This design comes from an exercise in tuning for small area on the open sky130 flow, not from production work. Function was checked by simulation only, so behaviour that the tests miss may differ from the original. The series may have gaps, and a smaller design here may also do less where the tests do not look. Power is estimated from default activity; no workload was simulated.

## design/flow/config.mk

```make
export PLATFORM = sky130hd
export DESIGN_NAME = pcie_app_7x
export DESIGN_NICKNAME = pcie_app_7x
export VERILOG_FILES = /design/flow/design.v
export SDC_FILE = /design/flow/constraint.sdc
export NUM_CORES = 4
export LEC_CHECK = 0
export CAP_MARGIN = 20
export CORE_MARGIN = 2
export CORE_UTILIZATION = 40
export SLEW_MARGIN = 20
```

## design/flow/constraint.sdc

```tcl
create_clock -name core_clock -period 10.0 [get_ports {user_clk}]
set_input_delay 2.0000 -clock core_clock [delete_from_list [all_inputs] [get_ports {user_clk}]]
set_output_delay 2.0000 -clock core_clock [all_outputs]
set_load 0.01 [all_outputs]
```

## design/flow/design.v

```verilog
`timescale 1ns / 1ps
module  pcie_app_7x#(
   parameter C_DATA_WIDTH = 128,             
   parameter KEEP_WIDTH = C_DATA_WIDTH / 8  ,              
   parameter REM_WIDTH  = (C_DATA_WIDTH == 128) ? 2 : 1  
)(
  input                         user_clk,
  input                         user_reset,
  input                         user_lnk_up, 
  input  [5:0]                  tx_buf_av,
  input                         tx_cfg_req,
  input                         tx_err_drop,
  output                        tx_cfg_gnt,
  input                         s_axis_tx_tready,
  output  [C_DATA_WIDTH-1:0]    s_axis_tx_tdata,
  output  [KEEP_WIDTH-1:0]      s_axis_tx_tkeep,
  output  [3:0]                 s_axis_tx_tuser,
  output                        s_axis_tx_tlast,
  output                        s_axis_tx_tvalid, 
  output                        rx_np_ok,
  output                        rx_np_req,
  input  [C_DATA_WIDTH-1:0]     m_axis_rx_tdata,
  input  [KEEP_WIDTH-1:0]       m_axis_rx_tkeep,
  input                         m_axis_rx_tlast,
  input                         m_axis_rx_tvalid,
  output                        m_axis_rx_tready,
  input    [21:0]               m_axis_rx_tuser,
  input  [11:0]                 fc_cpld,
  input  [7:0]                  fc_cplh,
  input  [11:0]                 fc_npd,
  input  [7:0]                  fc_nph,
  input  [11:0]                 fc_pd,
  input  [7:0]                  fc_ph,
  output [2:0]                  fc_sel,  
  input  [31:0]                 cfg_do,
  input                         cfg_rd_wr_done,
  output [31:0]                 cfg_di,
  output [3:0]                  cfg_byte_en,
  output [9:0]                  cfg_dwaddr,
  output                        cfg_wr_en,
  output                        cfg_rd_en,
  output                        cfg_err_cor,
  output                        cfg_err_ur,
  output                        cfg_err_ecrc,
  output                        cfg_err_cpl_timeout,
  output                        cfg_err_cpl_abort,
  output                        cfg_err_cpl_unexpect,
  output                        cfg_err_posted,
  output                        cfg_err_locked,
  output [47:0]                 cfg_err_tlp_cpl_header,
  input                         cfg_err_cpl_rdy,
  output                        cfg_interrupt,
  input                         cfg_interrupt_rdy,
  output                        cfg_interrupt_assert,
  output [7:0]                  cfg_interrupt_di,
  input  [7:0]                  cfg_interrupt_do,
  input  [2:0]                  cfg_interrupt_mmenable,
  input                         cfg_interrupt_msienable,
  input                         cfg_interrupt_msixenable,
  input                         cfg_interrupt_msixfm,
  output                        cfg_turnoff_ok,
  input                         cfg_to_turnoff,
  output                        cfg_trn_pending,
  output                        cfg_pm_wake,
  input   [7:0]                 cfg_bus_number,
  input   [4:0]                 cfg_device_number,
  input   [2:0]                 cfg_function_number,
  input  [15:0]                 cfg_status,
  input  [15:0]                 cfg_command,
  input  [15:0]                 cfg_dstatus,
  input  [15:0]                 cfg_dcommand,
  input  [15:0]                 cfg_lstatus,
  input  [15:0]                 cfg_lcommand,
  input  [15:0]                 cfg_dcommand2,
  input   [2:0]                 cfg_pcie_link_state,
  output [1:0]                  pl_directed_link_change,
  input  [5:0]                  pl_ltssm_state,
  output [1:0]                  pl_directed_link_width,
  output                        pl_directed_link_speed,
  output                        pl_directed_link_auton,
  output                        pl_upstream_prefer_deemph,
  input  [1:0]                  pl_sel_link_width,
  input                         pl_sel_link_rate,
  input                         pl_link_gen2_capable,
  input                         pl_link_partner_gen2_supported,
  input  [2:0]                  pl_initial_link_width,
  input                         pl_link_upcfg_capable,
  input  [1:0]                  pl_lane_reversal_mode,
  input                         pl_received_hot_rst,
  output [63:0]                 cfg_dsn
);
   wire [REM_WIDTH-1:0]    trn_trem_n;
   wire [REM_WIDTH-1:0]    trn_rrem;
   wire [C_DATA_WIDTH-1:0] trn_td;
   wire [C_DATA_WIDTH-1:0] trn_rd;
   wire                    trn_tsof_n;
   wire                    trn_teof_n;
   wire                    trn_tsrc_rdy_n;
   wire                    trn_tdst_rdy;
   wire                    trn_tstr_n;
   wire                    trn_rsof;
   wire                    trn_reof;
   wire                    trn_rsrc_rdy;
   wire                    trn_rdst_rdy_n;
   wire                    trn_rsrc_dsc;
   wire  [7:0]             trn_rbar_hit;
   wire                    trn_rnp_ok_n;
  assign fc_sel               = 3'b0; 
  assign rx_np_ok             = 1'b1;
  assign rx_np_req            = 1'b1; 
  assign tx_cfg_gnt           = 1'b1;
  assign cfg_err_cor          = 1'b0;
  assign cfg_err_ur           = 1'b0;
  assign cfg_err_ecrc         = 1'b0;
  assign cfg_err_cpl_timeout  = 1'b0;
  assign cfg_err_cpl_abort    = 1'b0;
  assign cfg_err_cpl_unexpect = 1'b0;
  assign cfg_err_posted       = 1'b0;
  assign cfg_err_locked       = 1'b0;
  assign cfg_pm_wake          = 1'b0;
  assign cfg_trn_pending      = 1'b0;
  assign pl_upstream_prefer_deemph = 1'b1;   
  assign cfg_interrupt_di          = 8'b0;
  assign cfg_err_tlp_cpl_header    = 47'h0;
  assign cfg_di                    = 0;
  assign cfg_byte_en               = 4'h0;
  assign cfg_wr_en                 = 0;
  assign cfg_dsn                   = {32'h00000001, {{8'h1},24'h000A35}};
  wire [15:0] cfg_completer_id        = { cfg_bus_number, cfg_device_number, cfg_function_number };
  wire        cfg_bus_mstr_enable     = cfg_command[2];  
  wire        cfg_rd_en_n;
  wire        cfg_interrupt_n;
  wire        cfg_interrupt_assert_n;
  wire        cfg_turnoff_ok_n;
  assign      cfg_rd_en               = ~cfg_rd_en_n;
  assign      cfg_interrupt           = ~cfg_interrupt_n;
  assign      cfg_interrupt_assert    = ~cfg_interrupt_assert_n;
  assign      cfg_turnoff_ok          = ~cfg_turnoff_ok_n;
  wire        cfg_ext_tag_en          = cfg_dcommand[8];
  wire        cfg_phant_func_en       = cfg_dcommand[9];
  wire  [1:0] cfg_phant_func_supported= cfg_dstatus[4:3];
  wire  [5:0] cfg_neg_max_lnk_width   = cfg_lstatus[9:4];
  wire  [2:0] cfg_prg_max_payload_size= cfg_dcommand[7:5];
  wire  [2:0] cfg_max_rd_req_size     = cfg_dcommand[14:12];
  wire        cfg_rd_comp_bound       = cfg_lcommand[3];
  BMD BMD (
        .trn_clk     ( user_clk ),                          
        .trn_reset_n ( ~user_reset ),                       
        .trn_lnk_up_n (~user_lnk_up ),                      
        .trn_td ( trn_td ),                                 
        .trn_trem_n ( trn_trem_n ),                         
        .trn_tsof_n ( trn_tsof_n ),                         
        .trn_teof_n ( trn_teof_n ),                         
        .trn_tsrc_rdy_n ( trn_tsrc_rdy_n ),                 
        .trn_tsrc_dsc_n ( trn_tsrc_dsc_n ),                 
        .trn_tdst_rdy_n ( ~trn_tdst_rdy ),                  
        .trn_tdst_dsc_n ( 1'b1 ),                           
        .trn_tbuf_av ( tx_buf_av ),                         
        .trn_tstr_n (trn_tstr_n ),                          
        .trn_rd ( trn_rd ),                                 
        .trn_rrem_n ( ~trn_rrem),                           
        .trn_rsof_n ( ~trn_rsof ),                          
        .trn_reof_n ( ~trn_reof ),                          
        .trn_rsrc_rdy_n ( ~trn_rsrc_rdy ),                  
        .trn_rsrc_dsc_n ( ~trn_rsrc_dsc ),                  
        .trn_rdst_rdy_n ( trn_rdst_rdy_n ),                 
        .trn_rbar_hit_n ( ~trn_rbar_hit[6:0] ),             
        .trn_rnp_ok_n ( trn_rnp_ok_n ),                     
        .cfg_to_turnoff_n ( ~cfg_to_turnoff ),              
        .cfg_turnoff_ok_n ( cfg_turnoff_ok_n ),             
        .cfg_interrupt_n(cfg_interrupt_n),                  
        .cfg_interrupt_rdy_n(~cfg_interrupt_rdy),           
        .cfg_interrupt_msienable(cfg_interrupt_msienable),  
        .cfg_interrupt_do(cfg_interrupt_do),                
        .cfg_interrupt_mmenable(cfg_interrupt_mmenable),    
        .cfg_interrupt_assert_n(cfg_interrupt_assert_n),    
        .cfg_ext_tag_en(cfg_ext_tag_en),                    
        .cfg_phant_func_en(cfg_phant_func_en),              
        .cfg_phant_func_supported(cfg_phant_func_supported),    
        .cfg_interrupt_di( ),                                   
        .cfg_neg_max_lnk_width(cfg_neg_max_lnk_width),          
        .cfg_prg_max_payload_size(cfg_prg_max_payload_size),    
        .cfg_max_rd_req_size(cfg_max_rd_req_size),              
        .cfg_rd_comp_bound(cfg_rd_comp_bound),                  
        .cfg_dwaddr(cfg_dwaddr),                                
        .cfg_rd_en_n(cfg_rd_en_n),                              
        .cfg_do(cfg_do),                                        
        .cfg_rd_wr_done_n(~cfg_rd_wr_done),                     
        .pl_initial_link_width( pl_initial_link_width ),        
        .pl_lane_reversal_mode( pl_lane_reversal_mode ),        
        .pl_link_gen2_capable( pl_link_gen2_capable ),          
        .pl_link_partner_gen2_supported( pl_link_partner_gen2_supported ),  
        .pl_link_upcfg_capable( pl_link_upcfg_capable ),                    
        .pl_ltssm_state( pl_ltssm_state ),                                  
        .pl_sel_link_width( pl_sel_link_width ),                            
        .pl_sel_link_rate( pl_sel_link_rate ),                              
        .pl_directed_link_auton( pl_directed_link_auton ),                  
        .pl_directed_link_change( pl_directed_link_change ),                
        .pl_directed_link_speed( pl_directed_link_speed ),                  
        .pl_directed_link_width( pl_directed_link_width ),                  
        .pl_upstream_preemph_src( ),                                        
        .cpld_data_size_hwm( ),                                             
        .cur_rd_count_hwm( ),                                               
        .cpld_size( ),                                                      
        .cur_mrd_count( ),                                                  
        .cfg_completer_id ( cfg_completer_id ),                             
        .cfg_bus_mstr_enable (cfg_bus_mstr_enable )                         
);
axi_trn_top #(
  .C_DATA_WIDTH     (C_DATA_WIDTH),                  
  .C_FAMILY         ("X7"),                
  .C_ROOT_PORT      ("FALSE"),             
  .C_PM_PRIORITY    ("FALSE")              
  ) axi_trn_top (
  .s_axis_tx_tdata          (s_axis_tx_tdata),           
  .s_axis_tx_tvalid         (s_axis_tx_tvalid),          
  .s_axis_tx_tready         (s_axis_tx_tready),          
  .s_axis_tx_tkeep          (s_axis_tx_tkeep),           
  .s_axis_tx_tlast          (s_axis_tx_tlast),           
  .s_axis_tx_tuser          (s_axis_tx_tuser),           
  .m_axis_rx_tdata          (m_axis_rx_tdata),           
  .m_axis_rx_tvalid         (m_axis_rx_tvalid),          
  .m_axis_rx_tready         (m_axis_rx_tready),          
  .m_axis_rx_tkeep          (m_axis_rx_tkeep),           
  .m_axis_rx_tlast          (m_axis_rx_tlast),           
  .m_axis_rx_tuser          (m_axis_rx_tuser),           
  .trn_td                   (trn_td),                    
  .trn_tsof                 (~trn_tsof_n),               
  .trn_teof                 (~trn_teof_n),               
  .trn_tsrc_rdy             (~trn_tsrc_rdy_n),           
  .trn_tdst_rdy             (trn_tdst_rdy),              
  .trn_tsrc_dsc             (~trn_tsrc_dsc_n),           
  .trn_trem                 (~trn_trem_n),               
  .trn_terrfwd              (0),                         
  .trn_tstr                 (~trn_tstr_n),               
  .trn_rd                   (trn_rd),                    
  .trn_rsof                 (trn_rsof),                  
  .trn_reof                 (trn_reof),                  
  .trn_rsrc_rdy             (trn_rsrc_rdy),              
  .trn_rdst_rdy             (~trn_rdst_rdy_n),           
  .trn_rsrc_dsc             (trn_rsrc_dsc),              
  .trn_rrem                 (trn_rrem),                  
  .trn_rbar_hit             (trn_rbar_hit),              
  .trn_lnk_up               (user_lnk_up),               
  .user_clk                 (user_clk),                  
  .user_rst                 (user_reset)                 
);
endmodule  
`timescale 1ps/1ps
module axi_trn_top #(
  parameter C_DATA_WIDTH = 64,             
  parameter C_FAMILY = "X7",               
  parameter C_ROOT_PORT = "FALSE",         
  parameter C_PM_PRIORITY = "FALSE",       
  parameter TCQ = 1,                       
  parameter REM_WIDTH  = (C_DATA_WIDTH == 128) ? 2 : 1,  
  parameter RBAR_WIDTH = (C_FAMILY == "X7") ? 8 : 7,     
  parameter KEEP_WIDTH = C_DATA_WIDTH / 8                
  ) (
  input                       s_axis_tx_tready,        
  output   [C_DATA_WIDTH-1:0] s_axis_tx_tdata,         
  output                      s_axis_tx_tvalid,        
  output     [KEEP_WIDTH-1:0] s_axis_tx_tkeep,         
  output                      s_axis_tx_tlast,         
  output                [3:0] s_axis_tx_tuser,         
  input  [C_DATA_WIDTH-1:0] m_axis_rx_tdata,         
  input                     m_axis_rx_tvalid,        
  output                    m_axis_rx_tready,        
  input    [KEEP_WIDTH-1:0] m_axis_rx_tkeep,         
  input                     m_axis_rx_tlast,         
  input              [21:0] m_axis_rx_tuser,         
  input [C_DATA_WIDTH-1:0] trn_td,                   
  input                    trn_tsof,                 
  input                    trn_teof,                 
  input                    trn_tsrc_rdy,             
  output                   trn_tdst_rdy,             
  input                    trn_tsrc_dsc,             
  input    [REM_WIDTH-1:0] trn_trem,                 
  input                    trn_terrfwd,              
  input                    trn_tstr,                 
  output  [C_DATA_WIDTH-1:0] trn_rd,                   
  output                     trn_rsof,                 
  output                     trn_reof,                 
  output                     trn_rsrc_rdy,             
  input                      trn_rdst_rdy,             
  output                     trn_rsrc_dsc,             
  output     [REM_WIDTH-1:0] trn_rrem,                 
  output    [RBAR_WIDTH-1:0] trn_rbar_hit,             
  input                       trn_lnk_up,              
  input                      user_clk,                 
  input                      user_rst                  
  );
  axi_trn_rx #(
    .C_DATA_WIDTH( C_DATA_WIDTH ),
    .C_FAMILY( C_FAMILY ),
    .REM_WIDTH( REM_WIDTH ),
    .RBAR_WIDTH( RBAR_WIDTH ),
    .KEEP_WIDTH( KEEP_WIDTH )
  ) rx_inst (
    .m_axis_rx_tdata( m_axis_rx_tdata ),
    .m_axis_rx_tvalid( m_axis_rx_tvalid ),
    .m_axis_rx_tready( m_axis_rx_tready ),
    .m_axis_rx_tkeep( m_axis_rx_tkeep ),
    .m_axis_rx_tlast( m_axis_rx_tlast ),
    .m_axis_rx_tuser( m_axis_rx_tuser ),
    .trn_rd( trn_rd ),
    .trn_rsof( trn_rsof ),
    .trn_reof( trn_reof ),
    .trn_rsrc_rdy( trn_rsrc_rdy ),
    .trn_rdst_rdy( trn_rdst_rdy ),
    .trn_rsrc_dsc( trn_rsrc_dsc ),
    .trn_rrem( trn_rrem ),
    .trn_rbar_hit( trn_rbar_hit ),
    .trn_rerrfwd(),
    .trn_lnk_up(trn_lnk_up),
    .user_clk( user_clk ),
    .user_rst( user_rst )
  );
  axi_trn_tx #(
    .C_DATA_WIDTH( C_DATA_WIDTH ),
    .C_FAMILY( C_FAMILY ),
    .C_ROOT_PORT( C_ROOT_PORT ),
    .C_PM_PRIORITY( C_PM_PRIORITY ),
    .REM_WIDTH( REM_WIDTH ),
    .KEEP_WIDTH( KEEP_WIDTH )
  ) tx_inst (
    .s_axis_tx_tdata( s_axis_tx_tdata ),
    .s_axis_tx_tvalid( s_axis_tx_tvalid ),
    .s_axis_tx_tready( s_axis_tx_tready ),
    .s_axis_tx_tkeep( s_axis_tx_tkeep ),
    .s_axis_tx_tlast( s_axis_tx_tlast ),
    .s_axis_tx_tuser( s_axis_tx_tuser ),
    .trn_td( trn_td ),
    .trn_tsof( trn_tsof ),
    .trn_teof( trn_teof ),
    .trn_tsrc_rdy( trn_tsrc_rdy ),
    .trn_tdst_rdy( trn_tdst_rdy ),
    .trn_tsrc_dsc( trn_tsrc_dsc ),
    .trn_trem( trn_trem ),
    .trn_terrfwd( trn_terrfwd ),
    .trn_tstr( trn_tstr ),
    .trn_lnk_up( trn_lnk_up ),
    .user_clk( user_clk ),
    .user_rst( user_rst )
  );
endmodule
`timescale 1ps/1ps
module axi_trn_rx #(
  parameter C_DATA_WIDTH = 128,            
  parameter C_FAMILY = "X7",               
  parameter C_ROOT_PORT = "FALSE",         
  parameter C_PM_PRIORITY = "FALSE",       
  parameter TCQ = 1,                       
  parameter REM_WIDTH  = (C_DATA_WIDTH == 128) ? 2 : 1,  
  parameter RBAR_WIDTH = (C_FAMILY == "X7") ? 8 : 7,     
  parameter KEEP_WIDTH = C_DATA_WIDTH / 8                
  ) (
  input  [C_DATA_WIDTH-1:0] m_axis_rx_tdata,         
  input                     m_axis_rx_tvalid,        
  output                    m_axis_rx_tready,        
  input    [KEEP_WIDTH-1:0] m_axis_rx_tkeep,         
  input                     m_axis_rx_tlast,         
  input              [21:0] m_axis_rx_tuser,         
  output  [C_DATA_WIDTH-1:0] trn_rd,                   
  output                     trn_rsof,                 
  output                     trn_reof,                 
  output                     trn_rsrc_rdy,             
  input                      trn_rdst_rdy,             
  output reg                 trn_rsrc_dsc,             
  output     [REM_WIDTH-1:0] trn_rrem,                 
  output                     trn_rerrfwd,              
  output    [RBAR_WIDTH-1:0] trn_rbar_hit,             
  input                     trn_lnk_up,               
  input                     user_clk,                 
  input                     user_rst                  
  );
reg                     trn_in_packet;
    assign trn_rbar_hit = m_axis_rx_tuser[9:2];
generate begin : m_axis_trn_rd
  if(C_DATA_WIDTH == 128) begin : rd_DW_swap_128
    assign trn_rd[127:0] = {m_axis_rx_tdata[31:0],
                     m_axis_rx_tdata[63:32],
                     m_axis_rx_tdata[95:64],
                     m_axis_rx_tdata[127:96]};
  end
  else if(C_DATA_WIDTH == 64) begin : rd_DW_swap_64
    assign trn_rd = {m_axis_rx_tdata[31:0], 
                     m_axis_rx_tdata[63:32]};
  end
 end  
endgenerate
always @(posedge user_clk) begin
  if(user_rst) begin
    trn_in_packet <= #TCQ 1'b0;
  end
  else begin
    if(m_axis_rx_tvalid && trn_rdst_rdy) begin
      trn_in_packet <= #TCQ !m_axis_rx_tlast;
    end
  end
end
generate begin : m_axis_to_trn_rsof
  if(C_DATA_WIDTH == 128) begin : rx_tuser_to_rsof 
    assign trn_rsof = m_axis_rx_tuser[14]; 
  end
  else begin : m_axis_to_trn_rsof
    assign trn_rsof = m_axis_rx_tvalid && !trn_in_packet;
  end
end  
endgenerate 
generate begin : m_axis_trn_rrem
  if(C_DATA_WIDTH == 128) begin : rkeep_to_rrem_128
    wire [4:0] is_sof  = m_axis_rx_tuser[14:10];
    wire [4:0] is_eof  = m_axis_rx_tuser[21:17];
        assign trn_rrem[1] = (is_eof[4] || is_sof[4] )  ?  ( (is_sof[4] && is_eof[4] && is_eof[3]) || 
                                                             (!is_sof[4] && is_eof[4] && is_eof[3]) || 
                                                             (is_sof[4] && !is_eof[4] && !is_sof[3]) )  
                                                        :   1'b1;
    assign trn_rrem[0] = is_eof[2];
  end
  else if(C_DATA_WIDTH == 64) begin : rkeep_to_rrem_64
    assign trn_rrem    = (m_axis_rx_tkeep[7:4] == 4'hF) ? 1 : 0;
  end
end  
endgenerate
generate begin : m_axis_to_trn_reof
  if(C_DATA_WIDTH == 128) begin : rx_tuser_to_reof 
    assign trn_reof = m_axis_rx_tuser[21]; 
  end
  else begin : m_axis_to_trn_teof
    assign trn_reof         = m_axis_rx_tlast;
  end
end  
endgenerate 
assign trn_recrc_gen    = m_axis_rx_tuser[0];
assign trn_rerrfwd      = m_axis_rx_tuser[1];
assign trn_rsrc_rdy     = m_axis_rx_tvalid;
assign m_axis_rx_tready = trn_rdst_rdy;
always @(posedge user_clk) begin
 if(user_rst) begin
  trn_rsrc_dsc     <= #TCQ 1'b0;
 end
 else begin 
   trn_rsrc_dsc     <= #TCQ trn_lnk_up;
   end
end
endmodule
`timescale 1ps/1ps
module axi_trn_tx #(
  parameter C_DATA_WIDTH = 64,             
  parameter C_FAMILY = "X7",               
  parameter C_ROOT_PORT = "FALSE",         
  parameter C_PM_PRIORITY = "FALSE",       
  parameter TCQ = 1,                       
  parameter REM_WIDTH  = (C_DATA_WIDTH == 128) ? 2 : 1,  
  parameter KEEP_WIDTH = C_DATA_WIDTH / 8                
  ) (
  output   [C_DATA_WIDTH-1:0] s_axis_tx_tdata,         
  output                      s_axis_tx_tvalid,        
  input                       s_axis_tx_tready,        
  output     [KEEP_WIDTH-1:0] s_axis_tx_tkeep,         
  output                      s_axis_tx_tlast,         
  output                [3:0] s_axis_tx_tuser,         
  input [C_DATA_WIDTH-1:0] trn_td,                   
  input                    trn_tsof,                 
  input                    trn_teof,                 
  input                    trn_tsrc_rdy,             
  output                   trn_tdst_rdy,             
  input                    trn_tsrc_dsc,             
  input    [REM_WIDTH-1:0] trn_trem,                 
  input                    trn_terrfwd,              
  input                    trn_tstr,                 
  input                     trn_lnk_up,              
  input                     user_clk,                 
  input                     user_rst                  
  );
wire   [KEEP_WIDTH-1:0] tkeep;
reg                     trn_in_packet;
generate begin : s_axis_tdata
  if(C_DATA_WIDTH == 128) begin : td_DW_swap_128
    assign s_axis_tx_tdata    = {trn_td[31:0],
                                trn_td[63:32],
                                trn_td[95:64],
                                trn_td[127:96]};
  end
  else if(C_DATA_WIDTH == 64) begin : td_DW_swap_64
    assign s_axis_tx_tdata    = {trn_td[31:0], trn_td[63:32]};
  end
  else if(C_DATA_WIDTH == 32) begin : td_DW_swap_32
    assign s_axis_tx_tdata = trn_td;
  end
end  
endgenerate
    assign s_axis_tx_tvalid = trn_tsrc_rdy ||
                             (trn_tsrc_dsc && trn_in_packet);
    assign s_axis_tx_tlast  = trn_teof;
    assign s_axis_tx_tkeep  = tkeep;
    assign s_axis_tx_tuser  = {trn_tsrc_dsc,
                              1'b0,  
                              trn_terrfwd,
                              1'b0};       
generate begin : s_axis_tkeep
  if(C_DATA_WIDTH == 128) begin : trem_to_tkeep_128
    assign tkeep      = (trn_trem[1:0] == 2'b11) ? 16'hFFFF : 
                        (trn_trem[1:0] == 2'b10) ? 16'h0FFF :
                        (trn_trem[1:0] == 2'b01) ? 16'h00FF :
                        (trn_trem[1:0] == 2'b00) ? 16'h000F : 0 ;
  end
  else if(C_DATA_WIDTH == 64) begin : trem_to_tkeep_64
    assign tkeep      = trn_trem      ? 8'hFF : 8'h0F;
  end
  else begin : trem_to_tkeep_32
    assign tkeep      = 4'hF;
  end
 end  
endgenerate
    assign trn_tdst_rdy = s_axis_tx_tready;
always @(posedge user_clk) begin
  if(user_rst) begin
    trn_in_packet <= #TCQ 1'b0;
  end
  else begin
    if(!trn_in_packet && trn_tsof && !trn_teof && trn_tsrc_rdy && trn_tdst_rdy)
    begin
      trn_in_packet <= 1'b1;
    end
    else if(trn_in_packet && trn_teof && !trn_tsof && trn_tsrc_rdy &&
                                                             trn_tdst_rdy) begin
      trn_in_packet <= 1'b0;
    end
  end
end
endmodule
`timescale 1ns/1ns
module BMD #( parameter NUM_GP_PORTS = 20 ) (
                  trn_clk,
                  trn_reset_n,
                  trn_lnk_up_n,
                  trn_td,
                  trn_trem_n,
                  trn_tsof_n,
                  trn_teof_n,
                  trn_tsrc_rdy_n,
                  trn_tsrc_dsc_n,
                  trn_tdst_rdy_n,
                  trn_tdst_dsc_n,
                  trn_tbuf_av,
                  trn_tstr_n,
                  trn_rd,
                  trn_rrem_n,
                  trn_rsof_n,
                  trn_reof_n,
                  trn_rsrc_rdy_n,
                  trn_rsrc_dsc_n,
                  trn_rdst_rdy_n,
                  trn_rbar_hit_n,
                  trn_rnp_ok_n,
                  cfg_to_turnoff_n,
                  cfg_turnoff_ok_n,
                  cfg_interrupt_n,
                  cfg_interrupt_rdy_n,
                  cfg_interrupt_msienable,
                  cfg_interrupt_do,
                  cfg_interrupt_mmenable,
                  cfg_interrupt_assert_n,
                  cfg_ext_tag_en,
                  cfg_phant_func_en,
                  cfg_phant_func_supported,
                  cfg_interrupt_di,
                  cfg_neg_max_lnk_width,
                  cfg_prg_max_payload_size,
                  cfg_max_rd_req_size,
                  cfg_rd_comp_bound,
                  cfg_dwaddr,
                  cfg_rd_en_n,
                  cfg_do,
                  cfg_rd_wr_done_n,
                  pl_initial_link_width,
                  pl_lane_reversal_mode,
                  pl_link_gen2_capable,
                  pl_link_partner_gen2_supported,
                  pl_link_upcfg_capable,
                  pl_ltssm_state,
                  pl_directed_link_width,
                  pl_sel_link_rate,
                  pl_directed_link_auton,
                  pl_directed_link_change,
                  pl_directed_link_speed,
                  pl_sel_link_width,
                  pl_upstream_preemph_src,
                  cpld_data_size_hwm,      
                  cur_rd_count_hwm,        
                  cpld_size,
                  cur_mrd_count,
                  cfg_completer_id,
                  cfg_bus_mstr_enable
                  );  
    input         trn_clk;         
    input         trn_reset_n;
    input         trn_lnk_up_n;
       output [127:0] trn_td;
       output [1:0]  trn_trem_n;
    output        trn_tsof_n;
    output        trn_teof_n;
    output        trn_tsrc_rdy_n;
    output        trn_tsrc_dsc_n;
    input         trn_tdst_rdy_n;
    input         trn_tdst_dsc_n;
    input  [5:0]  trn_tbuf_av;
    output        trn_tstr_n;
       input [127:0]  trn_rd;
       input [1:0]   trn_rrem_n;
    input         trn_rsof_n;
    input         trn_reof_n;
    input         trn_rsrc_rdy_n;
    input         trn_rsrc_dsc_n;
    output        trn_rdst_rdy_n;
    input [6:0]   trn_rbar_hit_n;
    output        trn_rnp_ok_n;
    input         cfg_to_turnoff_n;
    output        cfg_turnoff_ok_n;
    output        cfg_interrupt_n;
    input         cfg_interrupt_rdy_n;
    output        cfg_interrupt_assert_n;
    output  [7:0] cfg_interrupt_di;
    input   [7:0] cfg_interrupt_do;
    input   [2:0] cfg_interrupt_mmenable;
    input         cfg_interrupt_msienable;
    input [15:0]  cfg_completer_id;
    input         cfg_ext_tag_en;
    input         cfg_bus_mstr_enable;
    input [5:0]   cfg_neg_max_lnk_width;
    input [2:0]   cfg_prg_max_payload_size;
    input [2:0]   cfg_max_rd_req_size;
    input         cfg_rd_comp_bound;
    input         cfg_phant_func_en;
    input [1:0]   cfg_phant_func_supported;
    output [9:0]  cfg_dwaddr;
    output        cfg_rd_en_n;
    input  [31:0] cfg_do;
    input         cfg_rd_wr_done_n;
    output [1:0]  pl_directed_link_change;
    input  [5:0]  pl_ltssm_state;
    output [1:0]  pl_directed_link_width;
    output        pl_directed_link_speed;
    output        pl_directed_link_auton;
    output        pl_upstream_preemph_src;
    input  [1:0]  pl_sel_link_width;
    input         pl_sel_link_rate;
    input         pl_link_gen2_capable;
    input         pl_link_partner_gen2_supported;
    input  [2:0]  pl_initial_link_width;
    input         pl_link_upcfg_capable;
    input  [1:0]  pl_lane_reversal_mode;
    output [31:0] cpld_data_size_hwm;      
    output [15:0] cur_rd_count_hwm;        
    output [31:0] cpld_size;
    output [15:0] cur_mrd_count;
    wire   [(NUM_GP_PORTS*32-1):0] gp_data_upstream = 0;
    wire   [(NUM_GP_PORTS*32-1):0] gp_data_dnstream;
    wire          req_compl;
    wire          compl_done;
    wire          bmd_reset_n = trn_reset_n & ~trn_lnk_up_n;
    wire [5:0]    cfg_cap_max_lnk_width;
    wire [2:0]    cfg_cap_max_payload_size;
    BMD_EP #( .NUM_GP_PORTS(NUM_GP_PORTS) ) BMD_EP (
                  .clk  ( trn_clk ),                            
                  .rst_n ( bmd_reset_n ),                       
                  .trn_td ( trn_td ),                           
                  .trn_trem_n ( trn_trem_n ),                   
                  .trn_tsof_n ( trn_tsof_n ),                   
                  .trn_teof_n ( trn_teof_n ),                   
                  .trn_tsrc_rdy_n ( trn_tsrc_rdy_n ),           
                  .trn_tsrc_dsc_n ( trn_tsrc_dsc_n ),           
                  .trn_tdst_rdy_n ( trn_tdst_rdy_n ),           
                  .trn_tdst_dsc_n ( trn_tdst_dsc_n ),           
                  .trn_tbuf_av ( trn_tbuf_av ),                 
                  .trn_tstr_n ( trn_tstr_n ),                   
                  .trn_rd ( trn_rd ),                           
                  .trn_rrem_n ( trn_rrem_n ),                   
                  .trn_rsof_n ( trn_rsof_n ),                   
                  .trn_reof_n ( trn_reof_n ),                   
                  .trn_rsrc_rdy_n ( trn_rsrc_rdy_n ),           
                  .trn_rsrc_dsc_n ( trn_rsrc_dsc_n ),           
                  .trn_rdst_rdy_n ( trn_rdst_rdy_n ),           
                  .trn_rbar_hit_n ( trn_rbar_hit_n ),           
                  .trn_rnp_ok_n ( trn_rnp_ok_n ),               
                  .pl_directed_link_change( pl_directed_link_change ),
                  .pl_ltssm_state( pl_ltssm_state ),
                  .pl_directed_link_width( pl_directed_link_width ),
                  .pl_directed_link_speed( pl_directed_link_speed ),
                  .pl_directed_link_auton( pl_directed_link_auton ),
                  .pl_upstream_preemph_src( pl_upstream_preemph_src ),
                  .pl_sel_link_width( pl_sel_link_width ),
                  .pl_sel_link_rate( pl_sel_link_rate ),
                  .pl_link_gen2_capable( pl_link_gen2_capable ),
                  .pl_link_partner_gen2_supported( pl_link_partner_gen2_supported ),
                  .pl_initial_link_width( pl_initial_link_width ),
                  .pl_link_upcfg_capable( pl_link_upcfg_capable ),
                  .pl_lane_reversal_mode( pl_lane_reversal_mode ),
                  .req_compl_o(req_compl),                      
                  .compl_done_o(compl_done),                    
                  .cfg_interrupt_n(cfg_interrupt_n),            
                  .cfg_interrupt_rdy_n(cfg_interrupt_rdy_n),    
                  .cfg_interrupt_assert_n(cfg_interrupt_assert_n),  
                  .cfg_interrupt_di ( cfg_interrupt_di ),       
                  .cfg_interrupt_do ( cfg_interrupt_do ),       
                  .cfg_interrupt_mmenable ( cfg_interrupt_mmenable ),      
                  .cfg_interrupt_msienable ( cfg_interrupt_msienable ),    
                  .cfg_completer_id ( cfg_completer_id ),       
                  .cfg_ext_tag_en ( cfg_ext_tag_en ),               
                  .cfg_cap_max_lnk_width( cfg_cap_max_lnk_width ),  
                  .cfg_neg_max_lnk_width( cfg_neg_max_lnk_width ),  
                  .cfg_cap_max_payload_size( cfg_cap_max_payload_size ),  
                  .cfg_prg_max_payload_size( cfg_prg_max_payload_size ),  
                  .cfg_max_rd_req_size( cfg_max_rd_req_size ),            
                  .cfg_msi_enable(cfg_interrupt_msienable),               
                  .cfg_rd_comp_bound( cfg_rd_comp_bound ),                
                  .cfg_phant_func_en(cfg_phant_func_en),                  
                  .cfg_phant_func_supported(cfg_phant_func_supported),    
                  .cpld_data_size_hwm(cpld_data_size_hwm),
                  .cur_rd_count_hwm(cur_rd_count_hwm),       
                  .cpld_size(cpld_size),
                  .cur_mrd_count(cur_mrd_count),
                  .cfg_bus_mstr_enable ( cfg_bus_mstr_enable ),     
                  .gp_data_upstream ( gp_data_upstream ),           
                  .gp_data_dnstream ( gp_data_dnstream )            
                  );
    BMD_TO_CTRL BMD_TO  (
                  .clk( trn_clk ),                              
                  .rst_n( bmd_reset_n ),                        
                  .req_compl_i( req_compl ),                    
                  .compl_done_i( compl_done ),                  
                  .cfg_to_turnoff_n( cfg_to_turnoff_n ),        
                  .cfg_turnoff_ok_n( cfg_turnoff_ok_n )         
                  );
    BMD_CFG_CTRL BMD_CF  (
                  .clk( trn_clk ),                              
                  .rst_n( bmd_reset_n ),                        
                  .cfg_bus_mstr_enable( cfg_bus_mstr_enable ),  
                  .cfg_dwaddr( cfg_dwaddr ),                     
                  .cfg_rd_en_n( cfg_rd_en_n ),                   
                  .cfg_do( cfg_do ),                             
                  .cfg_rd_wr_done_n( cfg_rd_wr_done_n ),         
                  .cfg_cap_max_lnk_width( cfg_cap_max_lnk_width ),        
                  .cfg_cap_max_payload_size( cfg_cap_max_payload_size )   
                  );
endmodule  
`timescale 1ns/1ns
module BMD_EP #( parameter NUM_GP_PORTS = 20 ) (
                        clk,                 
                        rst_n,              
                        trn_td,
                        trn_trem_n,
                        trn_tsof_n,
                        trn_teof_n,
                        trn_tsrc_dsc_n,
                        trn_tsrc_rdy_n,
                        trn_tdst_dsc_n,
                        trn_tdst_rdy_n,
                        trn_tbuf_av,
                        trn_tstr_n,
                        trn_rd,
                        trn_rrem_n,
                        trn_rsof_n,
                        trn_reof_n,
                        trn_rsrc_rdy_n,
                        trn_rsrc_dsc_n,
                        trn_rdst_rdy_n,
                        trn_rbar_hit_n,
                        trn_rnp_ok_n,
                        pl_directed_link_change,
                        pl_ltssm_state,
                        pl_directed_link_width,
                        pl_directed_link_speed,
                        pl_directed_link_auton,
                        pl_upstream_preemph_src,
                        pl_sel_link_width,
                        pl_sel_link_rate,
                        pl_link_gen2_capable,
                        pl_link_partner_gen2_supported,
                        pl_initial_link_width,
                        pl_link_upcfg_capable,
                        pl_lane_reversal_mode,
                        req_compl_o,
                        compl_done_o,
                        cfg_interrupt_n,
                        cfg_interrupt_rdy_n,
                        cfg_interrupt_assert_n,
                        cfg_interrupt_di,
                        cfg_interrupt_do,
                        cfg_interrupt_mmenable,
                        cfg_interrupt_msienable,
                        cfg_completer_id,
                        cfg_ext_tag_en,
                        cfg_cap_max_lnk_width,
                        cfg_neg_max_lnk_width,
                        cfg_cap_max_payload_size,
                        cfg_prg_max_payload_size,
                        cfg_max_rd_req_size,
                        cfg_msi_enable,
                        cfg_rd_comp_bound,
                        cfg_phant_func_en,
                        cfg_phant_func_supported,
                        cpld_data_size_hwm,
                        cur_rd_count_hwm,
                        cpld_size,
                        cur_mrd_count,
                        cfg_bus_mstr_enable,
                        gp_data_upstream,
                        gp_data_dnstream
                       );
    input              clk;
    input              rst_n;
       output [127:0]     trn_td;
       output [1:0]      trn_trem_n;
    output            trn_tsof_n;
    output            trn_teof_n;
    output            trn_tsrc_dsc_n;
    output            trn_tsrc_rdy_n;
    input             trn_tdst_dsc_n;
    input             trn_tdst_rdy_n;
    input  [5:0]      trn_tbuf_av;
    output            trn_tstr_n;
       input [127:0]     trn_rd;
       input [1:0]       trn_rrem_n;
    input             trn_rsof_n;
    input             trn_reof_n;
    input             trn_rsrc_rdy_n;
    input             trn_rsrc_dsc_n;
    output            trn_rdst_rdy_n;
    input [6:0]       trn_rbar_hit_n;
    output            trn_rnp_ok_n;
    output [1:0]      pl_directed_link_change;
    input  [5:0]      pl_ltssm_state; 
    output [1:0]      pl_directed_link_width;
    output            pl_directed_link_speed;
    output            pl_directed_link_auton;
    output            pl_upstream_preemph_src;
    input  [1:0]      pl_sel_link_width;
    input             pl_sel_link_rate;
    input             pl_link_gen2_capable;
    input             pl_link_partner_gen2_supported;
    input  [2:0]      pl_initial_link_width;
    input             pl_link_upcfg_capable;
    input  [1:0]      pl_lane_reversal_mode;
    output            req_compl_o;
    output            compl_done_o;
    output            cfg_interrupt_n;
    input             cfg_interrupt_rdy_n;
    output            cfg_interrupt_assert_n;
    output [7:0]      cfg_interrupt_di;
    input  [7:0]      cfg_interrupt_do;
    input  [2:0]      cfg_interrupt_mmenable;
    input             cfg_interrupt_msienable;
    input [15:0]      cfg_completer_id;
    input             cfg_ext_tag_en;
    input             cfg_bus_mstr_enable;
    input [5:0]       cfg_cap_max_lnk_width;
    input [5:0]       cfg_neg_max_lnk_width;
    input [2:0]       cfg_cap_max_payload_size;
    input [2:0]       cfg_prg_max_payload_size;
    input [2:0]       cfg_max_rd_req_size;
    input             cfg_msi_enable;
    input             cfg_rd_comp_bound;
    input             cfg_phant_func_en;
    input [1:0]       cfg_phant_func_supported;
    output [31:0]     cpld_data_size_hwm;      
    output [15:0]     cur_rd_count_hwm;        
    output [31:0]     cpld_size;
    output [15:0]     cur_mrd_count;
    input  [(NUM_GP_PORTS*32-1):0] gp_data_upstream;
    output [(NUM_GP_PORTS*32-1):0] gp_data_dnstream;
    wire  [10:0]      rd_addr; 
    wire  [3:0]       rd_be; 
    wire  [31:0]      rd_data; 
    wire  [10:0]      req_addr; 
    wire  [7:0]       wr_be; 
    wire  [31:0]      wr_data; 
    wire              wr_en;
    wire              wr_busy;
    wire              req_compl;
    wire              compl_done;
    wire  [2:0]       req_tc;
    wire              req_td; 
    wire              req_ep; 
    wire  [1:0]       req_attr; 
    wire  [9:0]       req_len;
    wire  [15:0]      req_rid;
    wire  [7:0]       req_tag;
    wire  [7:0]       req_be;
    wire              init_rst;
    wire              mwr_start;
    wire              mwr_int_dis_o; 
    wire              mwr_done;
    wire  [31:0]      mwr_len;
    wire  [7:0]       mwr_tag;
    wire  [3:0]       mwr_lbe;
    wire  [3:0]       mwr_fbe;
    wire  [31:0]      mwr_addr;
    wire  [31:0]      mwr_count;
    wire  [31:0]      mwr_data;
    wire  [2:0]       mwr_tlp_tc_o;  
    wire              mwr_64b_en_o;
    wire              mwr_phant_func_en1;
    wire  [7:0]       mwr_up_addr_o;
    wire              mwr_relaxed_order;
    wire              mwr_nosnoop;
    wire  [7:0]       mwr_wrr_cnt;
    wire              mrd_start;
    wire              mrd_int_dis_o; 
    wire              mrd_done;
    wire  [31:0]      mrd_len;
    wire  [7:0]       mrd_tag;
    wire  [3:0]       mrd_lbe;
    wire  [3:0]       mrd_fbe;
    wire  [31:0]      mrd_addr;
    wire  [31:0]      mrd_count;
    wire  [2:0]       mrd_tlp_tc_o;  
    wire              mrd_64b_en_o;
    wire              mrd_phant_func_en1;
    wire  [7:0]       mrd_up_addr_o;
    wire              mrd_relaxed_order;
    wire              mrd_nosnoop;
    wire  [7:0]       mrd_wrr_cnt;
    wire              mwr_zerolen_en_o;
    wire  [7:0]       cpl_ur_found;
    wire  [7:0]       cpl_ur_tag;
    wire  [31:0]      cpld_data;
    wire  [31:0]      cpld_found;
    wire  [31:0]      cpld_size;
    wire              cpld_malformed;
    wire              cpld_data_err;
    wire              mrd_start_o;
    wire [15:0]       cur_mrd_count;
    wire              cpl_streaming;              
    wire              rd_metering;
    wire              trn_rnp_ok_n_o;
    wire              trn_tstr_n_o;
    wire              cfg_interrupt_legacyclr;
    wire [3:0]        trn_wait_count;
    wire [1:0]        pl_directed_link_change_o;
    wire [1:0]        pl_directed_link_width_o;
    wire              pl_directed_link_speed_o;
    wire              pl_directed_link_auton_o;
    reg  [5:0]        pl_ltssm_state_user; 
    reg  [1:0]        pl_sel_link_width_user;
    reg               pl_sel_link_rate_user;
    reg               pl_link_gen2_capable_user;
    reg               pl_link_partner_gen2_supported_user;
    reg  [2:0]        pl_initial_link_width_user;
    reg               pl_link_upcfg_capable_user;
    reg  [1:0]        pl_lane_reversal_mode_user;
    assign            trn_rnp_ok_n = trn_rnp_ok_n_o;
    assign            trn_tstr_n = trn_tstr_n_o;
   always @(posedge clk) begin
     if (!rst_n) begin
       pl_ltssm_state_user <= 6'b0; 
       pl_sel_link_width_user <= 2'b0;
       pl_sel_link_rate_user <= 1'b0;
       pl_link_gen2_capable_user <= 1'b0;
       pl_link_partner_gen2_supported_user <= 1'b0;
       pl_initial_link_width_user <= 3'b0;
       pl_link_upcfg_capable_user <= 1'b0;
       pl_lane_reversal_mode_user <= 2'b0;
     end else begin
       pl_ltssm_state_user <= pl_ltssm_state; 
       pl_sel_link_width_user <= pl_sel_link_width;
       pl_sel_link_rate_user <= pl_sel_link_rate;
       pl_link_gen2_capable_user <= pl_link_gen2_capable;
       pl_link_partner_gen2_supported_user <= pl_link_partner_gen2_supported;
       pl_initial_link_width_user <= pl_initial_link_width;
       pl_link_upcfg_capable_user <= pl_link_upcfg_capable;
       pl_lane_reversal_mode_user <= pl_lane_reversal_mode;
     end
   end
    BMD_EP_MEM_ACCESS #( .NUM_GP_PORTS(NUM_GP_PORTS) ) EP_MEM (
                   .clk(clk),                            
                   .rst_n(rst_n),                        
                   .cfg_cap_max_lnk_width(cfg_cap_max_lnk_width),  
                   .cfg_neg_max_lnk_width(cfg_neg_max_lnk_width),  
                   .cfg_cap_max_payload_size(cfg_cap_max_payload_size),  
                   .cfg_prg_max_payload_size(cfg_prg_max_payload_size),  
                   .cfg_max_rd_req_size(cfg_max_rd_req_size),            
                   .addr_i(req_addr[6:0]),               
                   .rd_be_i(rd_be),                      
                   .rd_data_o(rd_data),                  
                   .wr_be_i(wr_be),                      
                   .wr_data_i(wr_data),                  
                   .wr_en_i(wr_en),                      
                   .wr_busy_o(wr_busy),                  
                   .init_rst_o(init_rst),                
                   .mrd_start_o(mrd_start),              
                   .mrd_int_dis_o(mrd_int_dis_o),        
                   .mrd_done_o(mrd_done),                
                   .mrd_addr_o(mrd_addr),                
                   .mrd_len_o(mrd_len),                  
                   .mrd_count_o(mrd_count),              
                   .mrd_tlp_tc_o(mrd_tlp_tc_o),          
                   .mrd_64b_en_o(mrd_64b_en_o),          
                   .mrd_phant_func_dis1_o(mrd_phant_func_dis1),  
                   .mrd_up_addr_o(mrd_up_addr_o),        
                   .mrd_relaxed_order_o(mrd_relaxed_order),  
                   .mrd_nosnoop_o(mrd_nosnoop),          
                   .mrd_wrr_cnt_o(mrd_wrr_cnt),          
                   .mwr_start_o(mwr_start),              
                   .mwr_int_dis_o(mwr_int_dis_o),        
                   .mwr_done_i(mwr_done),                
                   .mwr_addr_o(mwr_addr),                
                   .mwr_len_o(mwr_len),                  
                   .mwr_count_o(mwr_count),              
                   .mwr_data_o(mwr_data),                
                   .mwr_tlp_tc_o(mwr_tlp_tc_o),          
                   .mwr_64b_en_o(mwr_64b_en_o),          
                   .mwr_phant_func_dis1_o(mwr_phant_func_dis1),  
                   .mwr_up_addr_o(mwr_up_addr_o),        
                   .mwr_relaxed_order_o(mwr_relaxed_order),  
                   .mwr_nosnoop_o(mwr_nosnoop),          
                   .mwr_wrr_cnt_o(mwr_wrr_cnt),          
                   .mwr_zerolen_en_o(mwr_zerolen_en_o),  
                   .cpl_ur_found_i(cpl_ur_found),        
                   .cpl_ur_tag_i(cpl_ur_tag),            
                   .pl_directed_link_change( pl_directed_link_change ),
                   .pl_ltssm_state( pl_ltssm_state_user ),
                   .pl_directed_link_width( pl_directed_link_width ),
                   .pl_directed_link_speed( pl_directed_link_speed ),
                   .pl_directed_link_auton( pl_directed_link_auton ),
                   .pl_upstream_preemph_src( pl_upstream_preemph_src ),
                   .pl_sel_link_width( pl_sel_link_width_user ),
                   .pl_sel_link_rate( pl_sel_link_rate_user ),
                   .pl_link_gen2_capable( pl_link_gen2_capable_user ),
                   .pl_link_partner_gen2_supported( pl_link_partner_gen2_supported_user ),
                   .pl_initial_link_width( pl_initial_link_width_user ),
                   .pl_link_upcfg_capable( pl_link_upcfg_capable_user ),
                   .pl_lane_reversal_mode( pl_lane_reversal_mode_user ),
                   .pl_width_change_err( pl_width_change_err ),
                   .pl_speed_change_err( pl_speed_change_err ),
                   .clr_pl_width_change_err( clr_pl_width_change_err ),
                   .clr_pl_speed_change_err( clr_pl_speed_change_err ),
                   .clear_directed_speed_change( clear_directed_speed_change ),
                   .cpld_data_o(cpld_data),              
                   .cpld_found_i(cpld_found),            
                   .cpld_data_size_i(cpld_size),         
                   .cpld_malformed_i(cpld_malformed),    
                   .cpld_data_err_i(cpld_data_err),      
                   .cpl_streaming_o(cpl_streaming),      
                   .rd_metering_o(rd_metering),          
                   .cfg_interrupt_di(cfg_interrupt_di),          
                   .cfg_interrupt_do(cfg_interrupt_do),          
                   .cfg_interrupt_mmenable(cfg_interrupt_mmenable),      
                   .cfg_interrupt_msienable(cfg_interrupt_msienable),    
                   .cfg_interrupt_legacyclr(cfg_interrupt_legacyclr),    
                   .trn_rnp_ok_n_o(trn_rnp_ok_n_o),       
                   .trn_tstr_n_o ( trn_tstr_n_o  ),       
                   .gp_data_upstream(gp_data_upstream),   
                   .gp_data_dnstream(gp_data_dnstream),   
                   .trn_wait_count(trn_wait_count)
                   );
   BMD_GEN2 BMD_GEN2_I (
                   .pl_directed_link_change(pl_directed_link_change),
                   .pl_directed_link_width(pl_directed_link_width),
                   .pl_directed_link_speed(pl_directed_link_speed),
                   .pl_directed_link_auton(pl_directed_link_auton),
                   .pl_sel_link_width(pl_sel_link_width_user),
                   .pl_sel_link_rate(pl_sel_link_rate_user),
                   .pl_ltssm_state( pl_ltssm_state_user ),
                   .clk(clk),
                   .rst_n(rst_n),
                   .pl_width_change_err(pl_width_change_err),
                   .pl_speed_change_err(pl_speed_change_err),
                   .clr_pl_width_change_err(clr_pl_width_change_err),
                   .clr_pl_speed_change_err(clr_pl_speed_change_err),
                   .clear_directed_speed_change(clear_directed_speed_change)
                   );
    BMD_128_RX_ENGINE EP_RX (
                   .clk(clk),                            
                   .rst_n(rst_n),                        
                   .init_rst_i(init_rst),                
                   .trn_rd(trn_rd),                      
                   .trn_rrem_n(trn_rrem_n),              
                   .trn_rsof_n(trn_rsof_n),              
                   .trn_reof_n(trn_reof_n),              
                   .trn_rsrc_rdy_n(trn_rsrc_rdy_n),      
                   .trn_rsrc_dsc_n(trn_rsrc_dsc_n),      
                   .trn_rdst_rdy_n(trn_rdst_rdy_n),      
                   .trn_rbar_hit_n (trn_rbar_hit_n),     
                   .req_compl_o(req_compl),              
                   .compl_done_i(compl_done),            
                   .addr_o(req_addr),                    
                   .req_tc_o(req_tc),                    
                   .req_td_o(req_td),                    
                   .req_ep_o(req_ep),                    
                   .req_attr_o(req_attr),                
                   .req_len_o(req_len),                  
                   .req_rid_o(req_rid),                  
                   .req_tag_o(req_tag),                  
                   .req_be_o(req_be),                    
                   .wr_be_o(wr_be),                      
                   .wr_data_o(wr_data),                  
                   .wr_en_o(wr_en),                      
                   .wr_busy_i(wr_busy),                  
                   .cpl_ur_found_o(cpl_ur_found),        
                   .cpl_ur_tag_o(cpl_ur_tag),            
                   .cpld_data_i(cpld_data),              
                   .cpld_found_o(cpld_found),            
                   .cpld_data_size_o(cpld_size),         
                   .cpld_malformed_o(cpld_malformed),    
                   .cpld_data_err_o(cpld_data_err)       
                   );
    BMD_128_TX_ENGINE EP_TX (
                   .clk(clk),                          
                   .rst_n(rst_n),                      
                   .trn_td(trn_td),                    
                   .trn_trem_n(trn_trem_n),            
                   .trn_tsof_n(trn_tsof_n),            
                   .trn_teof_n(trn_teof_n),            
                   .trn_tsrc_dsc_n(trn_tsrc_dsc_n),    
                   .trn_tsrc_rdy_n(trn_tsrc_rdy_n),    
                   .trn_tdst_dsc_n(trn_tdst_dsc_n),    
                   .trn_tdst_rdy_n(trn_tdst_rdy_n),    
                   .trn_tbuf_av(trn_tbuf_av),          
                   .req_compl_i(req_compl),            
                   .compl_done_o(compl_done),          
                   .req_tc_i(req_tc),                  
                   .req_td_i(req_td),                  
                   .req_ep_i(req_ep),                  
                   .req_attr_i(req_attr),              
                   .req_len_i(req_len),                
                   .req_rid_i(req_rid),                
                   .req_tag_i(req_tag),                
                   .req_be_i(req_be),                  
                   .req_addr_i(req_addr),              
                   .rd_addr_o(rd_addr[6:0]),          
                   .rd_be_o(rd_be),                   
                   .rd_data_i(rd_data),               
                   .init_rst_i(init_rst),             
                   .mwr_start_i(mwr_start),           
                   .mwr_int_dis_i(mwr_int_dis_o),     
                   .mwr_done_o(mwr_done),             
                   .mwr_addr_i(mwr_addr),             
                   .mwr_len_i(mwr_len),               
                   .mwr_count_i(mwr_count),           
                   .mwr_data_i(mwr_data),             
                   .mwr_tlp_tc_i(mwr_tlp_tc_o),       
                   .mwr_64b_en_i(mwr_64b_en_o),       
                   .mwr_phant_func_dis1_i(1'b1),      
                   .mwr_up_addr_i(mwr_up_addr_o),     
                   .mwr_lbe_i(4'hF),
                   .mwr_fbe_i(4'hF),
                   .mwr_tag_i(8'h0),
                   .mwr_relaxed_order_i(mwr_relaxed_order),  
                   .mwr_nosnoop_i(mwr_nosnoop),              
                   .mwr_wrr_cnt_i(mwr_wrr_cnt),        
                   .mwr_zerolen_en_i(mwr_zerolen_en_o),  
                   .mrd_start_i(mrd_start_o),         
                   .mrd_int_dis_i(mrd_int_dis_o),     
                   .mrd_done_i(mrd_done),             
                   .mrd_addr_i(mrd_addr),             
                   .mrd_len_i(mrd_len),               
                   .mrd_count_i(mrd_count),           
                   .mrd_tlp_tc_i(mrd_tlp_tc_o),       
                   .mrd_64b_en_i(mrd_64b_en_o),       
                   .mrd_phant_func_dis1_i(1'b1),      
                   .mrd_up_addr_i(mrd_up_addr_o),     
                   .mrd_lbe_i(4'hF),        
                   .mrd_fbe_i(4'hF),
                   .mrd_tag_i(8'h0),
                   .mrd_relaxed_order_i(mrd_relaxed_order),  
                   .mrd_nosnoop_i(mrd_nosnoop),              
                   .mrd_wrr_cnt_i(mrd_wrr_cnt),       
                   .cur_mrd_count_o(cur_mrd_count),   
                   .cur_wr_count_o( ),                
                   .cfg_msi_enable_i(cfg_msi_enable),             
                   .cfg_interrupt_n_o(cfg_interrupt_n),           
                   .cfg_interrupt_assert_n_o(cfg_interrupt_assert_n),  
                   .cfg_interrupt_rdy_n_i(cfg_interrupt_rdy_n),   
                   .cfg_interrupt_legacyclr(cfg_interrupt_legacyclr),   
                   .completer_id_i(cfg_completer_id),             
                   .cfg_ext_tag_en_i(cfg_ext_tag_en),             
                   .cfg_bus_mstr_enable_i(cfg_bus_mstr_enable),   
                   .cfg_phant_func_en_i(cfg_phant_func_en),                   
                   .cfg_phant_func_supported_i(cfg_phant_func_supported),      
                   .wait_trn_time(trn_wait_count)
                   );
    assign req_compl_o  = req_compl;
    assign compl_done_o = compl_done;
    BMD_RD_THROTTLE RD_THR (
                    .clk(clk),                            
                    .rst_n(rst_n),                        
                    .init_rst_i(init_rst),                
                    .mrd_start_i(mrd_start),              
                    .mrd_len_i(mrd_len),                  
                    .mrd_cur_rd_count_i(cur_mrd_count),   
                    .cpld_found_i(cpld_found),            
                    .cpld_data_size_i(cpld_size),         
                    .cpld_malformed_i(cpld_malformed),    
                    .cpld_data_err_i(cpld_data_err),      
                    .cpld_data_size_hwm(cpld_data_size_hwm),  
                    .cur_rd_count_hwm(cur_rd_count_hwm),      
                    .cfg_rd_comp_bound_i(cfg_rd_comp_bound),  
                    .rd_metering_i(1'b0),                     
                    .mrd_start_o(mrd_start_o)                 
                    );
endmodule  
`timescale 1ns/1ns
module BMD_128_RX_ENGINE (
                        clk,
                        rst_n,
                        init_rst_i,
                        trn_rd,  
                        trn_rrem_n,
                        trn_rsof_n,
                        trn_reof_n,
                        trn_rsrc_rdy_n,
                        trn_rsrc_dsc_n,
                        trn_rdst_rdy_n,
                        trn_rbar_hit_n,
                        req_compl_o,
                        compl_done_i,
                        addr_o,                     
                        req_tc_o,                   
                        req_td_o,                   
                        req_ep_o,                   
                        req_attr_o,                 
                        req_len_o,                  
                        req_rid_o,                  
                        req_tag_o,                  
                        req_be_o,                   
                        wr_be_o,                    
                        wr_data_o,                  
                        wr_en_o,                    
                        wr_busy_i,                   
                        cpl_ur_found_o,
                        cpl_ur_tag_o,
                        cpld_data_i,
                        cpld_found_o,
                        cpld_data_size_o,
                        cpld_malformed_o,
                        cpld_data_err_o
                       );
    input              clk;
    input              rst_n;
    input              init_rst_i;
    input [127:0]      trn_rd;
    input [1:0]        trn_rrem_n;
    input              trn_rsof_n;
    input              trn_reof_n;
    input              trn_rsrc_rdy_n;
    input              trn_rsrc_dsc_n;
    output             trn_rdst_rdy_n;
    input [6:0]        trn_rbar_hit_n;
    output             req_compl_o;
    input              compl_done_i;
    output [10:0]      addr_o;
    output [2:0]       req_tc_o;
    output             req_td_o;
    output             req_ep_o;
    output [1:0]       req_attr_o;
    output [9:0]       req_len_o;
    output [15:0]      req_rid_o;
    output [7:0]       req_tag_o;
    output [7:0]       req_be_o;
    output [7:0]       wr_be_o;
    output [31:0]      wr_data_o;
    output             wr_en_o;
    input              wr_busy_i;
    output [7:0]       cpl_ur_found_o;
    output [7:0]       cpl_ur_tag_o;
    input  [31:0]      cpld_data_i;
    output [31:0]      cpld_found_o;
    output [31:0]      cpld_data_size_o;
    output             cpld_malformed_o;
    output             cpld_data_err_o;
    wire   [31:0]      cpld_data_i_sw = {cpld_data_i[07:00],
                                         cpld_data_i[15:08],
                                         cpld_data_i[23:16],
                                         cpld_data_i[31:24]};
    reg [7:0]          bmd_128_rx_state;
    reg [7:0]          prev_bmd_128_rx_state;
    reg [7:0]          strad_bmd_128_rx_state;
    reg                trn_rdst_rdy_n;
    reg                req_compl_o;
    reg [2:0]          req_tc_o;
    reg                req_td_o;
    reg                req_ep_o;
    reg [1:0]          req_attr_o;
    reg [9:0]          req_len_o;
    reg [15:0]         req_rid_o;
    reg [7:0]          req_tag_o;
    reg [7:0]          req_be_o;
    reg [10:0]         addr_o;
    reg [7:0]          wr_be_o;
    reg [31:0]         wr_data_o;
    reg                wr_en_o;
    reg [7:0]          cpl_ur_found_o;
    reg [7:0]          cpl_ur_tag_o;
    reg [31:0]         cpld_found_o;
    reg [31:0]         cpld_data_size_o;
    reg                cpld_malformed_o;
    reg                cpld_data_err_o;
    reg [6:0]          cpld_real_size;
    reg [6:0]          cpld_tlp_size;
    reg [11:0]         cpld_tlp_bytecount;
    reg [1:0]          cpld_tlp_addr;
    reg [7:0]          bmd_128_rx_state_q;
    reg [127:0]         trn_rd_q;
    reg [1:0]          trn_rrem_n_q;
    reg                trn_reof_n_q;
    reg                trn_rsof_n_q;
    reg                trn_rsrc_rdy_n_q;
    always @ ( posedge clk ) begin
        if (!rst_n ) begin
          bmd_128_rx_state   <= 8'b00000001;
          prev_bmd_128_rx_state   <= 8'b00000001;
          strad_bmd_128_rx_state   <= 8'b00000001;
          trn_rdst_rdy_n <= 1'b0;
          req_compl_o    <= 1'b0;
          req_tc_o       <= 2'b0;
          req_td_o       <= 1'b0;
          req_ep_o       <= 1'b0;
          req_attr_o     <= 2'b0;
          req_len_o      <= 10'b0;
          req_rid_o      <= 16'b0;
          req_tag_o      <= 8'b0;
          req_be_o       <= 8'b0;
          addr_o         <= 31'b0;
          wr_be_o        <= 8'b0;
          wr_data_o      <= 31'b0;
          wr_en_o        <= 1'b0;
          cpl_ur_found_o   <= 8'b0;
          cpl_ur_tag_o     <= 8'b0;
          cpld_found_o     <= 32'b0;
          cpld_data_size_o <= 32'b0;
          cpld_malformed_o <= 1'b0;
          cpld_real_size   <= 7'b0;
          cpld_tlp_size    <= 7'b0;
          cpld_tlp_bytecount <=12'b0;
          cpld_tlp_addr    <= 2'b0;
          bmd_128_rx_state_q <= 8'b00000001;
          trn_rd_q          <= 127'b0;
          trn_rrem_n_q      <= 2'b0;
          trn_reof_n_q      <= 1'b1;
          trn_rsrc_rdy_n_q  <= 1'b1;
        end else begin
          wr_en_o        <= 1'b0;
          req_compl_o    <= 1'b0;
          trn_rdst_rdy_n <= 1'b0;
          if (init_rst_i) begin
            bmd_128_rx_state  <= 8'b00000001;
            cpl_ur_found_o   <= 8'b0;
            cpl_ur_tag_o     <= 8'b0;
            cpld_found_o     <= 32'b0;
            cpld_data_size_o <= 32'b0;
            cpld_malformed_o <= 1'b0;
            cpld_real_size   <= 7'b0;
            cpld_tlp_size    <= 7'b0;
            cpld_tlp_bytecount <= 12'b0;
            cpld_tlp_addr    <= 2'b0;
            bmd_128_rx_state_q <= 8'b00000001;
            prev_bmd_128_rx_state   <= 8'b00000001;
            strad_bmd_128_rx_state   <= 8'b00000001;
            trn_rd_q          <= 127'b0;
            trn_rrem_n_q      <= 2'b0;
            trn_reof_n_q      <= 1'b1;
            trn_reof_n_q      <= 1'b0;
            trn_rsrc_rdy_n_q  <= 1'b1;
         end
         bmd_128_rx_state_q <= 8'b00000001;
         trn_rd_q          <= 127'b0;
         trn_rrem_n_q      <= 2'b0;
         trn_reof_n_q      <= 1'b1;
         trn_rsof_n_q      <= 1'b1;
         trn_rsrc_rdy_n_q  <= 1'b1;
         case (bmd_128_rx_state)
           8'b00000001 : begin    
                if ((!trn_rsrc_rdy_n) &&
                (!trn_rdst_rdy_n) &&
                (!trn_rsof_n) && 
                (trn_reof_n) && 
                (trn_rrem_n[1]))  begin  
                case (trn_rd[62:56])   
                        7'b00_00000 : begin
                                if (trn_rd[41:32] == 10'b1) begin
                                req_tc_o     <= trn_rd[54:52];  
                                req_td_o     <= trn_rd[47];
                                req_ep_o     <= trn_rd[46]; 
                                req_attr_o   <= trn_rd[45:44]; 
                                req_len_o    <= trn_rd[41:32]; 
                                req_rid_o    <= trn_rd[31:16]; 
                                req_tag_o    <= trn_rd[15:08]; 
                                req_be_o     <= trn_rd[07:00];
                                bmd_128_rx_state <= 8'b00000010;   
                                end else
                                bmd_128_rx_state <= 8'b00000001;
                        end
                        7'b10_00000 : begin
                                if (trn_rd[41:32] == 10'b1) begin   
                                wr_be_o      <= trn_rd[07:00];    
                                bmd_128_rx_state <= 8'b00001000 ;
                                end else
                                bmd_128_rx_state <= 8'b00000001;
                        end
                        7'b00_01010 : begin
                                if (trn_rd[15:12] != 3'b000) begin
                                cpl_ur_found_o <= cpl_ur_found_o + 1'b1;
                                bmd_128_rx_state   <= 8'b00100000;
                                end else
                                bmd_128_rx_state   <= 8'b00000001;
                        end
                        7'b10_01010 : begin
                                cpld_tlp_size    <= trn_rd[38:32];
                                cpld_tlp_bytecount <=trn_rd[11:0];
                                if(trn_rd[11:0]!=12'h1) begin
                                  cpld_data_size_o <= cpld_data_size_o + trn_rd[41:32];
                                  cpld_found_o     <= cpld_found_o  + 1'b1;
                                  cpld_real_size   <= 7'b0;
                                end
                                bmd_128_rx_state  <= 8'b01000000;
                        end
                        default : begin
                                bmd_128_rx_state   <= 8'b00000001;
                        end
                        endcase
                end else if ((!trn_rsrc_rdy_n) &&
                            (!trn_rdst_rdy_n) &&
                            (!trn_rsof_n) && 
                            (trn_reof_n) && 
                            (trn_rrem_n == 2'b00))  begin  
                             if ( trn_rd[126:120] == 7'b1001010 ) begin 
                                cpld_tlp_size    <= trn_rd[102:96];
                                cpld_tlp_bytecount <= trn_rd[75:64];
                                cpld_tlp_addr    <= trn_rd[33:32];
                                if(trn_rd[75:64]!=12'h1) begin
                                  cpld_data_size_o <= cpld_data_size_o + trn_rd[105:96];
                                  cpld_found_o     <= cpld_found_o  + 1'b1;
                                  bmd_128_rx_state_q <= bmd_128_rx_state;
                                  cpld_real_size   <= 1'b1;  
                                end
                                trn_rd_q          <= trn_rd;
                                trn_rrem_n_q      <= trn_rrem_n;
                                trn_reof_n_q     <= trn_reof_n; 
                                trn_rsof_n_q     <= trn_rsof_n;
                                bmd_128_rx_state  <= 8'b10000000;
                             end else begin
                                     bmd_128_rx_state <= 8'b00000001;
                             end
                end else if ((!trn_rsrc_rdy_n) &&
                            (!trn_rdst_rdy_n) &&
                            (!trn_rsof_n) && 
                            (!trn_reof_n) && 
                            (trn_rrem_n == 2'b00)) begin  
                case (trn_rd[126:120])   
                        7'b10_00000 : begin
                                if (trn_rd[105:96] == 10'b0000000001) begin   
                                wr_be_o      <= trn_rd[71:64];    
                                addr_o           <= trn_rd[44:34];
                                wr_data_o        <= trn_rd[31:00];
                                wr_en_o          <= 1'b1;
                                trn_rdst_rdy_n   <= 1'b1;
                                bmd_128_rx_state  <= 8'b00010000;
                                prev_bmd_128_rx_state <= 8'b00000001;       
                                end else begin
                                bmd_128_rx_state <= 8'b00000001;  
                                end
                        end
                        7'b10_01010 : begin   
                                cpld_tlp_size    <= trn_rd[102:96];
                                cpld_tlp_bytecount <=trn_rd[75:64];
                                cpld_tlp_addr    <= trn_rd[33:32];
                                if( trn_rd[75:64]!=12'h1) begin
                                  cpld_data_size_o <= cpld_data_size_o + trn_rd[105:96];
                                  cpld_found_o     <= cpld_found_o  + 1'b1;
                                  bmd_128_rx_state_q <= bmd_128_rx_state;
                                  cpld_real_size   <= 7'b1;
                                end
                                trn_rd_q          <= trn_rd;
                                trn_rrem_n_q      <= trn_rrem_n;
                                trn_reof_n_q     <= trn_reof_n;
                                trn_rsof_n_q     <= trn_rsof_n; 
                                bmd_128_rx_state  <= 8'b00000001;  
                        end
                        default : begin
                                bmd_128_rx_state   <= 8'b00000001;
                        end
                endcase
                end else if ((!trn_rsrc_rdy_n) &&
                            (!trn_rdst_rdy_n) &&
                            (!trn_rsof_n) && 
                            (!trn_reof_n) && 
                            (trn_rrem_n == 2'b01)) begin  
                case (trn_rd[126:120])
                        7'b00_00000 : begin
                                if (trn_rd[105:96] == 10'b1) begin
                                req_tc_o     <= trn_rd[118:116];  
                                req_td_o     <= trn_rd[111];
                                req_ep_o     <= trn_rd[110]; 
                                req_attr_o   <= trn_rd[109:108]; 
                                req_len_o    <= trn_rd[105:96]; 
                                req_rid_o    <= trn_rd[95:80]; 
                                req_tag_o    <= trn_rd[79:72]; 
                                req_be_o     <= trn_rd[71:64];
                                addr_o            <= trn_rd[63:34];
                                req_compl_o       <= 1'b1;
                                trn_rdst_rdy_n    <= 1'b1;
                                bmd_128_rx_state   <= 8'b00000100;
                                prev_bmd_128_rx_state <= 8'b00000001; 
                                end else begin
                                bmd_128_rx_state <= 8'b00000001;
                                end
                        end
                        7'b00_01010 : begin
                                if (trn_rd[79:76] != 3'b000) begin
                                cpl_ur_found_o <= cpl_ur_found_o + 1'b1;
                                cpl_ur_tag_o     <= trn_rd[47:40];
                                bmd_128_rx_state  <= 8'b00000001;
                                end else begin
                                bmd_128_rx_state   <= 8'b00000001;
                                end
                        end
                        default : begin
                                bmd_128_rx_state   <= 8'b00000001;
                        end
                        endcase
                end else if ((!trn_rsrc_rdy_n) &&
                            (!trn_rdst_rdy_n) &&
                            (!trn_rsof_n) && 
                            (!trn_reof_n) && 
                            (trn_rrem_n[1] == 1'b1 )) begin  
                        case (trn_rd[62:56])   
                        7'b00_00000 : begin
                                if (trn_rd[41:32] == 10'b1) begin
                                req_tc_o     <= trn_rd[54:52];  
                                req_td_o     <= trn_rd[47];
                                req_ep_o     <= trn_rd[46]; 
                                req_attr_o   <= trn_rd[45:44]; 
                                req_len_o    <= trn_rd[41:32]; 
                                req_rid_o    <= trn_rd[31:16]; 
                                req_tag_o    <= trn_rd[15:08]; 
                                req_be_o     <= trn_rd[07:00];
                                bmd_128_rx_state <= 8'b00000010;   
                                end else
                                bmd_128_rx_state <= 8'b00000001;
                        end
                        7'b10_00000 : begin
                                if (trn_rd[41:32] == 10'b1) begin   
                                wr_be_o      <= trn_rd[07:00];    
                                bmd_128_rx_state <= 8'b00001000 ;
                                end else
                                bmd_128_rx_state <= 8'b00000001;
                        end
                        7'b00_01010 : begin
                                if (trn_rd[15:12] != 3'b000) begin
                                cpl_ur_found_o <= cpl_ur_found_o + 1'b1;
                                bmd_128_rx_state   <= 8'b00100000;
                                end else
                                bmd_128_rx_state   <= 8'b00000001;
                        end
                        7'b10_01010 : begin
                                cpld_tlp_size    <= trn_rd[38:32];
                                cpld_tlp_bytecount <=trn_rd[11:0];
                                if(trn_rd[11:0]!=12'h1) begin
                                  cpld_found_o     <= cpld_found_o  + 1'b1;
                                  cpld_data_size_o <= cpld_data_size_o + trn_rd[41:32];
                                  cpld_real_size   <= 7'b0;
                                end
                                bmd_128_rx_state  <= 8'b01000000;
                        end
                        default : begin
                                bmd_128_rx_state   <= 8'b00000001;
                        end
                        endcase
                end else begin
                                bmd_128_rx_state   <= 8'b00000001;
                end
                end     
           8'b00000010 : begin  
               prev_bmd_128_rx_state <= 8'b00000010; 
             if ((!trn_reof_n) && 
                 (!trn_rsrc_rdy_n) && 
                 (!trn_rsof_n) &&   
                 (!trn_rdst_rdy_n)) begin   
               addr_o            <= trn_rd[127:98];
               req_compl_o       <= 1'b1;
               trn_rdst_rdy_n    <= 1'b1;
               bmd_128_rx_state   <= 8'b00000100;
               case (trn_rd[62:56])   
                        7'b00_00000 : begin
                                if (trn_rd[41:32] == 10'b1) begin
                                req_tc_o     <= trn_rd[54:52];  
                                req_td_o     <= trn_rd[47];
                                req_ep_o     <= trn_rd[46]; 
                                req_attr_o   <= trn_rd[45:44]; 
                                req_len_o    <= trn_rd[41:32]; 
                                req_rid_o    <= trn_rd[31:16]; 
                                req_tag_o    <= trn_rd[15:08]; 
                                req_be_o     <= trn_rd[07:00];
                                strad_bmd_128_rx_state <= 8'b00000010; 
                                end else
                                strad_bmd_128_rx_state <= 8'b00000001;
                        end
                        7'b10_00000 : begin
                                if (trn_rd[41:32] == 10'b1) begin   
                                wr_be_o      <= trn_rd[07:00];    
                                strad_bmd_128_rx_state <= 8'b00001000;
                                end else
                                strad_bmd_128_rx_state <= 8'b00000001;
                        end
                        7'b00_01010 : begin
                                if (trn_rd[15:12] != 3'b000) begin
                                cpl_ur_found_o <= cpl_ur_found_o + 1'b1;
                                strad_bmd_128_rx_state   <= 8'b00100000;
                                end else
                                strad_bmd_128_rx_state   <= 8'b00000001;
                        end
                        7'b10_01010 : begin
                                cpld_tlp_size    <= trn_rd[38:32];
                                cpld_tlp_bytecount <=trn_rd[11:0];
                                if(trn_rd[11:0]!=12'h1) begin
                                  cpld_found_o     <= cpld_found_o  + 1'b1;
                                  cpld_data_size_o <= cpld_data_size_o + trn_rd[41:32];
                                  cpld_real_size   <= 7'b0;
                                end
                                strad_bmd_128_rx_state  <= 8'b01000000;
                        end
                        default : begin
                                strad_bmd_128_rx_state   <= 8'b00000001;
                        end
                        endcase
             end else if ((!trn_reof_n) && 
                 (!trn_rsrc_rdy_n) && 
                 (trn_rsof_n) &&   
                 (!trn_rdst_rdy_n)) begin   
                                addr_o            <= trn_rd[127:98];
                                req_compl_o       <= 1'b1;
                                trn_rdst_rdy_n    <= 1'b1;
                                bmd_128_rx_state   <= 8'b00000100;
                                strad_bmd_128_rx_state   <= 8'b00000001;
             end else
               bmd_128_rx_state   <= 8'b00000010;
           end
           8'b00000100: begin 
             trn_rdst_rdy_n <= 1'b1;
             if (prev_bmd_128_rx_state == 8'b00000001) begin   
                if (compl_done_i)
                        bmd_128_rx_state   <= 8'b00000001;
                 else begin
                        req_compl_o       <= 1'b1;
                        trn_rdst_rdy_n    <= 1'b1;
                        bmd_128_rx_state   <= 8'b00000100;
                end
                end else if (prev_bmd_128_rx_state == 8'b00000010) begin  
                if (compl_done_i)
                        bmd_128_rx_state   <= strad_bmd_128_rx_state;
                 else begin
                        req_compl_o       <= 1'b1;
                        trn_rdst_rdy_n    <= 1'b1;
                        bmd_128_rx_state   <= 8'b00000100;
                end
                end else begin
                        bmd_128_rx_state   <= 8'b00000001;
                end
           end
           8'b00001000 : begin 
               prev_bmd_128_rx_state <= 8'b00000010; 
             if ((!trn_reof_n) && 
                 (!trn_rsrc_rdy_n) && 
                 (!trn_rsof_n) &&   
                 (!trn_rdst_rdy_n)) begin  
               addr_o           <= trn_rd[108:98];
               wr_data_o        <= trn_rd[95:64];
               wr_en_o          <= 1'b1;
               trn_rdst_rdy_n   <= 1'b1;
               bmd_128_rx_state  <= 8'b00010000;
                case (trn_rd[62:56])   
                        7'b00_00000 : begin
                                if (trn_rd[41:32] == 10'b1) begin
                                req_tc_o     <= trn_rd[54:52];  
                                req_td_o     <= trn_rd[47];
                                req_ep_o     <= trn_rd[46]; 
                                req_attr_o   <= trn_rd[45:44]; 
                                req_len_o    <= trn_rd[41:32]; 
                                req_rid_o    <= trn_rd[31:16]; 
                                req_tag_o    <= trn_rd[15:08]; 
                                req_be_o     <= trn_rd[07:00];
                                strad_bmd_128_rx_state <= 8'b00000010; 
                                end else
                                strad_bmd_128_rx_state <= 8'b00000001;
                        end
                        7'b10_00000 : begin
                                if (trn_rd[41:32] == 10'b1) begin   
                                wr_be_o      <= trn_rd[07:00];    
                                strad_bmd_128_rx_state <= 8'b00001000;
                                end else
                                strad_bmd_128_rx_state <= 8'b00000001;
                        end
                        7'b00_01010 : begin
                                if (trn_rd[15:12] != 3'b000) begin
                                cpl_ur_found_o <= cpl_ur_found_o + 1'b1;
                                strad_bmd_128_rx_state   <= 8'b00100000;
                                end else
                                strad_bmd_128_rx_state   <= 8'b00000001;
                        end
                        7'b10_01010 : begin
                                cpld_tlp_size    <= trn_rd[38:32];
                                cpld_tlp_bytecount <=trn_rd[11:0];
                                if(trn_rd[11:0]!=12'h1) begin
                                  cpld_found_o     <= cpld_found_o  + 1'b1;
                                  cpld_data_size_o <= cpld_data_size_o + trn_rd[41:32];
                                  cpld_real_size   <= 7'b0;
                                end
                                strad_bmd_128_rx_state  <= 8'b01000000;
                        end
                        default : begin
                                strad_bmd_128_rx_state   <= 8'b00000001;
                        end
                        endcase
           end else if  ((!trn_rsrc_rdy_n) && 
                        (trn_rsof_n) &&   
                        (!trn_rdst_rdy_n)) begin
                                addr_o           <= trn_rd[108:98];
                                wr_data_o        <= trn_rd[95:64];
                                wr_en_o          <= 1'b1;
                                trn_rdst_rdy_n   <= 1'b1;
                                bmd_128_rx_state  <= 8'b00010000;
                                strad_bmd_128_rx_state   <= 8'b00000001;
             end else
               bmd_128_rx_state  <= 8'b00001000;
           end
           8'b00010000: begin
             trn_rdst_rdy_n <= 1'b1;
                if (prev_bmd_128_rx_state == 8'b00000001) begin   
                        if (!wr_busy_i)
                                bmd_128_rx_state  <= 8'b00000001;
                        else
                                bmd_128_rx_state  <= 8'b00010000;
                end else if (prev_bmd_128_rx_state == 8'b00001000) begin  
                        if (!wr_busy_i)
                                bmd_128_rx_state  <= strad_bmd_128_rx_state;
                        else
                                bmd_128_rx_state  <= 8'b00010000;
                end else 
                                bmd_128_rx_state  <= 8'b00000001;   
           end
           8'b00100000 : begin
             if ((!trn_reof_n) && 
                 (!trn_rsrc_rdy_n) &&
                 (trn_rsof_n) &&   
                 (!trn_rdst_rdy_n)) begin
               cpl_ur_tag_o     <= trn_rd[111:104];
               bmd_128_rx_state  <= 8'b00000001;
             end else if ((!trn_reof_n) && 
                 (!trn_rsrc_rdy_n) &&
                 (!trn_rsof_n) &&  
                 (!trn_rdst_rdy_n)) begin
                cpl_ur_tag_o     <= trn_rd[111:104];
                        case (trn_rd[62:56])   
                        7'b00_00000 : begin
                                if (trn_rd[41:32] == 10'b1) begin
                                req_tc_o     <= trn_rd[54:52];  
                                req_td_o     <= trn_rd[47];
                                req_ep_o     <= trn_rd[46]; 
                                req_attr_o   <= trn_rd[45:44]; 
                                req_len_o    <= trn_rd[41:32]; 
                                req_rid_o    <= trn_rd[31:16]; 
                                req_tag_o    <= trn_rd[15:08]; 
                                req_be_o     <= trn_rd[07:00];
                                bmd_128_rx_state <= 8'b00000010;   
                                end else
                                bmd_128_rx_state <= 8'b00000001;
                        end
                        7'b10_00000 : begin
                                if (trn_rd[41:32] == 10'b1) begin   
                                wr_be_o      <= trn_rd[07:00];    
                                bmd_128_rx_state <= 8'b00001000;
                                end else
                                bmd_128_rx_state <= 8'b00000001;
                        end
                        7'b00_01010 : begin
                                if (trn_rd[15:12] != 3'b000) begin
                                cpl_ur_found_o <= cpl_ur_found_o + 1'b1;
                                bmd_128_rx_state   <= 8'b00100000;
                                end else
                                bmd_128_rx_state   <= 8'b00000001;
                        end
                        7'b10_01010 : begin
                                cpld_tlp_size    <= trn_rd[38:32];
                                cpld_tlp_bytecount <=trn_rd[11:0];
                                if(trn_rd != 12'h1) begin
                                  cpld_data_size_o <= cpld_data_size_o + trn_rd[41:32];
                                  cpld_found_o     <= cpld_found_o  + 1'b1;
                                end
                                cpld_real_size   <= 7'b0;
                                bmd_128_rx_state  <= 8'b01000000;
                        end
                        default : begin
                                bmd_128_rx_state   <= 8'b00000001;
                        end
                        endcase
             end else
               bmd_128_rx_state  <= 8'b00100000;
           end
           8'b01000000 : begin
             bmd_128_rx_state_q <= bmd_128_rx_state;
             trn_rd_q          <= trn_rd;
             trn_rrem_n_q      <= trn_rrem_n;
             trn_reof_n_q      <= trn_reof_n;
             trn_rsof_n_q      <= trn_rsof_n;
             trn_rsrc_rdy_n_q  <= trn_rsrc_rdy_n;
             if ((!trn_reof_n) &&
                 (trn_rsof_n) &&
                 (!trn_rsrc_rdy_n) && 
                 (!trn_rdst_rdy_n)) begin
                 if(cpld_tlp_bytecount!=12'h1) begin
                   if ( trn_rrem_n == 2'b10 ) begin  
                     cpld_real_size   <= cpld_real_size  + 1'h1;
                     if (cpld_tlp_size  != cpld_real_size  + 1'h1)
                       cpld_malformed_o <= 1'b1;
                     end else if ( trn_rrem_n == 2'b01 ) begin  
                       cpld_real_size   <= cpld_real_size  + 2'h2;
                     if (cpld_tlp_size  != cpld_real_size  + 2'h2)
                       cpld_malformed_o <= 1'b1;
                   end else if ( trn_rrem_n == 2'b11 ) begin  
                     cpld_real_size   <= cpld_real_size  + 3'h3;
                     if (cpld_tlp_size  != cpld_real_size  + 3'h3)
                       cpld_malformed_o <= 1'b1;
                   end
                 end
                 bmd_128_rx_state   <= 8'b00000001;
             end else if ((!trn_rsrc_rdy_n) && 
                         (!trn_rsof_n) &&  
                         (!trn_reof_n) && 
                         (!trn_rdst_rdy_n)) begin  
                        case (trn_rd[62:56])   
                        7'b00_00000 : begin
                                if (trn_rd[41:32] == 10'b1) begin
                                req_tc_o     <= trn_rd[54:52];  
                                req_td_o     <= trn_rd[47];
                                req_ep_o     <= trn_rd[46]; 
                                req_attr_o   <= trn_rd[45:44]; 
                                req_len_o    <= trn_rd[41:32]; 
                                req_rid_o    <= trn_rd[31:16]; 
                                req_tag_o    <= trn_rd[15:08]; 
                                req_be_o     <= trn_rd[07:00];
                                bmd_128_rx_state <= 8'b00000010;   
                                end else
                                bmd_128_rx_state <= 8'b00000001;
                        end
                        7'b10_00000 : begin
                                if (trn_rd[41:32] == 10'b1) begin   
                                wr_be_o      <= trn_rd[07:00];    
                                bmd_128_rx_state <= 8'b00001000;
                                end else
                                bmd_128_rx_state <= 8'b00000001;
                        end
                        7'b00_01010 : begin
                                if (trn_rd[15:12] != 3'b000) begin
                                cpl_ur_found_o <= cpl_ur_found_o + 1'b1;
                                bmd_128_rx_state   <= 8'b00100000;
                                end else
                                bmd_128_rx_state   <= 8'b00000001;
                        end
                        7'b10_01010 : begin
                                cpld_tlp_size    <= trn_rd[38:32];
                                cpld_tlp_bytecount <=trn_rd[11:0];
                                if(trn_rd[11:0]!=12'h1) begin
                                  cpld_data_size_o <= cpld_data_size_o + trn_rd[41:32];
                                  cpld_found_o     <= cpld_found_o  + 1'b1;
                                  cpld_real_size   <= 7'b0;   
                                end
                                bmd_128_rx_state  <= 8'b01000000;
                        end
                        default : begin
                                bmd_128_rx_state   <= 8'b00000001;
                        end
                        endcase
                                cpld_real_size   <= cpld_real_size  + 1'h1;
                        if (cpld_tlp_size  != cpld_real_size  + 1'h1)
                                cpld_malformed_o <= 1'b1;
           end else if ((!trn_rsrc_rdy_n) && 
                       (!trn_rdst_rdy_n) &&
                       (trn_reof_n) &&  
                       (trn_rsof_n)) begin  
                                cpld_real_size   <= cpld_real_size  + 3'h3;
                                bmd_128_rx_state  <= 8'b10000000;
             end else
               bmd_128_rx_state   <= 8'b01000000;
           end
           8'b10000000 : begin 
             bmd_128_rx_state_q <= bmd_128_rx_state;
             trn_rd_q          <= trn_rd;
             trn_rrem_n_q      <= trn_rrem_n;
             trn_reof_n_q      <= trn_reof_n;
             trn_rsof_n_q      <= trn_rsof_n;
             trn_rsrc_rdy_n_q  <= trn_rsrc_rdy_n;
             if ((!trn_reof_n) && 
                 (!trn_rsrc_rdy_n) && 
                 (!trn_rsof_n) &&  
                 (!trn_rdst_rdy_n)) begin 
               if ( trn_rrem_n == 2'b11 ) begin  
                        case (trn_rd[62:56])   
                        7'b00_00000 : begin
                                if (trn_rd[41:32] == 10'b1) begin
                                req_tc_o     <= trn_rd[54:52];  
                                req_td_o     <= trn_rd[47];
                                req_ep_o     <= trn_rd[46]; 
                                req_attr_o   <= trn_rd[45:44]; 
                                req_len_o    <= trn_rd[41:32]; 
                                req_rid_o    <= trn_rd[31:16]; 
                                req_tag_o    <= trn_rd[15:08]; 
                                req_be_o     <= trn_rd[07:00];
                                bmd_128_rx_state <= 8'b00000010;   
                                end else
                                bmd_128_rx_state <= 8'b00000001;
                        end
                        7'b10_00000 : begin
                                if (trn_rd[41:32] == 10'b1) begin   
                                wr_be_o      <= trn_rd[07:00];    
                                bmd_128_rx_state <= 8'b00001000;
                                end else
                                bmd_128_rx_state <= 8'b00000001;
                        end
                        7'b00_01010 : begin
                                if (trn_rd[15:12] != 3'b000) begin
                                cpl_ur_found_o <= cpl_ur_found_o + 1'b1;
                                bmd_128_rx_state   <= 8'b00100000;
                                end else
                                bmd_128_rx_state   <= 8'b00000001;
                        end
                        7'b10_01010 : begin
                                cpld_tlp_bytecount   <= trn_rd[11:0];
                                cpld_tlp_size    <= trn_rd[38:32];
                                if(trn_rd[11:0] != 12'h1) begin
                                  cpld_data_size_o <= cpld_data_size_o + trn_rd[41:32];
                                  cpld_found_o     <= cpld_found_o  + 1'b1;
                                  cpld_real_size   <= 7'b0;
                                end
                                bmd_128_rx_state  <= 8'b01000000;
                        end
                        default : begin
                                bmd_128_rx_state   <= 8'b00000001;
                        end
                        endcase
                 cpld_real_size   <= cpld_real_size  + 1'h1;
                 if (cpld_tlp_size  != cpld_real_size  + 1'h1)
                   cpld_malformed_o <= 1'b1;
               end else if (trn_rrem_n[0] == 1'b0 && trn_rrem_n[1] == 1'b1) begin  
                        case (trn_rd[62:56])   
                        7'b00_00000 : begin
                                if (trn_rd[41:32] == 10'b1) begin
                                req_tc_o     <= trn_rd[54:52];  
                                req_td_o     <= trn_rd[47];
                                req_ep_o     <= trn_rd[46]; 
                                req_attr_o   <= trn_rd[45:44]; 
                                req_len_o    <= trn_rd[41:32]; 
                                req_rid_o    <= trn_rd[31:16]; 
                                req_tag_o    <= trn_rd[15:08]; 
                                req_be_o     <= trn_rd[07:00];
                                bmd_128_rx_state <= 8'b00000010;   
                                end else
                                bmd_128_rx_state <= 8'b00000001;
                        end
                        7'b10_00000 : begin
                                if (trn_rd[41:32] == 10'b1) begin   
                                wr_be_o      <= trn_rd[07:00];    
                                bmd_128_rx_state <= 8'b00001000;
                                end else
                                bmd_128_rx_state <= 8'b00000001;
                        end
                        7'b00_01010 : begin
                                if (trn_rd[15:12] != 3'b000) begin
                                cpl_ur_found_o <= cpl_ur_found_o + 1'b1;
                                bmd_128_rx_state   <= 8'b00100000;
                                end else
                                bmd_128_rx_state   <= 8'b00000001;
                        end
                        7'b10_01010 : begin
                                cpld_tlp_bytecount   <= trn_rd[11:0];
                                cpld_tlp_size    <= trn_rd[38:32];
                                if(trn_rd[11:0] != 12'h1) begin
                                  cpld_data_size_o <= cpld_data_size_o + trn_rd[41:32];
                                  cpld_found_o     <= cpld_found_o  + 1'b1;
                                  cpld_real_size   <= 7'b0;
                                end
                                bmd_128_rx_state  <= 8'b01000000;
                        end
                        default : begin
                                bmd_128_rx_state   <= 8'b00000001;
                        end
                        endcase
                 cpld_real_size   <= cpld_real_size  + 2'h2;
                 if (cpld_tlp_size  != cpld_real_size  + 2'h2)
                   cpld_malformed_o <= 1'b1;
                end 
             end else if ((!trn_reof_n) && 
                         (!trn_rsrc_rdy_n) && 
                         (trn_rsof_n) &&  
                         (!trn_rdst_rdy_n)) begin
                 if (trn_rrem_n[0] == 1'b0 && trn_rrem_n[1] == 1'b1) begin  
                 cpld_real_size   <= cpld_real_size  + 2'h2;
                 if (cpld_tlp_size  != cpld_real_size  + 2'h2)
                   cpld_malformed_o <= 1'b1;
                 end else if (trn_rrem_n[0] == 1'b1 && trn_rrem_n[1] == 1'b1) begin  
                 cpld_real_size   <= cpld_real_size  + 1'h1;
                 if (cpld_tlp_size  != cpld_real_size  + 1'h1)
                   cpld_malformed_o <= 1'b1;
                 end else if (trn_rrem_n[0] == 1'b1 && trn_rrem_n[1] == 1'b0) begin  
                  cpld_real_size   <= cpld_real_size  + 3'h3;
                 if (cpld_tlp_size  != cpld_real_size  + 3'h3)
                   cpld_malformed_o <= 1'b1;
                 end else if (trn_rrem_n[0] == 1'b1 && trn_rrem_n[1] == 1'b1) begin  
                  cpld_real_size   <= cpld_real_size  + 4'h4;
                 if (cpld_tlp_size  != cpld_real_size  + 4'h4)
                   cpld_malformed_o <= 1'b1;
                 end
                 bmd_128_rx_state   <= 8'b00000001;
             end else if ((trn_reof_n) &&  
                         (!trn_rsrc_rdy_n) && 
                         (trn_rsof_n) &&  
                         (!trn_rdst_rdy_n)) begin
                 bmd_128_rx_state   <= 8'b10000000;
                 cpld_real_size   <= cpld_real_size  + 4'h4;
             end else begin
               bmd_128_rx_state   <= 8'b10000000;
             end
     end
             default : begin
                bmd_128_rx_state <= 8'b00000001;
                end
        endcase
      end   
    end       
    always @ ( posedge clk ) begin
      if (!rst_n ) begin
                cpld_data_err_o <= 1'b0;
      end else if (cpld_found_o == 1'b0 || init_rst_i == 1'b1 ) begin
                cpld_data_err_o <= 1'b0;
      end else begin
          case (bmd_128_rx_state_q)
            8'b00000001 : begin
              if ( trn_rsrc_rdy_n_q == 1'b0 && trn_rsof_n_q == 1'b0 && trn_reof_n_q ==  1'b1 && trn_rrem_n_q == 2'b00) begin   
                      if ( trn_rd_q[126:120] != 7'b1001010 ) begin
                                        cpld_data_err_o <= cpld_data_err_o;
                      end else if ( cpld_data_err_o == 1'b0 && trn_rd_q[31:00] != cpld_data_i_sw && trn_rd_q[75:64]!=12'h1) begin
                                        cpld_data_err_o <= 1'b1;
                      end else begin
                                        cpld_data_err_o <= cpld_data_err_o; 
                      end
              end else if ( trn_rsrc_rdy_n_q == 1'b0 && trn_rsof_n_q == 1'b0 && trn_reof_n_q ==  1'b0 && trn_rrem_n_q == 2'b00) begin   
                      if ( trn_rd_q[126:120] != 7'b1001010 ) begin
                                        cpld_data_err_o <= cpld_data_err_o;
                      end else if ( cpld_data_err_o == 1'b0 && trn_rd_q[31:00] != cpld_data_i_sw && trn_rd_q[75:64]!=12'h1) begin
                                        cpld_data_err_o <= 1'b1;
                      end else begin
                                        cpld_data_err_o <= cpld_data_err_o; 
                      end
              end else begin
                                        cpld_data_err_o <= cpld_data_err_o;
              end
            end
            8'b01000000 : begin
              if ( trn_rsrc_rdy_n_q == 1'b0 && trn_rsof_n_q == 1'b1 && trn_reof_n_q == 1'b0 && trn_rrem_n_q == 2'b00) begin  
                      if (cpld_data_err_o == 1'b0 && trn_rd_q[95:00] != {cpld_data_i_sw, cpld_data_i_sw, cpld_data_i_sw}  && (cpld_tlp_bytecount != 12'h1)) begin
                                        cpld_data_err_o <= 1'b1;
                      end else begin
                                        cpld_data_err_o <= cpld_data_err_o;
                      end       
              end else if ( trn_rsrc_rdy_n_q == 1'b0 && trn_rsof_n_q == 1'b1 && trn_reof_n_q == 1'b0 && trn_rrem_n_q == 2'b01 ) begin  
                      if (cpld_data_err_o == 1'b0 && trn_rd_q[95:32] != {cpld_data_i_sw, cpld_data_i_sw} && (cpld_tlp_bytecount != 12'h1)) begin
                                        cpld_data_err_o <= 1'b1;
                      end else begin
                                        cpld_data_err_o <= cpld_data_err_o;
                      end
              end else if ( trn_rsrc_rdy_n_q == 1'b0 && trn_rsof_n_q == 1'b1 && trn_reof_n_q == 1'b0 && trn_rrem_n_q == 2'b10 ) begin  
                      if (cpld_data_err_o == 1'b0 && trn_rd_q[95:64] != cpld_data_i_sw && (cpld_tlp_bytecount != 12'h1)) begin
                                        cpld_data_err_o <= 1'b1;
                      end else begin
                                        cpld_data_err_o <= cpld_data_err_o;
                      end
              end else if ( trn_rsrc_rdy_n_q == 1'b0 && trn_rsof_n_q == 1'b1 && trn_reof_n_q == 1'b1 && trn_rrem_n_q == 2'b00 ) begin  
                      if (cpld_data_err_o == 1'b0 && trn_rd_q[95:00] != {cpld_data_i_sw, cpld_data_i_sw, cpld_data_i_sw } && (cpld_tlp_bytecount != 12'h1)) begin
                                        cpld_data_err_o <= 1'b1;
                      end else begin
                                        cpld_data_err_o <= cpld_data_err_o;
                      end
              end else if ( trn_rsrc_rdy_n_q == 1'b0 && trn_rsof_n_q == 1'b1 && trn_reof_n_q == 1'b0 && trn_rrem_n_q == 2'b11 && (cpld_tlp_bytecount!= 12'h1)) begin  
                                        cpld_data_err_o <= 1'b1;
              end else begin
                                        cpld_data_err_o <= cpld_data_err_o;
              end
             end
            8'b10000000 : begin
                if ( trn_rsrc_rdy_n_q == 1'b0 && trn_rsof_n_q == 1'b1 && trn_reof_n_q == 1'b1 && trn_rrem_n_q == 2'b00 ) begin  
                        if (cpld_data_err_o == 1'b0 && trn_rd_q[127:00] != {cpld_data_i_sw, cpld_data_i_sw, cpld_data_i_sw, cpld_data_i_sw} && (cpld_tlp_bytecount != 12'h1)) begin
                                        cpld_data_err_o <= 1'b1;
                        end else begin
                                        cpld_data_err_o <= cpld_data_err_o;
                        end
                end else if ( trn_rsrc_rdy_n_q == 1'b0 && trn_rsof_n_q == 1'b1 && trn_reof_n_q == 1'b0 && trn_rrem_n_q == 2'b00 ) begin  
                        if (cpld_data_err_o == 1'b0 && trn_rd_q[127:00] != {cpld_data_i_sw, cpld_data_i_sw, cpld_data_i_sw, cpld_data_i_sw} && (cpld_tlp_bytecount != 12'h1)) begin
                                        cpld_data_err_o <= 1'b1;
                        end else begin
                                        cpld_data_err_o <= cpld_data_err_o;
                        end
                end else if ( trn_rsrc_rdy_n_q == 1'b0 && trn_rsof_n_q == 1'b1 && trn_reof_n_q == 1'b0 && trn_rrem_n_q == 2'b01 ) begin  
                        if (cpld_data_err_o == 1'b0 && trn_rd_q[127:32] != {cpld_data_i_sw, cpld_data_i_sw, cpld_data_i_sw} && (cpld_tlp_bytecount != 12'h1)) begin
                                        cpld_data_err_o <= 1'b1;
                        end else begin
                                        cpld_data_err_o <= cpld_data_err_o;
                        end
                end else if ( trn_rsrc_rdy_n_q == 1'b0 && trn_rsof_n_q == 1'b1 && trn_reof_n_q == 1'b0 && trn_rrem_n_q == 2'b10 ) begin  
                        if (cpld_data_err_o == 1'b0 && trn_rd_q[127:64] != {cpld_data_i_sw, cpld_data_i_sw} && (cpld_tlp_bytecount != 12'h1)) begin
                                        cpld_data_err_o <= 1'b1;
                        end else begin
                                        cpld_data_err_o <= cpld_data_err_o;
                        end
                end else if ( trn_rsrc_rdy_n_q == 1'b0 && trn_rsof_n_q == 1'b1 && trn_reof_n_q == 1'b0 && trn_rrem_n_q == 2'b11 ) begin  
                        if (cpld_data_err_o == 1'b0 && trn_rd_q[127:96] != cpld_data_i_sw && (cpld_tlp_bytecount != 12'h1)) begin
                                        cpld_data_err_o <= 1'b1;
                        end else begin
                                        cpld_data_err_o <= cpld_data_err_o;
                        end
                end else if ( trn_rsrc_rdy_n_q == 1'b0 && trn_rsof_n_q == 1'b0 && trn_reof_n_q == 1'b0 && trn_rrem_n_q == 2'b10 ) begin  
                        if (cpld_data_err_o == 1'b0 && trn_rd_q[127:64] != {cpld_data_i_sw, cpld_data_i_sw} && (cpld_tlp_bytecount != 12'h1)) begin
                                        cpld_data_err_o <= 1'b1;
                        end else begin
                                        cpld_data_err_o <= cpld_data_err_o;
                        end
                end else if ( trn_rsrc_rdy_n_q == 1'b0 && trn_rsof_n_q == 1'b0 && trn_reof_n_q == 1'b0 && trn_rrem_n_q == 2'b11 ) begin  
                        if (cpld_data_err_o == 1'b0 && trn_rd_q[127:96] != cpld_data_i_sw && (cpld_tlp_bytecount != 12'h1)) begin
                                        cpld_data_err_o <= 1'b1;
                        end else begin
                                        cpld_data_err_o <= cpld_data_err_o;
                        end
                end else begin 
                                        cpld_data_err_o <= cpld_data_err_o ;
                end
            end
          endcase
        end
      end
endmodule  
`timescale 1ns/1ns
module BMD_128_TX_ENGINE (
                        clk,
                        rst_n,
                        trn_td,
                        trn_trem_n,
                        trn_tsof_n,
                        trn_teof_n,
                        trn_tsrc_rdy_n,
                        trn_tsrc_dsc_n,
                        trn_tdst_rdy_n,
                        trn_tdst_dsc_n,
                        trn_tbuf_av,
                        req_compl_i,    
                        compl_done_o,  
                        req_tc_i,     
                        req_td_i,    
                        req_ep_i,   
                        req_attr_i,
                        req_len_i,         
                        req_rid_i,        
                        req_tag_i,       
                        req_be_i,
                        req_addr_i,     
                        rd_addr_o,   
                        rd_be_o,    
                        rd_data_i,
                        init_rst_i,
                        mwr_start_i,
                        mwr_int_dis_i,
                        mwr_len_i,
                        mwr_tag_i,
                        mwr_lbe_i,
                        mwr_fbe_i,
                        mwr_addr_i,
                        mwr_data_i,
                        mwr_count_i,
                        mwr_done_o,
                        mwr_tlp_tc_i,
                        mwr_64b_en_i,
                        mwr_phant_func_dis1_i,
                        mwr_up_addr_i,
                        mwr_relaxed_order_i,
                        mwr_nosnoop_i,
                        mwr_wrr_cnt_i,
                        mwr_zerolen_en_i,
                        mrd_start_i,
                        mrd_int_dis_i,
                        mrd_done_i,
                        mrd_addr_i,
                        mrd_len_i,
                        mrd_count_i,
                        mrd_tlp_tc_i,
                        mrd_64b_en_i,
                        mrd_phant_func_dis1_i,
                        mrd_up_addr_i,
                        mrd_lbe_i,
                        mrd_fbe_i,
                        mrd_tag_i,
                        mrd_relaxed_order_i,
                        mrd_nosnoop_i,
                        mrd_wrr_cnt_i,
                        cur_mrd_count_o,
                        cur_wr_count_o,
                        cfg_msi_enable_i,
                        cfg_interrupt_n_o,
                        cfg_interrupt_assert_n_o,
                        cfg_interrupt_rdy_n_i,
                        cfg_interrupt_legacyclr,
                        completer_id_i,
                        cfg_ext_tag_en_i,
                        cfg_bus_mstr_enable_i,
                        cfg_phant_func_en_i,
                        cfg_phant_func_supported_i,
                        wait_trn_time
                        );
    input               clk;
    input               rst_n;
    output [127:0]       trn_td;
    output [1:0]        trn_trem_n;
    output              trn_tsof_n;
    output              trn_teof_n;
    output              trn_tsrc_rdy_n;
    output              trn_tsrc_dsc_n;
    input               trn_tdst_rdy_n;
    input               trn_tdst_dsc_n;
    input [5:0]         trn_tbuf_av;
    input               req_compl_i;
    output              compl_done_o;
    input [2:0]         req_tc_i;
    input               req_td_i;
    input               req_ep_i;
    input [1:0]         req_attr_i;
    input [9:0]         req_len_i;
    input [15:0]        req_rid_i;
    input [7:0]         req_tag_i;
    input [7:0]         req_be_i;
    input [10:0]        req_addr_i;
    output [6:0]        rd_addr_o;
    output [3:0]        rd_be_o;
    input  [31:0]       rd_data_i;
    input               init_rst_i;
    input               mwr_start_i;
    input               mwr_int_dis_i;
    input  [31:0]       mwr_len_i;
    input  [7:0]        mwr_tag_i;
    input  [3:0]        mwr_lbe_i;
    input  [3:0]        mwr_fbe_i;
    input  [31:0]       mwr_addr_i;
    input  [31:0]       mwr_data_i;
    input  [31:0]       mwr_count_i;
    output              mwr_done_o;
    input  [2:0]        mwr_tlp_tc_i;
    input               mwr_64b_en_i;
    input               mwr_phant_func_dis1_i;
    input  [7:0]        mwr_up_addr_i;
    input               mwr_relaxed_order_i;
    input               mwr_nosnoop_i;
    input  [7:0]        mwr_wrr_cnt_i;
    input               mrd_start_i;
    input               mrd_int_dis_i;
    input  [31:0]       mrd_len_i;
    input  [7:0]        mrd_tag_i;
    input  [3:0]        mrd_lbe_i;
    input  [3:0]        mrd_fbe_i;
    input  [31:0]       mrd_addr_i;
    input  [31:0]       mrd_count_i;
    input               mrd_done_i;
    input  [2:0]        mrd_tlp_tc_i;
    input               mrd_64b_en_i;
    input               mrd_phant_func_dis1_i;
    input  [7:0]        mrd_up_addr_i;
    input               mrd_relaxed_order_i;
    input               mrd_nosnoop_i;
    input  [7:0]        mrd_wrr_cnt_i;
    input               mwr_zerolen_en_i;
    output [15:0]       cur_mrd_count_o;
    output [15:0]       cur_wr_count_o;
    input               cfg_msi_enable_i;
    output              cfg_interrupt_n_o;
    output              cfg_interrupt_assert_n_o;
    input               cfg_interrupt_rdy_n_i;
    input               cfg_interrupt_legacyclr;
    input [15:0]        completer_id_i;
    input               cfg_ext_tag_en_i;
    input               cfg_bus_mstr_enable_i;
    input               cfg_phant_func_en_i;
    input [1:0]         cfg_phant_func_supported_i;
    input [3:0]         wait_trn_time;
    reg [3:0]           wait_trn_count;
    reg [127:0]          trn_td;
    reg [1:0]           trn_trem_n;
    reg                 trn_tsof_n;
    reg                 trn_teof_n;
    reg                 trn_tsrc_rdy_n;
    reg                 trn_tsrc_dsc_n;
    reg [11:0]          byte_count;
    reg [06:0]          lower_addr;
    reg                 req_compl_q;                 
    reg [2:0]           bmd_128_tx_state;
    reg                 compl_done_o;
    reg                 mwr_done_o;
    reg                 mrd_done;
    reg [15:0]          cur_wr_count;
    reg [15:0]          cur_rd_count;
    reg [9:0]           cur_mwr_dw_count;
    reg [12:0]          mwr_len_byte;
    reg [12:0]          mrd_len_byte;
    reg [31:0]          pmwr_addr;
    reg [31:0]          pmrd_addr;
    reg [31:0]          tmwr_addr;
    reg [31:0]          tmrd_addr;
    reg [15:0]          rmwr_count;
    reg [15:0]          rmrd_count;
    reg                 serv_mwr;
    reg                 serv_mrd;
    reg  [7:0]          tmwr_wrr_cnt;
    reg  [7:0]          tmrd_wrr_cnt;
    wire [15:0]         cur_mrd_count_o = cur_rd_count;
    wire [15:0]         cur_wr_count_o = cur_wr_count; 
    wire                cfg_bm_en = cfg_bus_mstr_enable_i;
    wire [31:0]         mwr_addr  = mwr_addr_i;
    wire [31:0]         mrd_addr  = mrd_addr_i;
    wire [31:0]         mwr_data_i_sw = {mwr_data_i[07:00],
                                         mwr_data_i[15:08],
                                         mwr_data_i[23:16],
                                         mwr_data_i[31:24]};
    wire  [2:0]         mwr_func_num = (!mwr_phant_func_dis1_i && cfg_phant_func_en_i) ? 
                                       ((cfg_phant_func_supported_i == 2'b00) ? 3'b000 : 
                                        (cfg_phant_func_supported_i == 2'b01) ? {cur_wr_count[8], 2'b00} : 
                                        (cfg_phant_func_supported_i == 2'b10) ? {cur_wr_count[9:8], 1'b0} : 
                                        (cfg_phant_func_supported_i == 2'b11) ? {cur_wr_count[10:8]} : 3'b000) : 3'b000;
    wire  [2:0]         mrd_func_num = (!mrd_phant_func_dis1_i && cfg_phant_func_en_i) ? 
                                       ((cfg_phant_func_supported_i == 2'b00) ? 3'b000 : 
                                        (cfg_phant_func_supported_i == 2'b01) ? {cur_rd_count[8], 2'b00} : 
                                        (cfg_phant_func_supported_i == 2'b10) ? {cur_rd_count[9:8], 1'b0} : 
                                        (cfg_phant_func_supported_i == 2'b11) ? {cur_rd_count[10:8]} : 3'b000) : 3'b000;
    assign rd_addr_o = req_addr_i[10:2];
    assign rd_be_o =   req_be_i[3:0];
    always @ (rd_be_o) begin
      casex (rd_be_o[3:0])
        4'b1xx1 : byte_count = 12'h004;
        4'b01x1 : byte_count = 12'h003;
        4'b1x10 : byte_count = 12'h003;
        4'b0011 : byte_count = 12'h002;
        4'b0110 : byte_count = 12'h002;
        4'b1100 : byte_count = 12'h002;
        4'b0001 : byte_count = 12'h001;
        4'b0010 : byte_count = 12'h001;
        4'b0100 : byte_count = 12'h001;
        4'b1000 : byte_count = 12'h001;
        4'b0000 : byte_count = 12'h001;
      endcase
    end
    always @ (rd_be_o or req_addr_i) begin
      casex (rd_be_o[3:0])
        4'b0000 : lower_addr = {req_addr_i[4:0], 2'b00};
        4'bxxx1 : lower_addr = {req_addr_i[4:0], 2'b00};
        4'bxx10 : lower_addr = {req_addr_i[4:0], 2'b01};
        4'bx100 : lower_addr = {req_addr_i[4:0], 2'b10};
        4'b1000 : lower_addr = {req_addr_i[4:0], 2'b11};
      endcase
    end
    always @ ( posedge clk ) begin
        if (!rst_n ) begin
          req_compl_q <= 1'b0;
        end else begin 
          req_compl_q <= req_compl_i;
        end
    end
    BMD_INTR_CTRL BMD_INTR_CTRL  (
      .clk(clk),                                      
      .rst_n(rst_n),                                  
      .init_rst_i(init_rst_i),                        
      .mrd_done_i(mrd_done_i & !mrd_int_dis_i),       
      .mwr_done_i(mwr_done_o & !mwr_int_dis_i),       
      .msi_on(cfg_msi_enable_i),                      
      .cfg_interrupt_rdy_n_i(cfg_interrupt_rdy_n_i),  
      .cfg_interrupt_assert_n_o(cfg_interrupt_assert_n_o),  
      .cfg_interrupt_n_o(cfg_interrupt_n_o),         
      .cfg_interrupt_legacyclr(cfg_interrupt_legacyclr)  
    );
    always @ ( posedge clk ) begin
      if (!rst_n ) begin
        trn_tsof_n        <= 1'b1;
        trn_teof_n        <= 1'b1;
        trn_tsrc_rdy_n    <= 1'b1;
        trn_tsrc_dsc_n    <= 1'b1;
        trn_td            <= 127'b0;
        trn_trem_n        <= 2'b0;
        cur_mwr_dw_count  <= 10'b0;
        compl_done_o      <= 1'b0;
        mwr_done_o        <= 1'b0;
        mrd_done          <= 1'b0;
        cur_wr_count      <= 16'b0;
        cur_rd_count      <= 16'b1;
        mwr_len_byte      <= 13'b0;
        mrd_len_byte      <= 13'b0;
        pmwr_addr         <= 32'b0;
        pmrd_addr         <= 32'b0;
        rmwr_count        <= 16'b0;
        rmrd_count        <= 16'b0;
        serv_mwr          <= 1'b1;
        serv_mrd          <= 1'b1;
        tmwr_wrr_cnt      <= 8'h00;
        tmrd_wrr_cnt      <= 8'h00;
        bmd_128_tx_state   <= 3'b001;
        wait_trn_count     <= 4'h1;
      end else begin 
        if (init_rst_i ) begin
          trn_tsof_n        <= 1'b1;
          trn_teof_n        <= 1'b1;
          trn_tsrc_rdy_n    <= 1'b1;
          trn_tsrc_dsc_n    <= 1'b1;
          trn_td            <= 127'b0;
          trn_trem_n        <= 2'b0;
          cur_mwr_dw_count  <= 10'b0;
          compl_done_o      <= 1'b0;
          mwr_done_o        <= 1'b0;
          mrd_done          <= 1'b0;
          cur_wr_count      <= 16'b0;
          cur_rd_count      <= 16'b1;
          mwr_len_byte      <= 13'b0;
          mrd_len_byte      <= 13'b0;
          pmwr_addr         <= 32'b0;
          pmrd_addr         <= 32'b0;
          rmwr_count        <= 16'b0;
          rmrd_count        <= 16'b0;
          serv_mwr          <= 1'b1;
          serv_mrd          <= 1'b1;
          tmwr_wrr_cnt      <= 8'h00;
          tmrd_wrr_cnt      <= 8'h00;
          bmd_128_tx_state   <= 3'b001;
        end
        if(!trn_tdst_rdy_n) begin
          mwr_len_byte        <= 4 * mwr_len_i[10:0];
          mrd_len_byte        <= 4 * mrd_len_i[10:0];
          rmwr_count          <= mwr_count_i[15:0];
          rmrd_count          <= mrd_count_i[15:0];
          case ( bmd_128_tx_state ) 
            3'b011 : begin
              trn_tsof_n        <= 1'b1;
              trn_teof_n        <= 1'b1;
              trn_tsrc_rdy_n    <= 1'b1;
              trn_tsrc_dsc_n    <= 1'b1;
              if(!trn_tdst_rdy_n) begin
                wait_trn_count<=wait_trn_count+1;
              end
              if(wait_trn_count==wait_trn_time) begin
                wait_trn_count<=4'h1;
                bmd_128_tx_state   <= 3'b001;
              end
            end
            3'b001 : begin
              compl_done_o       <= 1'b0;
              if (req_compl_q && !compl_done_o && !trn_tdst_rdy_n ) begin
                trn_tsof_n       <= 1'b0;
                trn_teof_n       <= 1'b0;  
                trn_tsrc_rdy_n   <= 1'b0;
                trn_td           <= { {1'b0}, 
                                   7'b10_01010, 
                                   {1'b0}, 
                                   req_tc_i, 
                                   {4'b0}, 
                                   req_td_i, 
                                   req_ep_i, 
                                   req_attr_i, 
                                   {2'b0}, 
                                   req_len_i,
                                   completer_id_i, 
                                   {3'b0}, 
                                   {1'b0}, 
                                   byte_count,
                                   req_rid_i, 
                                   req_tag_i, 
                                   {1'b0}, 
                                   lower_addr,
                                   rd_data_i
                                   }; 
                compl_done_o      <= 1'b1;
                trn_trem_n        <= 2'b00;  
                bmd_128_tx_state   <= 3'b010;
              end else if (mwr_start_i && !mwr_done_o && serv_mwr && !trn_tdst_rdy_n &&  cfg_bm_en) begin
                trn_tsof_n       <= 1'b0;
                trn_tsrc_rdy_n   <= 1'b0;
                if (mwr_64b_en_i) begin  
                  if (cur_wr_count == 0) begin
                    tmwr_addr       = mwr_addr;
                  end else begin
                    tmwr_addr       = pmwr_addr + mwr_len_byte;
                  end
                  pmwr_addr        <= tmwr_addr;
                  trn_teof_n       <= 1'b1;
                  trn_td           <= { {1'b0}, 
                                        {mwr_64b_en_i ? 
                                        7'b11_00000 :  
                                        7'b10_00000}, 
                                        {1'b0}, 
                                        mwr_tlp_tc_i, 
                                        {4'b0}, 
                                        1'b0, 
                                        1'b0, 
                                        {mwr_relaxed_order_i, mwr_nosnoop_i},  
                                        {2'b0}, 
                                        mwr_len_i[9:0],
                                        {completer_id_i[15:3], mwr_func_num}, 
                                        cfg_ext_tag_en_i ? cur_wr_count[7:0] : {3'b0, cur_wr_count[4:0]},
                                        (mwr_len_i[9:0] == 1'b1) ? 4'b0 : mwr_lbe_i,
                                        mwr_fbe_i,
                                        {24'b0},
                                        mwr_up_addr_i,
                                        tmwr_addr[31:2],
                                        {2'b0}
                                        };
                  trn_trem_n        <= 2'b00;   
                  cur_mwr_dw_count  <= mwr_len_i[9:0];
                  cur_wr_count <= cur_wr_count + 1'b1;
                  bmd_128_tx_state  <= 3'b100;
                end else begin  
                  if (cur_wr_count == 0) begin
                    tmwr_addr       = mwr_addr;
                  end else begin
                    tmwr_addr       = pmwr_addr + mwr_len_byte;
                  end
                  pmwr_addr        <= tmwr_addr;
                  trn_td           <= { {1'b0}, 
                                      {mwr_64b_en_i ? 
                                      7'b11_00000 :  
                                      7'b10_00000}, 
                                      {1'b0}, 
                                      mwr_tlp_tc_i, 
                                      {4'b0}, 
                                      1'b0, 
                                      1'b0, 
                                      {mwr_relaxed_order_i, mwr_nosnoop_i},  
                                      {2'b0}, 
                                      mwr_len_i[9:0],
                                      {completer_id_i[15:3], mwr_func_num}, 
                                      cfg_ext_tag_en_i ? cur_wr_count[7:0] : {3'b0, cur_wr_count[4:0]},
                                      (mwr_len_i[9:0] == 1'b1) ? 4'b0 : mwr_lbe_i,
                                      mwr_fbe_i,
                                      tmwr_addr[31:2],
                                      {2'b00}, 
                                      mwr_data_i_sw
                                      };
                  trn_trem_n        <= 2'b00;
                  cur_wr_count <= cur_wr_count + 1'b1;
                  if (mwr_len_i[9:0] == 1'h1) begin 
                    trn_teof_n       <= 1'b0;
                    cur_mwr_dw_count <= mwr_len_i[9:0] - 1'h1;
                    if (mwr_zerolen_en_i)
                      bmd_128_tx_state  <= 3'b110;
                    else if (wait_trn_time == 4'b0) 
                      bmd_128_tx_state  <= 3'b001;
                    else
                      bmd_128_tx_state  <= 3'b011;
                    if (cur_wr_count == (rmwr_count - 1'b1)) begin
                      cur_wr_count <= 1'b0; 
                      mwr_done_o <= 1'b1; 
                    end
                  end else begin
                    cur_mwr_dw_count <= mwr_len_i[9:0] - 1'h1; 
                    bmd_128_tx_state  <= 3'b100;
                    trn_teof_n       <= 1'b1;
                  end
                end
                if (mwr_start_i && !mwr_done_o && (tmwr_wrr_cnt != mwr_wrr_cnt_i)) begin
                  serv_mwr        <= 1'b1;
                  serv_mrd        <= 1'b0;
                  tmwr_wrr_cnt    <= tmwr_wrr_cnt + 1'b1;
                end else if (mrd_start_i && !mrd_done) begin
                  serv_mwr        <= 1'b0;
                  serv_mrd        <= 1'b1;
                  tmwr_wrr_cnt    <= 8'h00;
                end else begin
                  serv_mwr        <= 1'b0;
                  serv_mrd        <= 1'b0;
                  tmwr_wrr_cnt    <= 8'h00;
                end             
              end else if (mrd_start_i && 
                           !mrd_done &&
                           serv_mrd &&
                           !trn_tdst_rdy_n &&
                           cfg_bm_en) 
              begin
                trn_tsof_n       <= 1'b0;
                trn_teof_n       <= 1'b0;
                trn_tsrc_rdy_n   <= 1'b0;
                if (cur_rd_count == 1) begin
                  tmrd_addr       = mrd_addr;
                end else begin                  
                  tmrd_addr       = {pmrd_addr[31:24], pmrd_addr[23:0] + mrd_len_byte};
                end
                pmrd_addr        <= tmrd_addr;
                if (mrd_64b_en_i) begin
                  trn_td           <= { {1'b0}, 
                                        {mrd_64b_en_i ? 
                                        7'b01_00000 : 
                                        7'b00_00000}, 
                                        {1'b0}, 
                                        mrd_tlp_tc_i, 
                                        {4'b0}, 
                                        1'b0, 
                                        1'b0, 
                                        {mrd_relaxed_order_i, mrd_nosnoop_i},  
                                        {2'b0}, 
                                        mrd_len_i[9:0],
                                        {completer_id_i[15:3], mrd_func_num}, 
                                        cfg_ext_tag_en_i ? cur_rd_count[7:0] : {3'b0, cur_rd_count[4:0]},
                                        (mrd_len_i[9:0] == 1'b1) ? 4'b0 : mrd_lbe_i,
                                        mrd_fbe_i,
                                        {24'b0},
                                        {mrd_up_addr_i},
                                        tmrd_addr[31:2],
                                        {2'b0}
                                        };
                  trn_trem_n        <= 2'b00;
                end else begin
                  trn_td           <= { {1'b0}, 
                                        {mrd_64b_en_i ? 
                                        7'b01_00000 : 
                                        7'b00_00000}, 
                                        {1'b0}, 
                                        mrd_tlp_tc_i, 
                                        {4'b0}, 
                                        1'b0, 
                                        1'b0, 
                                        {mrd_relaxed_order_i, mrd_nosnoop_i},  
                                        {2'b0}, 
                                        mrd_len_i[9:0],
                                        {completer_id_i[15:3], mrd_func_num}, 
                                        cfg_ext_tag_en_i ? cur_rd_count[7:0] : {3'b0, cur_rd_count[4:0]},
                                        (mrd_len_i[9:0] == 1'b1) ? 4'b0 : mrd_lbe_i,
                                        mrd_fbe_i,
                                        {tmrd_addr[31:2], 2'b00},
                                        32'hd0_da_d0_da};
                  trn_trem_n        <= 2'b01;  
                end
                if (cur_rd_count == rmrd_count) begin
                  cur_rd_count   <= 0; 
                  mrd_done       <= 1'b1;
                end else begin 
                  cur_rd_count <= cur_rd_count + 1'b1;
                end
                if (wait_trn_time == 4'b0) 
                  bmd_128_tx_state  <= 3'b001;
                else
                  bmd_128_tx_state  <= 3'b011;
                if (mrd_start_i && !mrd_done && (tmrd_wrr_cnt != mrd_wrr_cnt_i)) begin
                  serv_mrd        <= 1'b1;
                  serv_mwr        <= 1'b0;
                  tmrd_wrr_cnt    <= tmrd_wrr_cnt + 1'b1;
                end else if (mwr_start_i && !mwr_done_o) begin
                  serv_mrd        <= 1'b0;
                  serv_mwr        <= 1'b1;
                  tmrd_wrr_cnt    <= 8'h00;
                end else begin
                  serv_mrd        <= 1'b0;
                  serv_mwr        <= 1'b0;
                  tmrd_wrr_cnt    <= 8'h00;
                end
              end else begin
                if (!trn_tdst_rdy_n) begin
                  trn_tsof_n        <= 1'b1;
                  trn_teof_n        <= 1'b1;
                  trn_tsrc_rdy_n    <= 1'b1;
                  trn_tsrc_dsc_n    <= 1'b1;
                  trn_td            <= 64'b0;
                  trn_trem_n        <= 2'b0;
                  serv_mwr          <= ~serv_mwr;
                  serv_mrd          <= ~serv_mrd;
                end
                bmd_128_tx_state   <= 3'b001;
              end
            end
            3'b010 : begin
              if ( !trn_tdst_rdy_n  ) begin
                trn_tsof_n       <= 1'b1;
                trn_teof_n       <= 1'b1;
                trn_tsrc_rdy_n   <= 1'b1;
                trn_tsrc_dsc_n   <= 1'b1;
                if (wait_trn_time == 4'b0) 
                  bmd_128_tx_state  <= 3'b001;
                else
                  bmd_128_tx_state  <= 3'b011;
              end else
                bmd_128_tx_state  <= 3'b010;
            end
            3'b110: begin
              if (!trn_tdst_rdy_n) begin
                trn_tsof_n       <= 1'b0;
                trn_teof_n       <= 1'b0;
                trn_tsrc_rdy_n   <= 1'b0;
                if (mwr_64b_en_i) begin
                  trn_td  <= { {1'b0}, 
                               {mrd_64b_en_i ? 
                               7'b01_00000 : 
                               7'b00_00000}, 
                               {1'b0}, 
                               mrd_tlp_tc_i, 
                               {4'b0}, 
                               1'b0, 
                               1'b0, 
                               {mrd_relaxed_order_i, mrd_nosnoop_i},  
                               {2'b0}, 
                               10'h1,
                               {completer_id_i[15:3], mrd_func_num}, 
                               8'b0,
                               4'b0,
                               4'b0,
                               {24'b0},
                               {mwr_up_addr_i},
                               pmwr_addr[31:2],
                               {2'b0}
                             };
                  trn_trem_n        <= 2'b00;
                end else begin
                  trn_td <=  { {1'b0}, 
                               {mrd_64b_en_i ? 
                               7'b01_00000 : 
                               7'b00_00000}, 
                               {1'b0}, 
                               mrd_tlp_tc_i, 
                               {4'b0}, 
                               1'b0, 
                               1'b0, 
                               {mrd_relaxed_order_i, mrd_nosnoop_i},  
                               {2'b0}, 
                               10'h1,
                               {completer_id_i[15:3], mrd_func_num}, 
                               8'b0,
                               4'b0,
                               4'b0,
                               {pmwr_addr[31:2], 2'b00},
                               32'hd0_da_d0_da};
                  trn_trem_n        <= 2'b01;  
                end
                if (wait_trn_time == 4'b0) 
                  bmd_128_tx_state  <= 3'b001;
                else
                  bmd_128_tx_state  <= 3'b011;
              end else begin
                bmd_128_tx_state  <= 3'b110; 
              end
            end
            3'b100 : begin
              if (!trn_tdst_rdy_n ) begin
                trn_tsrc_rdy_n   <= 1'b0;
                trn_tsof_n      <= 1'b1;            
                if (cur_mwr_dw_count == 1'h1) begin
                  trn_td           <= {mwr_data_i_sw, 32'hd0_da_d0_da, 32'hd0_da_d0_da, 32'hd0_da_d0_da};
                  trn_trem_n       <= 2'b11;  
                  trn_teof_n       <= 1'b0;
                  cur_mwr_dw_count <= cur_mwr_dw_count - 1'h1; 
                  if (mwr_zerolen_en_i)
                    bmd_128_tx_state  <= 3'b110;
                  else if (wait_trn_time == 4'b0) 
                    bmd_128_tx_state  <= 3'b001;
                  else
                    bmd_128_tx_state  <= 3'b011;
                  if (cur_wr_count == rmwr_count)  begin
                    cur_wr_count <= 0; 
                    mwr_done_o   <= 1'b1;
                  end 
                end else if (cur_mwr_dw_count == 2'h2) begin
                  trn_td           <= {mwr_data_i_sw, mwr_data_i_sw, 32'hd0_da_d0_da, 32'hd0_da_d0_da};
                  trn_trem_n       <= 2'b10;
                  trn_teof_n       <= 1'b0;
                  cur_mwr_dw_count <= cur_mwr_dw_count - 2'h2; 
                  if (mwr_zerolen_en_i)
                    bmd_128_tx_state  <= 3'b110;
                  else if (wait_trn_time == 4'b0) 
                      bmd_128_tx_state  <= 3'b001;
                  else
                    bmd_128_tx_state  <= 3'b011;
                  if (cur_wr_count == rmwr_count)  begin
                    cur_wr_count <= 0; 
                    mwr_done_o   <= 1'b1;
                  end
                end else if (cur_mwr_dw_count == 3'h3) begin
                  trn_td           <= {mwr_data_i_sw, mwr_data_i_sw, mwr_data_i_sw, 32'hd0_da_d0_da};
                  trn_trem_n       <= 2'b01;
                  trn_teof_n       <= 1'b0;
                  cur_mwr_dw_count <= cur_mwr_dw_count - 3'h3; 
                  if (mwr_zerolen_en_i)
                    bmd_128_tx_state  <= 3'b110;
                  else if (wait_trn_time == 4'b0) 
                    bmd_128_tx_state  <= 3'b001;
                  else
                    bmd_128_tx_state  <= 3'b011;
                  if (cur_wr_count == rmwr_count)  begin
                    cur_wr_count <= 0; 
                    mwr_done_o   <= 1'b1;
                  end
                end else if (cur_mwr_dw_count == 4'h4) begin
                  trn_td           <= {mwr_data_i_sw, mwr_data_i_sw, mwr_data_i_sw, mwr_data_i_sw};
                  trn_trem_n       <= 2'b00;
                  trn_teof_n       <= 1'b0;
                  cur_mwr_dw_count <= cur_mwr_dw_count - 4'h4; 
                  if (mwr_zerolen_en_i)
                    bmd_128_tx_state  <= 3'b110;
                  else if (wait_trn_time == 4'b0) 
                    bmd_128_tx_state  <= 3'b001;
                  else
                    bmd_128_tx_state  <= 3'b011;
                  if (cur_wr_count == rmwr_count)  begin
                    cur_wr_count <= 0; 
                    mwr_done_o   <= 1'b1;
                  end
                end else begin
                  trn_td           <= {mwr_data_i_sw, mwr_data_i_sw, mwr_data_i_sw, mwr_data_i_sw};
                  trn_trem_n       <= 2'b00;
                  cur_mwr_dw_count <= cur_mwr_dw_count - 4'h4; 
                  bmd_128_tx_state  <= 3'b100;
                end
              end else
              bmd_128_tx_state    <= 3'b100;
            end
          endcase
        end
      end
    end
endmodule 
`timescale 1ns/1ns
module BMD_EP_MEM_ACCESS #( parameter NUM_GP_PORTS = 20 ) (
                     clk,
                     rst_n,
                     cfg_cap_max_lnk_width,  
                     cfg_neg_max_lnk_width,  
                     cfg_cap_max_payload_size,   
                     cfg_prg_max_payload_size,   
                     cfg_max_rd_req_size,        
                     addr_i,         
                     rd_be_i,        
                     rd_data_o,      
                     wr_be_i,        
                     wr_data_i,      
                     wr_en_i,        
                     wr_busy_o,      
                     init_rst_o,     
                     mrd_start_o,    
                     mrd_int_dis_o,  
                     mrd_done_o,     
                     mrd_addr_o,     
                     mrd_len_o,      
                     mrd_count_o,    
                     mrd_tlp_tc_o,   
                     mrd_64b_en_o,   
                     mrd_phant_func_dis1_o,  
                     mrd_up_addr_o,  
                     mrd_relaxed_order_o,    
                     mrd_nosnoop_o,          
                     mrd_wrr_cnt_o,          
                     mwr_start_o,    
                     mwr_int_dis_o,  
                     mwr_done_i,     
                     mwr_addr_o,     
                     mwr_len_o,      
                     mwr_count_o,    
                     mwr_data_o,     
                     mwr_tlp_tc_o,   
                     mwr_64b_en_o,   
                     mwr_phant_func_dis1_o,  
                     mwr_up_addr_o,  
                     mwr_relaxed_order_o,    
                     mwr_nosnoop_o,          
                     mwr_wrr_cnt_o,          
                     mwr_zerolen_en_o,       
                     pl_directed_link_change,
                     pl_ltssm_state,
                     pl_directed_link_width,
                     pl_directed_link_speed,
                     pl_directed_link_auton,
                     pl_upstream_preemph_src,
                     pl_sel_link_width,
                     pl_sel_link_rate,
                     pl_link_gen2_capable,
                     pl_link_partner_gen2_supported,
                     pl_initial_link_width,
                     pl_link_upcfg_capable,
                     pl_lane_reversal_mode,
                     pl_width_change_err,
                     pl_speed_change_err,
                     clr_pl_width_change_err,
                     clr_pl_speed_change_err,
                     clear_directed_speed_change,
                     cpl_ur_found_i,      
                     cpl_ur_tag_i,        
                     cpld_data_o,         
                     cpld_found_i,        
                     cpld_data_size_i,    
                     cpld_malformed_i,    
                     cpld_data_err_i,     
                     cpl_streaming_o,     
                     rd_metering_o,       
                     cfg_interrupt_di,    
                     cfg_interrupt_do,    
                     cfg_interrupt_mmenable,     
                     cfg_interrupt_msienable,    
                     cfg_interrupt_legacyclr,    
                     trn_rnp_ok_n_o,             
                     trn_tstr_n_o,               
                     gp_data_upstream,    
                     gp_data_dnstream,    
                     trn_wait_count
                     );
    input            clk;
    input            rst_n;
    input [5:0]      cfg_cap_max_lnk_width;
    input [5:0]      cfg_neg_max_lnk_width;
    input [2:0]      cfg_cap_max_payload_size;
    input [2:0]      cfg_prg_max_payload_size;
    input [2:0]      cfg_max_rd_req_size;
    input  [6:0]     addr_i;
    input  [3:0]     rd_be_i;
    output [31:0]    rd_data_o;
    input  [7:0]     wr_be_i;
    input  [31:0]    wr_data_i;
    input            wr_en_i;
    output           wr_busy_o;
    output           init_rst_o;
    output           mrd_start_o;
    output           mrd_int_dis_o;
    output           mrd_done_o;
    output [31:0]    mrd_addr_o;
    output [31:0]    mrd_len_o;
    output [2:0]     mrd_tlp_tc_o;
    output           mrd_64b_en_o;
    output           mrd_phant_func_dis1_o;
    output [7:0]     mrd_up_addr_o;
    output [31:0]    mrd_count_o;
    output           mrd_relaxed_order_o;
    output           mrd_nosnoop_o;
    output [7:0]     mrd_wrr_cnt_o;
    output           mwr_start_o;
    output           mwr_int_dis_o;
    input            mwr_done_i;
    output [31:0]    mwr_addr_o;
    output [31:0]    mwr_len_o;
    output [31:0]    mwr_count_o;
    output [31:0]    mwr_data_o;
    output [2:0]     mwr_tlp_tc_o;
    output           mwr_64b_en_o;
    output           mwr_phant_func_dis1_o;
    output [7:0]     mwr_up_addr_o;
    output           mwr_relaxed_order_o;
    output           mwr_nosnoop_o;
    output [7:0]     mwr_wrr_cnt_o;
    output           mwr_zerolen_en_o;
    input  [7:0]     cpl_ur_found_i;
    input  [7:0]     cpl_ur_tag_i;
    output [31:0]    cpld_data_o;
    input  [31:0]    cpld_found_i;
    input  [31:0]    cpld_data_size_i;
    input            cpld_malformed_i;
    input            cpld_data_err_i;
    output           cpl_streaming_o;
    output           rd_metering_o;
    output           trn_rnp_ok_n_o;
    output           trn_tstr_n_o;
    output [7:0]     cfg_interrupt_di;
    input  [7:0]     cfg_interrupt_do;
    input  [2:0]     cfg_interrupt_mmenable;
    input            cfg_interrupt_msienable;
    output           cfg_interrupt_legacyclr;
    output [1:0]     pl_directed_link_change;
    input  [5:0]     pl_ltssm_state;
    output [1:0]     pl_directed_link_width;
    output           pl_directed_link_speed;
    output           pl_directed_link_auton;
    output           pl_upstream_preemph_src;
    input  [1:0]     pl_sel_link_width;
    input            pl_sel_link_rate;
    input            pl_link_gen2_capable;
    input            pl_link_partner_gen2_supported;
    input  [2:0]     pl_initial_link_width;
    input            pl_link_upcfg_capable;
    input  [1:0]     pl_lane_reversal_mode;
    input            pl_width_change_err;
    input            pl_speed_change_err;
    output           clr_pl_width_change_err;
    output           clr_pl_speed_change_err;
    input            clear_directed_speed_change;
    input  [(NUM_GP_PORTS*32-1):0] gp_data_upstream;
    output [(NUM_GP_PORTS*32-1):0] gp_data_dnstream;
    output [3:0] trn_wait_count;
    wire [31:0]      mem_rd_data;
    wire [31:0]      w_pre_wr_data;
    reg              mem_write_en;
    reg   [31:0]     pre_wr_data;
    reg   [31:0]     mem_wr_data;
    reg    [3:0]     wr_mem_state;  
    wire [6:0]       mem_addr = addr_i; 
    wire  [7:0]      w_pre_wr_data_b3 = pre_wr_data[31:24];
    wire  [7:0]      w_pre_wr_data_b2 = pre_wr_data[23:16];
    wire  [7:0]      w_pre_wr_data_b1 = pre_wr_data[15:08];
    wire  [7:0]      w_pre_wr_data_b0 = pre_wr_data[07:00];
    wire  [7:0]      w_wr_data_b3 = wr_data_i[07:00];
    wire  [7:0]      w_wr_data_b2 = wr_data_i[15:08];
    wire  [7:0]      w_wr_data_b1 = wr_data_i[23:16];
    wire  [7:0]      w_wr_data_b0 = wr_data_i[31:24];
    always @(posedge clk ) begin
        if ( !rst_n ) begin
          pre_wr_data    <= 32'b0;
          mem_write_en   <= 1'b0;
          mem_wr_data    <= 32'b0;
          wr_mem_state <= 3'b000;
        end else begin
          case ( wr_mem_state )
            3'b000 : begin
              mem_write_en <= 1'b0;
              if (wr_en_i) begin  
                wr_mem_state <= 3'b010 ;
              end else begin
                wr_mem_state <= 3'b000;
              end
            end
            3'b010 : begin
              mem_write_en <= 1'b0;
              pre_wr_data  <= mem_rd_data; 
              wr_mem_state <= 3'b100;
            end
            3'b100 : begin
              mem_wr_data  <= {{wr_be_i[3] ? w_wr_data_b3 : w_pre_wr_data_b3},
                               {wr_be_i[2] ? w_wr_data_b2 : w_pre_wr_data_b2},
                               {wr_be_i[1] ? w_wr_data_b1 : w_pre_wr_data_b1},
                               {wr_be_i[0] ? w_wr_data_b0 : w_pre_wr_data_b0}};
              mem_write_en <= 1'b1;
              wr_mem_state <= 3'b000;
            end
          endcase
        end
    end
    assign wr_busy_o = wr_en_i | (wr_mem_state != 3'b000);
    assign rd_data_o = {{rd_be_i[0] ? mem_rd_data[07:00] : 8'h0},
                        {rd_be_i[1] ? mem_rd_data[15:08] : 8'h0}, 
                        {rd_be_i[2] ? mem_rd_data[23:16] : 8'h0}, 
                        {rd_be_i[3] ? mem_rd_data[31:24] : 8'h0}};
    BMD_EP_MEM #( .NUM_GP_PORTS(NUM_GP_PORTS) ) EP_MEM (
                      .clk(clk),
                      .rst_n(rst_n),
                      .cfg_cap_max_lnk_width(cfg_cap_max_lnk_width),  
                      .cfg_neg_max_lnk_width(cfg_neg_max_lnk_width),  
                      .cfg_cap_max_payload_size(cfg_cap_max_payload_size),  
                      .cfg_prg_max_payload_size(cfg_prg_max_payload_size),  
                      .cfg_max_rd_req_size(cfg_max_rd_req_size),            
                      .a_i(mem_addr[6:0]),                   
                      .wr_en_i(mem_write_en),                
                      .rd_d_o(mem_rd_data),                  
                      .wr_d_i(mem_wr_data),                  
                      .init_rst_o(init_rst_o),               
                      .mrd_start_o(mrd_start_o),             
                      .mrd_int_dis_o(mrd_int_dis_o),         
                      .mrd_done_o(mrd_done_o),               
                      .mrd_addr_o(mrd_addr_o),               
                      .mrd_len_o(mrd_len_o),                 
                      .mrd_count_o(mrd_count_o),             
                      .mrd_tlp_tc_o(mrd_tlp_tc_o),           
                      .mrd_64b_en_o(mrd_64b_en_o),           
                      .mrd_phant_func_dis1_o(mrd_phant_func_dis1_o),  
                      .mrd_up_addr_o(mrd_up_addr_o),         
                      .mrd_relaxed_order_o(mrd_relaxed_order_o),  
                      .mrd_nosnoop_o(mrd_nosnoop_o),         
                      .mrd_wrr_cnt_o(mrd_wrr_cnt_o),         
                      .mwr_start_o(mwr_start_o),             
                      .mwr_int_dis_o(mwr_int_dis_o),         
                      .mwr_done_i(mwr_done_i),               
                      .mwr_addr_o(mwr_addr_o),               
                      .mwr_len_o(mwr_len_o),                 
                      .mwr_count_o(mwr_count_o),             
                      .mwr_data_o(mwr_data_o),               
                      .mwr_tlp_tc_o(mwr_tlp_tc_o),           
                      .mwr_64b_en_o(mwr_64b_en_o),           
                      .mwr_phant_func_dis1_o(mwr_phant_func_dis1_o),  
                      .mwr_up_addr_o(mwr_up_addr_o),         
                      .mwr_relaxed_order_o(mwr_relaxed_order_o),  
                      .mwr_nosnoop_o(mwr_nosnoop_o),         
                      .mwr_wrr_cnt_o(mwr_wrr_cnt_o),         
                      .mwr_zerolen_en_o(mwr_zerolen_en_o),   
                      .pl_directed_link_change( pl_directed_link_change ),
                      .pl_ltssm_state( pl_ltssm_state ),
                      .pl_directed_link_width( pl_directed_link_width ),
                      .pl_directed_link_speed( pl_directed_link_speed ),
                      .pl_directed_link_auton( pl_directed_link_auton ),
                      .pl_upstream_preemph_src( pl_upstream_preemph_src ),
                      .pl_sel_link_width( pl_sel_link_width ),
                      .pl_sel_link_rate( pl_sel_link_rate ),
                      .pl_link_gen2_capable( pl_link_gen2_capable ),
                      .pl_link_partner_gen2_supported( pl_link_partner_gen2_supported ),
                      .pl_initial_link_width( pl_initial_link_width ),
                      .pl_link_upcfg_capable( pl_link_upcfg_capable ),
                      .pl_lane_reversal_mode( pl_lane_reversal_mode ),
                      .pl_speed_change_err_i(pl_speed_change_err),
                      .pl_width_change_err_i(pl_width_change_err),
                      .clr_pl_width_change_err(clr_pl_width_change_err),
                      .clr_pl_speed_change_err(clr_pl_speed_change_err),
                      .clear_directed_speed_change_i( clear_directed_speed_change ),
                      .cpl_ur_found_i(cpl_ur_found_i),       
                      .cpl_ur_tag_i(cpl_ur_tag_i),           
                      .cpld_data_o(cpld_data_o),             
                      .cpld_found_i(cpld_found_i),           
                      .cpld_data_size_i(cpld_data_size_i),   
                      .cpld_malformed_i(cpld_malformed_i),   
                      .cpld_data_err_i(cpld_data_err_i),     
                      .cpl_streaming_o(cpl_streaming_o),     
                      .rd_metering_o(rd_metering_o),         
                      .cfg_interrupt_di(cfg_interrupt_di),   
                      .cfg_interrupt_do(cfg_interrupt_do),   
                      .cfg_interrupt_mmenable(cfg_interrupt_mmenable),     
                      .cfg_interrupt_msienable(cfg_interrupt_msienable),   
                      .cfg_interrupt_legacyclr(cfg_interrupt_legacyclr),   
                      .trn_rnp_ok_n_o(trn_rnp_ok_n_o),                     
                      .trn_tstr_n_o (trn_tstr_n_o),                        
                      .gp_data_upstream(gp_data_upstream),   
                      .gp_data_dnstream(gp_data_dnstream),    
                      .trn_wait_count(trn_wait_count)
                    );
endmodule
`timescale 1ns/1ns
module BMD_EP_MEM  #( parameter NUM_GP_PORTS = 20 ) (
                      clk,                    
                      rst_n,                  
                      cfg_cap_max_lnk_width,  
                      cfg_neg_max_lnk_width,  
                      cfg_cap_max_payload_size,   
                      cfg_prg_max_payload_size,   
                      cfg_max_rd_req_size,    
                      a_i,                    
                      wr_en_i,                
                      rd_d_o,                 
                      wr_d_i,                 
                      init_rst_o,             
                      mrd_start_o,            
                      mrd_int_dis_o,          
                      mrd_done_o,             
                      mrd_addr_o,             
                      mrd_len_o,              
                      mrd_tlp_tc_o,           
                      mrd_64b_en_o,           
                      mrd_phant_func_dis1_o,   
                      mrd_up_addr_o,          
                      mrd_count_o,            
                      mrd_relaxed_order_o,    
                      mrd_nosnoop_o,          
                      mrd_wrr_cnt_o,          
                      mwr_start_o,            
                      mwr_int_dis_o,          
                      mwr_done_i,             
                      mwr_addr_o,             
                      mwr_len_o,              
                      mwr_tlp_tc_o,           
                      mwr_64b_en_o,           
                      mwr_phant_func_dis1_o,  
                      mwr_up_addr_o,          
                      mwr_count_o,            
                      mwr_data_o,             
                      mwr_relaxed_order_o,    
                      mwr_nosnoop_o,          
                      mwr_wrr_cnt_o,          
                      mwr_zerolen_en_o,       
                      cpl_ur_found_i,         
                      cpl_ur_tag_i,           
                      cpld_data_o,            
                      cpld_found_i,           
                      cpld_data_size_i,       
                      cpld_malformed_i,       
                      cpld_data_err_i,        
                      cpl_streaming_o,        
                      rd_metering_o,          
                      cfg_interrupt_di,       
                      cfg_interrupt_do,       
                      cfg_interrupt_mmenable,    
                      cfg_interrupt_msienable,   
                      cfg_interrupt_legacyclr,   
                      pl_directed_link_change,
                      pl_ltssm_state,
                      pl_directed_link_width,
                      pl_directed_link_speed,
                      pl_directed_link_auton,
                      pl_upstream_preemph_src,
                      pl_sel_link_width,
                      pl_sel_link_rate,
                      pl_link_gen2_capable,
                      pl_link_partner_gen2_supported,
                      pl_initial_link_width,
                      pl_link_upcfg_capable,
                      pl_lane_reversal_mode,
                      pl_width_change_err_i,
                      pl_speed_change_err_i,
                      clr_pl_width_change_err,
                      clr_pl_speed_change_err,
                      clear_directed_speed_change_i,
                      trn_rnp_ok_n_o,
                      trn_tstr_n_o,
                      gp_data_upstream,
                      gp_data_dnstream,
                      trn_wait_count
                    );
    input             clk;
    input             rst_n;
    input [5:0]       cfg_cap_max_lnk_width;
    input [5:0]       cfg_neg_max_lnk_width;
    input [2:0]       cfg_cap_max_payload_size;
    input [2:0]       cfg_prg_max_payload_size;
    input [2:0]       cfg_max_rd_req_size;
    input [6:0]       a_i;
    input             wr_en_i;
    output [31:0]     rd_d_o;
    input  [31:0]     wr_d_i;
    output            init_rst_o;
    output            mrd_start_o;
    output            mrd_int_dis_o;
    output            mrd_done_o;
    output [31:0]     mrd_addr_o;
    output [31:0]     mrd_len_o;
    output [2:0]      mrd_tlp_tc_o;
    output            mrd_64b_en_o;
    output            mrd_phant_func_dis1_o;
    output [7:0]      mrd_up_addr_o;
    output [31:0]     mrd_count_o;
    output            mrd_relaxed_order_o;
    output            mrd_nosnoop_o;
    output [7:0]      mrd_wrr_cnt_o;
    output            mwr_start_o;
    output            mwr_int_dis_o;
    input             mwr_done_i;
    output [31:0]     mwr_addr_o;
    output [31:0]     mwr_len_o;
    output [2:0]      mwr_tlp_tc_o;
    output            mwr_64b_en_o;
    output            mwr_phant_func_dis1_o;
    output [7:0]      mwr_up_addr_o;
    output [31:0]     mwr_count_o;
    output [31:0]     mwr_data_o;
    output            mwr_relaxed_order_o;
    output            mwr_nosnoop_o;
    output [7:0]      mwr_wrr_cnt_o;
    output            mwr_zerolen_en_o;
    input  [7:0]      cpl_ur_found_i;
    input  [7:0]      cpl_ur_tag_i;
    output [31:0]     cpld_data_o;
    input  [31:0]     cpld_found_i;
    input  [31:0]     cpld_data_size_i;
    input             cpld_malformed_i;
    input             cpld_data_err_i;
    output            cpl_streaming_o;
    output            rd_metering_o;
    output            trn_rnp_ok_n_o;
    output            trn_tstr_n_o;
    output [7:0]      cfg_interrupt_di;
    input  [7:0]      cfg_interrupt_do;
    input  [2:0]      cfg_interrupt_mmenable;
    input             cfg_interrupt_msienable;
    output            cfg_interrupt_legacyclr;
    output [1:0]      pl_directed_link_change;
    input  [5:0]      pl_ltssm_state;
    output [1:0]      pl_directed_link_width;
    output            pl_directed_link_speed;
    output            pl_directed_link_auton;
    output            pl_upstream_preemph_src;
    input  [1:0]      pl_sel_link_width;
    input             pl_sel_link_rate;
    input             pl_link_gen2_capable;
    input             pl_link_partner_gen2_supported;
    input  [2:0]      pl_initial_link_width;
    input             pl_link_upcfg_capable;
    input  [1:0]      pl_lane_reversal_mode;
    input             pl_width_change_err_i;
    input             pl_speed_change_err_i;
    output            clr_pl_width_change_err;
    output            clr_pl_speed_change_err;
    input             clear_directed_speed_change_i;
    input  [(NUM_GP_PORTS*32-1):0] gp_data_upstream;
    output [(NUM_GP_PORTS*32-1):0] gp_data_dnstream;
    output [3:0] trn_wait_count;
    reg [31:0]        rd_d_o  ; 
    reg               init_rst_o;
    reg               mrd_start_o;
    reg               mrd_int_dis_o;
    reg [31:0]        mrd_addr_o;
    reg [31:0]        mrd_len_o;
    reg [31:0]        mrd_count_o;
    reg [2:0]         mrd_tlp_tc_o;
    reg               mrd_64b_en_o;
    reg               mrd_phant_func_dis1_o;
    reg [7:0]         mrd_up_addr_o;
    reg               mrd_relaxed_order_o;
    reg               mrd_nosnoop_o;
    reg [7:0]         mrd_wrr_cnt_o;
    reg               mwr_start_o;
    reg               mwr_int_dis_o;
    reg [31:0]        mwr_addr_o;
    reg [31:0]        mwr_len_o;
    reg [31:0]        mwr_count_o;
    reg [31:0]        mwr_data_o;
    reg [2:0]         mwr_tlp_tc_o;
    reg               mwr_64b_en_o;
    reg               mwr_phant_func_dis1_o;
    reg [7:0]         mwr_up_addr_o;
    reg               mwr_relaxed_order_o;
    reg               mwr_nosnoop_o;
    reg [7:0]         mwr_wrr_cnt_o;
    reg               mwr_zerolen_en_o;
    reg [3:0]         trn_wait_count;
    reg [31:0]        mrd_perf;
    reg [31:0]        mwr_perf;
    reg               mrd_done_o;
    reg [31:0]        cpld_data_o;
    reg [20:0]        expect_cpld_data_size;   
    reg [20:0]        cpld_data_size;          
    reg               cpld_done;
    reg               cpl_streaming_o;
    reg               rd_metering_o;
    reg               trn_rnp_ok_n_o;
    reg               trn_tstr_n_o;
    reg [7:0]         INTDI;
    reg               LEGACYCLR;
    reg [1:0]         pl_directed_link_change;
    reg [1:0]         pl_directed_link_width;
    wire              pl_directed_link_speed;
    reg [1:0]         pl_directed_link_speed_binary;
    reg               pl_directed_link_auton;
    reg               pl_upstream_preemph_src;
    reg               pl_width_change_err;
    reg               pl_speed_change_err;
    reg               clr_pl_width_change_err;
    reg               clr_pl_speed_change_err;
    wire [1:0]        pl_sel_link_rate_binary;
    wire [7:0]        fpga_family;
    wire [3:0]        interface_type;
    wire [7:0]        version_number;
    assign version_number = 8'h16;
    assign interface_type = 4'b0001;
assign fpga_family = 8'h14;
assign cfg_interrupt_di[7:0] = INTDI[7:0];
assign cfg_interrupt_legacyclr = LEGACYCLR;
   assign pl_sel_link_rate_binary = (pl_sel_link_rate == 0) ? 2'b01 : 2'b10;
   assign pl_directed_link_speed = (pl_directed_link_speed_binary == 2'b01) ?
                                                0 : 1;
   reg  [31:0]   gp_data_dn0;
   reg  [31:0]   gp_data_dn1;
   reg  [31:0]   gp_data_dn2;
   reg  [31:0]   gp_data_dn3;
   reg  [31:0]   gp_data_dn4;
   reg  [31:0]   gp_data_dn5;
   reg  [31:0]   gp_data_dn6;
   reg  [31:0]   gp_data_dn7;
   reg  [31:0]   gp_data_dn8;
   reg  [31:0]   gp_data_dn9;
   reg  [31:0]   gp_data_dn10;
   reg  [31:0]   gp_data_dn11;
   reg  [31:0]   gp_data_dn12;
   reg  [31:0]   gp_data_dn13;
   reg  [31:0]   gp_data_dn14;
   reg  [31:0]   gp_data_dn15;
   reg  [31:0]   gp_data_dn16;
   reg  [31:0]   gp_data_dn17;
   reg  [31:0]   gp_data_dn18;
   reg  [31:0]   gp_data_dn19;
   assign gp_data_dnstream = {gp_data_dn19, gp_data_dn18, gp_data_dn17, gp_data_dn16,
                              gp_data_dn15, gp_data_dn14, gp_data_dn13, gp_data_dn12,
                              gp_data_dn11, gp_data_dn10, gp_data_dn9,  gp_data_dn8, 
                              gp_data_dn7,  gp_data_dn6,  gp_data_dn5,  gp_data_dn4, 
                              gp_data_dn3,  gp_data_dn2,  gp_data_dn1,  gp_data_dn0};
   wire [31:0]  gp_data_up0  = gp_data_upstream[31:0];
   wire [31:0]  gp_data_up1  = gp_data_upstream[63:32];
   wire [31:0]  gp_data_up2  = gp_data_upstream[95:64];
   wire [31:0]  gp_data_up3  = gp_data_upstream[127:96];
   wire [31:0]  gp_data_up4  = gp_data_upstream[159:128];
   wire [31:0]  gp_data_up5  = gp_data_upstream[191:160];
   wire [31:0]  gp_data_up6  = gp_data_upstream[223:192];
   wire [31:0]  gp_data_up7  = gp_data_upstream[255:224];
   wire [31:0]  gp_data_up8  = gp_data_upstream[287:256];
   wire [31:0]  gp_data_up9  = gp_data_upstream[319:288];
   wire [31:0]  gp_data_up10 = gp_data_upstream[351:320];
   wire [31:0]  gp_data_up11 = gp_data_upstream[383:352];
   wire [31:0]  gp_data_up12 = gp_data_upstream[415:384];
   wire [31:0]  gp_data_up13 = gp_data_upstream[447:416];
   wire [31:0]  gp_data_up14 = gp_data_upstream[479:448];
   wire [31:0]  gp_data_up15 = gp_data_upstream[511:480];
   wire [31:0]  gp_data_up16 = gp_data_upstream[543:512];
   wire [31:0]  gp_data_up17 = gp_data_upstream[575:544];
   wire [31:0]  gp_data_up18 = gp_data_upstream[607:576];
   wire [31:0]  gp_data_up19 = gp_data_upstream[639:608];
    always @(posedge clk ) begin
        if ( !rst_n ) begin
          init_rst_o  <= 1'b0;
          trn_wait_count<=4'b0;
          mrd_start_o <= 1'b0;
          mrd_int_dis_o <= 1'b0;
          mrd_addr_o  <= 32'b0;
          mrd_len_o   <= 32'b0;
          mrd_count_o <= 32'b0;
          mrd_tlp_tc_o <= 3'b0;
          mrd_64b_en_o <= 1'b0;
          mrd_up_addr_o <= 8'b0;
          mrd_relaxed_order_o <= 1'b0;
          mrd_nosnoop_o <= 1'b0;
          mwr_start_o <= 1'b0;
          mwr_int_dis_o <= 1'b0;
          mwr_addr_o  <= 32'b0;
          mwr_len_o   <= 32'b0;
          mwr_count_o <= 32'b0;
          mwr_data_o  <= 32'b0;
          mwr_tlp_tc_o <= 3'b0;
          mwr_64b_en_o <= 1'b0;
          mwr_up_addr_o <= 8'b0;
          mwr_phant_func_dis1_o <= 1'b0;
          mrd_phant_func_dis1_o <= 1'b0;
          mwr_zerolen_en_o <= 1'b0;
          mwr_relaxed_order_o <= 1'b0;
          mwr_nosnoop_o <= 1'b0;
          cpld_data_o <= 32'b0;
          cpl_streaming_o <= 1'b1;
          rd_metering_o <= 1'b0;
          trn_rnp_ok_n_o <= 1'b0;
          trn_tstr_n_o <= 1'b0;
          mwr_wrr_cnt_o <= 8'h08;
          mrd_wrr_cnt_o <= 8'h08;
          clr_pl_width_change_err <= 1'b0;
          clr_pl_speed_change_err <= 1'b0;
          pl_directed_link_change <= 2'h0;
          pl_directed_link_width  <= 2'h0;
          pl_directed_link_speed_binary  <= 2'b0; 
          pl_directed_link_auton  <= 1'b0;
          pl_upstream_preemph_src <= 1'b0;
          pl_width_change_err     <= 0;
          pl_speed_change_err     <= 0;
          INTDI   <= 8'h00;
          LEGACYCLR  <=  1'b0;     
          gp_data_dn0  <= 0; 
          gp_data_dn1  <= 0; 
          gp_data_dn2  <= 0; 
          gp_data_dn3  <= 0; 
          gp_data_dn4  <= 0; 
          gp_data_dn5  <= 0; 
          gp_data_dn6  <= 0; 
          gp_data_dn7  <= 0; 
          gp_data_dn8  <= 0; 
          gp_data_dn9  <= 0; 
          gp_data_dn10 <= 0; 
          gp_data_dn11 <= 0; 
          gp_data_dn12 <= 0; 
          gp_data_dn13 <= 0; 
          gp_data_dn14 <= 0; 
          gp_data_dn15 <= 0; 
          gp_data_dn16 <= 0; 
          gp_data_dn17 <= 0; 
          gp_data_dn18 <= 0; 
          gp_data_dn19 <= 0; 
        end else begin
         if (a_i[6:0] != 7'b010011)    
         begin
            pl_width_change_err <= pl_width_change_err_i;
            pl_speed_change_err <= pl_speed_change_err_i;
            pl_directed_link_change <=
                        clear_directed_speed_change_i ? 0 :     
                        pl_directed_link_change;                
         end
          case (a_i[6:0])
            7'b0000000: begin
              if (wr_en_i)
                init_rst_o  <= wr_d_i[0];
              rd_d_o <= {fpga_family, {4'b0}, interface_type, version_number, {7'b0}, init_rst_o};
              if (init_rst_o) begin
                mwr_start_o <= 1'b0;
                mrd_start_o <= 1'b0;
              end
            end
            7'b0000001: begin
              if (wr_en_i) begin
                mwr_start_o  <= wr_d_i[0];
                mwr_relaxed_order_o <=  wr_d_i[5];
                mwr_nosnoop_o <= wr_d_i[6];
                mwr_int_dis_o <= wr_d_i[7];
                mrd_start_o  <= wr_d_i[16];
                mrd_relaxed_order_o <=  wr_d_i[21];
                mrd_nosnoop_o <= wr_d_i[22];
                mrd_int_dis_o <= wr_d_i[23];
              end 
              rd_d_o <= {cpld_data_err_i, 6'b0, mrd_done_o,
                         mrd_int_dis_o, 4'b0, mrd_nosnoop_o, mrd_relaxed_order_o, mrd_start_o, 
                         7'b0, mwr_done_i,
                         mwr_int_dis_o, 4'b0, mwr_nosnoop_o, mwr_relaxed_order_o, mwr_start_o};
            end
            7'b0000010: begin
              if (wr_en_i)
                mwr_addr_o  <= wr_d_i;
              rd_d_o <= mwr_addr_o;
            end
            7'b0000011: begin
              if (wr_en_i) begin
                mwr_len_o  <= wr_d_i[15:0];
                mwr_tlp_tc_o  <= wr_d_i[18:16];
                mwr_64b_en_o <= wr_d_i[19];
                mwr_phant_func_dis1_o <= wr_d_i[20];
                mwr_up_addr_o <= wr_d_i[31:24];
                mwr_zerolen_en_o <= wr_d_i[21];
              end
              rd_d_o <= {mwr_up_addr_o, 
                          2'b0, mwr_zerolen_en_o, mwr_phant_func_dis1_o, mwr_64b_en_o, mwr_tlp_tc_o, 
                          mwr_len_o[15:0]};
            end
            7'b0000100: begin
              if (wr_en_i) begin
                mwr_count_o  <= wr_d_i[15:0];
                trn_wait_count<=wr_d_i[19:16];
              end
              rd_d_o <= {12'h0,trn_wait_count[3:0], 
                         mwr_count_o[15:0]};
            end
            7'b000101: begin
              if (wr_en_i)
                mwr_data_o  <= wr_d_i;
              rd_d_o <= mwr_data_o;
            end
            7'b000110: begin
              if (wr_en_i)
                cpld_data_o  <= wr_d_i;
              rd_d_o <= cpld_data_o;
            end
            7'b000111: begin
              if (wr_en_i)
                mrd_addr_o  <= wr_d_i;
              rd_d_o <= mrd_addr_o;
            end
            7'b001000: begin
              if (wr_en_i) begin
                mrd_len_o  <= wr_d_i[15:0];
                mrd_tlp_tc_o  <= wr_d_i[18:16];
                mrd_64b_en_o <= wr_d_i[19];
                mrd_phant_func_dis1_o <= wr_d_i[20];
                mrd_up_addr_o <= wr_d_i[31:24];
              end
              rd_d_o <= {mrd_up_addr_o, 
                         3'b0, mrd_phant_func_dis1_o, mrd_64b_en_o, mrd_tlp_tc_o, 
                         mrd_len_o[15:0]};
            end
            7'b001001: begin
              if (wr_en_i)
                mrd_count_o  <= wr_d_i;
              rd_d_o <= mrd_count_o;
            end
            7'b001010: begin
              rd_d_o <= mwr_perf;
            end
            7'b001011: begin
              rd_d_o <= mrd_perf;
            end
            7'b001100: begin
              rd_d_o <= {{15'b0}, cpld_malformed_i, cpl_ur_tag_i, cpl_ur_found_i};
            end
            7'b001101: begin
              rd_d_o <= {cpld_found_i};
            end
            7'b001110: begin
              rd_d_o <= {cpld_data_size_i};
            end
            7'b001111: begin
              rd_d_o <= {16'b0, 
                         2'b0, cfg_neg_max_lnk_width, 
                         2'b0, cfg_cap_max_lnk_width};
            end
            7'b010000: begin
              rd_d_o <= {8'b0,
                         5'b0, cfg_max_rd_req_size, 
                         5'b0, cfg_prg_max_payload_size, 
                         5'b0, cfg_cap_max_payload_size};
            end
            7'b010001: begin
              if (wr_en_i) begin
                cpl_streaming_o <= wr_d_i[0];
                rd_metering_o <= wr_d_i[1];
                trn_rnp_ok_n_o <= wr_d_i[8];
                trn_tstr_n_o <= wr_d_i[9];
                mwr_wrr_cnt_o <= wr_d_i[23:16];
                mrd_wrr_cnt_o <= wr_d_i[31:24];
              end
              rd_d_o <= {mrd_wrr_cnt_o, 
                         mwr_wrr_cnt_o, 
                         6'b0, trn_tstr_n_o, trn_rnp_ok_n_o, 
                         6'b0, rd_metering_o, cpl_streaming_o};
            end
            7'b010010: begin
               if (wr_en_i) begin
                  INTDI[7:0] <= wr_d_i[7:0];  
                  LEGACYCLR <= wr_d_i[8];
               end
               rd_d_o <= {4'h0, 
                          cfg_interrupt_msienable,
                          cfg_interrupt_mmenable[2:0],
                          cfg_interrupt_do[7:0],
                          7'h0,
                          LEGACYCLR,
                          INTDI[7:0]};
            end
            7'b010011: begin
               if (wr_en_i) begin
                   clr_pl_width_change_err       <= wr_d_i[29];
                   clr_pl_speed_change_err       <= wr_d_i[28];
                   pl_upstream_preemph_src       <= wr_d_i[15];     
                   pl_directed_link_auton        <= wr_d_i[14];     
                   pl_directed_link_speed_binary <= wr_d_i[13:12];  
                   pl_directed_link_width        <= wr_d_i[9:8];    
                   pl_directed_link_change       <= wr_d_i[1:0];    
               end else
               begin
                   clr_pl_width_change_err          <= 1'b0;
                   clr_pl_speed_change_err          <= 1'b0;
                   pl_directed_link_change <= clear_directed_speed_change_i ?
                                      0 : pl_directed_link_change;  
               end
               rd_d_o <= { 
                  pl_lane_reversal_mode[1:0],              
                  pl_width_change_err,                     
                  pl_speed_change_err,                     
                  pl_link_upcfg_capable,                   
                  pl_initial_link_width[2:0],              
                  pl_link_partner_gen2_supported,          
                  pl_link_gen2_capable,                    
                  pl_sel_link_rate_binary[1:0],            
                  2'b0,                                    
                  pl_sel_link_width[1:0],                  
                  pl_upstream_preemph_src,                 
                  pl_directed_link_auton,                  
                  pl_directed_link_speed_binary[1:0],      
                  2'b0,                                    
                  pl_directed_link_width[1:0],             
                  pl_ltssm_state[5:0],                     
                  pl_directed_link_change[1:0]             
                          };
            end
            7'b011001: begin
              if (wr_en_i) gp_data_dn0 <= wr_d_i;
              rd_d_o <= gp_data_up0;
            end
            7'b011010: begin
              if (wr_en_i) gp_data_dn1 <= wr_d_i;
              rd_d_o <= gp_data_up1;
            end
            7'b011011: begin
              if (wr_en_i) gp_data_dn2 <= wr_d_i;
              rd_d_o <= gp_data_up2;
            end
            7'b011100: begin
              if (wr_en_i) gp_data_dn3 <= wr_d_i;
              rd_d_o <= gp_data_up3;
            end
            7'b011101: begin
              if (wr_en_i) gp_data_dn4 <= wr_d_i;
              rd_d_o <= gp_data_up4;
            end
            7'b011110: begin
              if (wr_en_i) gp_data_dn5 <= wr_d_i;
              rd_d_o <= gp_data_up5;
            end
            7'b011111: begin
              if (wr_en_i) gp_data_dn6 <= wr_d_i;
              rd_d_o <= gp_data_up6;
            end
            7'b100000: begin
              if (wr_en_i) gp_data_dn7 <= wr_d_i;
              rd_d_o <= gp_data_up7;
            end
            7'b100001: begin
              if (wr_en_i) gp_data_dn8 <= wr_d_i;
              rd_d_o <= gp_data_up8;
            end
            7'b100010: begin
              if (wr_en_i) gp_data_dn9 <= wr_d_i;
              rd_d_o <= gp_data_up9;
            end
            7'b100011: begin
              if (wr_en_i) gp_data_dn10 <= wr_d_i;
              rd_d_o <= gp_data_up10;
            end
            7'b100100: begin
              if (wr_en_i) gp_data_dn11 <= wr_d_i;
              rd_d_o <= gp_data_up11;
            end
            7'b100101: begin
              if (wr_en_i) gp_data_dn12 <= wr_d_i;
              rd_d_o <= gp_data_up12;
            end
            7'b100110: begin
              if (wr_en_i) gp_data_dn13 <= wr_d_i;
              rd_d_o <= gp_data_up13;
            end
            7'b100111: begin
              if (wr_en_i) gp_data_dn14 <= wr_d_i;
              rd_d_o <= gp_data_up14;
            end
            7'b101000: begin
              if (wr_en_i) gp_data_dn15 <= wr_d_i;
              rd_d_o <= gp_data_up15;
            end
            7'b101001: begin
              if (wr_en_i) gp_data_dn16 <= wr_d_i;
              rd_d_o <= gp_data_up16;
            end
            7'b101010: begin
              if (wr_en_i) gp_data_dn17 <= wr_d_i;
              rd_d_o <= gp_data_up17;
            end
            7'b101011: begin
              if (wr_en_i) gp_data_dn18 <= wr_d_i;
              rd_d_o <= gp_data_up18;
            end
            7'b101100: begin
              if (wr_en_i) gp_data_dn19 <= wr_d_i;
              rd_d_o <= gp_data_up19;
            end
            7'b101101: begin
              rd_d_o <= {cpld_found_i};
            end
            default: begin
              rd_d_o <= 32'b0;
            end
          endcase
        end
    end
    always @(posedge clk ) begin
        if ( !rst_n ) begin
          mwr_perf <= 32'b0;
        end else begin
          if (init_rst_o)
            mwr_perf <= 32'b0;
          else if (mwr_start_o && !mwr_done_i)
            mwr_perf <= mwr_perf + 1'b1;
        end
    end
    always @(posedge clk ) begin
        if ( !rst_n ) begin
          mrd_perf <= 32'b0;
        end else begin
          if (init_rst_o)
            mrd_perf <= 32'b0;
          else if (mrd_start_o && !mrd_done_o)
            mrd_perf <= mrd_perf + 1'b1;
        end
    end
    always @(posedge clk ) begin
        if ( !rst_n ) begin
          expect_cpld_data_size  <=  21'b0;
          cpld_data_size         <=  21'b0;
          cpld_done              <=  1'b0;
        end else begin
          if (init_rst_o) begin
            expect_cpld_data_size <=  21'b0;
            cpld_data_size        <=  21'b0;
            cpld_done             <=  1'b0;
          end else begin
            expect_cpld_data_size <= mrd_len_o[15:0] * mrd_count_o[15:0];
            cpld_data_size        <= cpld_data_size_i[20:0];
            cpld_done             <= (expect_cpld_data_size == cpld_data_size);
          end
        end
    end
    always @(posedge clk ) begin
        if ( !rst_n )
          mrd_done_o <= 1'b0;
        else
          if (init_rst_o)
            mrd_done_o <= 1'b0;
          else if ( (mrd_start_o) && (!mrd_done_o) && (cpld_done) )
            mrd_done_o <= 1'b1;
    end
endmodule
`timescale 1ns/1ns
module BMD_TO_CTRL    (
                        clk,
                        rst_n,
                        req_compl_i,    
                        compl_done_i,  
                        cfg_to_turnoff_n,
                        cfg_turnoff_ok_n
                        );
    input               clk;
    input               rst_n;
    input               req_compl_i;
    input               compl_done_i;
    input               cfg_to_turnoff_n;
    output              cfg_turnoff_ok_n;
    reg                 trn_pending;
    reg                 cfg_turnoff_ok_n;
    always @ ( posedge clk ) begin
      if (!rst_n ) begin
        trn_pending <= 0;
      end else begin 
        if (!trn_pending && req_compl_i)
          trn_pending <= 1'b1;
        else if (compl_done_i)
          trn_pending <= 1'b0;
      end
    end
    always @ ( posedge clk ) begin
      if (!rst_n ) begin
        cfg_turnoff_ok_n <= 1'b1;
      end else begin
        if ( !cfg_to_turnoff_n  && !trn_pending ) 
          cfg_turnoff_ok_n <= 1'b0;
        else 
          cfg_turnoff_ok_n <= 1'b1;
      end
    end
endmodule  
`timescale 1ns/1ns
module BMD_CFG_CTRL (
                    clk,
                    rst_n,
                    cfg_bus_mstr_enable,
                    cfg_dwaddr,
                    cfg_rd_en_n,
                    cfg_do,
                    cfg_rd_wr_done_n,
                    cfg_cap_max_lnk_width,
                    cfg_cap_max_payload_size
                    );
input               clk;
input               rst_n;
input               cfg_bus_mstr_enable;
output [9:0]        cfg_dwaddr;
output              cfg_rd_en_n;
input  [31:0]       cfg_do;
input               cfg_rd_wr_done_n;
output [5:0]        cfg_cap_max_lnk_width;
output [2:0]        cfg_cap_max_payload_size;
reg [4:0]           cfg_intf_state;
reg                 cfg_bme_state;
reg [9:0]           cfg_dwaddr;
reg                 cfg_rd_en_n;
reg [15:0]          cfg_msi_control;
reg [5:0]           cfg_cap_max_lnk_width;
reg [2:0]           cfg_cap_max_payload_size;
always @(posedge clk ) begin
  if ( !rst_n ) begin
    cfg_dwaddr <= 0;
    cfg_rd_en_n <= 1'b1;
    cfg_msi_control <= 16'b0;
    cfg_cap_max_lnk_width <= 6'b0;
    cfg_cap_max_payload_size <= 3'b0;
    cfg_intf_state <= 5'b00001;
    cfg_bme_state <= cfg_bus_mstr_enable;
  end else begin
    case ( cfg_intf_state )
      5'b00001 : begin
        cfg_bme_state <= cfg_bus_mstr_enable;
        if (cfg_rd_wr_done_n == 1'b1 && cfg_bus_mstr_enable) begin
          cfg_dwaddr <= 10'h012;
          cfg_rd_en_n <= 1'b0;
          cfg_intf_state <= 5'b00010;
        end else begin
          cfg_intf_state <= 5'b00001;
          cfg_rd_en_n <= 1'b1;
        end
      end
      5'b00010 : begin
        if (cfg_rd_wr_done_n == 1'b0) begin
          cfg_msi_control <= cfg_do[31:16];
          cfg_dwaddr <= 10'h017;
          cfg_rd_en_n <= 1'b0;
          cfg_intf_state <= 5'b00100;
        end else begin
          cfg_intf_state <= 5'b00010;
        end
      end
      5'b00100 : begin
        if (cfg_rd_wr_done_n == 1'b0) begin
          cfg_cap_max_payload_size <= cfg_do[2:0];
          cfg_dwaddr <= 10'h019;
          cfg_rd_en_n <= 1'b0;
          cfg_intf_state <= 5'b01000;
        end else begin
          cfg_intf_state <= 5'b00100;
        end
      end
      5'b01000 : begin
        if (cfg_rd_wr_done_n == 1'b0) begin
          cfg_cap_max_lnk_width <= cfg_do[9:4];
          cfg_intf_state <= 5'b10000;
        end else begin
          cfg_intf_state <= 5'b01000;
        end
      end
      5'b10000 : begin
        cfg_dwaddr <= 0;
        cfg_rd_en_n <= 1'b1; 
        if (cfg_bme_state != cfg_bus_mstr_enable)
          cfg_intf_state <= 5'b00001;
        else
          cfg_intf_state <= 5'b10000;
      end
    endcase
  end
end
endmodule  
`timescale 1ns/1ns
module BMD_INTR_CTRL (
                      clk,                    
                      rst_n,                  
                      init_rst_i,             
                      mrd_done_i,             
                      mwr_done_i,             
                      msi_on,                 
                      cfg_interrupt_assert_n_o,  
                      cfg_interrupt_rdy_n_i,     
                      cfg_interrupt_n_o,         
                      cfg_interrupt_legacyclr    
                      );
    input             clk;
    input             rst_n;
    input             init_rst_i;
    input             mrd_done_i;
    input             mwr_done_i;
    input             msi_on;
    output            cfg_interrupt_assert_n_o;
    input             cfg_interrupt_rdy_n_i;
    output            cfg_interrupt_n_o;
    input             cfg_interrupt_legacyclr;
    reg [2:0]         intr_state;
    reg [2:0]         next_intr_state;
    reg [3:0]         rd_intr_state;
    reg [3:0]         next_rd_intr_state;
    reg [3:0]         wr_intr_state;
    reg [3:0]         next_wr_intr_state;
    reg               rd_intr_n;
    reg               rd_intr_assert_n;
    reg               wr_intr_n;
    reg               wr_intr_assert_n;
    reg               mrd_done;
    reg               mwr_done;
    wire              mrd_exp;
    wire              mwr_exp;
    parameter         Tcq = 1;
    assign cfg_interrupt_n_o = rd_intr_n  & wr_intr_n;
    assign cfg_interrupt_assert_n_o = rd_intr_assert_n & wr_intr_assert_n;
    always @(mrd_done_i or mwr_done_i or rd_intr_state or intr_state or rd_intr_state or wr_intr_state) begin
      case (intr_state)    
        3'b001 : begin
          if (mrd_done_i)  begin
            mrd_done = 1'b1;
            mwr_done = 1'b0;
            next_intr_state = 3'b010;
          end else if (mwr_done_i) begin
            mrd_done = 1'b0;
            mwr_done = 1'b1;
            next_intr_state = 3'b100;
          end else begin
            mrd_done = 1'b0;
            mwr_done = 1'b0;
            next_intr_state = 3'b001;
          end
        end
        3'b010 : begin
          if (mwr_done_i && (rd_intr_state == 4'b1000)) begin
            mwr_done = 1'b1;
            mrd_done = 1'b1;
          end else begin
            mwr_done = 1'b0;
            mrd_done = 1'b1;
          end
          next_intr_state = 3'b010;
        end
        3'b100 : begin
          if (mrd_done_i && (wr_intr_state == 4'b1000)) begin
            mrd_done = 1'b1;
            mwr_done = 1'b1;
          end else begin
            mrd_done = 1'b0;
            mwr_done = 1'b1;
          end
          next_intr_state = 3'b100;
        end
        default : begin
          mrd_done = 1'b0;
          mwr_done = 1'b0;
          next_intr_state = 3'b001;
        end
      endcase
    end
    always @(rd_intr_state or mrd_done or cfg_interrupt_rdy_n_i or mrd_exp or msi_on or cfg_interrupt_legacyclr) begin
      case (rd_intr_state)    
        4'b0001 : begin
          if (mrd_done) begin
            rd_intr_n = 1'b0;
            rd_intr_assert_n = 1'b0;
            if (!cfg_interrupt_rdy_n_i)
               next_rd_intr_state = 4'b0010;
            else
               next_rd_intr_state = 4'b0001;
          end else begin
            rd_intr_n = 1'b1;
            rd_intr_assert_n = 1'b1;
            next_rd_intr_state = 4'b0001;
          end
        end
        4'b0010 : begin
          if (msi_on) begin
            rd_intr_n = 1'b1;
            rd_intr_assert_n = 1'b1;
            next_rd_intr_state = 4'b1000;
          end else begin
            rd_intr_n = 1'b1;
            rd_intr_assert_n = 1'b1;
            next_rd_intr_state = 4'b0100;
          end
        end
        4'b0100 : begin
          if (cfg_interrupt_legacyclr) begin
            rd_intr_n = 1'b0;
            rd_intr_assert_n = 1'b1;
            if (!cfg_interrupt_rdy_n_i)
               next_rd_intr_state = 4'b1000;
            else
               next_rd_intr_state = 4'b0100;
          end else begin
            rd_intr_n = 1'b1;
            rd_intr_assert_n = 1'b1;
            next_rd_intr_state = 4'b0100;
          end
        end
        4'b1000 : begin
          rd_intr_n = 1'b1;
          rd_intr_assert_n = 1'b1;
          next_rd_intr_state = 4'b1000;
        end
        default : begin
          rd_intr_n = 1'b1;
          rd_intr_assert_n = 1'b1;
          next_rd_intr_state = 4'b0001;
        end
      endcase
    end
    always @(wr_intr_state or mwr_done or cfg_interrupt_rdy_n_i or cfg_interrupt_legacyclr or msi_on) begin
      case (wr_intr_state)    
        4'b0001 : begin
          if (mwr_done) begin
            wr_intr_n = 1'b0;
            wr_intr_assert_n = 1'b0;
            if (!cfg_interrupt_rdy_n_i)
               next_wr_intr_state = 4'b0010;
            else
               next_wr_intr_state = 4'b0001;
          end else begin
            wr_intr_n = 1'b1;
            wr_intr_assert_n = 1'b1;
            next_wr_intr_state = 4'b0001;
          end
        end
        4'b0010 : begin
          if (msi_on) begin
            wr_intr_n = 1'b1;
            wr_intr_assert_n = 1'b1;
            next_wr_intr_state = 4'b1000;
          end else begin
            wr_intr_n = 1'b1;
            wr_intr_assert_n = 1'b1;
            next_wr_intr_state = 4'b0100;
          end
        end
        4'b0100 : begin
          if (cfg_interrupt_legacyclr) begin
            wr_intr_n = 1'b0;
            wr_intr_assert_n = 1'b1;
            if (!cfg_interrupt_rdy_n_i)
               next_wr_intr_state = 4'b1000;
            else
               next_wr_intr_state = 4'b0100;
          end else begin
            wr_intr_n = 1'b1;
            wr_intr_assert_n = 1'b1;
            next_wr_intr_state = 4'b0100;
          end
        end
        4'b1000 : begin
          wr_intr_n = 1'b1;
          wr_intr_assert_n = 1'b1;
          next_wr_intr_state = 4'b1000;
        end
        default : begin
          wr_intr_n = 1'b1;
          wr_intr_assert_n = 1'b1;
          next_wr_intr_state = 4'b0001;
        end
      endcase
    end
    always @(posedge clk ) begin
        if ( !rst_n ) begin
          rd_intr_state <= #(Tcq) 4'b0001;
          wr_intr_state <= #(Tcq) 4'b0001;
          intr_state    <= #(Tcq) 3'b001;
        end else begin
          if (init_rst_i) begin
            rd_intr_state <= #(Tcq) 4'b0001;
            wr_intr_state <= #(Tcq) 4'b0001;
            intr_state    <= #(Tcq) 3'b001;
          end else begin
            rd_intr_state <= #(Tcq) next_rd_intr_state;
            wr_intr_state <= #(Tcq) next_wr_intr_state;
            intr_state <= #(Tcq) next_intr_state;
          end
        end
    end
endmodule
`timescale 1ns/1ns
module BMD_RD_THROTTLE (
                         clk,
                         rst_n,
                         init_rst_i,
                         mrd_start_i,
                         mrd_len_i,
                         mrd_cur_rd_count_i,
                         cpld_found_i,               
                         cpld_data_size_i,           
                         cpld_malformed_i,
                         cpld_data_err_i,
                         cfg_rd_comp_bound_i,
                         cpld_data_size_hwm,
                         cur_rd_count_hwm,
                         rd_metering_i,
                         mrd_start_o    
                       );
input                    clk;
input                    rst_n;
input                    init_rst_i;
input                    mrd_start_i;             
input [31:0]             mrd_len_i;               
input [15:0]             mrd_cur_rd_count_i;      
input [31:0]             cpld_found_i;            
input [31:0]             cpld_data_size_i;        
input                    cpld_malformed_i;        
input                    cpld_data_err_i;         
input                    cfg_rd_comp_bound_i;     
output [31:0]            cpld_data_size_hwm;      
output [15:0]            cur_rd_count_hwm;        
input                    rd_metering_i;
output                   mrd_start_o;             
parameter                Tcq = 1;
wire                     mrd_start_o;
reg   [31:0]             cpld_data_size_hwm;      
reg   [15:0]             cur_rd_count_hwm;        
reg                      cpld_found;                 
always @ ( posedge clk ) begin
  if (!rst_n ) begin
    cpld_found <= #(Tcq) 1'b0;
  end else begin
    if (init_rst_i)
      cpld_found <= #(Tcq) 1'b0;
    else if ((mrd_cur_rd_count_i == (cur_rd_count_hwm + 1'b1)) &&
             (cpld_data_size_i >= cpld_data_size_hwm))
      cpld_found <= #(Tcq) 1'b1;
    else
      cpld_found <= #(Tcq) 1'b0;
  end
end
always @ ( posedge clk ) begin
  if (!rst_n ) begin
    cpld_data_size_hwm <= #(Tcq) 32'hFFFF_FFFF;
    cur_rd_count_hwm <= #(Tcq) 15'h0;
  end else begin    
    if (init_rst_i) begin
      cpld_data_size_hwm <= #(Tcq) 32'hFFFF_FFFF;
      cur_rd_count_hwm <= #(Tcq) 15'h0;
    end else begin
      if (mrd_start_i) begin
        if (cur_rd_count_hwm == 15'h0) begin    
          if (!cfg_rd_comp_bound_i) begin                    
            if ((mrd_len_i[10:0] == 1)) begin
              cur_rd_count_hwm <= #(Tcq) 8;
              cpld_data_size_hwm <= #(Tcq) mrd_len_i[10:0]; 
            end else if ((mrd_len_i[10:0] > 1) &&            
                         (mrd_len_i[10:0] <= 16))  begin     
              cur_rd_count_hwm <= #(Tcq) 8/2;
              cpld_data_size_hwm <= #(Tcq) mrd_len_i[10:0]; 
            end else if ((mrd_len_i[10:0] > 16) &&           
                         (mrd_len_i[10:0] <= 32))  begin     
              cur_rd_count_hwm <= #(Tcq) 8/4;
              cpld_data_size_hwm <= #(Tcq) mrd_len_i[10:0];
            end else if ((mrd_len_i[10:0] > 32) &&           
                         (mrd_len_i[10:0] <= 64))  begin     
              cur_rd_count_hwm <= #(Tcq) 8/4;
              cpld_data_size_hwm <= #(Tcq) mrd_len_i[10:0]; 
            end else if ((mrd_len_i[10:0] > 64) &&           
                         (mrd_len_i[10:0] <= 128))  begin    
              cur_rd_count_hwm <= #(Tcq) 8/8;
              cpld_data_size_hwm <= #(Tcq) mrd_len_i[10:0];
            end else begin
              cur_rd_count_hwm <= #(Tcq) 8/8;
              cpld_data_size_hwm <= #(Tcq) mrd_len_i[10:0];
            end
          end else begin                                   
            if ((mrd_len_i[10:0] == 1)) begin
              cur_rd_count_hwm <= #(Tcq) 8;
              cpld_data_size_hwm <= #(Tcq) mrd_len_i[10:0]; 
            end else if ((mrd_len_i[10:0] > 1) &&            
                         (mrd_len_i[10:0] <= 32))  begin     
              cur_rd_count_hwm <= #(Tcq) 8/2;
              cpld_data_size_hwm <= #(Tcq) mrd_len_i[10:0]; 
            end else if ((mrd_len_i[10:0] > 32) &&         
                         (mrd_len_i[10:0] <= 64))  begin   
              cur_rd_count_hwm <= #(Tcq) 8/4;
              cpld_data_size_hwm <= #(Tcq) mrd_len_i[10:0];
            end else if ((mrd_len_i[10:0] > 64) &&         
                         (mrd_len_i[10:0] <= 128))  begin  
              cur_rd_count_hwm <= #(Tcq) 8/4;
              cpld_data_size_hwm <= #(Tcq) mrd_len_i[10:0];
            end else begin
              cur_rd_count_hwm <= #(Tcq) 8/8;
              cpld_data_size_hwm <= #(Tcq) mrd_len_i[10:0];
            end
          end
        end else begin   
          if (cpld_malformed_i || cpld_data_err_i) begin
            cpld_data_size_hwm <= #(Tcq) 32'hFFFF_FFFF;
            cur_rd_count_hwm <= #(Tcq) 15'h0;
          end else if (cpld_found == 1'b1) begin
            cur_rd_count_hwm <= #(Tcq) cur_rd_count_hwm + 1'b1;
            cpld_data_size_hwm <= #(Tcq) cpld_data_size_hwm + mrd_len_i[10:0];
          end
        end
      end
    end
  end
end
assign mrd_start_o = mrd_start_i;
endmodule  
`timescale 1ns/1ns
module BMD_GEN2 (
                      pl_directed_link_change,
                      pl_directed_link_width,
                      pl_directed_link_speed,
                      pl_directed_link_auton,
                      pl_sel_link_width,
                      pl_sel_link_rate,
                      pl_ltssm_state,
                      clk,
                      rst_n,
                      pl_speed_change_err,
                      pl_width_change_err,
                      clr_pl_width_change_err,
                      clr_pl_speed_change_err,
                      clear_directed_speed_change
);
input  [1:0]          pl_directed_link_change;
input  [1:0]          pl_directed_link_width;
input                 pl_directed_link_speed;
input                 pl_directed_link_auton;
input  [1:0]          pl_sel_link_width;
input                 pl_sel_link_rate;
input  [5:0]          pl_ltssm_state;
input                 clk;
input                 rst_n;
output                pl_speed_change_err;
output                pl_width_change_err;
input                 clr_pl_width_change_err;
input                 clr_pl_speed_change_err;
output                clear_directed_speed_change;
reg [2:0]             bmd_gen2_fsm;
reg                   pl_speed_change_err;
reg                   pl_width_change_err;
reg [1:0]             pl_sel_link_width_save;
reg                   pl_sel_link_rate_save;
reg                   polling_start;
reg                   clear_directed_WSC;
wire                  polling_exp;
wire                  clear_directed_speed_change;
reg [7:0]             poll_cntr_7_0;
reg [7:0]             poll_cntr_15_8;
reg [3:0]             poll_cntr_20_16;
assign polling_exp = poll_cntr_20_16[3] ? 1 : 0;
assign clear_directed_speed_change = polling_exp | clear_directed_WSC;
always @(posedge clk) begin
  if (!rst_n) begin
    pl_sel_link_width_save      <= 2'b0;
    pl_sel_link_rate_save       <= 1'b0;
    pl_speed_change_err         <= 1'b0;
    pl_width_change_err         <= 1'b0;
    polling_start               <= 1'b0;
    bmd_gen2_fsm                <= 3'b001;
    poll_cntr_7_0               <= 8'h0;
    poll_cntr_15_8              <= 8'h0;
    poll_cntr_20_16             <= 4'h0;
    clear_directed_WSC          <= 1'b0;
  end else begin
    if (polling_start == 1) begin
      poll_cntr_7_0    <=  poll_cntr_7_0 + 1'b1;
      poll_cntr_15_8   <=  (poll_cntr_7_0 == 8'hff) ?  (poll_cntr_15_8 + 1'b1) : poll_cntr_15_8;
      poll_cntr_20_16  <=  ((poll_cntr_15_8 == 8'hff) & (poll_cntr_7_0 == 8'hff)) ?  (poll_cntr_20_16 + 1'b1) : poll_cntr_20_16;
    end else begin
      poll_cntr_7_0         <= 8'h0;
      poll_cntr_15_8        <= 8'h0;
      poll_cntr_20_16       <= 4'h0;
    end
    case (bmd_gen2_fsm)
      3'b001: begin
        pl_sel_link_rate_save    <= pl_sel_link_rate;
        pl_sel_link_width_save   <= pl_sel_link_width;
        clear_directed_WSC       <= 0;
        if (!clear_directed_WSC && (pl_ltssm_state == 6'h16)) begin
          if (pl_directed_link_change == 2'h01) begin   
            polling_start         <= 1;
            bmd_gen2_fsm          <= 3'b100;
          end else if (pl_directed_link_change != 2'h00) begin   
            polling_start         <= 1;
            bmd_gen2_fsm          <= 3'b010;
          end else begin
            if (clr_pl_width_change_err)
              pl_width_change_err <= 0;
            if (clr_pl_speed_change_err)
              pl_speed_change_err <= 0;
            polling_start         <= 0;
          end
        end
      end
      3'b010: begin
        if (polling_exp == 0) begin
          if ((pl_sel_link_rate != pl_sel_link_rate_save) && 
              (pl_ltssm_state == 6'h20)) begin
            if (pl_directed_link_change == 2'b10)  begin  
              pl_speed_change_err          <= 1'b0;
              pl_width_change_err          <= 1'b0;
              clear_directed_WSC           <= 1;
              bmd_gen2_fsm                 <= 3'b001;
            end else if (pl_directed_link_change == 2'b11) begin  
              pl_speed_change_err          <= 1'b0;
              pl_width_change_err          <= 1'b0;
              clear_directed_WSC           <= 0;
              bmd_gen2_fsm                 <= 3'b100;
            end
          end
        end else begin  
          if (pl_directed_link_change == 2'b10)  begin  
            pl_speed_change_err    <= 1'b1;
            pl_width_change_err    <= 1'b0;
          end else if (pl_directed_link_change == 2'b11) begin  
            pl_speed_change_err    <= 1'b1;
            pl_width_change_err    <= 1'b1;
          end
          polling_start             <= 0;
          clear_directed_WSC        <= 1;
          bmd_gen2_fsm              <= 3'b001;
        end
      end
      3'b100: begin
        if (polling_exp == 0) begin
          if ((pl_sel_link_width != pl_sel_link_width_save) &&
              (pl_ltssm_state == 6'h15)) begin
            pl_speed_change_err           <= 1'b0;
            pl_width_change_err           <= 1'b0;
            clear_directed_WSC            <= 1;
            bmd_gen2_fsm                  <= 3'b001;
          end  
        end else begin  
          pl_speed_change_err           <= 1'b0;
          pl_width_change_err           <= 1'b1;
          polling_start                 <= 0;
          clear_directed_WSC            <= 0;
          bmd_gen2_fsm                  <= 3'b100;
        end
      end
    endcase
  end
end
endmodule
```

## design/flow/run.sh

```bash
#!/bin/bash
# synth_recipe.tcl (not shown) runs the flow's synth.tcl, then flattens the netlist and writes it again
# the make line also repeats each setting of config.mk as NAME=value (left out here)
make -C /OpenROAD-flow-scripts/flow DESIGN_CONFIG=/design/flow/config.mk WORK_HOME=/design/flow/orfs CLKGATE_MAP_FILE= SYNTH_SCRIPT=/design/flow/synth_recipe.tcl finish
```

==> results.cfg, run 1 <==
[clock_tree]
cts_tree = done
postCtsSetupRepairBufs = 0
cts_buffer_depth = 3
h-tree-depth = 4
clock_sinks = 1261
cts-root-buf = clkbuf_16

[finish]
seq_area_share_pct = 29.9
finalNetCount = 10400
diodes = 39
fin_util_pct = 46.2
final_cell_mix = 1372 x nand2_1, 1210 x dfxtp_1, 941 x a21oi_1, 914 x nor2_1, 497 x o21ai_0
fill_cells = 18500
clock_cell_area_share_pct = 6.03
final_area_sq_mm = 0.0858
multi_input_area_share_pct = 52.5
n_all_inverters = 267
buffer_area_share_pct = 6.68
drive_gt1_share_pct = 6.68
multi_input_gates = 7397

[timing]
hold_viol_final = 0
tightestPinTransition_ns = 1.36
final_max_slew_viol_count = 0
max_slew_margin_pct = 9.49
max_freq_mhz = 158
setup_violations = 0
period_minus_slack_ns = 6.33
rsz0062_at_grt = false
clock_skew_ns = 0.0601

[route]
wl_per_cell_um = 35.8
dr.pass1.iters = 10
drcViolationCount = 0
route.met2.wl_um = 178000
viasPerCell = 6.51
wl_met1_um = 171000
wl_met3_um = 57800

[global_route]
grt_max_degree = 172
grt.busiest_layer = met2
grt.overflow.total = 0
groute.usage.overall_pct = 44.6
grtUsageMet2_pct = 62.3
grt_pass1_wl_um = 600000

[floorplan]
dieArea_sq_mm = 0.191
initial_core_util_pct = 40.4
taps = 2480
fp-row-count = 158
die_w_um = 437
die_h_um = 437
pin_count = 784

[logic_synthesis]
synth_compound_area_share_pct = 21.4
muxShareOfSynthArea_pct = 2.86
synth.distinct_cells = 93
synth_most_common_cell = nand2_1
ys_seq_elements = 1261
synthesis.area_sq_mm = 0.0750
synth_top_area_cell = dfxtp_1
yosysSeqAreaShare_pct = 34.1
ys_top_cells_by_area = dfxtp_1 33%, nand2_1 6.9%, a21oi_1 6.3%
synthSimpleGateAreaFrac_pct = 22.8
synth_top_area_share_pct = 32.8
dominantRegCellSynth = dfxtp_1
yosys-top-cells-count = 1381 x nand2_1, 1227 x dfxtp_1, 944 x a21oi_1
synth_cells = 9696
synth_edf_count = 34

[setup_path]
crit_path_frequent_cell = fa_1
path_buf_inv = 5
worstPathRequired_ns = 10.69
crit_path_max_incr_delay_ns = 0.56
cp-startpoint = BMD.BMD_EP.EP_MEM.EP_MEM.mrd_len_o[4]
start_kind = register
r2r_slack_ns = 3.67
r2r-start = BMD.BMD_EP.EP_MEM.EP_MEM.mrd_len_o[4]
crit_path_cell_trace = buf_4 -> and2_1 -> fa_1 -> inv_1 -> fa_1 -> inv_1 -> fa_1 -> inv_1 -> fa_1 -> fa_1 -> fa_1 -> inv_1 -> ha_1 -> and2_1 -> o21ai_0 -> a21boi_0 -> a211oi_1 -> nor3_1 -> a21oi_1 -> xnor2_1 -> nor2_1
crit_type = register to register
cp.depth = 21
endpoint_kind = register

[power]
p_seq_share_pct = 44.2
ir_drop_mv = 0.138
maxPowerGroup = clock
powerClk_w = 0.00585
p_comb_share_pct = 5.0
total_power_w = 0.0115
p_int_w = 0.00847
power.density_mw_per_mm2 = 134
pwr-share-clk_pct = 50.8

[min_path]
hp-start = BMD.BMD_EP.BMD_GEN2_I.poll_cntr_7_0[0]
hold_path.class = register to register

[place]
portBuffers = 367
placed_cells = 12000
pre_cts_slack_ns = 3.44
hpwl_um = 328000
dpl_cell_area_sq_mm = 0.0805

[outcome]
status = no timing/DRC/antenna violations

[run]
maxCapViolations = 0
Run 1, signal wires on met1:
The bar under the picture is 100 um long. Cells faint in the background.
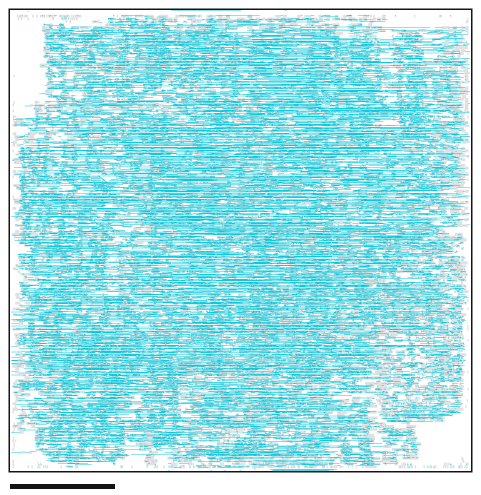
- nets with wire on the layer: 9595
- longest straight run: 147 um
- share of all routed wire: 39%
- main direction: horizontal
via count: 80400
GR Util met1: 57.7%
DRT Wirelength: 443000 um

Run 1, signal wires on met2:
The bar under the picture is 100 um long. Cells faint in the background.
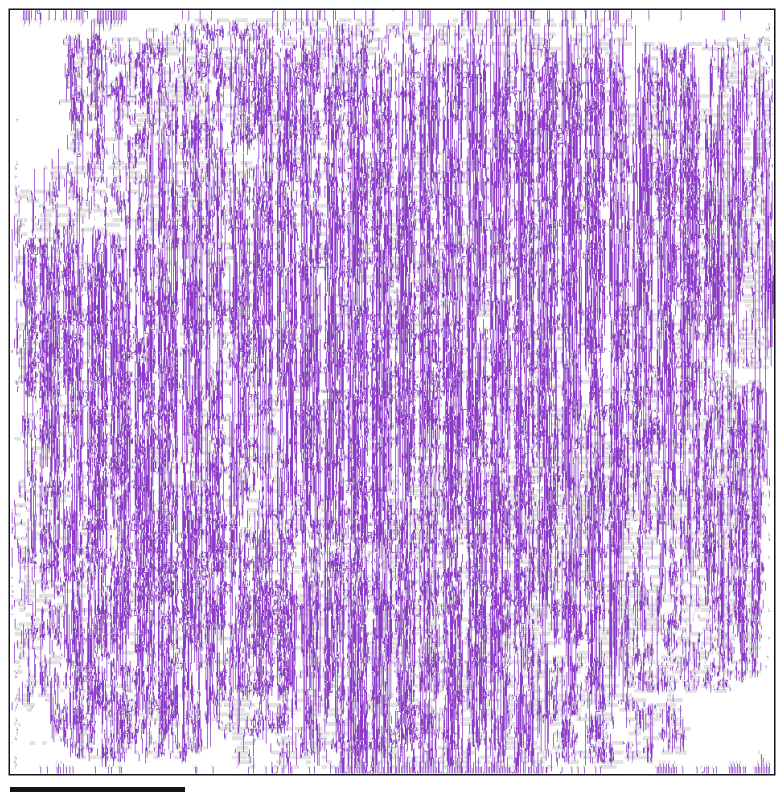
- main direction: vertical
- share of all routed wire: 40%
- wire length on this layer: 178 mm

Run 1, signal wires on met3:
The bar under the picture is 100 um long.
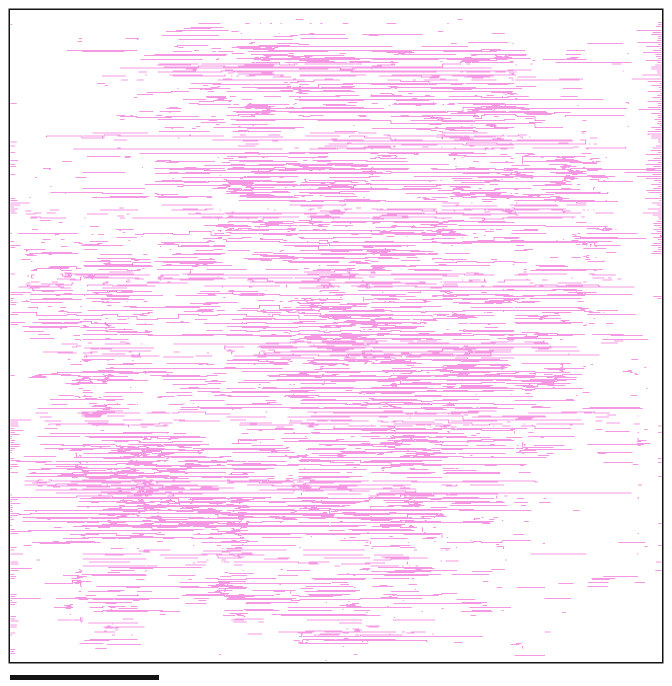
- main direction: horizontal
- wire length on this layer: 57.8 mm
- share of all routed wire: 13%
- longest straight run: 207 um
GR Util met3: 14.2%

Run 1, met4 routing:
The bar under the picture is 100 um long. Cells faint in the background.
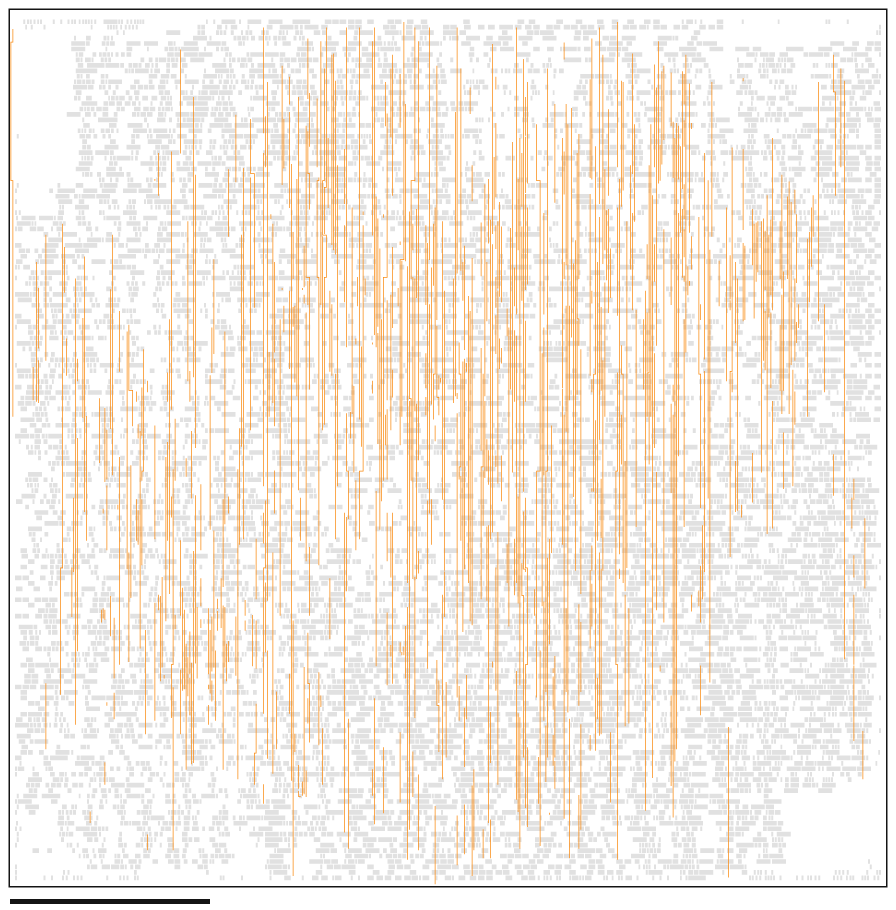
- share of all routed wire: 8.2%
- wire length on this layer: 36.1 mm
- nets with wire on the layer: 431

==> run 2: too many edits to list; what changed since run 1 <==
design/flow/design.v: 4365 -> 3016 lines; modules unchanged: 11
  BMD_128_RX_ENGINE: edited, 936 -> 316 lines
  BMD_128_TX_ENGINE: edited, 682 -> 301 lines
  BMD_EP_MEM_ACCESS: edited, 294 -> 293 lines
  BMD_EP_MEM: edited, 649 -> 302 lines
==> module BMD_EP_MEM_ACCESS as of run 2 <==
module BMD_EP_MEM_ACCESS #( parameter NUM_GP_PORTS = 20 ) (
                     clk,
                     rst_n,
                     cfg_cap_max_lnk_width,  
                     cfg_neg_max_lnk_width,  
                     cfg_cap_max_payload_size,   
                     cfg_prg_max_payload_size,   
                     cfg_max_rd_req_size,        
                     addr_i,         
                     rd_be_i,        
                     rd_data_o,      
                     wr_be_i,        
                     wr_data_i,      
                     wr_en_i,        
                     wr_busy_o,      
                     init_rst_o,     
                     mrd_start_o,    
                     mrd_int_dis_o,  
                     mrd_done_o,     
                     mrd_addr_o,     
                     mrd_len_o,      
                     mrd_count_o,    
                     mrd_tlp_tc_o,   
                     mrd_64b_en_o,   
                     mrd_phant_func_dis1_o,  
                     mrd_up_addr_o,  
                     mrd_relaxed_order_o,    
                     mrd_nosnoop_o,          
                     mrd_wrr_cnt_o,          
                     mwr_start_o,    
                     mwr_int_dis_o,  
                     mwr_done_i,     
                     mwr_addr_o,     
                     mwr_len_o,      
                     mwr_count_o,    
                     mwr_data_o,     
                     mwr_tlp_tc_o,   
                     mwr_64b_en_o,   
                     mwr_phant_func_dis1_o,  
                     mwr_up_addr_o,  
                     mwr_relaxed_order_o,    
                     mwr_nosnoop_o,          
                     mwr_wrr_cnt_o,          
                     mwr_zerolen_en_o,       
                     pl_directed_link_change,
                     pl_ltssm_state,
                     pl_directed_link_width,
                     pl_directed_link_speed,
                     pl_directed_link_auton,
                     pl_upstream_preemph_src,
                     pl_sel_link_width,
                     pl_sel_link_rate,
                     pl_link_gen2_capable,
                     pl_link_partner_gen2_supported,
                     pl_initial_link_width,
                     pl_link_upcfg_capable,
                     pl_lane_reversal_mode,
                     pl_width_change_err,
                     pl_speed_change_err,
                     clr_pl_width_change_err,
                     clr_pl_speed_change_err,
                     clear_directed_speed_change,
                     cpl_ur_found_i,      
                     cpl_ur_tag_i,        
                     cpld_data_o,         
                     cpld_found_i,        
                     cpld_data_size_i,    
                     cpld_malformed_i,    
                     cpld_data_err_i,     
                     cpl_streaming_o,     
                     rd_metering_o,       
                     cfg_interrupt_di,    
                     cfg_interrupt_do,    
                     cfg_interrupt_mmenable,     
                     cfg_interrupt_msienable,    
                     cfg_interrupt_legacyclr,    
                     trn_rnp_ok_n_o,             
                     trn_tstr_n_o,               
                     gp_data_upstream,    
                     gp_data_dnstream,    
                     trn_wait_count
                     );
    input            clk;
    input            rst_n;
    input [5:0]      cfg_cap_max_lnk_width;
    input [5:0]      cfg_neg_max_lnk_width;
    input [2:0]      cfg_cap_max_payload_size;
    input [2:0]      cfg_prg_max_payload_size;
    input [2:0]      cfg_max_rd_req_size;
    input  [6:0]     addr_i;
    input  [3:0]     rd_be_i;
    output [31:0]    rd_data_o;
    input  [7:0]     wr_be_i;
    input  [31:0]    wr_data_i;
    input            wr_en_i;
    output           wr_busy_o;
    output           init_rst_o;
    output           mrd_start_o;
    output           mrd_int_dis_o;
    output           mrd_done_o;
    output [31:0]    mrd_addr_o;
    output [31:0]    mrd_len_o;
    output [2:0]     mrd_tlp_tc_o;
    output           mrd_64b_en_o;
    output           mrd_phant_func_dis1_o;
    output [7:0]     mrd_up_addr_o;
    output [31:0]    mrd_count_o;
    output           mrd_relaxed_order_o;
    output           mrd_nosnoop_o;
    output [7:0]     mrd_wrr_cnt_o;
    output           mwr_start_o;
    output           mwr_int_dis_o;
    input            mwr_done_i;
    output [31:0]    mwr_addr_o;
    output [31:0]    mwr_len_o;
    output [31:0]    mwr_count_o;
    output [31:0]    mwr_data_o;
    output [2:0]     mwr_tlp_tc_o;
    output           mwr_64b_en_o;
    output           mwr_phant_func_dis1_o;
    output [7:0]     mwr_up_addr_o;
    output           mwr_relaxed_order_o;
    output           mwr_nosnoop_o;
    output [7:0]     mwr_wrr_cnt_o;
    output           mwr_zerolen_en_o;
    input  [7:0]     cpl_ur_found_i;
    input  [7:0]     cpl_ur_tag_i;
    output [31:0]    cpld_data_o;
    input  [31:0]    cpld_found_i;
    input  [31:0]    cpld_data_size_i;
    input            cpld_malformed_i;
    input            cpld_data_err_i;
    output           cpl_streaming_o;
    output           rd_metering_o;
    output           trn_rnp_ok_n_o;
    output           trn_tstr_n_o;
    output [7:0]     cfg_interrupt_di;
    input  [7:0]     cfg_interrupt_do;
    input  [2:0]     cfg_interrupt_mmenable;
    input            cfg_interrupt_msienable;
    output           cfg_interrupt_legacyclr;
    output [1:0]     pl_directed_link_change;
    input  [5:0]     pl_ltssm_state;
    output [1:0]     pl_directed_link_width;
    output           pl_directed_link_speed;
    output           pl_directed_link_auton;
    output           pl_upstream_preemph_src;
    input  [1:0]     pl_sel_link_width;
    input            pl_sel_link_rate;
    input            pl_link_gen2_capable;
    input            pl_link_partner_gen2_supported;
    input  [2:0]     pl_initial_link_width;
    input            pl_link_upcfg_capable;
    input  [1:0]     pl_lane_reversal_mode;
    input            pl_width_change_err;
    input            pl_speed_change_err;
    output           clr_pl_width_change_err;
    output           clr_pl_speed_change_err;
    input            clear_directed_speed_change;
    input  [(NUM_GP_PORTS*32-1):0] gp_data_upstream;
    output [(NUM_GP_PORTS*32-1):0] gp_data_dnstream;
    output [3:0] trn_wait_count;
    wire [31:0]      mem_rd_data;
    wire [31:0]      w_pre_wr_data;
    reg              mem_write_en;
    reg   [31:0]     pre_wr_data;
    reg   [31:0]     mem_wr_data;
    reg    [3:0]     wr_mem_state;  
    wire [6:0]       mem_addr = addr_i; 
    wire  [7:0]      w_pre_wr_data_b3 = pre_wr_data[31:24];
    wire  [7:0]      w_pre_wr_data_b2 = pre_wr_data[23:16];
    wire  [7:0]      w_pre_wr_data_b1 = pre_wr_data[15:08];
    wire  [7:0]      w_pre_wr_data_b0 = pre_wr_data[07:00];
    wire  [7:0]      w_wr_data_b3 = wr_data_i[07:00];
    wire  [7:0]      w_wr_data_b2 = wr_data_i[15:08];
    wire  [7:0]      w_wr_data_b1 = wr_data_i[23:16];
    wire  [7:0]      w_wr_data_b0 = wr_data_i[31:24];
    always @(posedge clk ) begin
        if ( !rst_n ) begin
          mem_write_en <= 1'b0;
          wr_mem_state <= 3'b000;
        end else begin
          case ( wr_mem_state )
            3'b000 : begin
              mem_write_en <= 1'b0;
              if (wr_en_i)
                wr_mem_state <= 3'b010;
            end
            3'b010 : begin
              mem_write_en <= 1'b0;
              wr_mem_state <= 3'b100;
            end
            3'b100 : begin
              mem_write_en <= 1'b1;
              wr_mem_state <= 3'b000;
            end
          endcase
        end
    end
    always @(posedge clk ) begin
        if (wr_mem_state == 3'b010)
          pre_wr_data <= mem_rd_data;
        if (wr_mem_state == 3'b100)
          mem_wr_data <= {{wr_be_i[3] ? w_wr_data_b3 : w_pre_wr_data_b3},
                          {wr_be_i[2] ? w_wr_data_b2 : w_pre_wr_data_b2},
                          {wr_be_i[1] ? w_wr_data_b1 : w_pre_wr_data_b1},
                          {wr_be_i[0] ? w_wr_data_b0 : w_pre_wr_data_b0}};
    end
    assign wr_busy_o = wr_en_i | (wr_mem_state != 3'b000);
    assign rd_data_o = {{rd_be_i[0] ? mem_rd_data[07:00] : 8'h0},
                        {rd_be_i[1] ? mem_rd_data[15:08] : 8'h0}, 
                        {rd_be_i[2] ? mem_rd_data[23:16] : 8'h0}, 
                        {rd_be_i[3] ? mem_rd_data[31:24] : 8'h0}};
    BMD_EP_MEM #( .NUM_GP_PORTS(NUM_GP_PORTS) ) EP_MEM (
                      .clk(clk),
                      .rst_n(rst_n),
                      .cfg_cap_max_lnk_width(cfg_cap_max_lnk_width),  
                      .cfg_neg_max_lnk_width(cfg_neg_max_lnk_width),  
                      .cfg_cap_max_payload_size(cfg_cap_max_payload_size),  
                      .cfg_prg_max_payload_size(cfg_prg_max_payload_size),  
                      .cfg_max_rd_req_size(cfg_max_rd_req_size),            
                      .a_i(mem_addr[6:0]),                   
                      .wr_en_i(mem_write_en),                
                      .rd_d_o(mem_rd_data),                  
                      .wr_d_i(mem_wr_data),                  
                      .init_rst_o(init_rst_o),               
                      .mrd_start_o(mrd_start_o),             
                      .mrd_int_dis_o(mrd_int_dis_o),         
                      .mrd_done_o(mrd_done_o),               
                      .mrd_addr_o(mrd_addr_o),               
                      .mrd_len_o(mrd_len_o),                 
                      .mrd_count_o(mrd_count_o),             
                      .mrd_tlp_tc_o(mrd_tlp_tc_o),           
                      .mrd_64b_en_o(mrd_64b_en_o),           
                      .mrd_phant_func_dis1_o(mrd_phant_func_dis1_o),  
                      .mrd_up_addr_o(mrd_up_addr_o),         
                      .mrd_relaxed_order_o(mrd_relaxed_order_o),  
                      .mrd_nosnoop_o(mrd_nosnoop_o),         
                      .mrd_wrr_cnt_o(mrd_wrr_cnt_o),         
                      .mwr_start_o(mwr_start_o),             
                      .mwr_int_dis_o(mwr_int_dis_o),         
                      .mwr_done_i(mwr_done_i),               
                      .mwr_addr_o(mwr_addr_o),               
                      .mwr_len_o(mwr_len_o),                 
                      .mwr_count_o(mwr_count_o),             
                      .mwr_data_o(mwr_data_o),               
                      .mwr_tlp_tc_o(mwr_tlp_tc_o),           
                      .mwr_64b_en_o(mwr_64b_en_o),           
                      .mwr_phant_func_dis1_o(mwr_phant_func_dis1_o),  
                      .mwr_up_addr_o(mwr_up_addr_o),         
                      .mwr_relaxed_order_o(mwr_relaxed_order_o),  
                      .mwr_nosnoop_o(mwr_nosnoop_o),         
                      .mwr_wrr_cnt_o(mwr_wrr_cnt_o),         
                      .mwr_zerolen_en_o(mwr_zerolen_en_o),   
                      .pl_directed_link_change( pl_directed_link_change ),
                      .pl_ltssm_state( pl_ltssm_state ),
                      .pl_directed_link_width( pl_directed_link_width ),
                      .pl_directed_link_speed( pl_directed_link_speed ),
                      .pl_directed_link_auton( pl_directed_link_auton ),
                      .pl_upstream_preemph_src( pl_upstream_preemph_src ),
                      .pl_sel_link_width( pl_sel_link_width ),
                      .pl_sel_link_rate( pl_sel_link_rate ),
                      .pl_link_gen2_capable( pl_link_gen2_capable ),
                      .pl_link_partner_gen2_supported( pl_link_partner_gen2_supported ),
                      .pl_initial_link_width( pl_initial_link_width ),
                      .pl_link_upcfg_capable( pl_link_upcfg_capable ),
                      .pl_lane_reversal_mode( pl_lane_reversal_mode ),
                      .pl_speed_change_err_i(pl_speed_change_err),
                      .pl_width_change_err_i(pl_width_change_err),
                      .clr_pl_width_change_err(clr_pl_width_change_err),
                      .clr_pl_speed_change_err(clr_pl_speed_change_err),
                      .clear_directed_speed_change_i( clear_directed_speed_change ),
                      .cpl_ur_found_i(cpl_ur_found_i),       
                      .cpl_ur_tag_i(cpl_ur_tag_i),           
                      .cpld_data_o(cpld_data_o),             
                      .cpld_found_i(cpld_found_i),           
                      .cpld_data_size_i(cpld_data_size_i),   
                      .cpld_malformed_i(cpld_malformed_i),   
                      .cpld_data_err_i(cpld_data_err_i),     
                      .cpl_streaming_o(cpl_streaming_o),     
                      .rd_metering_o(rd_metering_o),         
                      .cfg_interrupt_di(cfg_interrupt_di),   
                      .cfg_interrupt_do(cfg_interrupt_do),   
                      .cfg_interrupt_mmenable(cfg_interrupt_mmenable),     
                      .cfg_interrupt_msienable(cfg_interrupt_msienable),   
                      .cfg_interrupt_legacyclr(cfg_interrupt_legacyclr),   
                      .trn_rnp_ok_n_o(trn_rnp_ok_n_o),                     
                      .trn_tstr_n_o (trn_tstr_n_o),                        
                      .gp_data_upstream(gp_data_upstream),   
                      .gp_data_dnstream(gp_data_dnstream),    
                      .trn_wait_count(trn_wait_count)
                    );
endmodule
==> design/flow/flow/run.sh (new file) <==
#!/bin/bash
set -euo pipefail
export BUFFER_PORTS_ARGS="-buffer_cell sky130_fd_sc_hd__buf_1"
export CTS_ARGS="-sink_clustering_enable -repair_clock_nets -dont_use_dummy_load -buf_list {sky130_fd_sc_hd__clkbuf_4 sky130_fd_sc_hd__clkbuf_8}"
bash standard.sh > standard_flow.log 2>&1
==> design/flow/standard.sh (new file) <==
#!/bin/bash
# synth_recipe.tcl (not shown) runs the flow's synth.tcl, then flattens the netlist and writes it again
# the make line also repeats each setting of config.mk as NAME=value (left out here)
make -C /OpenROAD-flow-scripts/flow DESIGN_CONFIG=/design/flow/config.mk WORK_HOME=/design/flow/orfs CLKGATE_MAP_FILE= SYNTH_SCRIPT=/design/flow/synth_recipe.tcl "${@:-finish}"
--- a/design/flow/config.mk
+++ b/design/flow/config.mk
@@ -8,4 +8,4 @@
 export CAP_MARGIN = 20
 export CORE_MARGIN = 2
-export CORE_UTILIZATION = 40
+export CORE_UTILIZATION = 50
 export SLEW_MARGIN = 20
removed: design/flow/run.sh
Run 2, met4 routing:
The bar under the picture is 100 um long. Cells faint in the background.
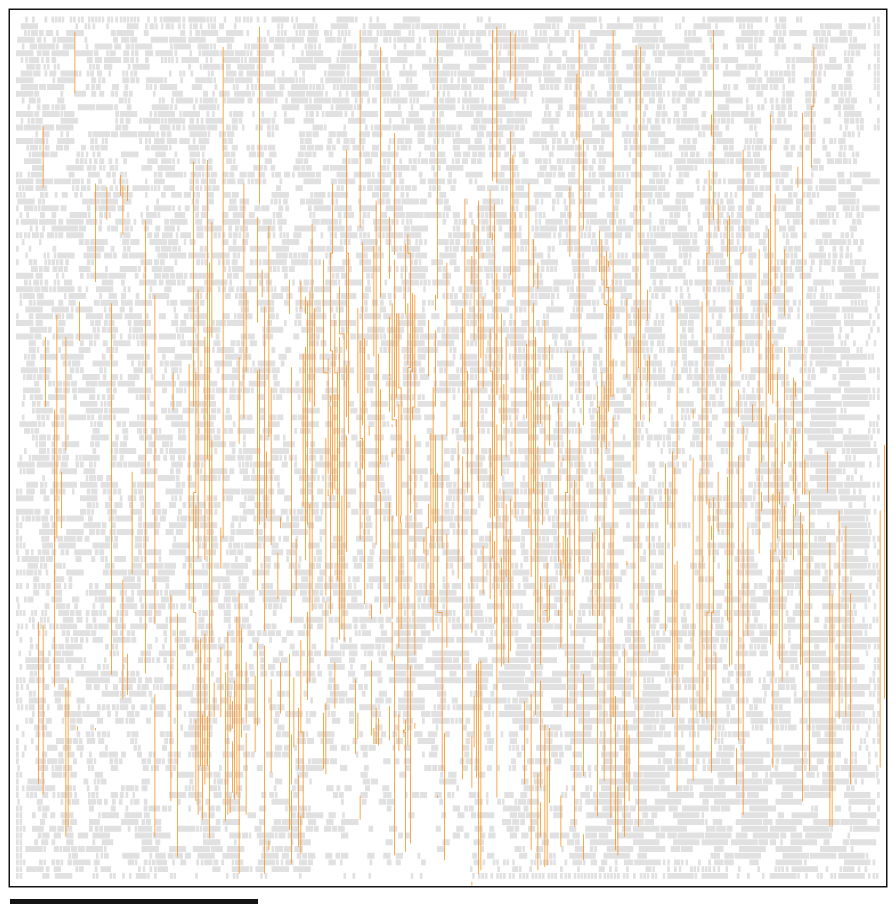
- longest straight run: 232 um
- main direction: vertical
- wire length on this layer: 20.4 mm
- share of all routed wire: 6.8%
DRT Wirelength: 299000 um
via count: 59800

==> results.cfg, run 2 <==
[finish]
final_area_sq_mm = 0.0657
final_cell_mix = 1111 x nand2_1, 783 x dfxtp_1, 609 x a21oi_1, 539 x nor2_1, 365 x buf_1
seqCellArea_sq_mm = 0.0237
drive_gt1_share_pct = 7.28
clock_cell_area_share_pct = 3.79
multi_input_area_sq_mm = 0.0336
multi_input_area_share_pct = 51.2
dominant_cells = multi-input combinational cells
syn_to_final_growth_pct = 7.66
seq_cells = 1051
largest_register_ffs = 128
fin_util_pct = 54.1
buffer_area_share_pct = 3.94
fill_cells = 11500
multi_input_gates = 5305
seq_area_share_pct = 36.1
finalNetCount = 8080
diodes = 22
n_all_inverters = 318
layout_commonest_cell = nand2_1

[power]
p_int_w = 0.00601
p_comb_w = 0.000356
netSwitchingPower_w = 0.00199
p_comb_share_pct = 4.4
p_seq_share_pct = 54.4
total_power_w = 0.00800
power_leakage_nw = 23.6
power.density_mw_per_mm2 = 122
powerClk_w = 0.00329
pwr-share-clk_pct = 41.1
maxPowerGroup = registers
ir_drop_mv = 0.139

[logic_synthesis]
synth.distinct_cells = 98
synth-xor-area-share_pct = 5.24
ys_seq_elements = 1051
ys_top_cells_by_area = dfxtp_1 26%, edfxtp_1 13%, nand2_1 6.9%
yosysSeqAreaShare_pct = 38.9
yosys_warnings = 22
yosys-top-cells-count = 1116 x nand2_1, 784 x dfxtp_1, 611 x a21oi_1
synth_top_area_cell = dfxtp_1
synthesis.area_sq_mm = 0.0610
synth_most_common_cell = nand2_1
synth_compound_area_share_pct = 17.1
synthArstFlopShare_pct = 0
synth_top_family_by_area = simple AND/OR/NAND/NOR gates
synth_edf_count = 267
synth_cells = 7193
synthSimpleGateAreaFrac_pct = 20.7
muxShareOfSynthArea_pct = 3.42
synth_fa_ha_area_share_pct = 7.13
dominantRegCellSynth = dfxtp_1
synth_top_area_share_pct = 25.7

[clock_tree]
path_clk_slew_ns = 0.06
numCtsBuffers = 181
cts_tree = done
cts-root-buf = clkbuf_8
h-tree-depth = 4
postCtsSetupRepairBufs = 0
cts_buffer_depth = 3
clock_sinks = 1051
post_cts_resized = 0
insertion_delay_ns = 0.97

[floorplan]
taps = 1625
fp-row-count = 128
core_sq_mm = 0.121
pin_count = 784
initial_core_util_pct = 50.3

[setup_path]
crit_fanout = 20
worstPathRequired_ns = 10.77
r2r_slack_ns = 2.89
ff2ff_path_depth = 21
cp.depth = 22
r2r-start = BMD.BMD_EP.EP_TX.state[0]
slowest_stage = o31ai_1
crit_path_cell_trace = buf_1 -> and4b_1 -> nand2_1 -> nor2_1 -> buf_4 -> nand2_1 -> a21oi_1 -> ha_1 -> fa_1 -> a21o_1 -> nand4_1 -> and3_1 -> or3_1 -> a21o_1 -> nor2_1 -> ha_1 -> ha_1 -> nand3_1 -> o31a_1 -> o31ai_1 -> a21oi_1 -> a21oi_1
path_buf_inv = 2
crit_type = primary input to register
endpoint = BMD.BMD_EP.EP_TX.trn_td[30]
arrival_ns = 8.52
cp-startpoint = cfg_command[2]
crit_path_max_incr_delay_ns = 0.77
endpoint_kind = register
start_kind = primary input

[timing]
tightestPinTransition_ns = 1.28
setup_violations = 0
max_slew_margin_pct = 12.7
final_max_slew_viol_count = 0
holdWs_ns = 0.442
period_minus_slack_ns = 7.75
hold_viol_final = 0
max_freq_mhz = 129
rsz0062_at_grt = false
period_share_pct = 77.5
finalWorstSetupSlack_ns = 2.25
clock_skew_ns = 0.138

[global_route]
grt.busiest_layer = met1
use_met1_pct = 62.7
grt_pass1_vias = 53300
grt.overflow.total = 0
antenna_found_initial = 33
groute.usage.overall_pct = 46.1
grt_pass1_wl_um = 410000
grt_use_met3_pct = 16.6
grt_max_degree = 221
grtUsageMet2_pct = 62.2

[place]
placed_cells = 8822
pre_cts_slack_ns = 1.48
dpl_cell_area_sq_mm = 0.0631
portBuffers = 366
hpwl_um = 221000

[route]
wl_met1_um = 116000
drcViolationCount = 0
route.met2.wl_um = 118000
wl_met3_um = 43900
viasPerCell = 6.62
first_iter_violations = 9711
dr.pass1.iters = 11
wl_per_cell_um = 33.1

[run]
maxCapViolations = 0

[min_path]
whs_path_depth = 1
hold_path.class = register to register
hold_end = BMD.BMD_EP.BMD_GEN2_I.poll_cntr_7_0[0]
hp-start = BMD.BMD_EP.BMD_GEN2_I.poll_cntr_7_0[0]

[outcome]
status = no timing/DRC/antenna violations
Run 2, top view of the die:
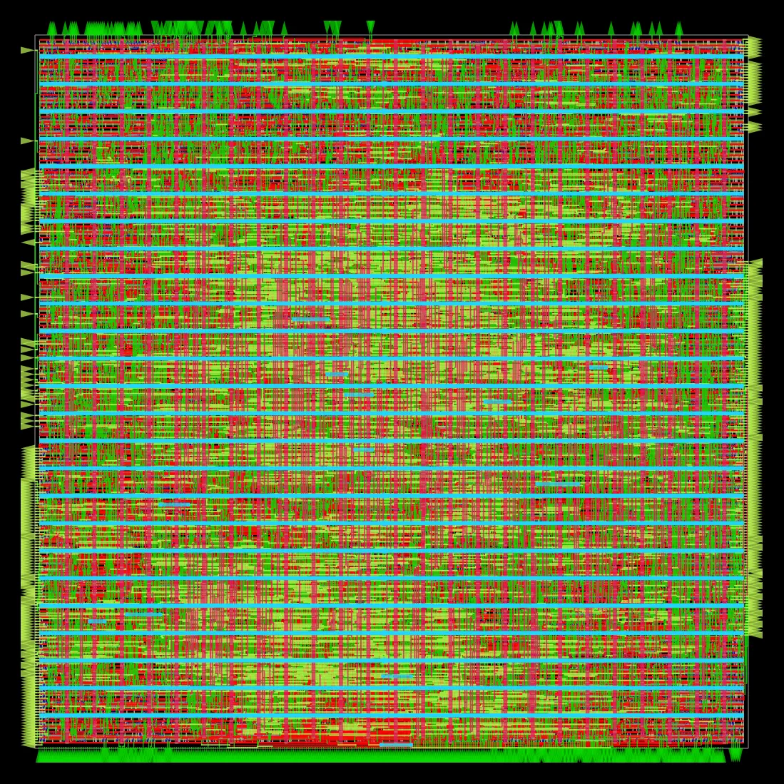
Die Span X: 353 um
Die ar.: 0.125 sq mm
Post-Layout Cell Count: 9025

--- run 3 (diff from run 2) ---
==> design/flow/flow/run.sh (replaced) <==
#!/bin/bash
# The standard layout (standard.sh) with these changes:
#  - synthesis: synth_recipe.tcl unchanged, but ABC maps with an area script
#    (flow/abc_area.script) instead of ORFS's delay script;
#  - input/output port buffers use the smallest buffer (buf_1); the resizer
#    still upsizes any that need it;
#  - clock tree synthesis without dummy loads, with larger sink clusters
#    driven by clkbuf_8;
#  - constant outputs keep the tie cells of synthesis (no per-load tie copies).
# Each step's full output goes to a log file in this folder; ORFS also keeps
# its per-step logs under orfs/logs.
set -euo pipefail
here=$(pwd)
export AREA_ABC_SCRIPT="$here/flow/abc_area.script"
export FLOW_SYNTH_TCL="$here/synth_recipe.tcl"
export BUFFER_PORTS_ARGS="-buffer_cell sky130_fd_sc_hd__buf_1"
export SKIP_REPAIR_TIE_FANOUT=1
export CTS_ARGS="-sink_clustering_enable -sink_clustering_size 14 -sink_clustering_max_diameter 60 -sink_clustering_buffer sky130_fd_sc_hd__clkbuf_8 -repair_clock_nets -dont_use_dummy_load -buf_list {sky130_fd_sc_hd__clkbuf_4 sky130_fd_sc_hd__clkbuf_8}"
# standard.sh with only the synthesis script swapped
sed "s#'\?SYNTH_SCRIPT=[^ ]*#SYNTH_SCRIPT=$here/flow/synth_area.tcl#" standard.sh > area_standard.sh
grep -q "SYNTH_SCRIPT=$here/flow/synth_area.tcl" area_standard.sh
bash area_standard.sh synth > synth_step.log 2>&1
bash area_standard.sh > layout_steps.log 2>&1
==> design/flow/flow/abc_area.script (new file) <==
strash
dc2
dch -f
map -a
mfs2
strash
dc2
dch -f
map -a
mfs2
strash
dch -f
map -a
topo
dnsize
==> design/flow/flow/synth_area.tcl (new file) <==
proc abc {args} {
  set i [lsearch -exact $args -script]
  if {$i >= 0} {
    lset args [expr {$i + 1}] $::env(AREA_ABC_SCRIPT)
  }
  yosys abc {*}$args
}
source $::env(FLOW_SYNTH_TCL)
Run 3, signal wires on met2:
The bar under the picture is 100 um long. Cells faint in the background.
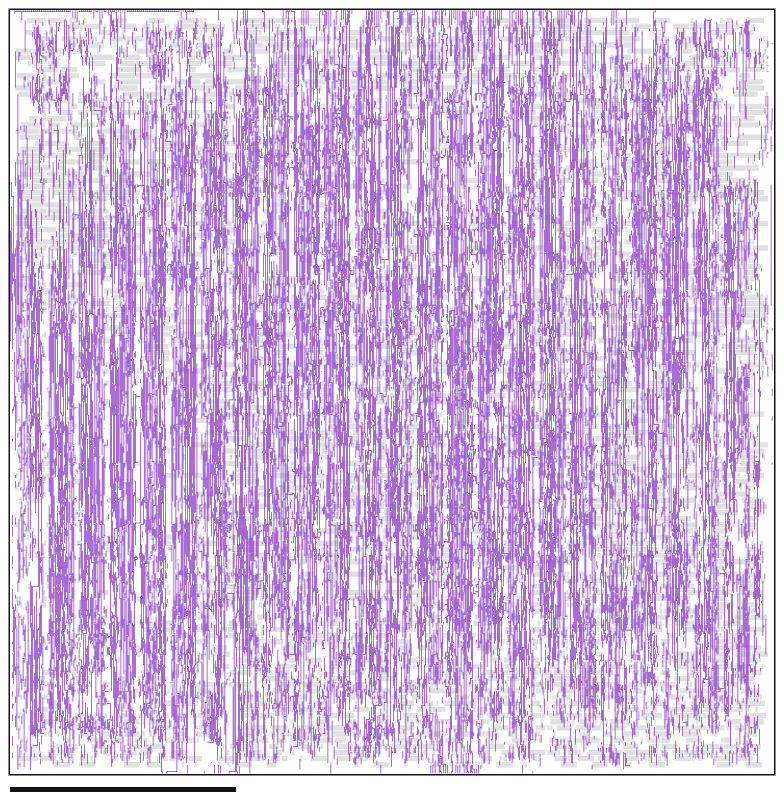
- main direction: vertical
- share of all routed wire: 40%
- longest straight run: 142 um
- nets with wire on the layer: 6340

==> results.cfg, run 3 <==
[outcome]
status = no timing/DRC/antenna violations

[timing]
period_share_pct = 80.3
max_freq_mhz = 125
clock_skew_ns = 0.136
max_slew_margin_pct = 12.8
finalWorstSetupSlack_ns = 1.97
tightestPinTransition_ns = 1.29
rsz0062_at_grt = false
period_minus_slack_ns = 8.03
holdWs_ns = 0.380
hold_viol_final = 0
setup_violations = 0
tns_ns = 0
final_max_slew_viol_count = 0

[logic_synthesis]
muxShareOfSynthArea_pct = 0.683
synth_fa_ha_area_share_pct = 7.82
synth.distinct_cells = 49
synth_most_common_cell = clkinv_1
yosys-top-cells-count = 959 x clkinv_1, 835 x nor2_1, 808 x nand2_1
synth-xor-area-share_pct = 2.69
synth_top_family_by_area = compound AO/OA/AOI/OAI gates
ys_top_cells_by_area = dfxtp_1 28%, edfxtp_1 14%, clkinv_1 6.5%
synth_top_area_share_pct = 28.2
synth_edf_count = 267
yosysSeqAreaShare_pct = 42.6
ys_seq_elements = 1051
dominantRegCellSynth = dfxtp_1
synth_top_area_cell = dfxtp_1
synthArstFlopShare_pct = 0
syn_avg_cell_area_sq_um = 8.20
synthSimpleGateAreaFrac_pct = 16.0
yosys_warnings = 22
synthesis.area_sq_mm = 0.0557
synth_cells = 6794
synth_compound_area_share_pct = 21.1

[finish]
seq_cells = 1051
fill_cells = 10800
finalNetCount = 7923
dominant_cells = multi-input combinational cells
final_area_sq_mm = 0.0603
n_all_inverters = 959
syn_to_final_growth_pct = 8.27
seq_area_share_pct = 39.3
drive_gt1_share_pct = 4.85
seqCellArea_sq_mm = 0.0237
largest_register_ffs = 128
multi_input_gates = 4588
fin_util_pct = 54.6
multi_input_area_share_pct = 44.9
diodes = 6
multi_input_area_sq_mm = 0.0271
final_cell_mix = 954 x clkinv_1, 807 x nand2_1, 805 x nor2_1, 784 x dfxtp_1, 618 x o21ai_0
clock_cell_area_share_pct = 2.49
layout_commonest_cell = clkinv_1
top_register = BMD.BMD_EP.EP_TX.trn_td
finalNonFillerCells = 8715
buffers = 514
buffer_area_share_pct = 4.14
clock_buffers = 109

[floorplan]
core_sq_mm = 0.111
fp-row-count = 122
initial_core_util_pct = 50.4
die_w_um = 338
die_h_um = 338
pin_count = 784
dieArea_sq_mm = 0.114
taps = 1488

[route]
first_iter_violations = 8667
drcViolationCount = 0
viasPerCell = 6.37
dr.pass1.iters = 7
ant_nets = 0
wl_per_cell_um = 31.1
wl_met1_um = 101000
wl_met3_um = 35300
route.met2.wl_um = 110000
top_layer = met5

[global_route]
grt_pass1_vias = 50100
grt_use_met3_pct = 12.6
antenna_found_initial = 24
use_met1_pct = 59.9
grt_max_degree = 172
grt.busiest_layer = met2
grt_pass1_wl_um = 372000
groute.usage.overall_pct = 46.3
grt.overflow.total = 0
grtUsageMet2_pct = 65.7

[setup_path]
r2r-start = BMD.BMD_EP.EP_MEM.EP_MEM.mrd_len_r[4]
start_kind = primary input
crit_type = primary input to register
slowest_stage = a2111oi_1
path_buf_inv = 11
cp-startpoint = cfg_command[2]
r2r_slack_ns = 2.27
cp.depth = 44
crit_path_max_incr_delay_ns = 0.51
endpoint = BMD.BMD_EP.EP_TX.trn_td[28]
crit_fanout = 25
arrival_ns = 8.58
crit_path_frequent_cell = nor2_1
worstPathRequired_ns = 10.55
endpoint_kind = register
reg2reg_to = BMD.BMD_EP.EP_MEM.EP_MEM.cpld_eq_q
crit_family = simple AND/OR/NAND/NOR gates
ff2ff_path_depth = 29

[place]
placed_cells = 8599
hpwl_um = 207000
dpl_cell_area_sq_mm = 0.0588
pre_cts_slack_ns = 1.30
gp_congestion = 1.04
portBuffers = 366

[clock_tree]
postCtsSetupRepairBufs = 0
clock_sinks = 1051
cts_tree = done
cts-root-buf = clkbuf_8
cts_hold_buf = 0
cts_buffer_depth = 3
path_clk_slew_ns = 0.09
insertion_delay_ns = 0.88
post_cts_resized = 0
numCtsBuffers = 109
h-tree-depth = 3

[min_path]
hold_end = BMD.BMD_EP.EP_MEM.EP_MEM.cpld_done
hold_path.class = register to register
whs_path_depth = 2
hp-start = BMD.BMD_EP.EP_MEM.EP_MEM.cpld_eq_q

[power]
power_leakage_nw = 19.4
p_comb_share_pct = 4.9
powerClk_w = 0.00249
power.density_mw_per_mm2 = 119
maxPowerGroup = registers
seq_power_w = 0.00436
netSwitchingPower_w = 0.00182
p_int_w = 0.00538
ir_drop_mv = 0.165
total_power_w = 0.00720
p_seq_share_pct = 60.6
p_comb_w = 0.000353
switching_share_pct = 25.2
pwr-share-clk_pct = 34.5

[run]
maxCapViolations = 0
Run 3, signal wires on met1:
The bar under the picture is 100 um long. Cells faint in the background.
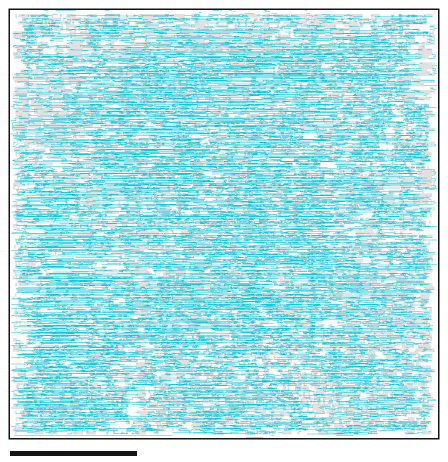
- main direction: horizontal
- share of all routed wire: 37%
- nets with wire on the layer: 7264
DRT Wirelength: 271000 um
via count: 55500

--- run 4 (diff from run 3) ---
--- a/design/flow/design.v
+++ b/design/flow/design.v
@@ -1257,3 +1257,3 @@
     reg [6:0]  cpld_tlp_size;
-    reg [11:0] cpld_tlp_bytecount;
+    reg        cpld_bc1;             
     reg        mism_q;               
@@ -1368,3 +1368,3 @@
             n_state = S_RST;
-            if (cpld_tlp_bytecount != 12'd1 && rr != 2'b00) begin
+            if (!cpld_bc1 && rr != 2'b00) begin
               real_add = 1'b1; real_chk = 1'b1;
@@ -1431,3 +1431,3 @@
         cpld_tlp_size    <= 7'b0;
-        cpld_tlp_bytecount <= 12'b0;
+        cpld_bc1         <= 1'b0;
         mism_q           <= 1'b0;
@@ -1460,9 +1460,9 @@
           cpld_tlp_size      <= trn_rd[102:96];
-          cpld_tlp_bytecount <= trn_rd[75:64];
+          cpld_bc1           <= bc1_hi;
         end else if (h_cpldhd) begin
           cpld_tlp_size      <= trn_rd[38:32];
-          cpld_tlp_bytecount <= trn_rd[11:0];
+          cpld_bc1           <= bc1_lo;
         end else if (init_rst_i) begin
           cpld_tlp_size      <= 7'b0;
-          cpld_tlp_bytecount <= 12'b0;
+          cpld_bc1           <= 1'b0;
         end
@@ -1517,3 +1517,3 @@
         cpld_data_err_o <= 1'b0;
-      else if (mism_q && cpld_tlp_bytecount != 12'h1)
+      else if (mism_q && !cpld_bc1)
         cpld_data_err_o <= 1'b1;
Run 4, signal wires on met2:
The bar under the picture is 100 um long. Cells faint in the background.
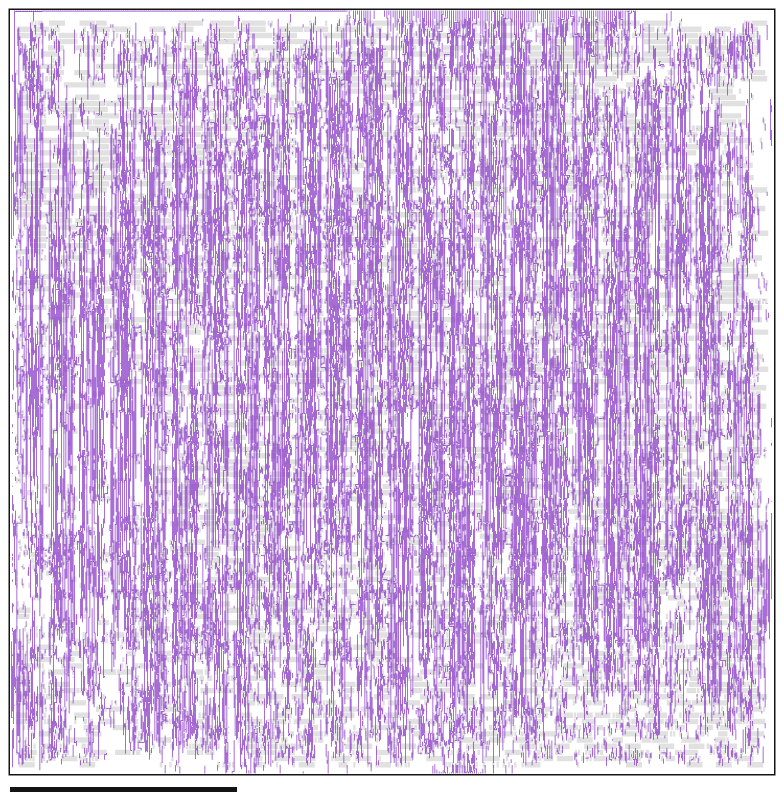
- share of all routed wire: 40%
- nets with wire on the layer: 6229

==> results.cfg, run 4 <==
[outcome]
status = no timing/DRC/antenna violations

[min_path]
hp-start = BMD.BMD_EP.EP_MEM.EP_MEM.cpld_eq_q
hold_end = BMD.BMD_EP.EP_MEM.EP_MEM.cpld_done
whs_path_depth = 2
hold_path.class = register to register

[floorplan]
pin_count = 784
die_h_um = 336
dieArea_sq_mm = 0.113
initial_core_util_pct = 50.6
fp-row-count = 121
core_sq_mm = 0.109
taps = 1476
die_w_um = 336

[logic_synthesis]
dominantRegCellSynth = dfxtp_1
yosys-top-cells-count = 981 x clkinv_1, 830 x nor2_1, 773 x dfxtp_1
synth_compound_area_share_pct = 21.1
synth_fa_ha_area_share_pct = 7.87
ys_top_cells_by_area = dfxtp_1 28%, edfxtp_1 15%, clkinv_1 6.7%
ys_seq_elements = 1040
synth-xor-area-share_pct = 2.44
synthesis.area_sq_mm = 0.0552
synth_edf_count = 267
synth.distinct_cells = 51
synth_top_area_cell = dfxtp_1
yosys_warnings = 22
synth_top_family_by_area = compound AO/OA/AOI/OAI gates
syn_avg_cell_area_sq_um = 8.21
synthSimpleGateAreaFrac_pct = 16.0
synth_most_common_cell = clkinv_1
synth_cells = 6724
muxShareOfSynthArea_pct = 0.671
yosysSeqAreaShare_pct = 42.6
synthArstFlopShare_pct = 0
synth_top_area_share_pct = 28.0

[finish]
clock_buffers = 106
largest_register_ffs = 128
syn_to_final_growth_pct = 8.17
seqCellArea_sq_mm = 0.0235
multi_input_area_sq_mm = 0.0267
clock_cell_area_share_pct = 2.44
buffers = 503
multi_input_area_share_pct = 44.8
layout_commonest_cell = clkinv_1
fill_cells = 10600
seq_area_share_pct = 39.3
fin_util_pct = 54.7
final_cell_mix = 976 x clkinv_1, 809 x nor2_1, 773 x dfxtp_1, 766 x nand2_1, 622 x o21ai_0
diodes = 11
seq_cells = 1040
n_all_inverters = 981
finalNetCount = 7838
dominant_cells = multi-input combinational cells
buffer_area_share_pct = 4.07
multi_input_gates = 4507
final_area_sq_mm = 0.0597
top_register = BMD.BMD_EP.EP_TX.trn_td
drive_gt1_share_pct = 4.71
finalNonFillerCells = 8624

[clock_tree]
clock_sinks = 1040
h-tree-depth = 3
post_cts_resized = 0
cts_buffer_depth = 3
insertion_delay_ns = 0.85
postCtsSetupRepairBufs = 0
cts_tree = done
cts_hold_buf = 0
path_clk_slew_ns = 0.10
numCtsBuffers = 106
cts-root-buf = clkbuf_8

[setup_path]
ff2ff_path_depth = 43
cp.depth = 43
slowest_stage = clkinv_1
reg2reg_to = BMD.BMD_EP.EP_TX.trn_td[29]
endpoint = BMD.BMD_EP.EP_TX.trn_td[29]
crit_family = simple AND/OR/NAND/NOR gates
arrival_ns = 9.14
crit_path_frequent_cell = nor2_1
cp-startpoint = BMD.BMD_EP.EP_TX.compl_done_o
crit_fanout = 33
path_buf_inv = 10
r2r_slack_ns = 1.42
start_kind = register
crit_type = register to register
r2r-start = BMD.BMD_EP.EP_TX.compl_done_o
worstPathRequired_ns = 10.56
crit_path_max_incr_delay_ns = 0.49
endpoint_kind = register

[timing]
max_slew_margin_pct = 10.9
clock_skew_ns = 0.143
rsz0062_at_grt = false
hold_viol_final = 0
setup_violations = 0
finalWorstSetupSlack_ns = 1.42
tns_ns = 0
period_share_pct = 85.8
tightestPinTransition_ns = 1.32
max_freq_mhz = 117
holdWs_ns = 0.409
period_minus_slack_ns = 8.58
final_max_slew_viol_count = 0

[place]
hpwl_um = 207000
portBuffers = 366
pre_cts_slack_ns = 1.04
gp_congestion = 1.07
placed_cells = 8507
dpl_cell_area_sq_mm = 0.0582

[route]
viasPerCell = 6.36
first_iter_violations = 8165
route.met2.wl_um = 107000
drcViolationCount = 0
wl_met1_um = 101000
top_layer = met5
wl_per_cell_um = 31.1
ant_nets = 0
wl_met3_um = 37300
dr.pass1.iters = 9

[power]
switching_share_pct = 25.3
ir_drop_mv = 0.133
p_comb_w = 0.000336
p_seq_share_pct = 60.7
power.density_mw_per_mm2 = 119
netSwitchingPower_w = 0.00180
power_leakage_nw = 19.2
p_comb_share_pct = 4.7
pwr-share-clk_pct = 34.6
powerClk_w = 0.00246
total_power_w = 0.00711
maxPowerGroup = registers
p_int_w = 0.00531
seq_power_w = 0.00431

[global_route]
grt.busiest_layer = met2
antenna_found_initial = 22
grt_max_degree = 172
use_met1_pct = 59.8
grt_pass1_vias = 49300
grt_use_met3_pct = 16.1
grt_pass1_wl_um = 370000
grt.overflow.total = 0
grtUsageMet2_pct = 64.5
groute.usage.overall_pct = 46.5

[run]
maxCapViolations = 0
Run 4, met4 routing:
The bar under the picture is 100 um long. Cells faint in the background.
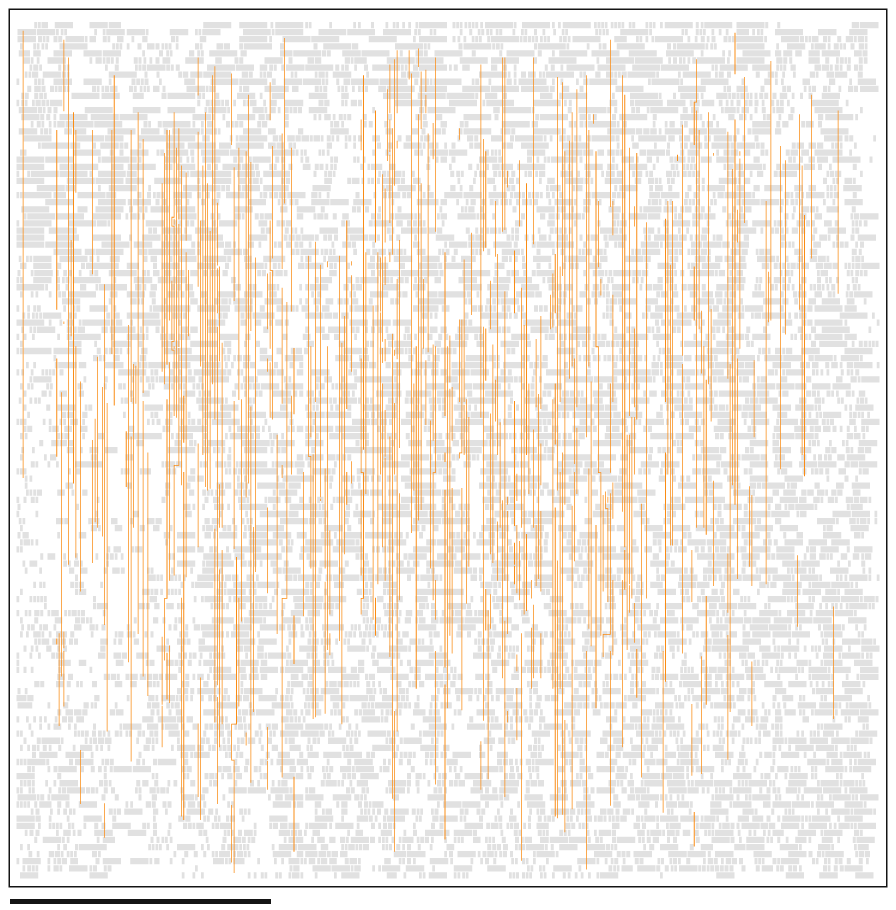
- wire length on this layer: 22.9 mm
- nets with wire on the layer: 300
- share of all routed wire: 8.5%
- main direction: vertical
via count: 54900
DRT Wirelength: 269000 um

--- run 5 (diff from run 4) ---
--- a/design/flow/design.v
+++ b/design/flow/design.v
@@ -2403,3 +2403,4 @@
     end
-    wire [20:0] expect_cpld_data_size = mrd_len_r * mrd_count_o[15:0];
+    wire [20:0] expect_cpld_data_size;    
+    BMD_MUL21 expect_mul (.a(mrd_len_r), .b(mrd_count_o[15:0]), .p(expect_cpld_data_size));
     always @(posedge clk) begin
@@ -2420,2 +2421,32 @@
 endmodule
+module BMD_MUL21 (
+    input  [15:0] a,
+    input  [15:0] b,
+    output [20:0] p
+);
+    wire [18:0] bz = {2'b00, b, 1'b0};    
+    wire [20:0] ax = {5'b0, a};
+    reg  [20:0] acc;
+    reg  [20:0] pp;
+    reg  [20:0] corr;
+    reg         b1, b0, bm, one, two, neg;
+    integer i;
+    always @(*) begin
+      acc  = 21'd0;
+      corr = 21'd0;
+      for (i = 0; i < 9; i = i + 1) begin
+        b1   = bz[2*i+2];
+        b0   = bz[2*i+1];
+        bm   = bz[2*i];
+        one  = b0 ^ bm;
+        two  = (b1 & !b0 & !bm) | (!b1 & b0 & bm);
+        neg  = b1 & !(b0 & bm);
+        pp   = one ? ax : two ? (ax << 1) : 21'd0;
+        pp   = neg ? ~pp : pp;
+        acc  = acc + (pp << (2*i));
+        corr = corr | ({20'd0, neg} << (2*i));
+      end
+    end
+    assign p = acc + corr;
+endmodule
 `timescale 1ns/1ns
@@ -2550,206 +2581,52 @@
 module BMD_INTR_CTRL (
-                      clk,                    
-                      rst_n,                  
-                      init_rst_i,             
-                      mrd_done_i,             
-                      mwr_done_i,             
-                      msi_on,                 
-                      cfg_interrupt_assert_n_o,  
-                      cfg_interrupt_rdy_n_i,     
-                      cfg_interrupt_n_o,         
-                      cfg_interrupt_legacyclr    
-                      );
-    input             clk;
-    input             rst_n;
-    input             init_rst_i;
-    input             mrd_done_i;
-    input             mwr_done_i;
-    input             msi_on;
-    output            cfg_interrupt_assert_n_o;
-    input             cfg_interrupt_rdy_n_i;
-    output            cfg_interrupt_n_o;
-    input             cfg_interrupt_legacyclr;
-    reg [2:0]         intr_state;
-    reg [2:0]         next_intr_state;
-    reg [3:0]         rd_intr_state;
-    reg [3:0]         next_rd_intr_state;
-    reg [3:0]         wr_intr_state;
-    reg [3:0]         next_wr_intr_state;
-    reg               rd_intr_n;
-    reg               rd_intr_assert_n;
-    reg               wr_intr_n;
-    reg               wr_intr_assert_n;
-    reg               mrd_done;
-    reg               mwr_done;
-    wire              mrd_exp;
-    wire              mwr_exp;
-    parameter         Tcq = 1;
-    assign cfg_interrupt_n_o = rd_intr_n  & wr_intr_n;
-    assign cfg_interrupt_assert_n_o = rd_intr_assert_n & wr_intr_assert_n;
-    always @(mrd_done_i or mwr_done_i or rd_intr_state or intr_state or rd_intr_state or wr_intr_state) begin
-      case (intr_state)    
-        3'b001 : begin
-          if (mrd_done_i)  begin
-            mrd_done = 1'b1;
-            mwr_done = 1'b0;
-            next_intr_state = 3'b010;
-          end else if (mwr_done_i) begin
-            mrd_done = 1'b0;
-            mwr_done = 1'b1;
-            next_intr_state = 3'b100;
-          end else begin
-            mrd_done = 1'b0;
-            mwr_done = 1'b0;
-            next_intr_state = 3'b001;
-          end
-        end
-        3'b010 : begin
-          if (mwr_done_i && (rd_intr_state == 4'b1000)) begin
-            mwr_done = 1'b1;
-            mrd_done = 1'b1;
-          end else begin
-            mwr_done = 1'b0;
-            mrd_done = 1'b1;
-          end
-          next_intr_state = 3'b010;
-        end
-        3'b100 : begin
-          if (mrd_done_i && (wr_intr_state == 4'b1000)) begin
-            mrd_done = 1'b1;
-            mwr_done = 1'b1;
-          end else begin
-            mrd_done = 1'b0;
-            mwr_done = 1'b1;
-          end
-          next_intr_state = 3'b100;
-        end
-        default : begin
-          mrd_done = 1'b0;
-          mwr_done = 1'b0;
-          next_intr_state = 3'b001;
-        end
-      endcase
-    end
-    always @(rd_intr_state or mrd_done or cfg_interrupt_rdy_n_i or mrd_exp or msi_on or cfg_interrupt_legacyclr) begin
-      case (rd_intr_state)    
-        4'b0001 : begin
-          if (mrd_done) begin
-            rd_intr_n = 1'b0;
-            rd_intr_assert_n = 1'b0;
-            if (!cfg_interrupt_rdy_n_i)
-               next_rd_intr_state = 4'b0010;
-            else
-               next_rd_intr_state = 4'b0001;
-          end else begin
-            rd_intr_n = 1'b1;
-            rd_intr_assert_n = 1'b1;
-            next_rd_intr_state = 4'b0001;
-          end
-        end
-        4'b0010 : begin
-          if (msi_on) begin
-            rd_intr_n = 1'b1;
-            rd_intr_assert_n = 1'b1;
-            next_rd_intr_state = 4'b1000;
-          end else begin
-            rd_intr_n = 1'b1;
-            rd_intr_assert_n = 1'b1;
-            next_rd_intr_state = 4'b0100;
-          end
-        end
-        4'b0100 : begin
-          if (cfg_interrupt_legacyclr) begin
-            rd_intr_n = 1'b0;
-            rd_intr_assert_n = 1'b1;
-            if (!cfg_interrupt_rdy_n_i)
-               next_rd_intr_state = 4'b1000;
-            else
-               next_rd_intr_state = 4'b0100;
-          end else begin
-            rd_intr_n = 1'b1;
-            rd_intr_assert_n = 1'b1;
-            next_rd_intr_state = 4'b0100;
-          end
-        end
-        4'b1000 : begin
-          rd_intr_n = 1'b1;
-          rd_intr_assert_n = 1'b1;
-          next_rd_intr_state = 4'b1000;
-        end
-        default : begin
-          rd_intr_n = 1'b1;
-          rd_intr_assert_n = 1'b1;
-          next_rd_intr_state = 4'b0001;
-        end
-      endcase
-    end
-    always @(wr_intr_state or mwr_done or cfg_interrupt_rdy_n_i or cfg_interrupt_legacyclr or msi_on) begin
-      case (wr_intr_state)    
-        4'b0001 : begin
-          if (mwr_done) begin
-            wr_intr_n = 1'b0;
-            wr_intr_assert_n = 1'b0;
-            if (!cfg_interrupt_rdy_n_i)
-               next_wr_intr_state = 4'b0010;
-            else
-               next_wr_intr_state = 4'b0001;
-          end else begin
-            wr_intr_n = 1'b1;
-            wr_intr_assert_n = 1'b1;
-            next_wr_intr_state = 4'b0001;
-          end
-        end
-        4'b0010 : begin
-          if (msi_on) begin
-            wr_intr_n = 1'b1;
-            wr_intr_assert_n = 1'b1;
-            next_wr_intr_state = 4'b1000;
-          end else begin
-            wr_intr_n = 1'b1;
-            wr_intr_assert_n = 1'b1;
-            next_wr_intr_state = 4'b0100;
-          end
-        end
-        4'b0100 : begin
-          if (cfg_interrupt_legacyclr) begin
-            wr_intr_n = 1'b0;
-            wr_intr_assert_n = 1'b1;
-            if (!cfg_interrupt_rdy_n_i)
-               next_wr_intr_state = 4'b1000;
-            else
-               next_wr_intr_state = 4'b0100;
-          end else begin
-            wr_intr_n = 1'b1;
-            wr_intr_assert_n = 1'b1;
-            next_wr_intr_state = 4'b0100;
-          end
-        end
-        4'b1000 : begin
-          wr_intr_n = 1'b1;
-          wr_intr_assert_n = 1'b1;
-          next_wr_intr_state = 4'b1000;
-        end
-        default : begin
-          wr_intr_n = 1'b1;
-          wr_intr_assert_n = 1'b1;
-          next_wr_intr_state = 4'b0001;
-        end
-      endcase
-    end
-    always @(posedge clk ) begin
-        if ( !rst_n ) begin
-          rd_intr_state <= #(Tcq) 4'b0001;
-          wr_intr_state <= #(Tcq) 4'b0001;
-          intr_state    <= #(Tcq) 3'b001;
-        end else begin
-          if (init_rst_i) begin
-            rd_intr_state <= #(Tcq) 4'b0001;
-            wr_intr_state <= #(Tcq) 4'b0001;
-            intr_state    <= #(Tcq) 3'b001;
-          end else begin
-            rd_intr_state <= #(Tcq) next_rd_intr_state;
-            wr_intr_state <= #(Tcq) next_wr_intr_state;
-            intr_state <= #(Tcq) next_intr_state;
-          end
-        end
+    input      clk,
+    input      rst_n,
+    input      init_rst_i,
+    input      mrd_done_i,
+    input      mwr_done_i,
+    input      msi_on,
+    output     cfg_interrupt_assert_n_o,
+    input      cfg_interrupt_rdy_n_i,
+    output     cfg_interrupt_n_o,
+    input      cfg_interrupt_legacyclr
+);
+    localparam [1:0] I_RST = 2'd0, I_RD = 2'd1, I_WR = 2'd2;
+    localparam [1:0] S_RST = 2'd0, S_ACT = 2'd1, S_ACT2 = 2'd2, S_DUN = 2'd3;
+    reg [1:0] intr_state;
+    reg [1:0] rd_state;
+    reg [1:0] wr_state;
+    wire i_rst = intr_state == I_RST;
+    wire i_rd  = intr_state == I_RD;
+    wire i_wr  = intr_state == I_WR;
+    wire mrd_done = (i_rst && mrd_done_i) || i_rd || (i_wr && mrd_done_i && wr_state == S_DUN);
+    wire mwr_done = (i_rst && !mrd_done_i && mwr_done_i) || i_wr || (i_rd && mwr_done_i && rd_state == S_DUN);
+    wire rdy = !cfg_interrupt_rdy_n_i;
+    function [3:0] step;    
+      input [1:0] st;
+      input       done;
+      begin
+        case (st)
+          S_RST:   step = done ? {(rdy ? S_ACT : S_RST), 2'b00} : {S_RST, 2'b11};
+          S_ACT:   step = {(msi_on ? S_DUN : S_ACT2), 2'b11};
+          S_ACT2:  step = cfg_interrupt_legacyclr ? {(rdy ? S_DUN : S_ACT2), 2'b01}
+                                                  : {S_ACT2, 2'b11};
+          default: step = {S_DUN, 2'b11};
+        endcase
+      end
+    endfunction
+    wire [3:0] rd_step = step(rd_state, mrd_done);
+    wire [3:0] wr_step = step(wr_state, mwr_done);
+    assign cfg_interrupt_n_o        = rd_step[1] & wr_step[1];
+    assign cfg_interrupt_assert_n_o = rd_step[0] & wr_step[0];
+    wire [1:0] intr_next = !i_rst ? intr_state : mrd_done_i ? I_RD : mwr_done_i ? I_WR : I_RST;
+    always @(posedge clk) begin
+      if (!rst_n || init_rst_i) begin
+        intr_state <= I_RST;
+        rd_state   <= S_RST;
+        wr_state   <= S_RST;
+      end else begin
+        intr_state <= intr_next;
+        rd_state   <= rd_step[3:2];
+        wr_state   <= wr_step[3:2];
+      end
     end
--- a/design/flow/flow/run.sh
+++ b/design/flow/flow/run.sh
@@ -17,3 +17,3 @@
 export SKIP_REPAIR_TIE_FANOUT=1
-export CTS_ARGS="-sink_clustering_enable -sink_clustering_size 14 -sink_clustering_max_diameter 60 -sink_clustering_buffer sky130_fd_sc_hd__clkbuf_8 -repair_clock_nets -dont_use_dummy_load -buf_list {sky130_fd_sc_hd__clkbuf_4 sky130_fd_sc_hd__clkbuf_8}"
+export CTS_ARGS="-sink_clustering_enable -sink_clustering_size 14 -sink_clustering_max_diameter 80 -sink_clustering_buffer sky130_fd_sc_hd__clkbuf_8 -repair_clock_nets -dont_use_dummy_load -buf_list {sky130_fd_sc_hd__clkbuf_4 sky130_fd_sc_hd__clkbuf_8}"
 # standard.sh with only the synthesis script swapped
--- a/design/flow/config.mk
+++ b/design/flow/config.mk
@@ -7,5 +7,5 @@
 export LEC_CHECK = 0
-export CAP_MARGIN = 20
+export CAP_MARGIN = 40
 export CORE_MARGIN = 2
 export CORE_UTILIZATION = 50
-export SLEW_MARGIN = 20
+export SLEW_MARGIN = 40
Run 5, top view of the die:
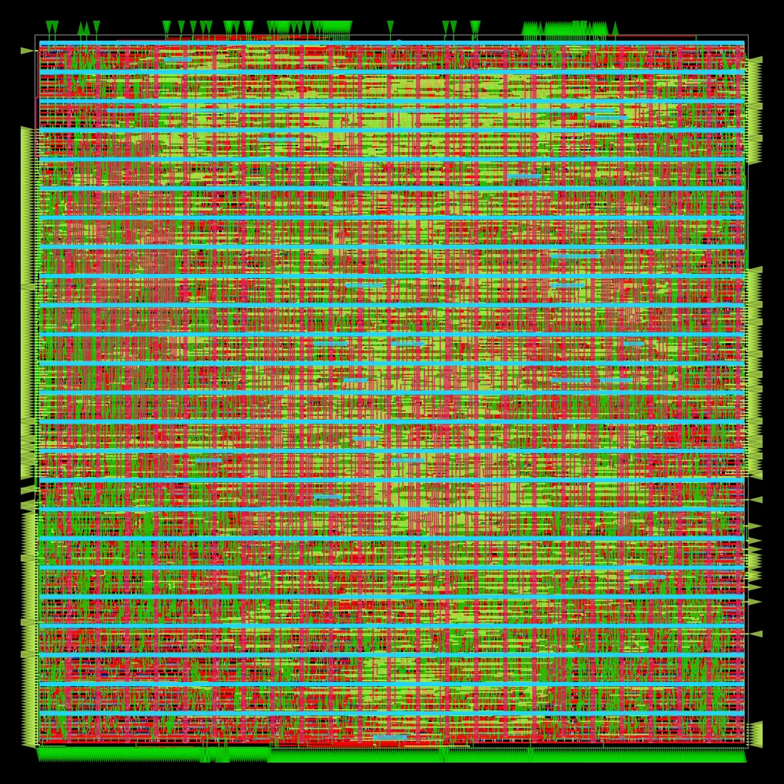
Die ar.: 0.111 sq mm
Die Span X: 333 um

==> results.cfg, run 5 <==
[global_route]
grt_use_met3_pct = 16.9
groute.usage.overall_pct = 46.6
grt_pass1_wl_um = 369000
grt_pass1_vias = 49500
grtUsageMet2_pct = 65.2
grt.busiest_layer = met2
antenna_found_initial = 35
grt_max_degree = 188
grt.overflow.total = 0

[logic_synthesis]
yosys_warnings = 23
synth_most_common_cell = clkinv_1
synth_edf_count = 267
synth_top_area_share_pct = 28.5
yosys-top-cells-count = 880 x clkinv_1, 768 x dfxtp_1, 723 x o21ai_0
syn_avg_cell_area_sq_um = 8.20
synthSimpleGateAreaFrac_pct = 14.8
ys_top_cells_by_area = dfxtp_1 28%, edfxtp_1 15%, o21ai_0 6.7%
synth_compound_area_share_pct = 23.0
dominantRegCellSynth = dfxtp_1
synth_cells = 6587
synth.distinct_cells = 51
muxShareOfSynthArea_pct = 0.722
ys_seq_elements = 1035
synth_top_area_cell = dfxtp_1
synthesis.area_sq_mm = 0.0540
synth_fa_ha_area_share_pct = 5.50
yosysSeqAreaShare_pct = 43.3
synth-xor-area-share_pct = 3.83
synth_top_family_by_area = compound AO/OA/AOI/OAI gates
synthArstFlopShare_pct = 0

[min_path]
hold_end = BMD.BMD_EP.EP_TX.req_compl_q
hold_path.class = register to register
whs_path_depth = 2
hp-start = BMD.BMD_EP.EP_RX.req_compl_o

[route]
wl_per_cell_um = 31.7
wl_met1_um = 98400
wl_met3_um = 39000
top_layer = met5
route.met2.wl_um = 106000
ant_nets = 0
first_iter_violations = 8826
viasPerCell = 6.55
dr.pass1.iters = 9
drcViolationCount = 0

[power]
power.density_mw_per_mm2 = 120
netSwitchingPower_w = 0.00183
pwr-share-clk_pct = 32.2
power_leakage_nw = 18.6
maxPowerGroup = registers
powerClk_w = 0.00225
p_int_w = 0.00515
switching_share_pct = 26.2
p_comb_w = 0.000404
ir_drop_mv = 0.187
total_power_w = 0.00698
p_comb_share_pct = 5.8
seq_power_w = 0.00433
p_seq_share_pct = 62.0

[finish]
fin_util_pct = 54.3
seq_area_share_pct = 40.2
syn_to_final_growth_pct = 7.74
finalNetCount = 7601
drive_gt1_share_pct = 4.64
largest_register_ffs = 128
finalNonFillerCells = 8380
layout_commonest_cell = clkinv_1
multi_input_area_share_pct = 44.9
top_register = BMD.BMD_EP.EP_TX.trn_td
dominant_cells = multi-input combinational cells
buffer_area_share_pct = 4.06
clock_buffers = 87
seqCellArea_sq_mm = 0.0234
buffers = 490
clock_cell_area_share_pct = 2.06
fill_cells = 10400
n_all_inverters = 880
multi_input_area_sq_mm = 0.0261
multi_input_gates = 4476
seq_cells = 1035
final_area_sq_mm = 0.0582
final_cell_mix = 870 x clkinv_1, 768 x dfxtp_1, 704 x o21ai_0, 688 x nor2_1, 653 x nand2_1
diodes = 9

[floorplan]
core_sq_mm = 0.107
fp-row-count = 120
initial_core_util_pct = 50.4
pin_count = 784
taps = 1403

[setup_path]
worstPathRequired_ns = 10.51
endpoint_kind = register
arrival_ns = 8.85
reg2reg_to = BMD.BMD_EP.EP_MEM.EP_MEM.cpld_eq_q
cp.depth = 40
cp-startpoint = cfg_command[2]
crit_path_max_incr_delay_ns = 0.63
crit_type = primary input to register
ff2ff_path_depth = 27
slowest_stage = clkinv_1
r2r-start = BMD.BMD_EP.EP_MEM.EP_MEM.mrd_count_o[1]
r2r_slack_ns = 1.85
path_buf_inv = 7
start_kind = primary input
crit_path_frequent_cell = nor2_1
crit_family = simple AND/OR/NAND/NOR gates
endpoint = BMD.BMD_EP.EP_TX.trn_td[29]
crit_fanout = 21

[clock_tree]
clock_sinks = 1035
cts_buffer_depth = 3
post_cts_resized = 0
insertion_delay_ns = 0.82
numCtsBuffers = 87
h-tree-depth = 3
path_clk_slew_ns = 0.10
cts_hold_buf = 0
cts-root-buf = clkbuf_8
postCtsSetupRepairBufs = 0
cts_tree = done

[timing]
clock_skew_ns = 0.0747
rsz0062_at_grt = false
tns_ns = 0
setup_violations = 0
holdWs_ns = 0.429
finalWorstSetupSlack_ns = 1.67
period_share_pct = 83.3
period_minus_slack_ns = 8.33
max_slew_margin_pct = 31.4
max_freq_mhz = 120
final_max_slew_viol_count = 0
hold_viol_final = 0
tightestPinTransition_ns = 1.03

[place]
gp_congestion = 1.06
portBuffers = 366
dpl_cell_area_sq_mm = 0.0569
placed_cells = 8283
hpwl_um = 205000
pre_cts_slack_ns = 1.12

[run]
maxCapViolations = 0

[outcome]
status = no timing/DRC/antenna violations
Run 5, signal wires on met1:
The bar under the picture is 100 um long. Cells faint in the background.
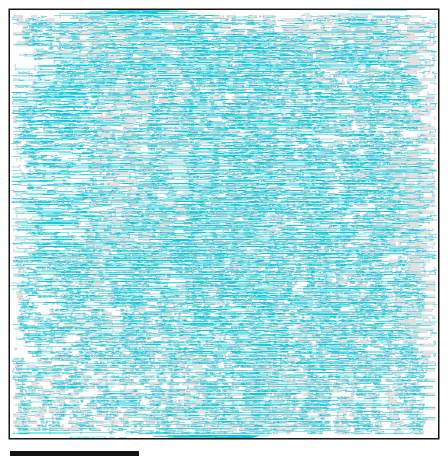
- wire length on this layer: 98.4 mm
- main direction: horizontal
- longest straight run: 136 um
DRT Wirelength: 266000 um
GR Util met1: 59.5%
via count: 54900

--- run 6 (diff from run 5) ---
--- a/design/flow/flow/run.sh
+++ b/design/flow/flow/run.sh
@@ -17,3 +17,3 @@
 export SKIP_REPAIR_TIE_FANOUT=1
-export CTS_ARGS="-sink_clustering_enable -sink_clustering_size 14 -sink_clustering_max_diameter 80 -sink_clustering_buffer sky130_fd_sc_hd__clkbuf_8 -repair_clock_nets -dont_use_dummy_load -buf_list {sky130_fd_sc_hd__clkbuf_4 sky130_fd_sc_hd__clkbuf_8}"
+export CTS_ARGS="-sink_clustering_enable -sink_clustering_size 14 -sink_clustering_max_diameter 60 -sink_clustering_buffer sky130_fd_sc_hd__clkbuf_8 -repair_clock_nets -dont_use_dummy_load -buf_list {sky130_fd_sc_hd__clkbuf_4 sky130_fd_sc_hd__clkbuf_8}"
 # standard.sh with only the synthesis script swapped
--- a/design/flow/config.mk
+++ b/design/flow/config.mk
@@ -9,3 +9,3 @@
 export CORE_MARGIN = 2
-export CORE_UTILIZATION = 50
+export CORE_UTILIZATION = 58
 export SLEW_MARGIN = 40
Run 6, signal wires on met3:
The bar under the picture is 100 um long.
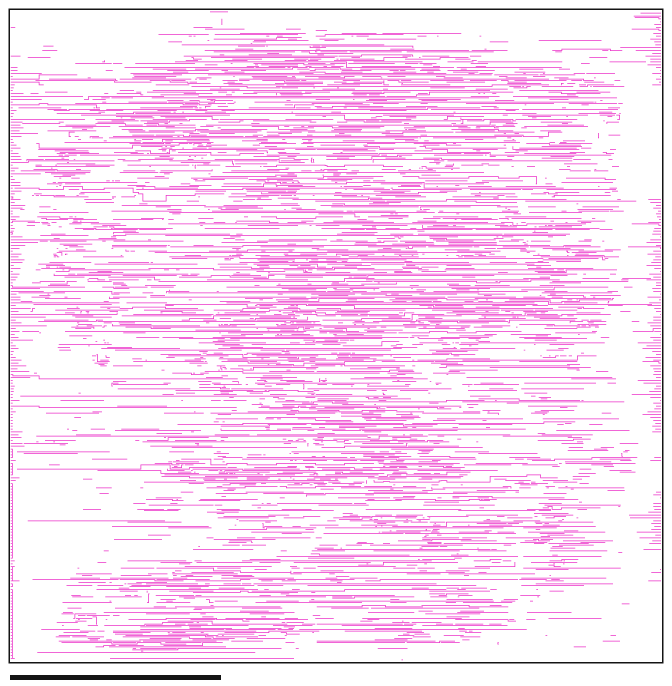
- wire length on this layer: 44.3 mm
- longest straight run: 190 um
- nets with wire on the layer: 1490
via count: 56200
GR Util met3: 22.8%

==> results.cfg, run 6 <==
[finish]
seq_cells = 1035
n_all_inverters = 880
multi_input_area_sq_mm = 0.0261
seqCellArea_sq_mm = 0.0234
layout_commonest_cell = clkinv_1
buffer_area_share_pct = 4.23
syn_to_final_growth_pct = 7.73
final_area_sq_mm = 0.0582
top_register = BMD.BMD_EP.EP_TX.trn_td
final_cell_mix = 870 x clkinv_1, 768 x dfxtp_1, 710 x o21ai_0, 684 x nor2_1, 653 x nand2_1
diodes = 21
finalNetCount = 7620
fin_util_pct = 63.3
finalNonFillerCells = 8251

[setup_path]
cp-startpoint = cfg_command[2]
path_buf_inv = 7
endpoint_kind = register
r2r-start = BMD.BMD_EP.EP_MEM.EP_MEM.mrd_count_o[5]
r2r_slack_ns = 1.80
crit_path_max_incr_delay_ns = 0.59
endpoint = BMD.BMD_EP.EP_TX.trn_td[29]
reg2reg_to = BMD.BMD_EP.EP_MEM.EP_MEM.cpld_eq_q

[clock_tree]
h-tree-depth = 3
cts-root-buf = clkbuf_8
numCtsBuffers = 94
post_cts_resized = 0
clock_sinks = 1035
cts_buffer_depth = 3

[timing]
rsz0062_at_grt = false
period_share_pct = 86.4
holdWs_ns = 0.319
max_freq_mhz = 116
final_max_slew_viol_count = 0
hold_viol_final = 0
setup_violations = 0

[route]
viasPerCell = 6.81
wl_per_cell_um = 31.1
route.met2.wl_um = 98600
wl_met1_um = 89000
dr.pass1.iters = 10
drcViolationCount = 0
first_iter_violations = 10600
top_layer = met5

[logic_synthesis]
synth_top_area_cell = dfxtp_1
syn_avg_cell_area_sq_um = 8.20
synth_most_common_cell = clkinv_1
synth.distinct_cells = 51
synthSimpleGateAreaFrac_pct = 14.8
synth_fa_ha_area_share_pct = 5.50
yosys_warnings = 23

[run]
maxCapViolations = 0

[min_path]
hold_end = BMD.BMD_EP.EP_MEM.EP_MEM.cpld_done
hp-start = BMD.BMD_EP.EP_MEM.EP_MEM.cpld_eq_q

[power]
powerClk_w = 0.00230
pwr-share-clk_pct = 32.7
power.density_mw_per_mm2 = 121
seq_power_w = 0.00433
switching_share_pct = 25.9
p_comb_share_pct = 5.7
power_leakage_nw = 18.7

[global_route]
grt_max_degree = 172
use_met1_pct = 65.4
antenna_found_initial = 37
groute.usage.overall_pct = 52.2
grtUsageMet2_pct = 71.1
grt_pass1_wl_um = 355000

[floorplan]
taps = 1243
pin_count = 784
die_w_um = 309

[place]
pre_cts_slack_ns = 0.837
portBuffers = 366

[outcome]
status = no timing/DRC/antenna violations
Run 6, met4 routing:
The bar under the picture is 100 um long. Cells faint in the background.
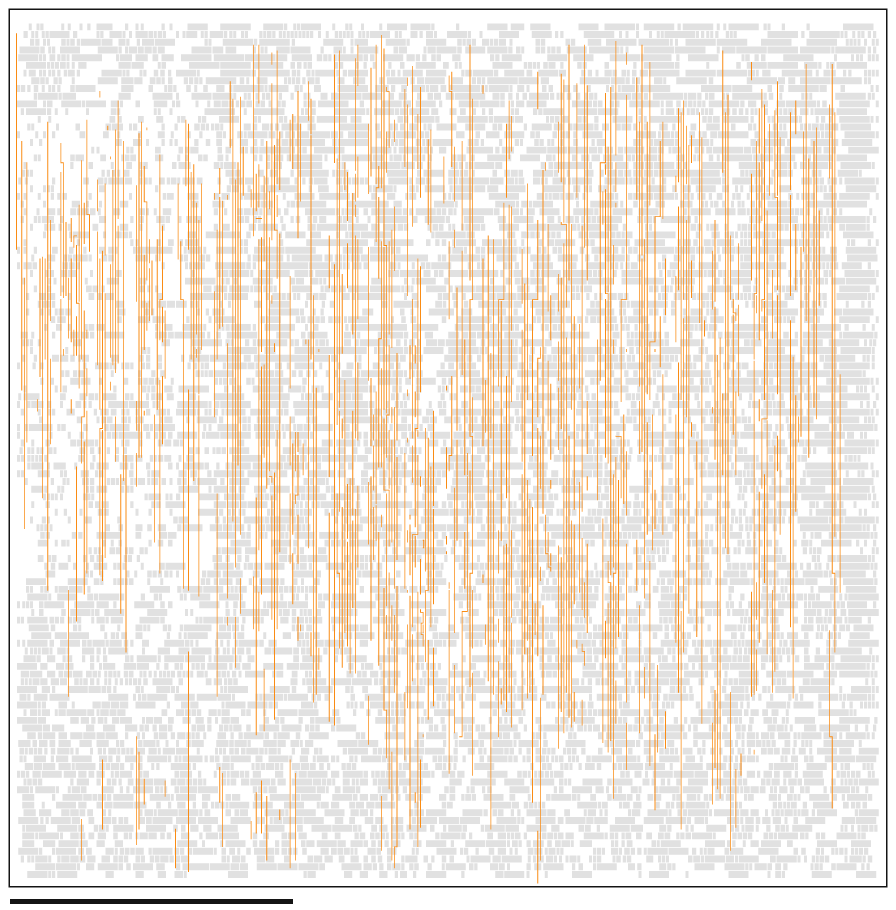
- nets with wire on the layer: 396
- share of all routed wire: 9.4%
DRT Wirelength: 256000 um

--- run 7 (diff from run 6) ---
--- a/design/flow/config.mk
+++ b/design/flow/config.mk
@@ -9,3 +9,3 @@
 export CORE_MARGIN = 2
-export CORE_UTILIZATION = 58
+export CORE_UTILIZATION = 50
 export SLEW_MARGIN = 40
Run 7, met4 routing:
The bar under the picture is 100 um long. Cells faint in the background.
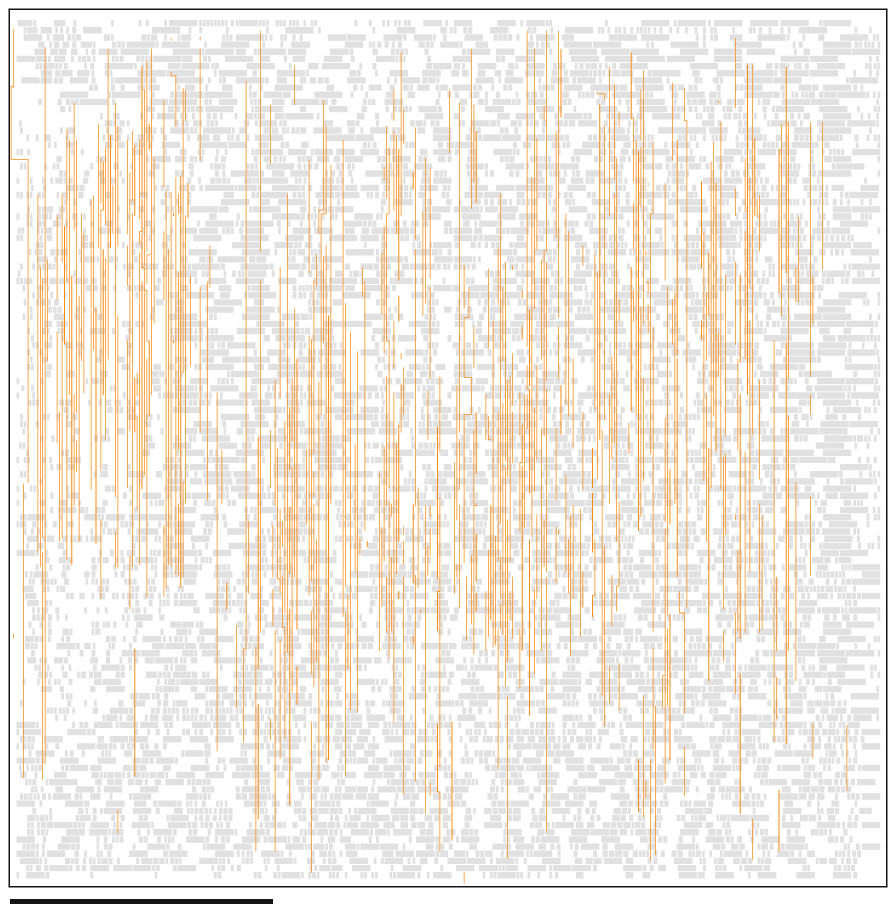
- main direction: vertical
- share of all routed wire: 8.6%
via count: 55300
DRT Wirelength: 266000 um

==> results.cfg, run 7 <==
[logic_synthesis]
synthArstFlopShare_pct = 0
synth_compound_area_share_pct = 23.0
synth-xor-area-share_pct = 3.83
synth_most_common_cell = clkinv_1
synth_top_family_by_area = compound AO/OA/AOI/OAI gates
synth_cells = 6587
synthSimpleGateAreaFrac_pct = 14.8
synth_fa_ha_area_share_pct = 5.50
synth.distinct_cells = 51
ys_top_cells_by_area = dfxtp_1 28%, edfxtp_1 15%, o21ai_0 6.7%
synth_top_area_share_pct = 28.5
synth_top_area_cell = dfxtp_1
dominantRegCellSynth = dfxtp_1
ys_seq_elements = 1035
yosys-top-cells-count = 880 x clkinv_1, 768 x dfxtp_1, 723 x o21ai_0

[floorplan]
dieArea_sq_mm = 0.111
taps = 1403
die_h_um = 333
fp-row-count = 120
die_w_um = 333
core_sq_mm = 0.107
initial_core_util_pct = 50.4
pin_count = 784

[finish]
seq_cells = 1035
layout_commonest_cell = clkinv_1
syn_to_final_growth_pct = 8.14
multi_input_area_share_pct = 44.7
dominant_cells = multi-input combinational cells
fill_cells = 10400
finalNonFillerCells = 8405
drive_gt1_share_pct = 4.80
largest_register_ffs = 128
fin_util_pct = 54.5
final_area_sq_mm = 0.0584
diodes = 20
multi_input_area_sq_mm = 0.0261

[timing]
holdWs_ns = 0.431
period_minus_slack_ns = 8.28
clock_skew_ns = 0.104
max_freq_mhz = 121
tightestPinTransition_ns = 1.04
hold_viol_final = 0
max_slew_margin_pct = 30.4
rsz0062_at_grt = false
period_share_pct = 82.8
setup_violations = 0
tns_ns = 0

[clock_tree]
path_clk_slew_ns = 0.09
postCtsSetupRepairBufs = 0
cts_hold_buf = 0
cts_buffer_depth = 3
insertion_delay_ns = 0.88

[route]
dr.pass1.iters = 9
ant_nets = 0
wl_met1_um = 98600
wl_per_cell_um = 31.7
drcViolationCount = 0
first_iter_violations = 8863
route.met2.wl_um = 106000

[power]
p_seq_share_pct = 60.7
p_comb_w = 0.000404
switching_share_pct = 26.1
ir_drop_mv = 0.186
power.density_mw_per_mm2 = 122
total_power_w = 0.00713
powerClk_w = 0.00240
p_int_w = 0.00527
pwr-share-clk_pct = 33.7
netSwitchingPower_w = 0.00186
power_leakage_nw = 18.7
seq_power_w = 0.00433

[place]
hpwl_um = 205000
dpl_cell_area_sq_mm = 0.0569
pre_cts_slack_ns = 1.12
gp_congestion = 1.06
portBuffers = 366

[setup_path]
start_kind = primary input
slowest_stage = clkinv_1
crit_fanout = 21
crit_type = primary input to register
cp.depth = 42
r2r-start = BMD.BMD_EP.EP_MEM.EP_MEM.mrd_count_o[1]
crit_path_frequent_cell = nor2_1
path_buf_inv = 9
crit_family = simple AND/OR/NAND/NOR gates
reg2reg_to = BMD.BMD_EP.EP_MEM.EP_MEM.cpld_eq_q

[global_route]
grtUsageMet2_pct = 65.6
use_met1_pct = 59.6
grt_pass1_vias = 49600
grt.overflow.total = 0
grt_max_degree = 188
grt_pass1_wl_um = 369000
groute.usage.overall_pct = 46.6

[min_path]
hold_end = BMD.BMD_EP.EP_TX.req_compl_q
hold_path.class = register to register
whs_path_depth = 2

[outcome]
status = no timing/DRC/antenna violations

[run]
maxCapViolations = 0
Run 7, signal wires on met1:
The bar under the picture is 100 um long. Cells faint in the background.
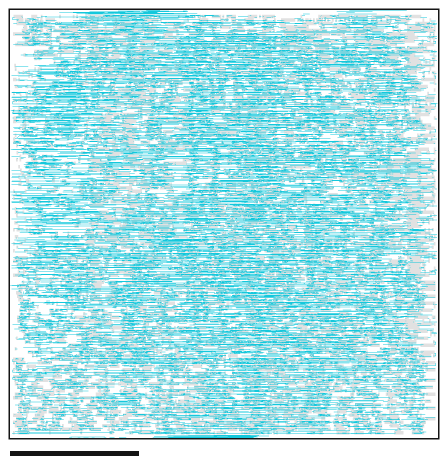
- main direction: horizontal
- share of all routed wire: 37%

--- run 8 (diff from run 7) ---
--- a/design/flow/flow/run.sh
+++ b/design/flow/flow/run.sh
@@ -17,3 +17,3 @@
 export SKIP_REPAIR_TIE_FANOUT=1
-export CTS_ARGS="-sink_clustering_enable -sink_clustering_size 14 -sink_clustering_max_diameter 60 -sink_clustering_buffer sky130_fd_sc_hd__clkbuf_8 -repair_clock_nets -dont_use_dummy_load -buf_list {sky130_fd_sc_hd__clkbuf_4 sky130_fd_sc_hd__clkbuf_8}"
+export CTS_ARGS="-sink_clustering_enable -sink_clustering_size 14 -sink_clustering_max_diameter 70 -sink_clustering_buffer sky130_fd_sc_hd__clkbuf_8 -repair_clock_nets -dont_use_dummy_load -buf_list {sky130_fd_sc_hd__clkbuf_4 sky130_fd_sc_hd__clkbuf_8}"
 # standard.sh with only the synthesis script swapped
--- a/design/flow/config.mk
+++ b/design/flow/config.mk
@@ -7,5 +7,5 @@
 export LEC_CHECK = 0
-export CAP_MARGIN = 40
+export CAP_MARGIN = 30
 export CORE_MARGIN = 2
 export CORE_UTILIZATION = 50
-export SLEW_MARGIN = 40
+export SLEW_MARGIN = 30
Run 8, met4 routing:
The bar under the picture is 100 um long. Cells faint in the background.
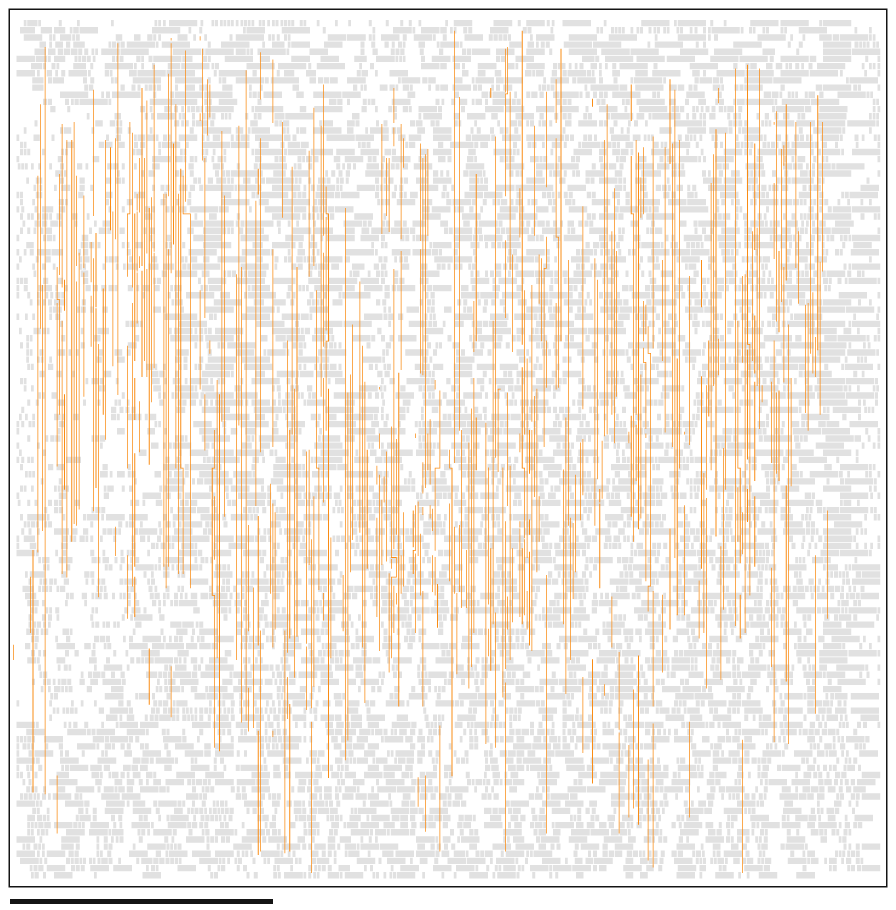
- wire length on this layer: 22.2 mm
- nets with wire on the layer: 282
- share of all routed wire: 8.3%
- longest straight run: 284 um
- main direction: vertical
DRT Wirelength: 267000 um
via count: 55300

==> results.cfg, run 8 <==
[clock_tree]
h-tree-depth = 3
cts_buffer_depth = 3
cts-root-buf = clkbuf_8
post_cts_resized = 0
cts_hold_buf = 0
clock_sinks = 1035
cts_tree = done
numCtsBuffers = 92
insertion_delay_ns = 0.85

[finish]
multi_input_area_sq_mm = 0.0261
buffer_area_share_pct = 3.95
finalNonFillerCells = 8379
drive_gt1_share_pct = 4.45
layout_commonest_cell = clkinv_1
finalNetCount = 7603
seq_cells = 1035
seq_area_share_pct = 40.2
dominant_cells = multi-input combinational cells
multi_input_gates = 4476
clock_buffers = 92
final_area_sq_mm = 0.0582
multi_input_area_share_pct = 44.9

[logic_synthesis]
synthesis.area_sq_mm = 0.0540
syn_avg_cell_area_sq_um = 8.20
synth_top_area_share_pct = 28.5
synth_fa_ha_area_share_pct = 5.50
dominantRegCellSynth = dfxtp_1
synth_edf_count = 267
ys_seq_elements = 1035
synth.distinct_cells = 51
synth-xor-area-share_pct = 3.83
synth_most_common_cell = clkinv_1
synth_top_family_by_area = compound AO/OA/AOI/OAI gates
muxShareOfSynthArea_pct = 0.722
synth_top_area_cell = dfxtp_1
synth_cells = 6587
yosysSeqAreaShare_pct = 43.3
synthSimpleGateAreaFrac_pct = 14.8
yosys_warnings = 23
ys_top_cells_by_area = dfxtp_1 28%, edfxtp_1 15%, o21ai_0 6.7%
synthArstFlopShare_pct = 0

[route]
dr.pass1.iters = 10
top_layer = met5
wl_per_cell_um = 31.9
viasPerCell = 6.60
ant_nets = 0
first_iter_violations = 9061

[power]
p_comb_share_pct = 5.7
pwr-share-clk_pct = 32.7
p_int_w = 0.00519
total_power_w = 0.00703
switching_share_pct = 26.1
netSwitchingPower_w = 0.00184
power_leakage_nw = 18.6
p_seq_share_pct = 61.5
powerClk_w = 0.00230
ir_drop_mv = 0.145
maxPowerGroup = registers
seq_power_w = 0.00433
power.density_mw_per_mm2 = 121
p_comb_w = 0.000403

[timing]
holdWs_ns = 0.435
max_freq_mhz = 121
clock_skew_ns = 0.108
max_slew_margin_pct = 22.2
tns_ns = 0
period_share_pct = 82.5
hold_viol_final = 0
rsz0062_at_grt = false
setup_violations = 0
tightestPinTransition_ns = 1.17
period_minus_slack_ns = 8.25
final_max_slew_viol_count = 0

[place]
placed_cells = 8281
gp_congestion = 1.06
pre_cts_slack_ns = 1.14
dpl_cell_area_sq_mm = 0.0569
portBuffers = 366
hpwl_um = 206000

[global_route]
grtUsageMet2_pct = 66.1
grt_use_met3_pct = 15.3
grt_max_degree = 188
grt.overflow.total = 0
antenna_found_initial = 26

[outcome]
status = no timing/DRC/antenna violations

[setup_path]
crit_type = primary input to register
start_kind = primary input
cp.depth = 40
worstPathRequired_ns = 10.56
r2r_slack_ns = 1.90
ff2ff_path_depth = 27
crit_path_frequent_cell = nor2_1
cp-startpoint = cfg_command[2]
crit_fanout = 21
crit_family = simple AND/OR/NAND/NOR gates
r2r-start = BMD.BMD_EP.EP_MEM.EP_MEM.mrd_count_o[1]
arrival_ns = 8.81
slowest_stage = clkinv_1
reg2reg_to = BMD.BMD_EP.EP_MEM.EP_MEM.cpld_eq_q
endpoint_kind = register

[floorplan]
die_w_um = 333
pin_count = 784
fp-row-count = 120
dieArea_sq_mm = 0.111
die_h_um = 333

[min_path]
hp-start = BMD.BMD_EP.EP_RX.req_compl_o
hold_end = BMD.BMD_EP.EP_TX.req_compl_q
hold_path.class = register to register
Run 8, signal wires on met1:
The bar under the picture is 100 um long. Cells faint in the background.
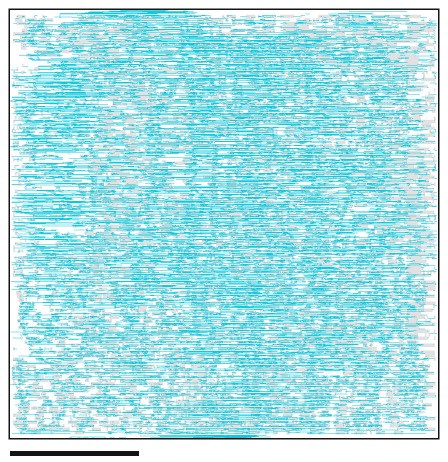
- share of all routed wire: 37%
- wire length on this layer: 99.7 mm
- nets with wire on the layer: 6954
- main direction: horizontal
- longest straight run: 126 um
GR Util met1: 60.6%

[afterwards: timing with drivers on the ports]
In the flow no input, the clock included, has a driving cell. The finished layouts below were timed again as built, in two steps.
Step 1 assumes that a clkbuf_16 drives the clock port and a buf_2 every other input.
Step 2 moves the port delays by t, midway between the first and last clock arrival at a register: inputs arrive t later, outputs are due t later. That takes back most of the time a late clock gives input paths.
Slacks: ideal / step 1 / step 2; pairs: ideal / step 1.
run	t, ns	slack for setup (ns)	slew at the worst register clock pin (ns)
run 1	0.942	3.668 / 3.668 / 3.141	0.07 / 0.07
run 2	0.971	2.248 / 2.290 / 1.319	0.07 / 0.07
run 3	0.871	1.975 / 2.007 / 1.136	0.10 / 0.10
run 4	0.873	1.418 / 1.418 / 0.768	0.10 / 0.10
run 5	0.870	1.665 / 1.729 / 0.859	0.12 / 0.12
run 6	0.893	1.363 / 1.421 / 0.528	0.11 / 0.11
run 7	0.916	1.721 / 1.781 / 0.865	0.10 / 0.10
run 8	0.877	1.747 / 1.808 / 0.931	0.11 / 0.11
After both steps setup and hold are still met in every run listed. For run 2, which loses most, drivers alone change the setup slack by +0.042 ns; drivers and shift together by -0.929 ns.
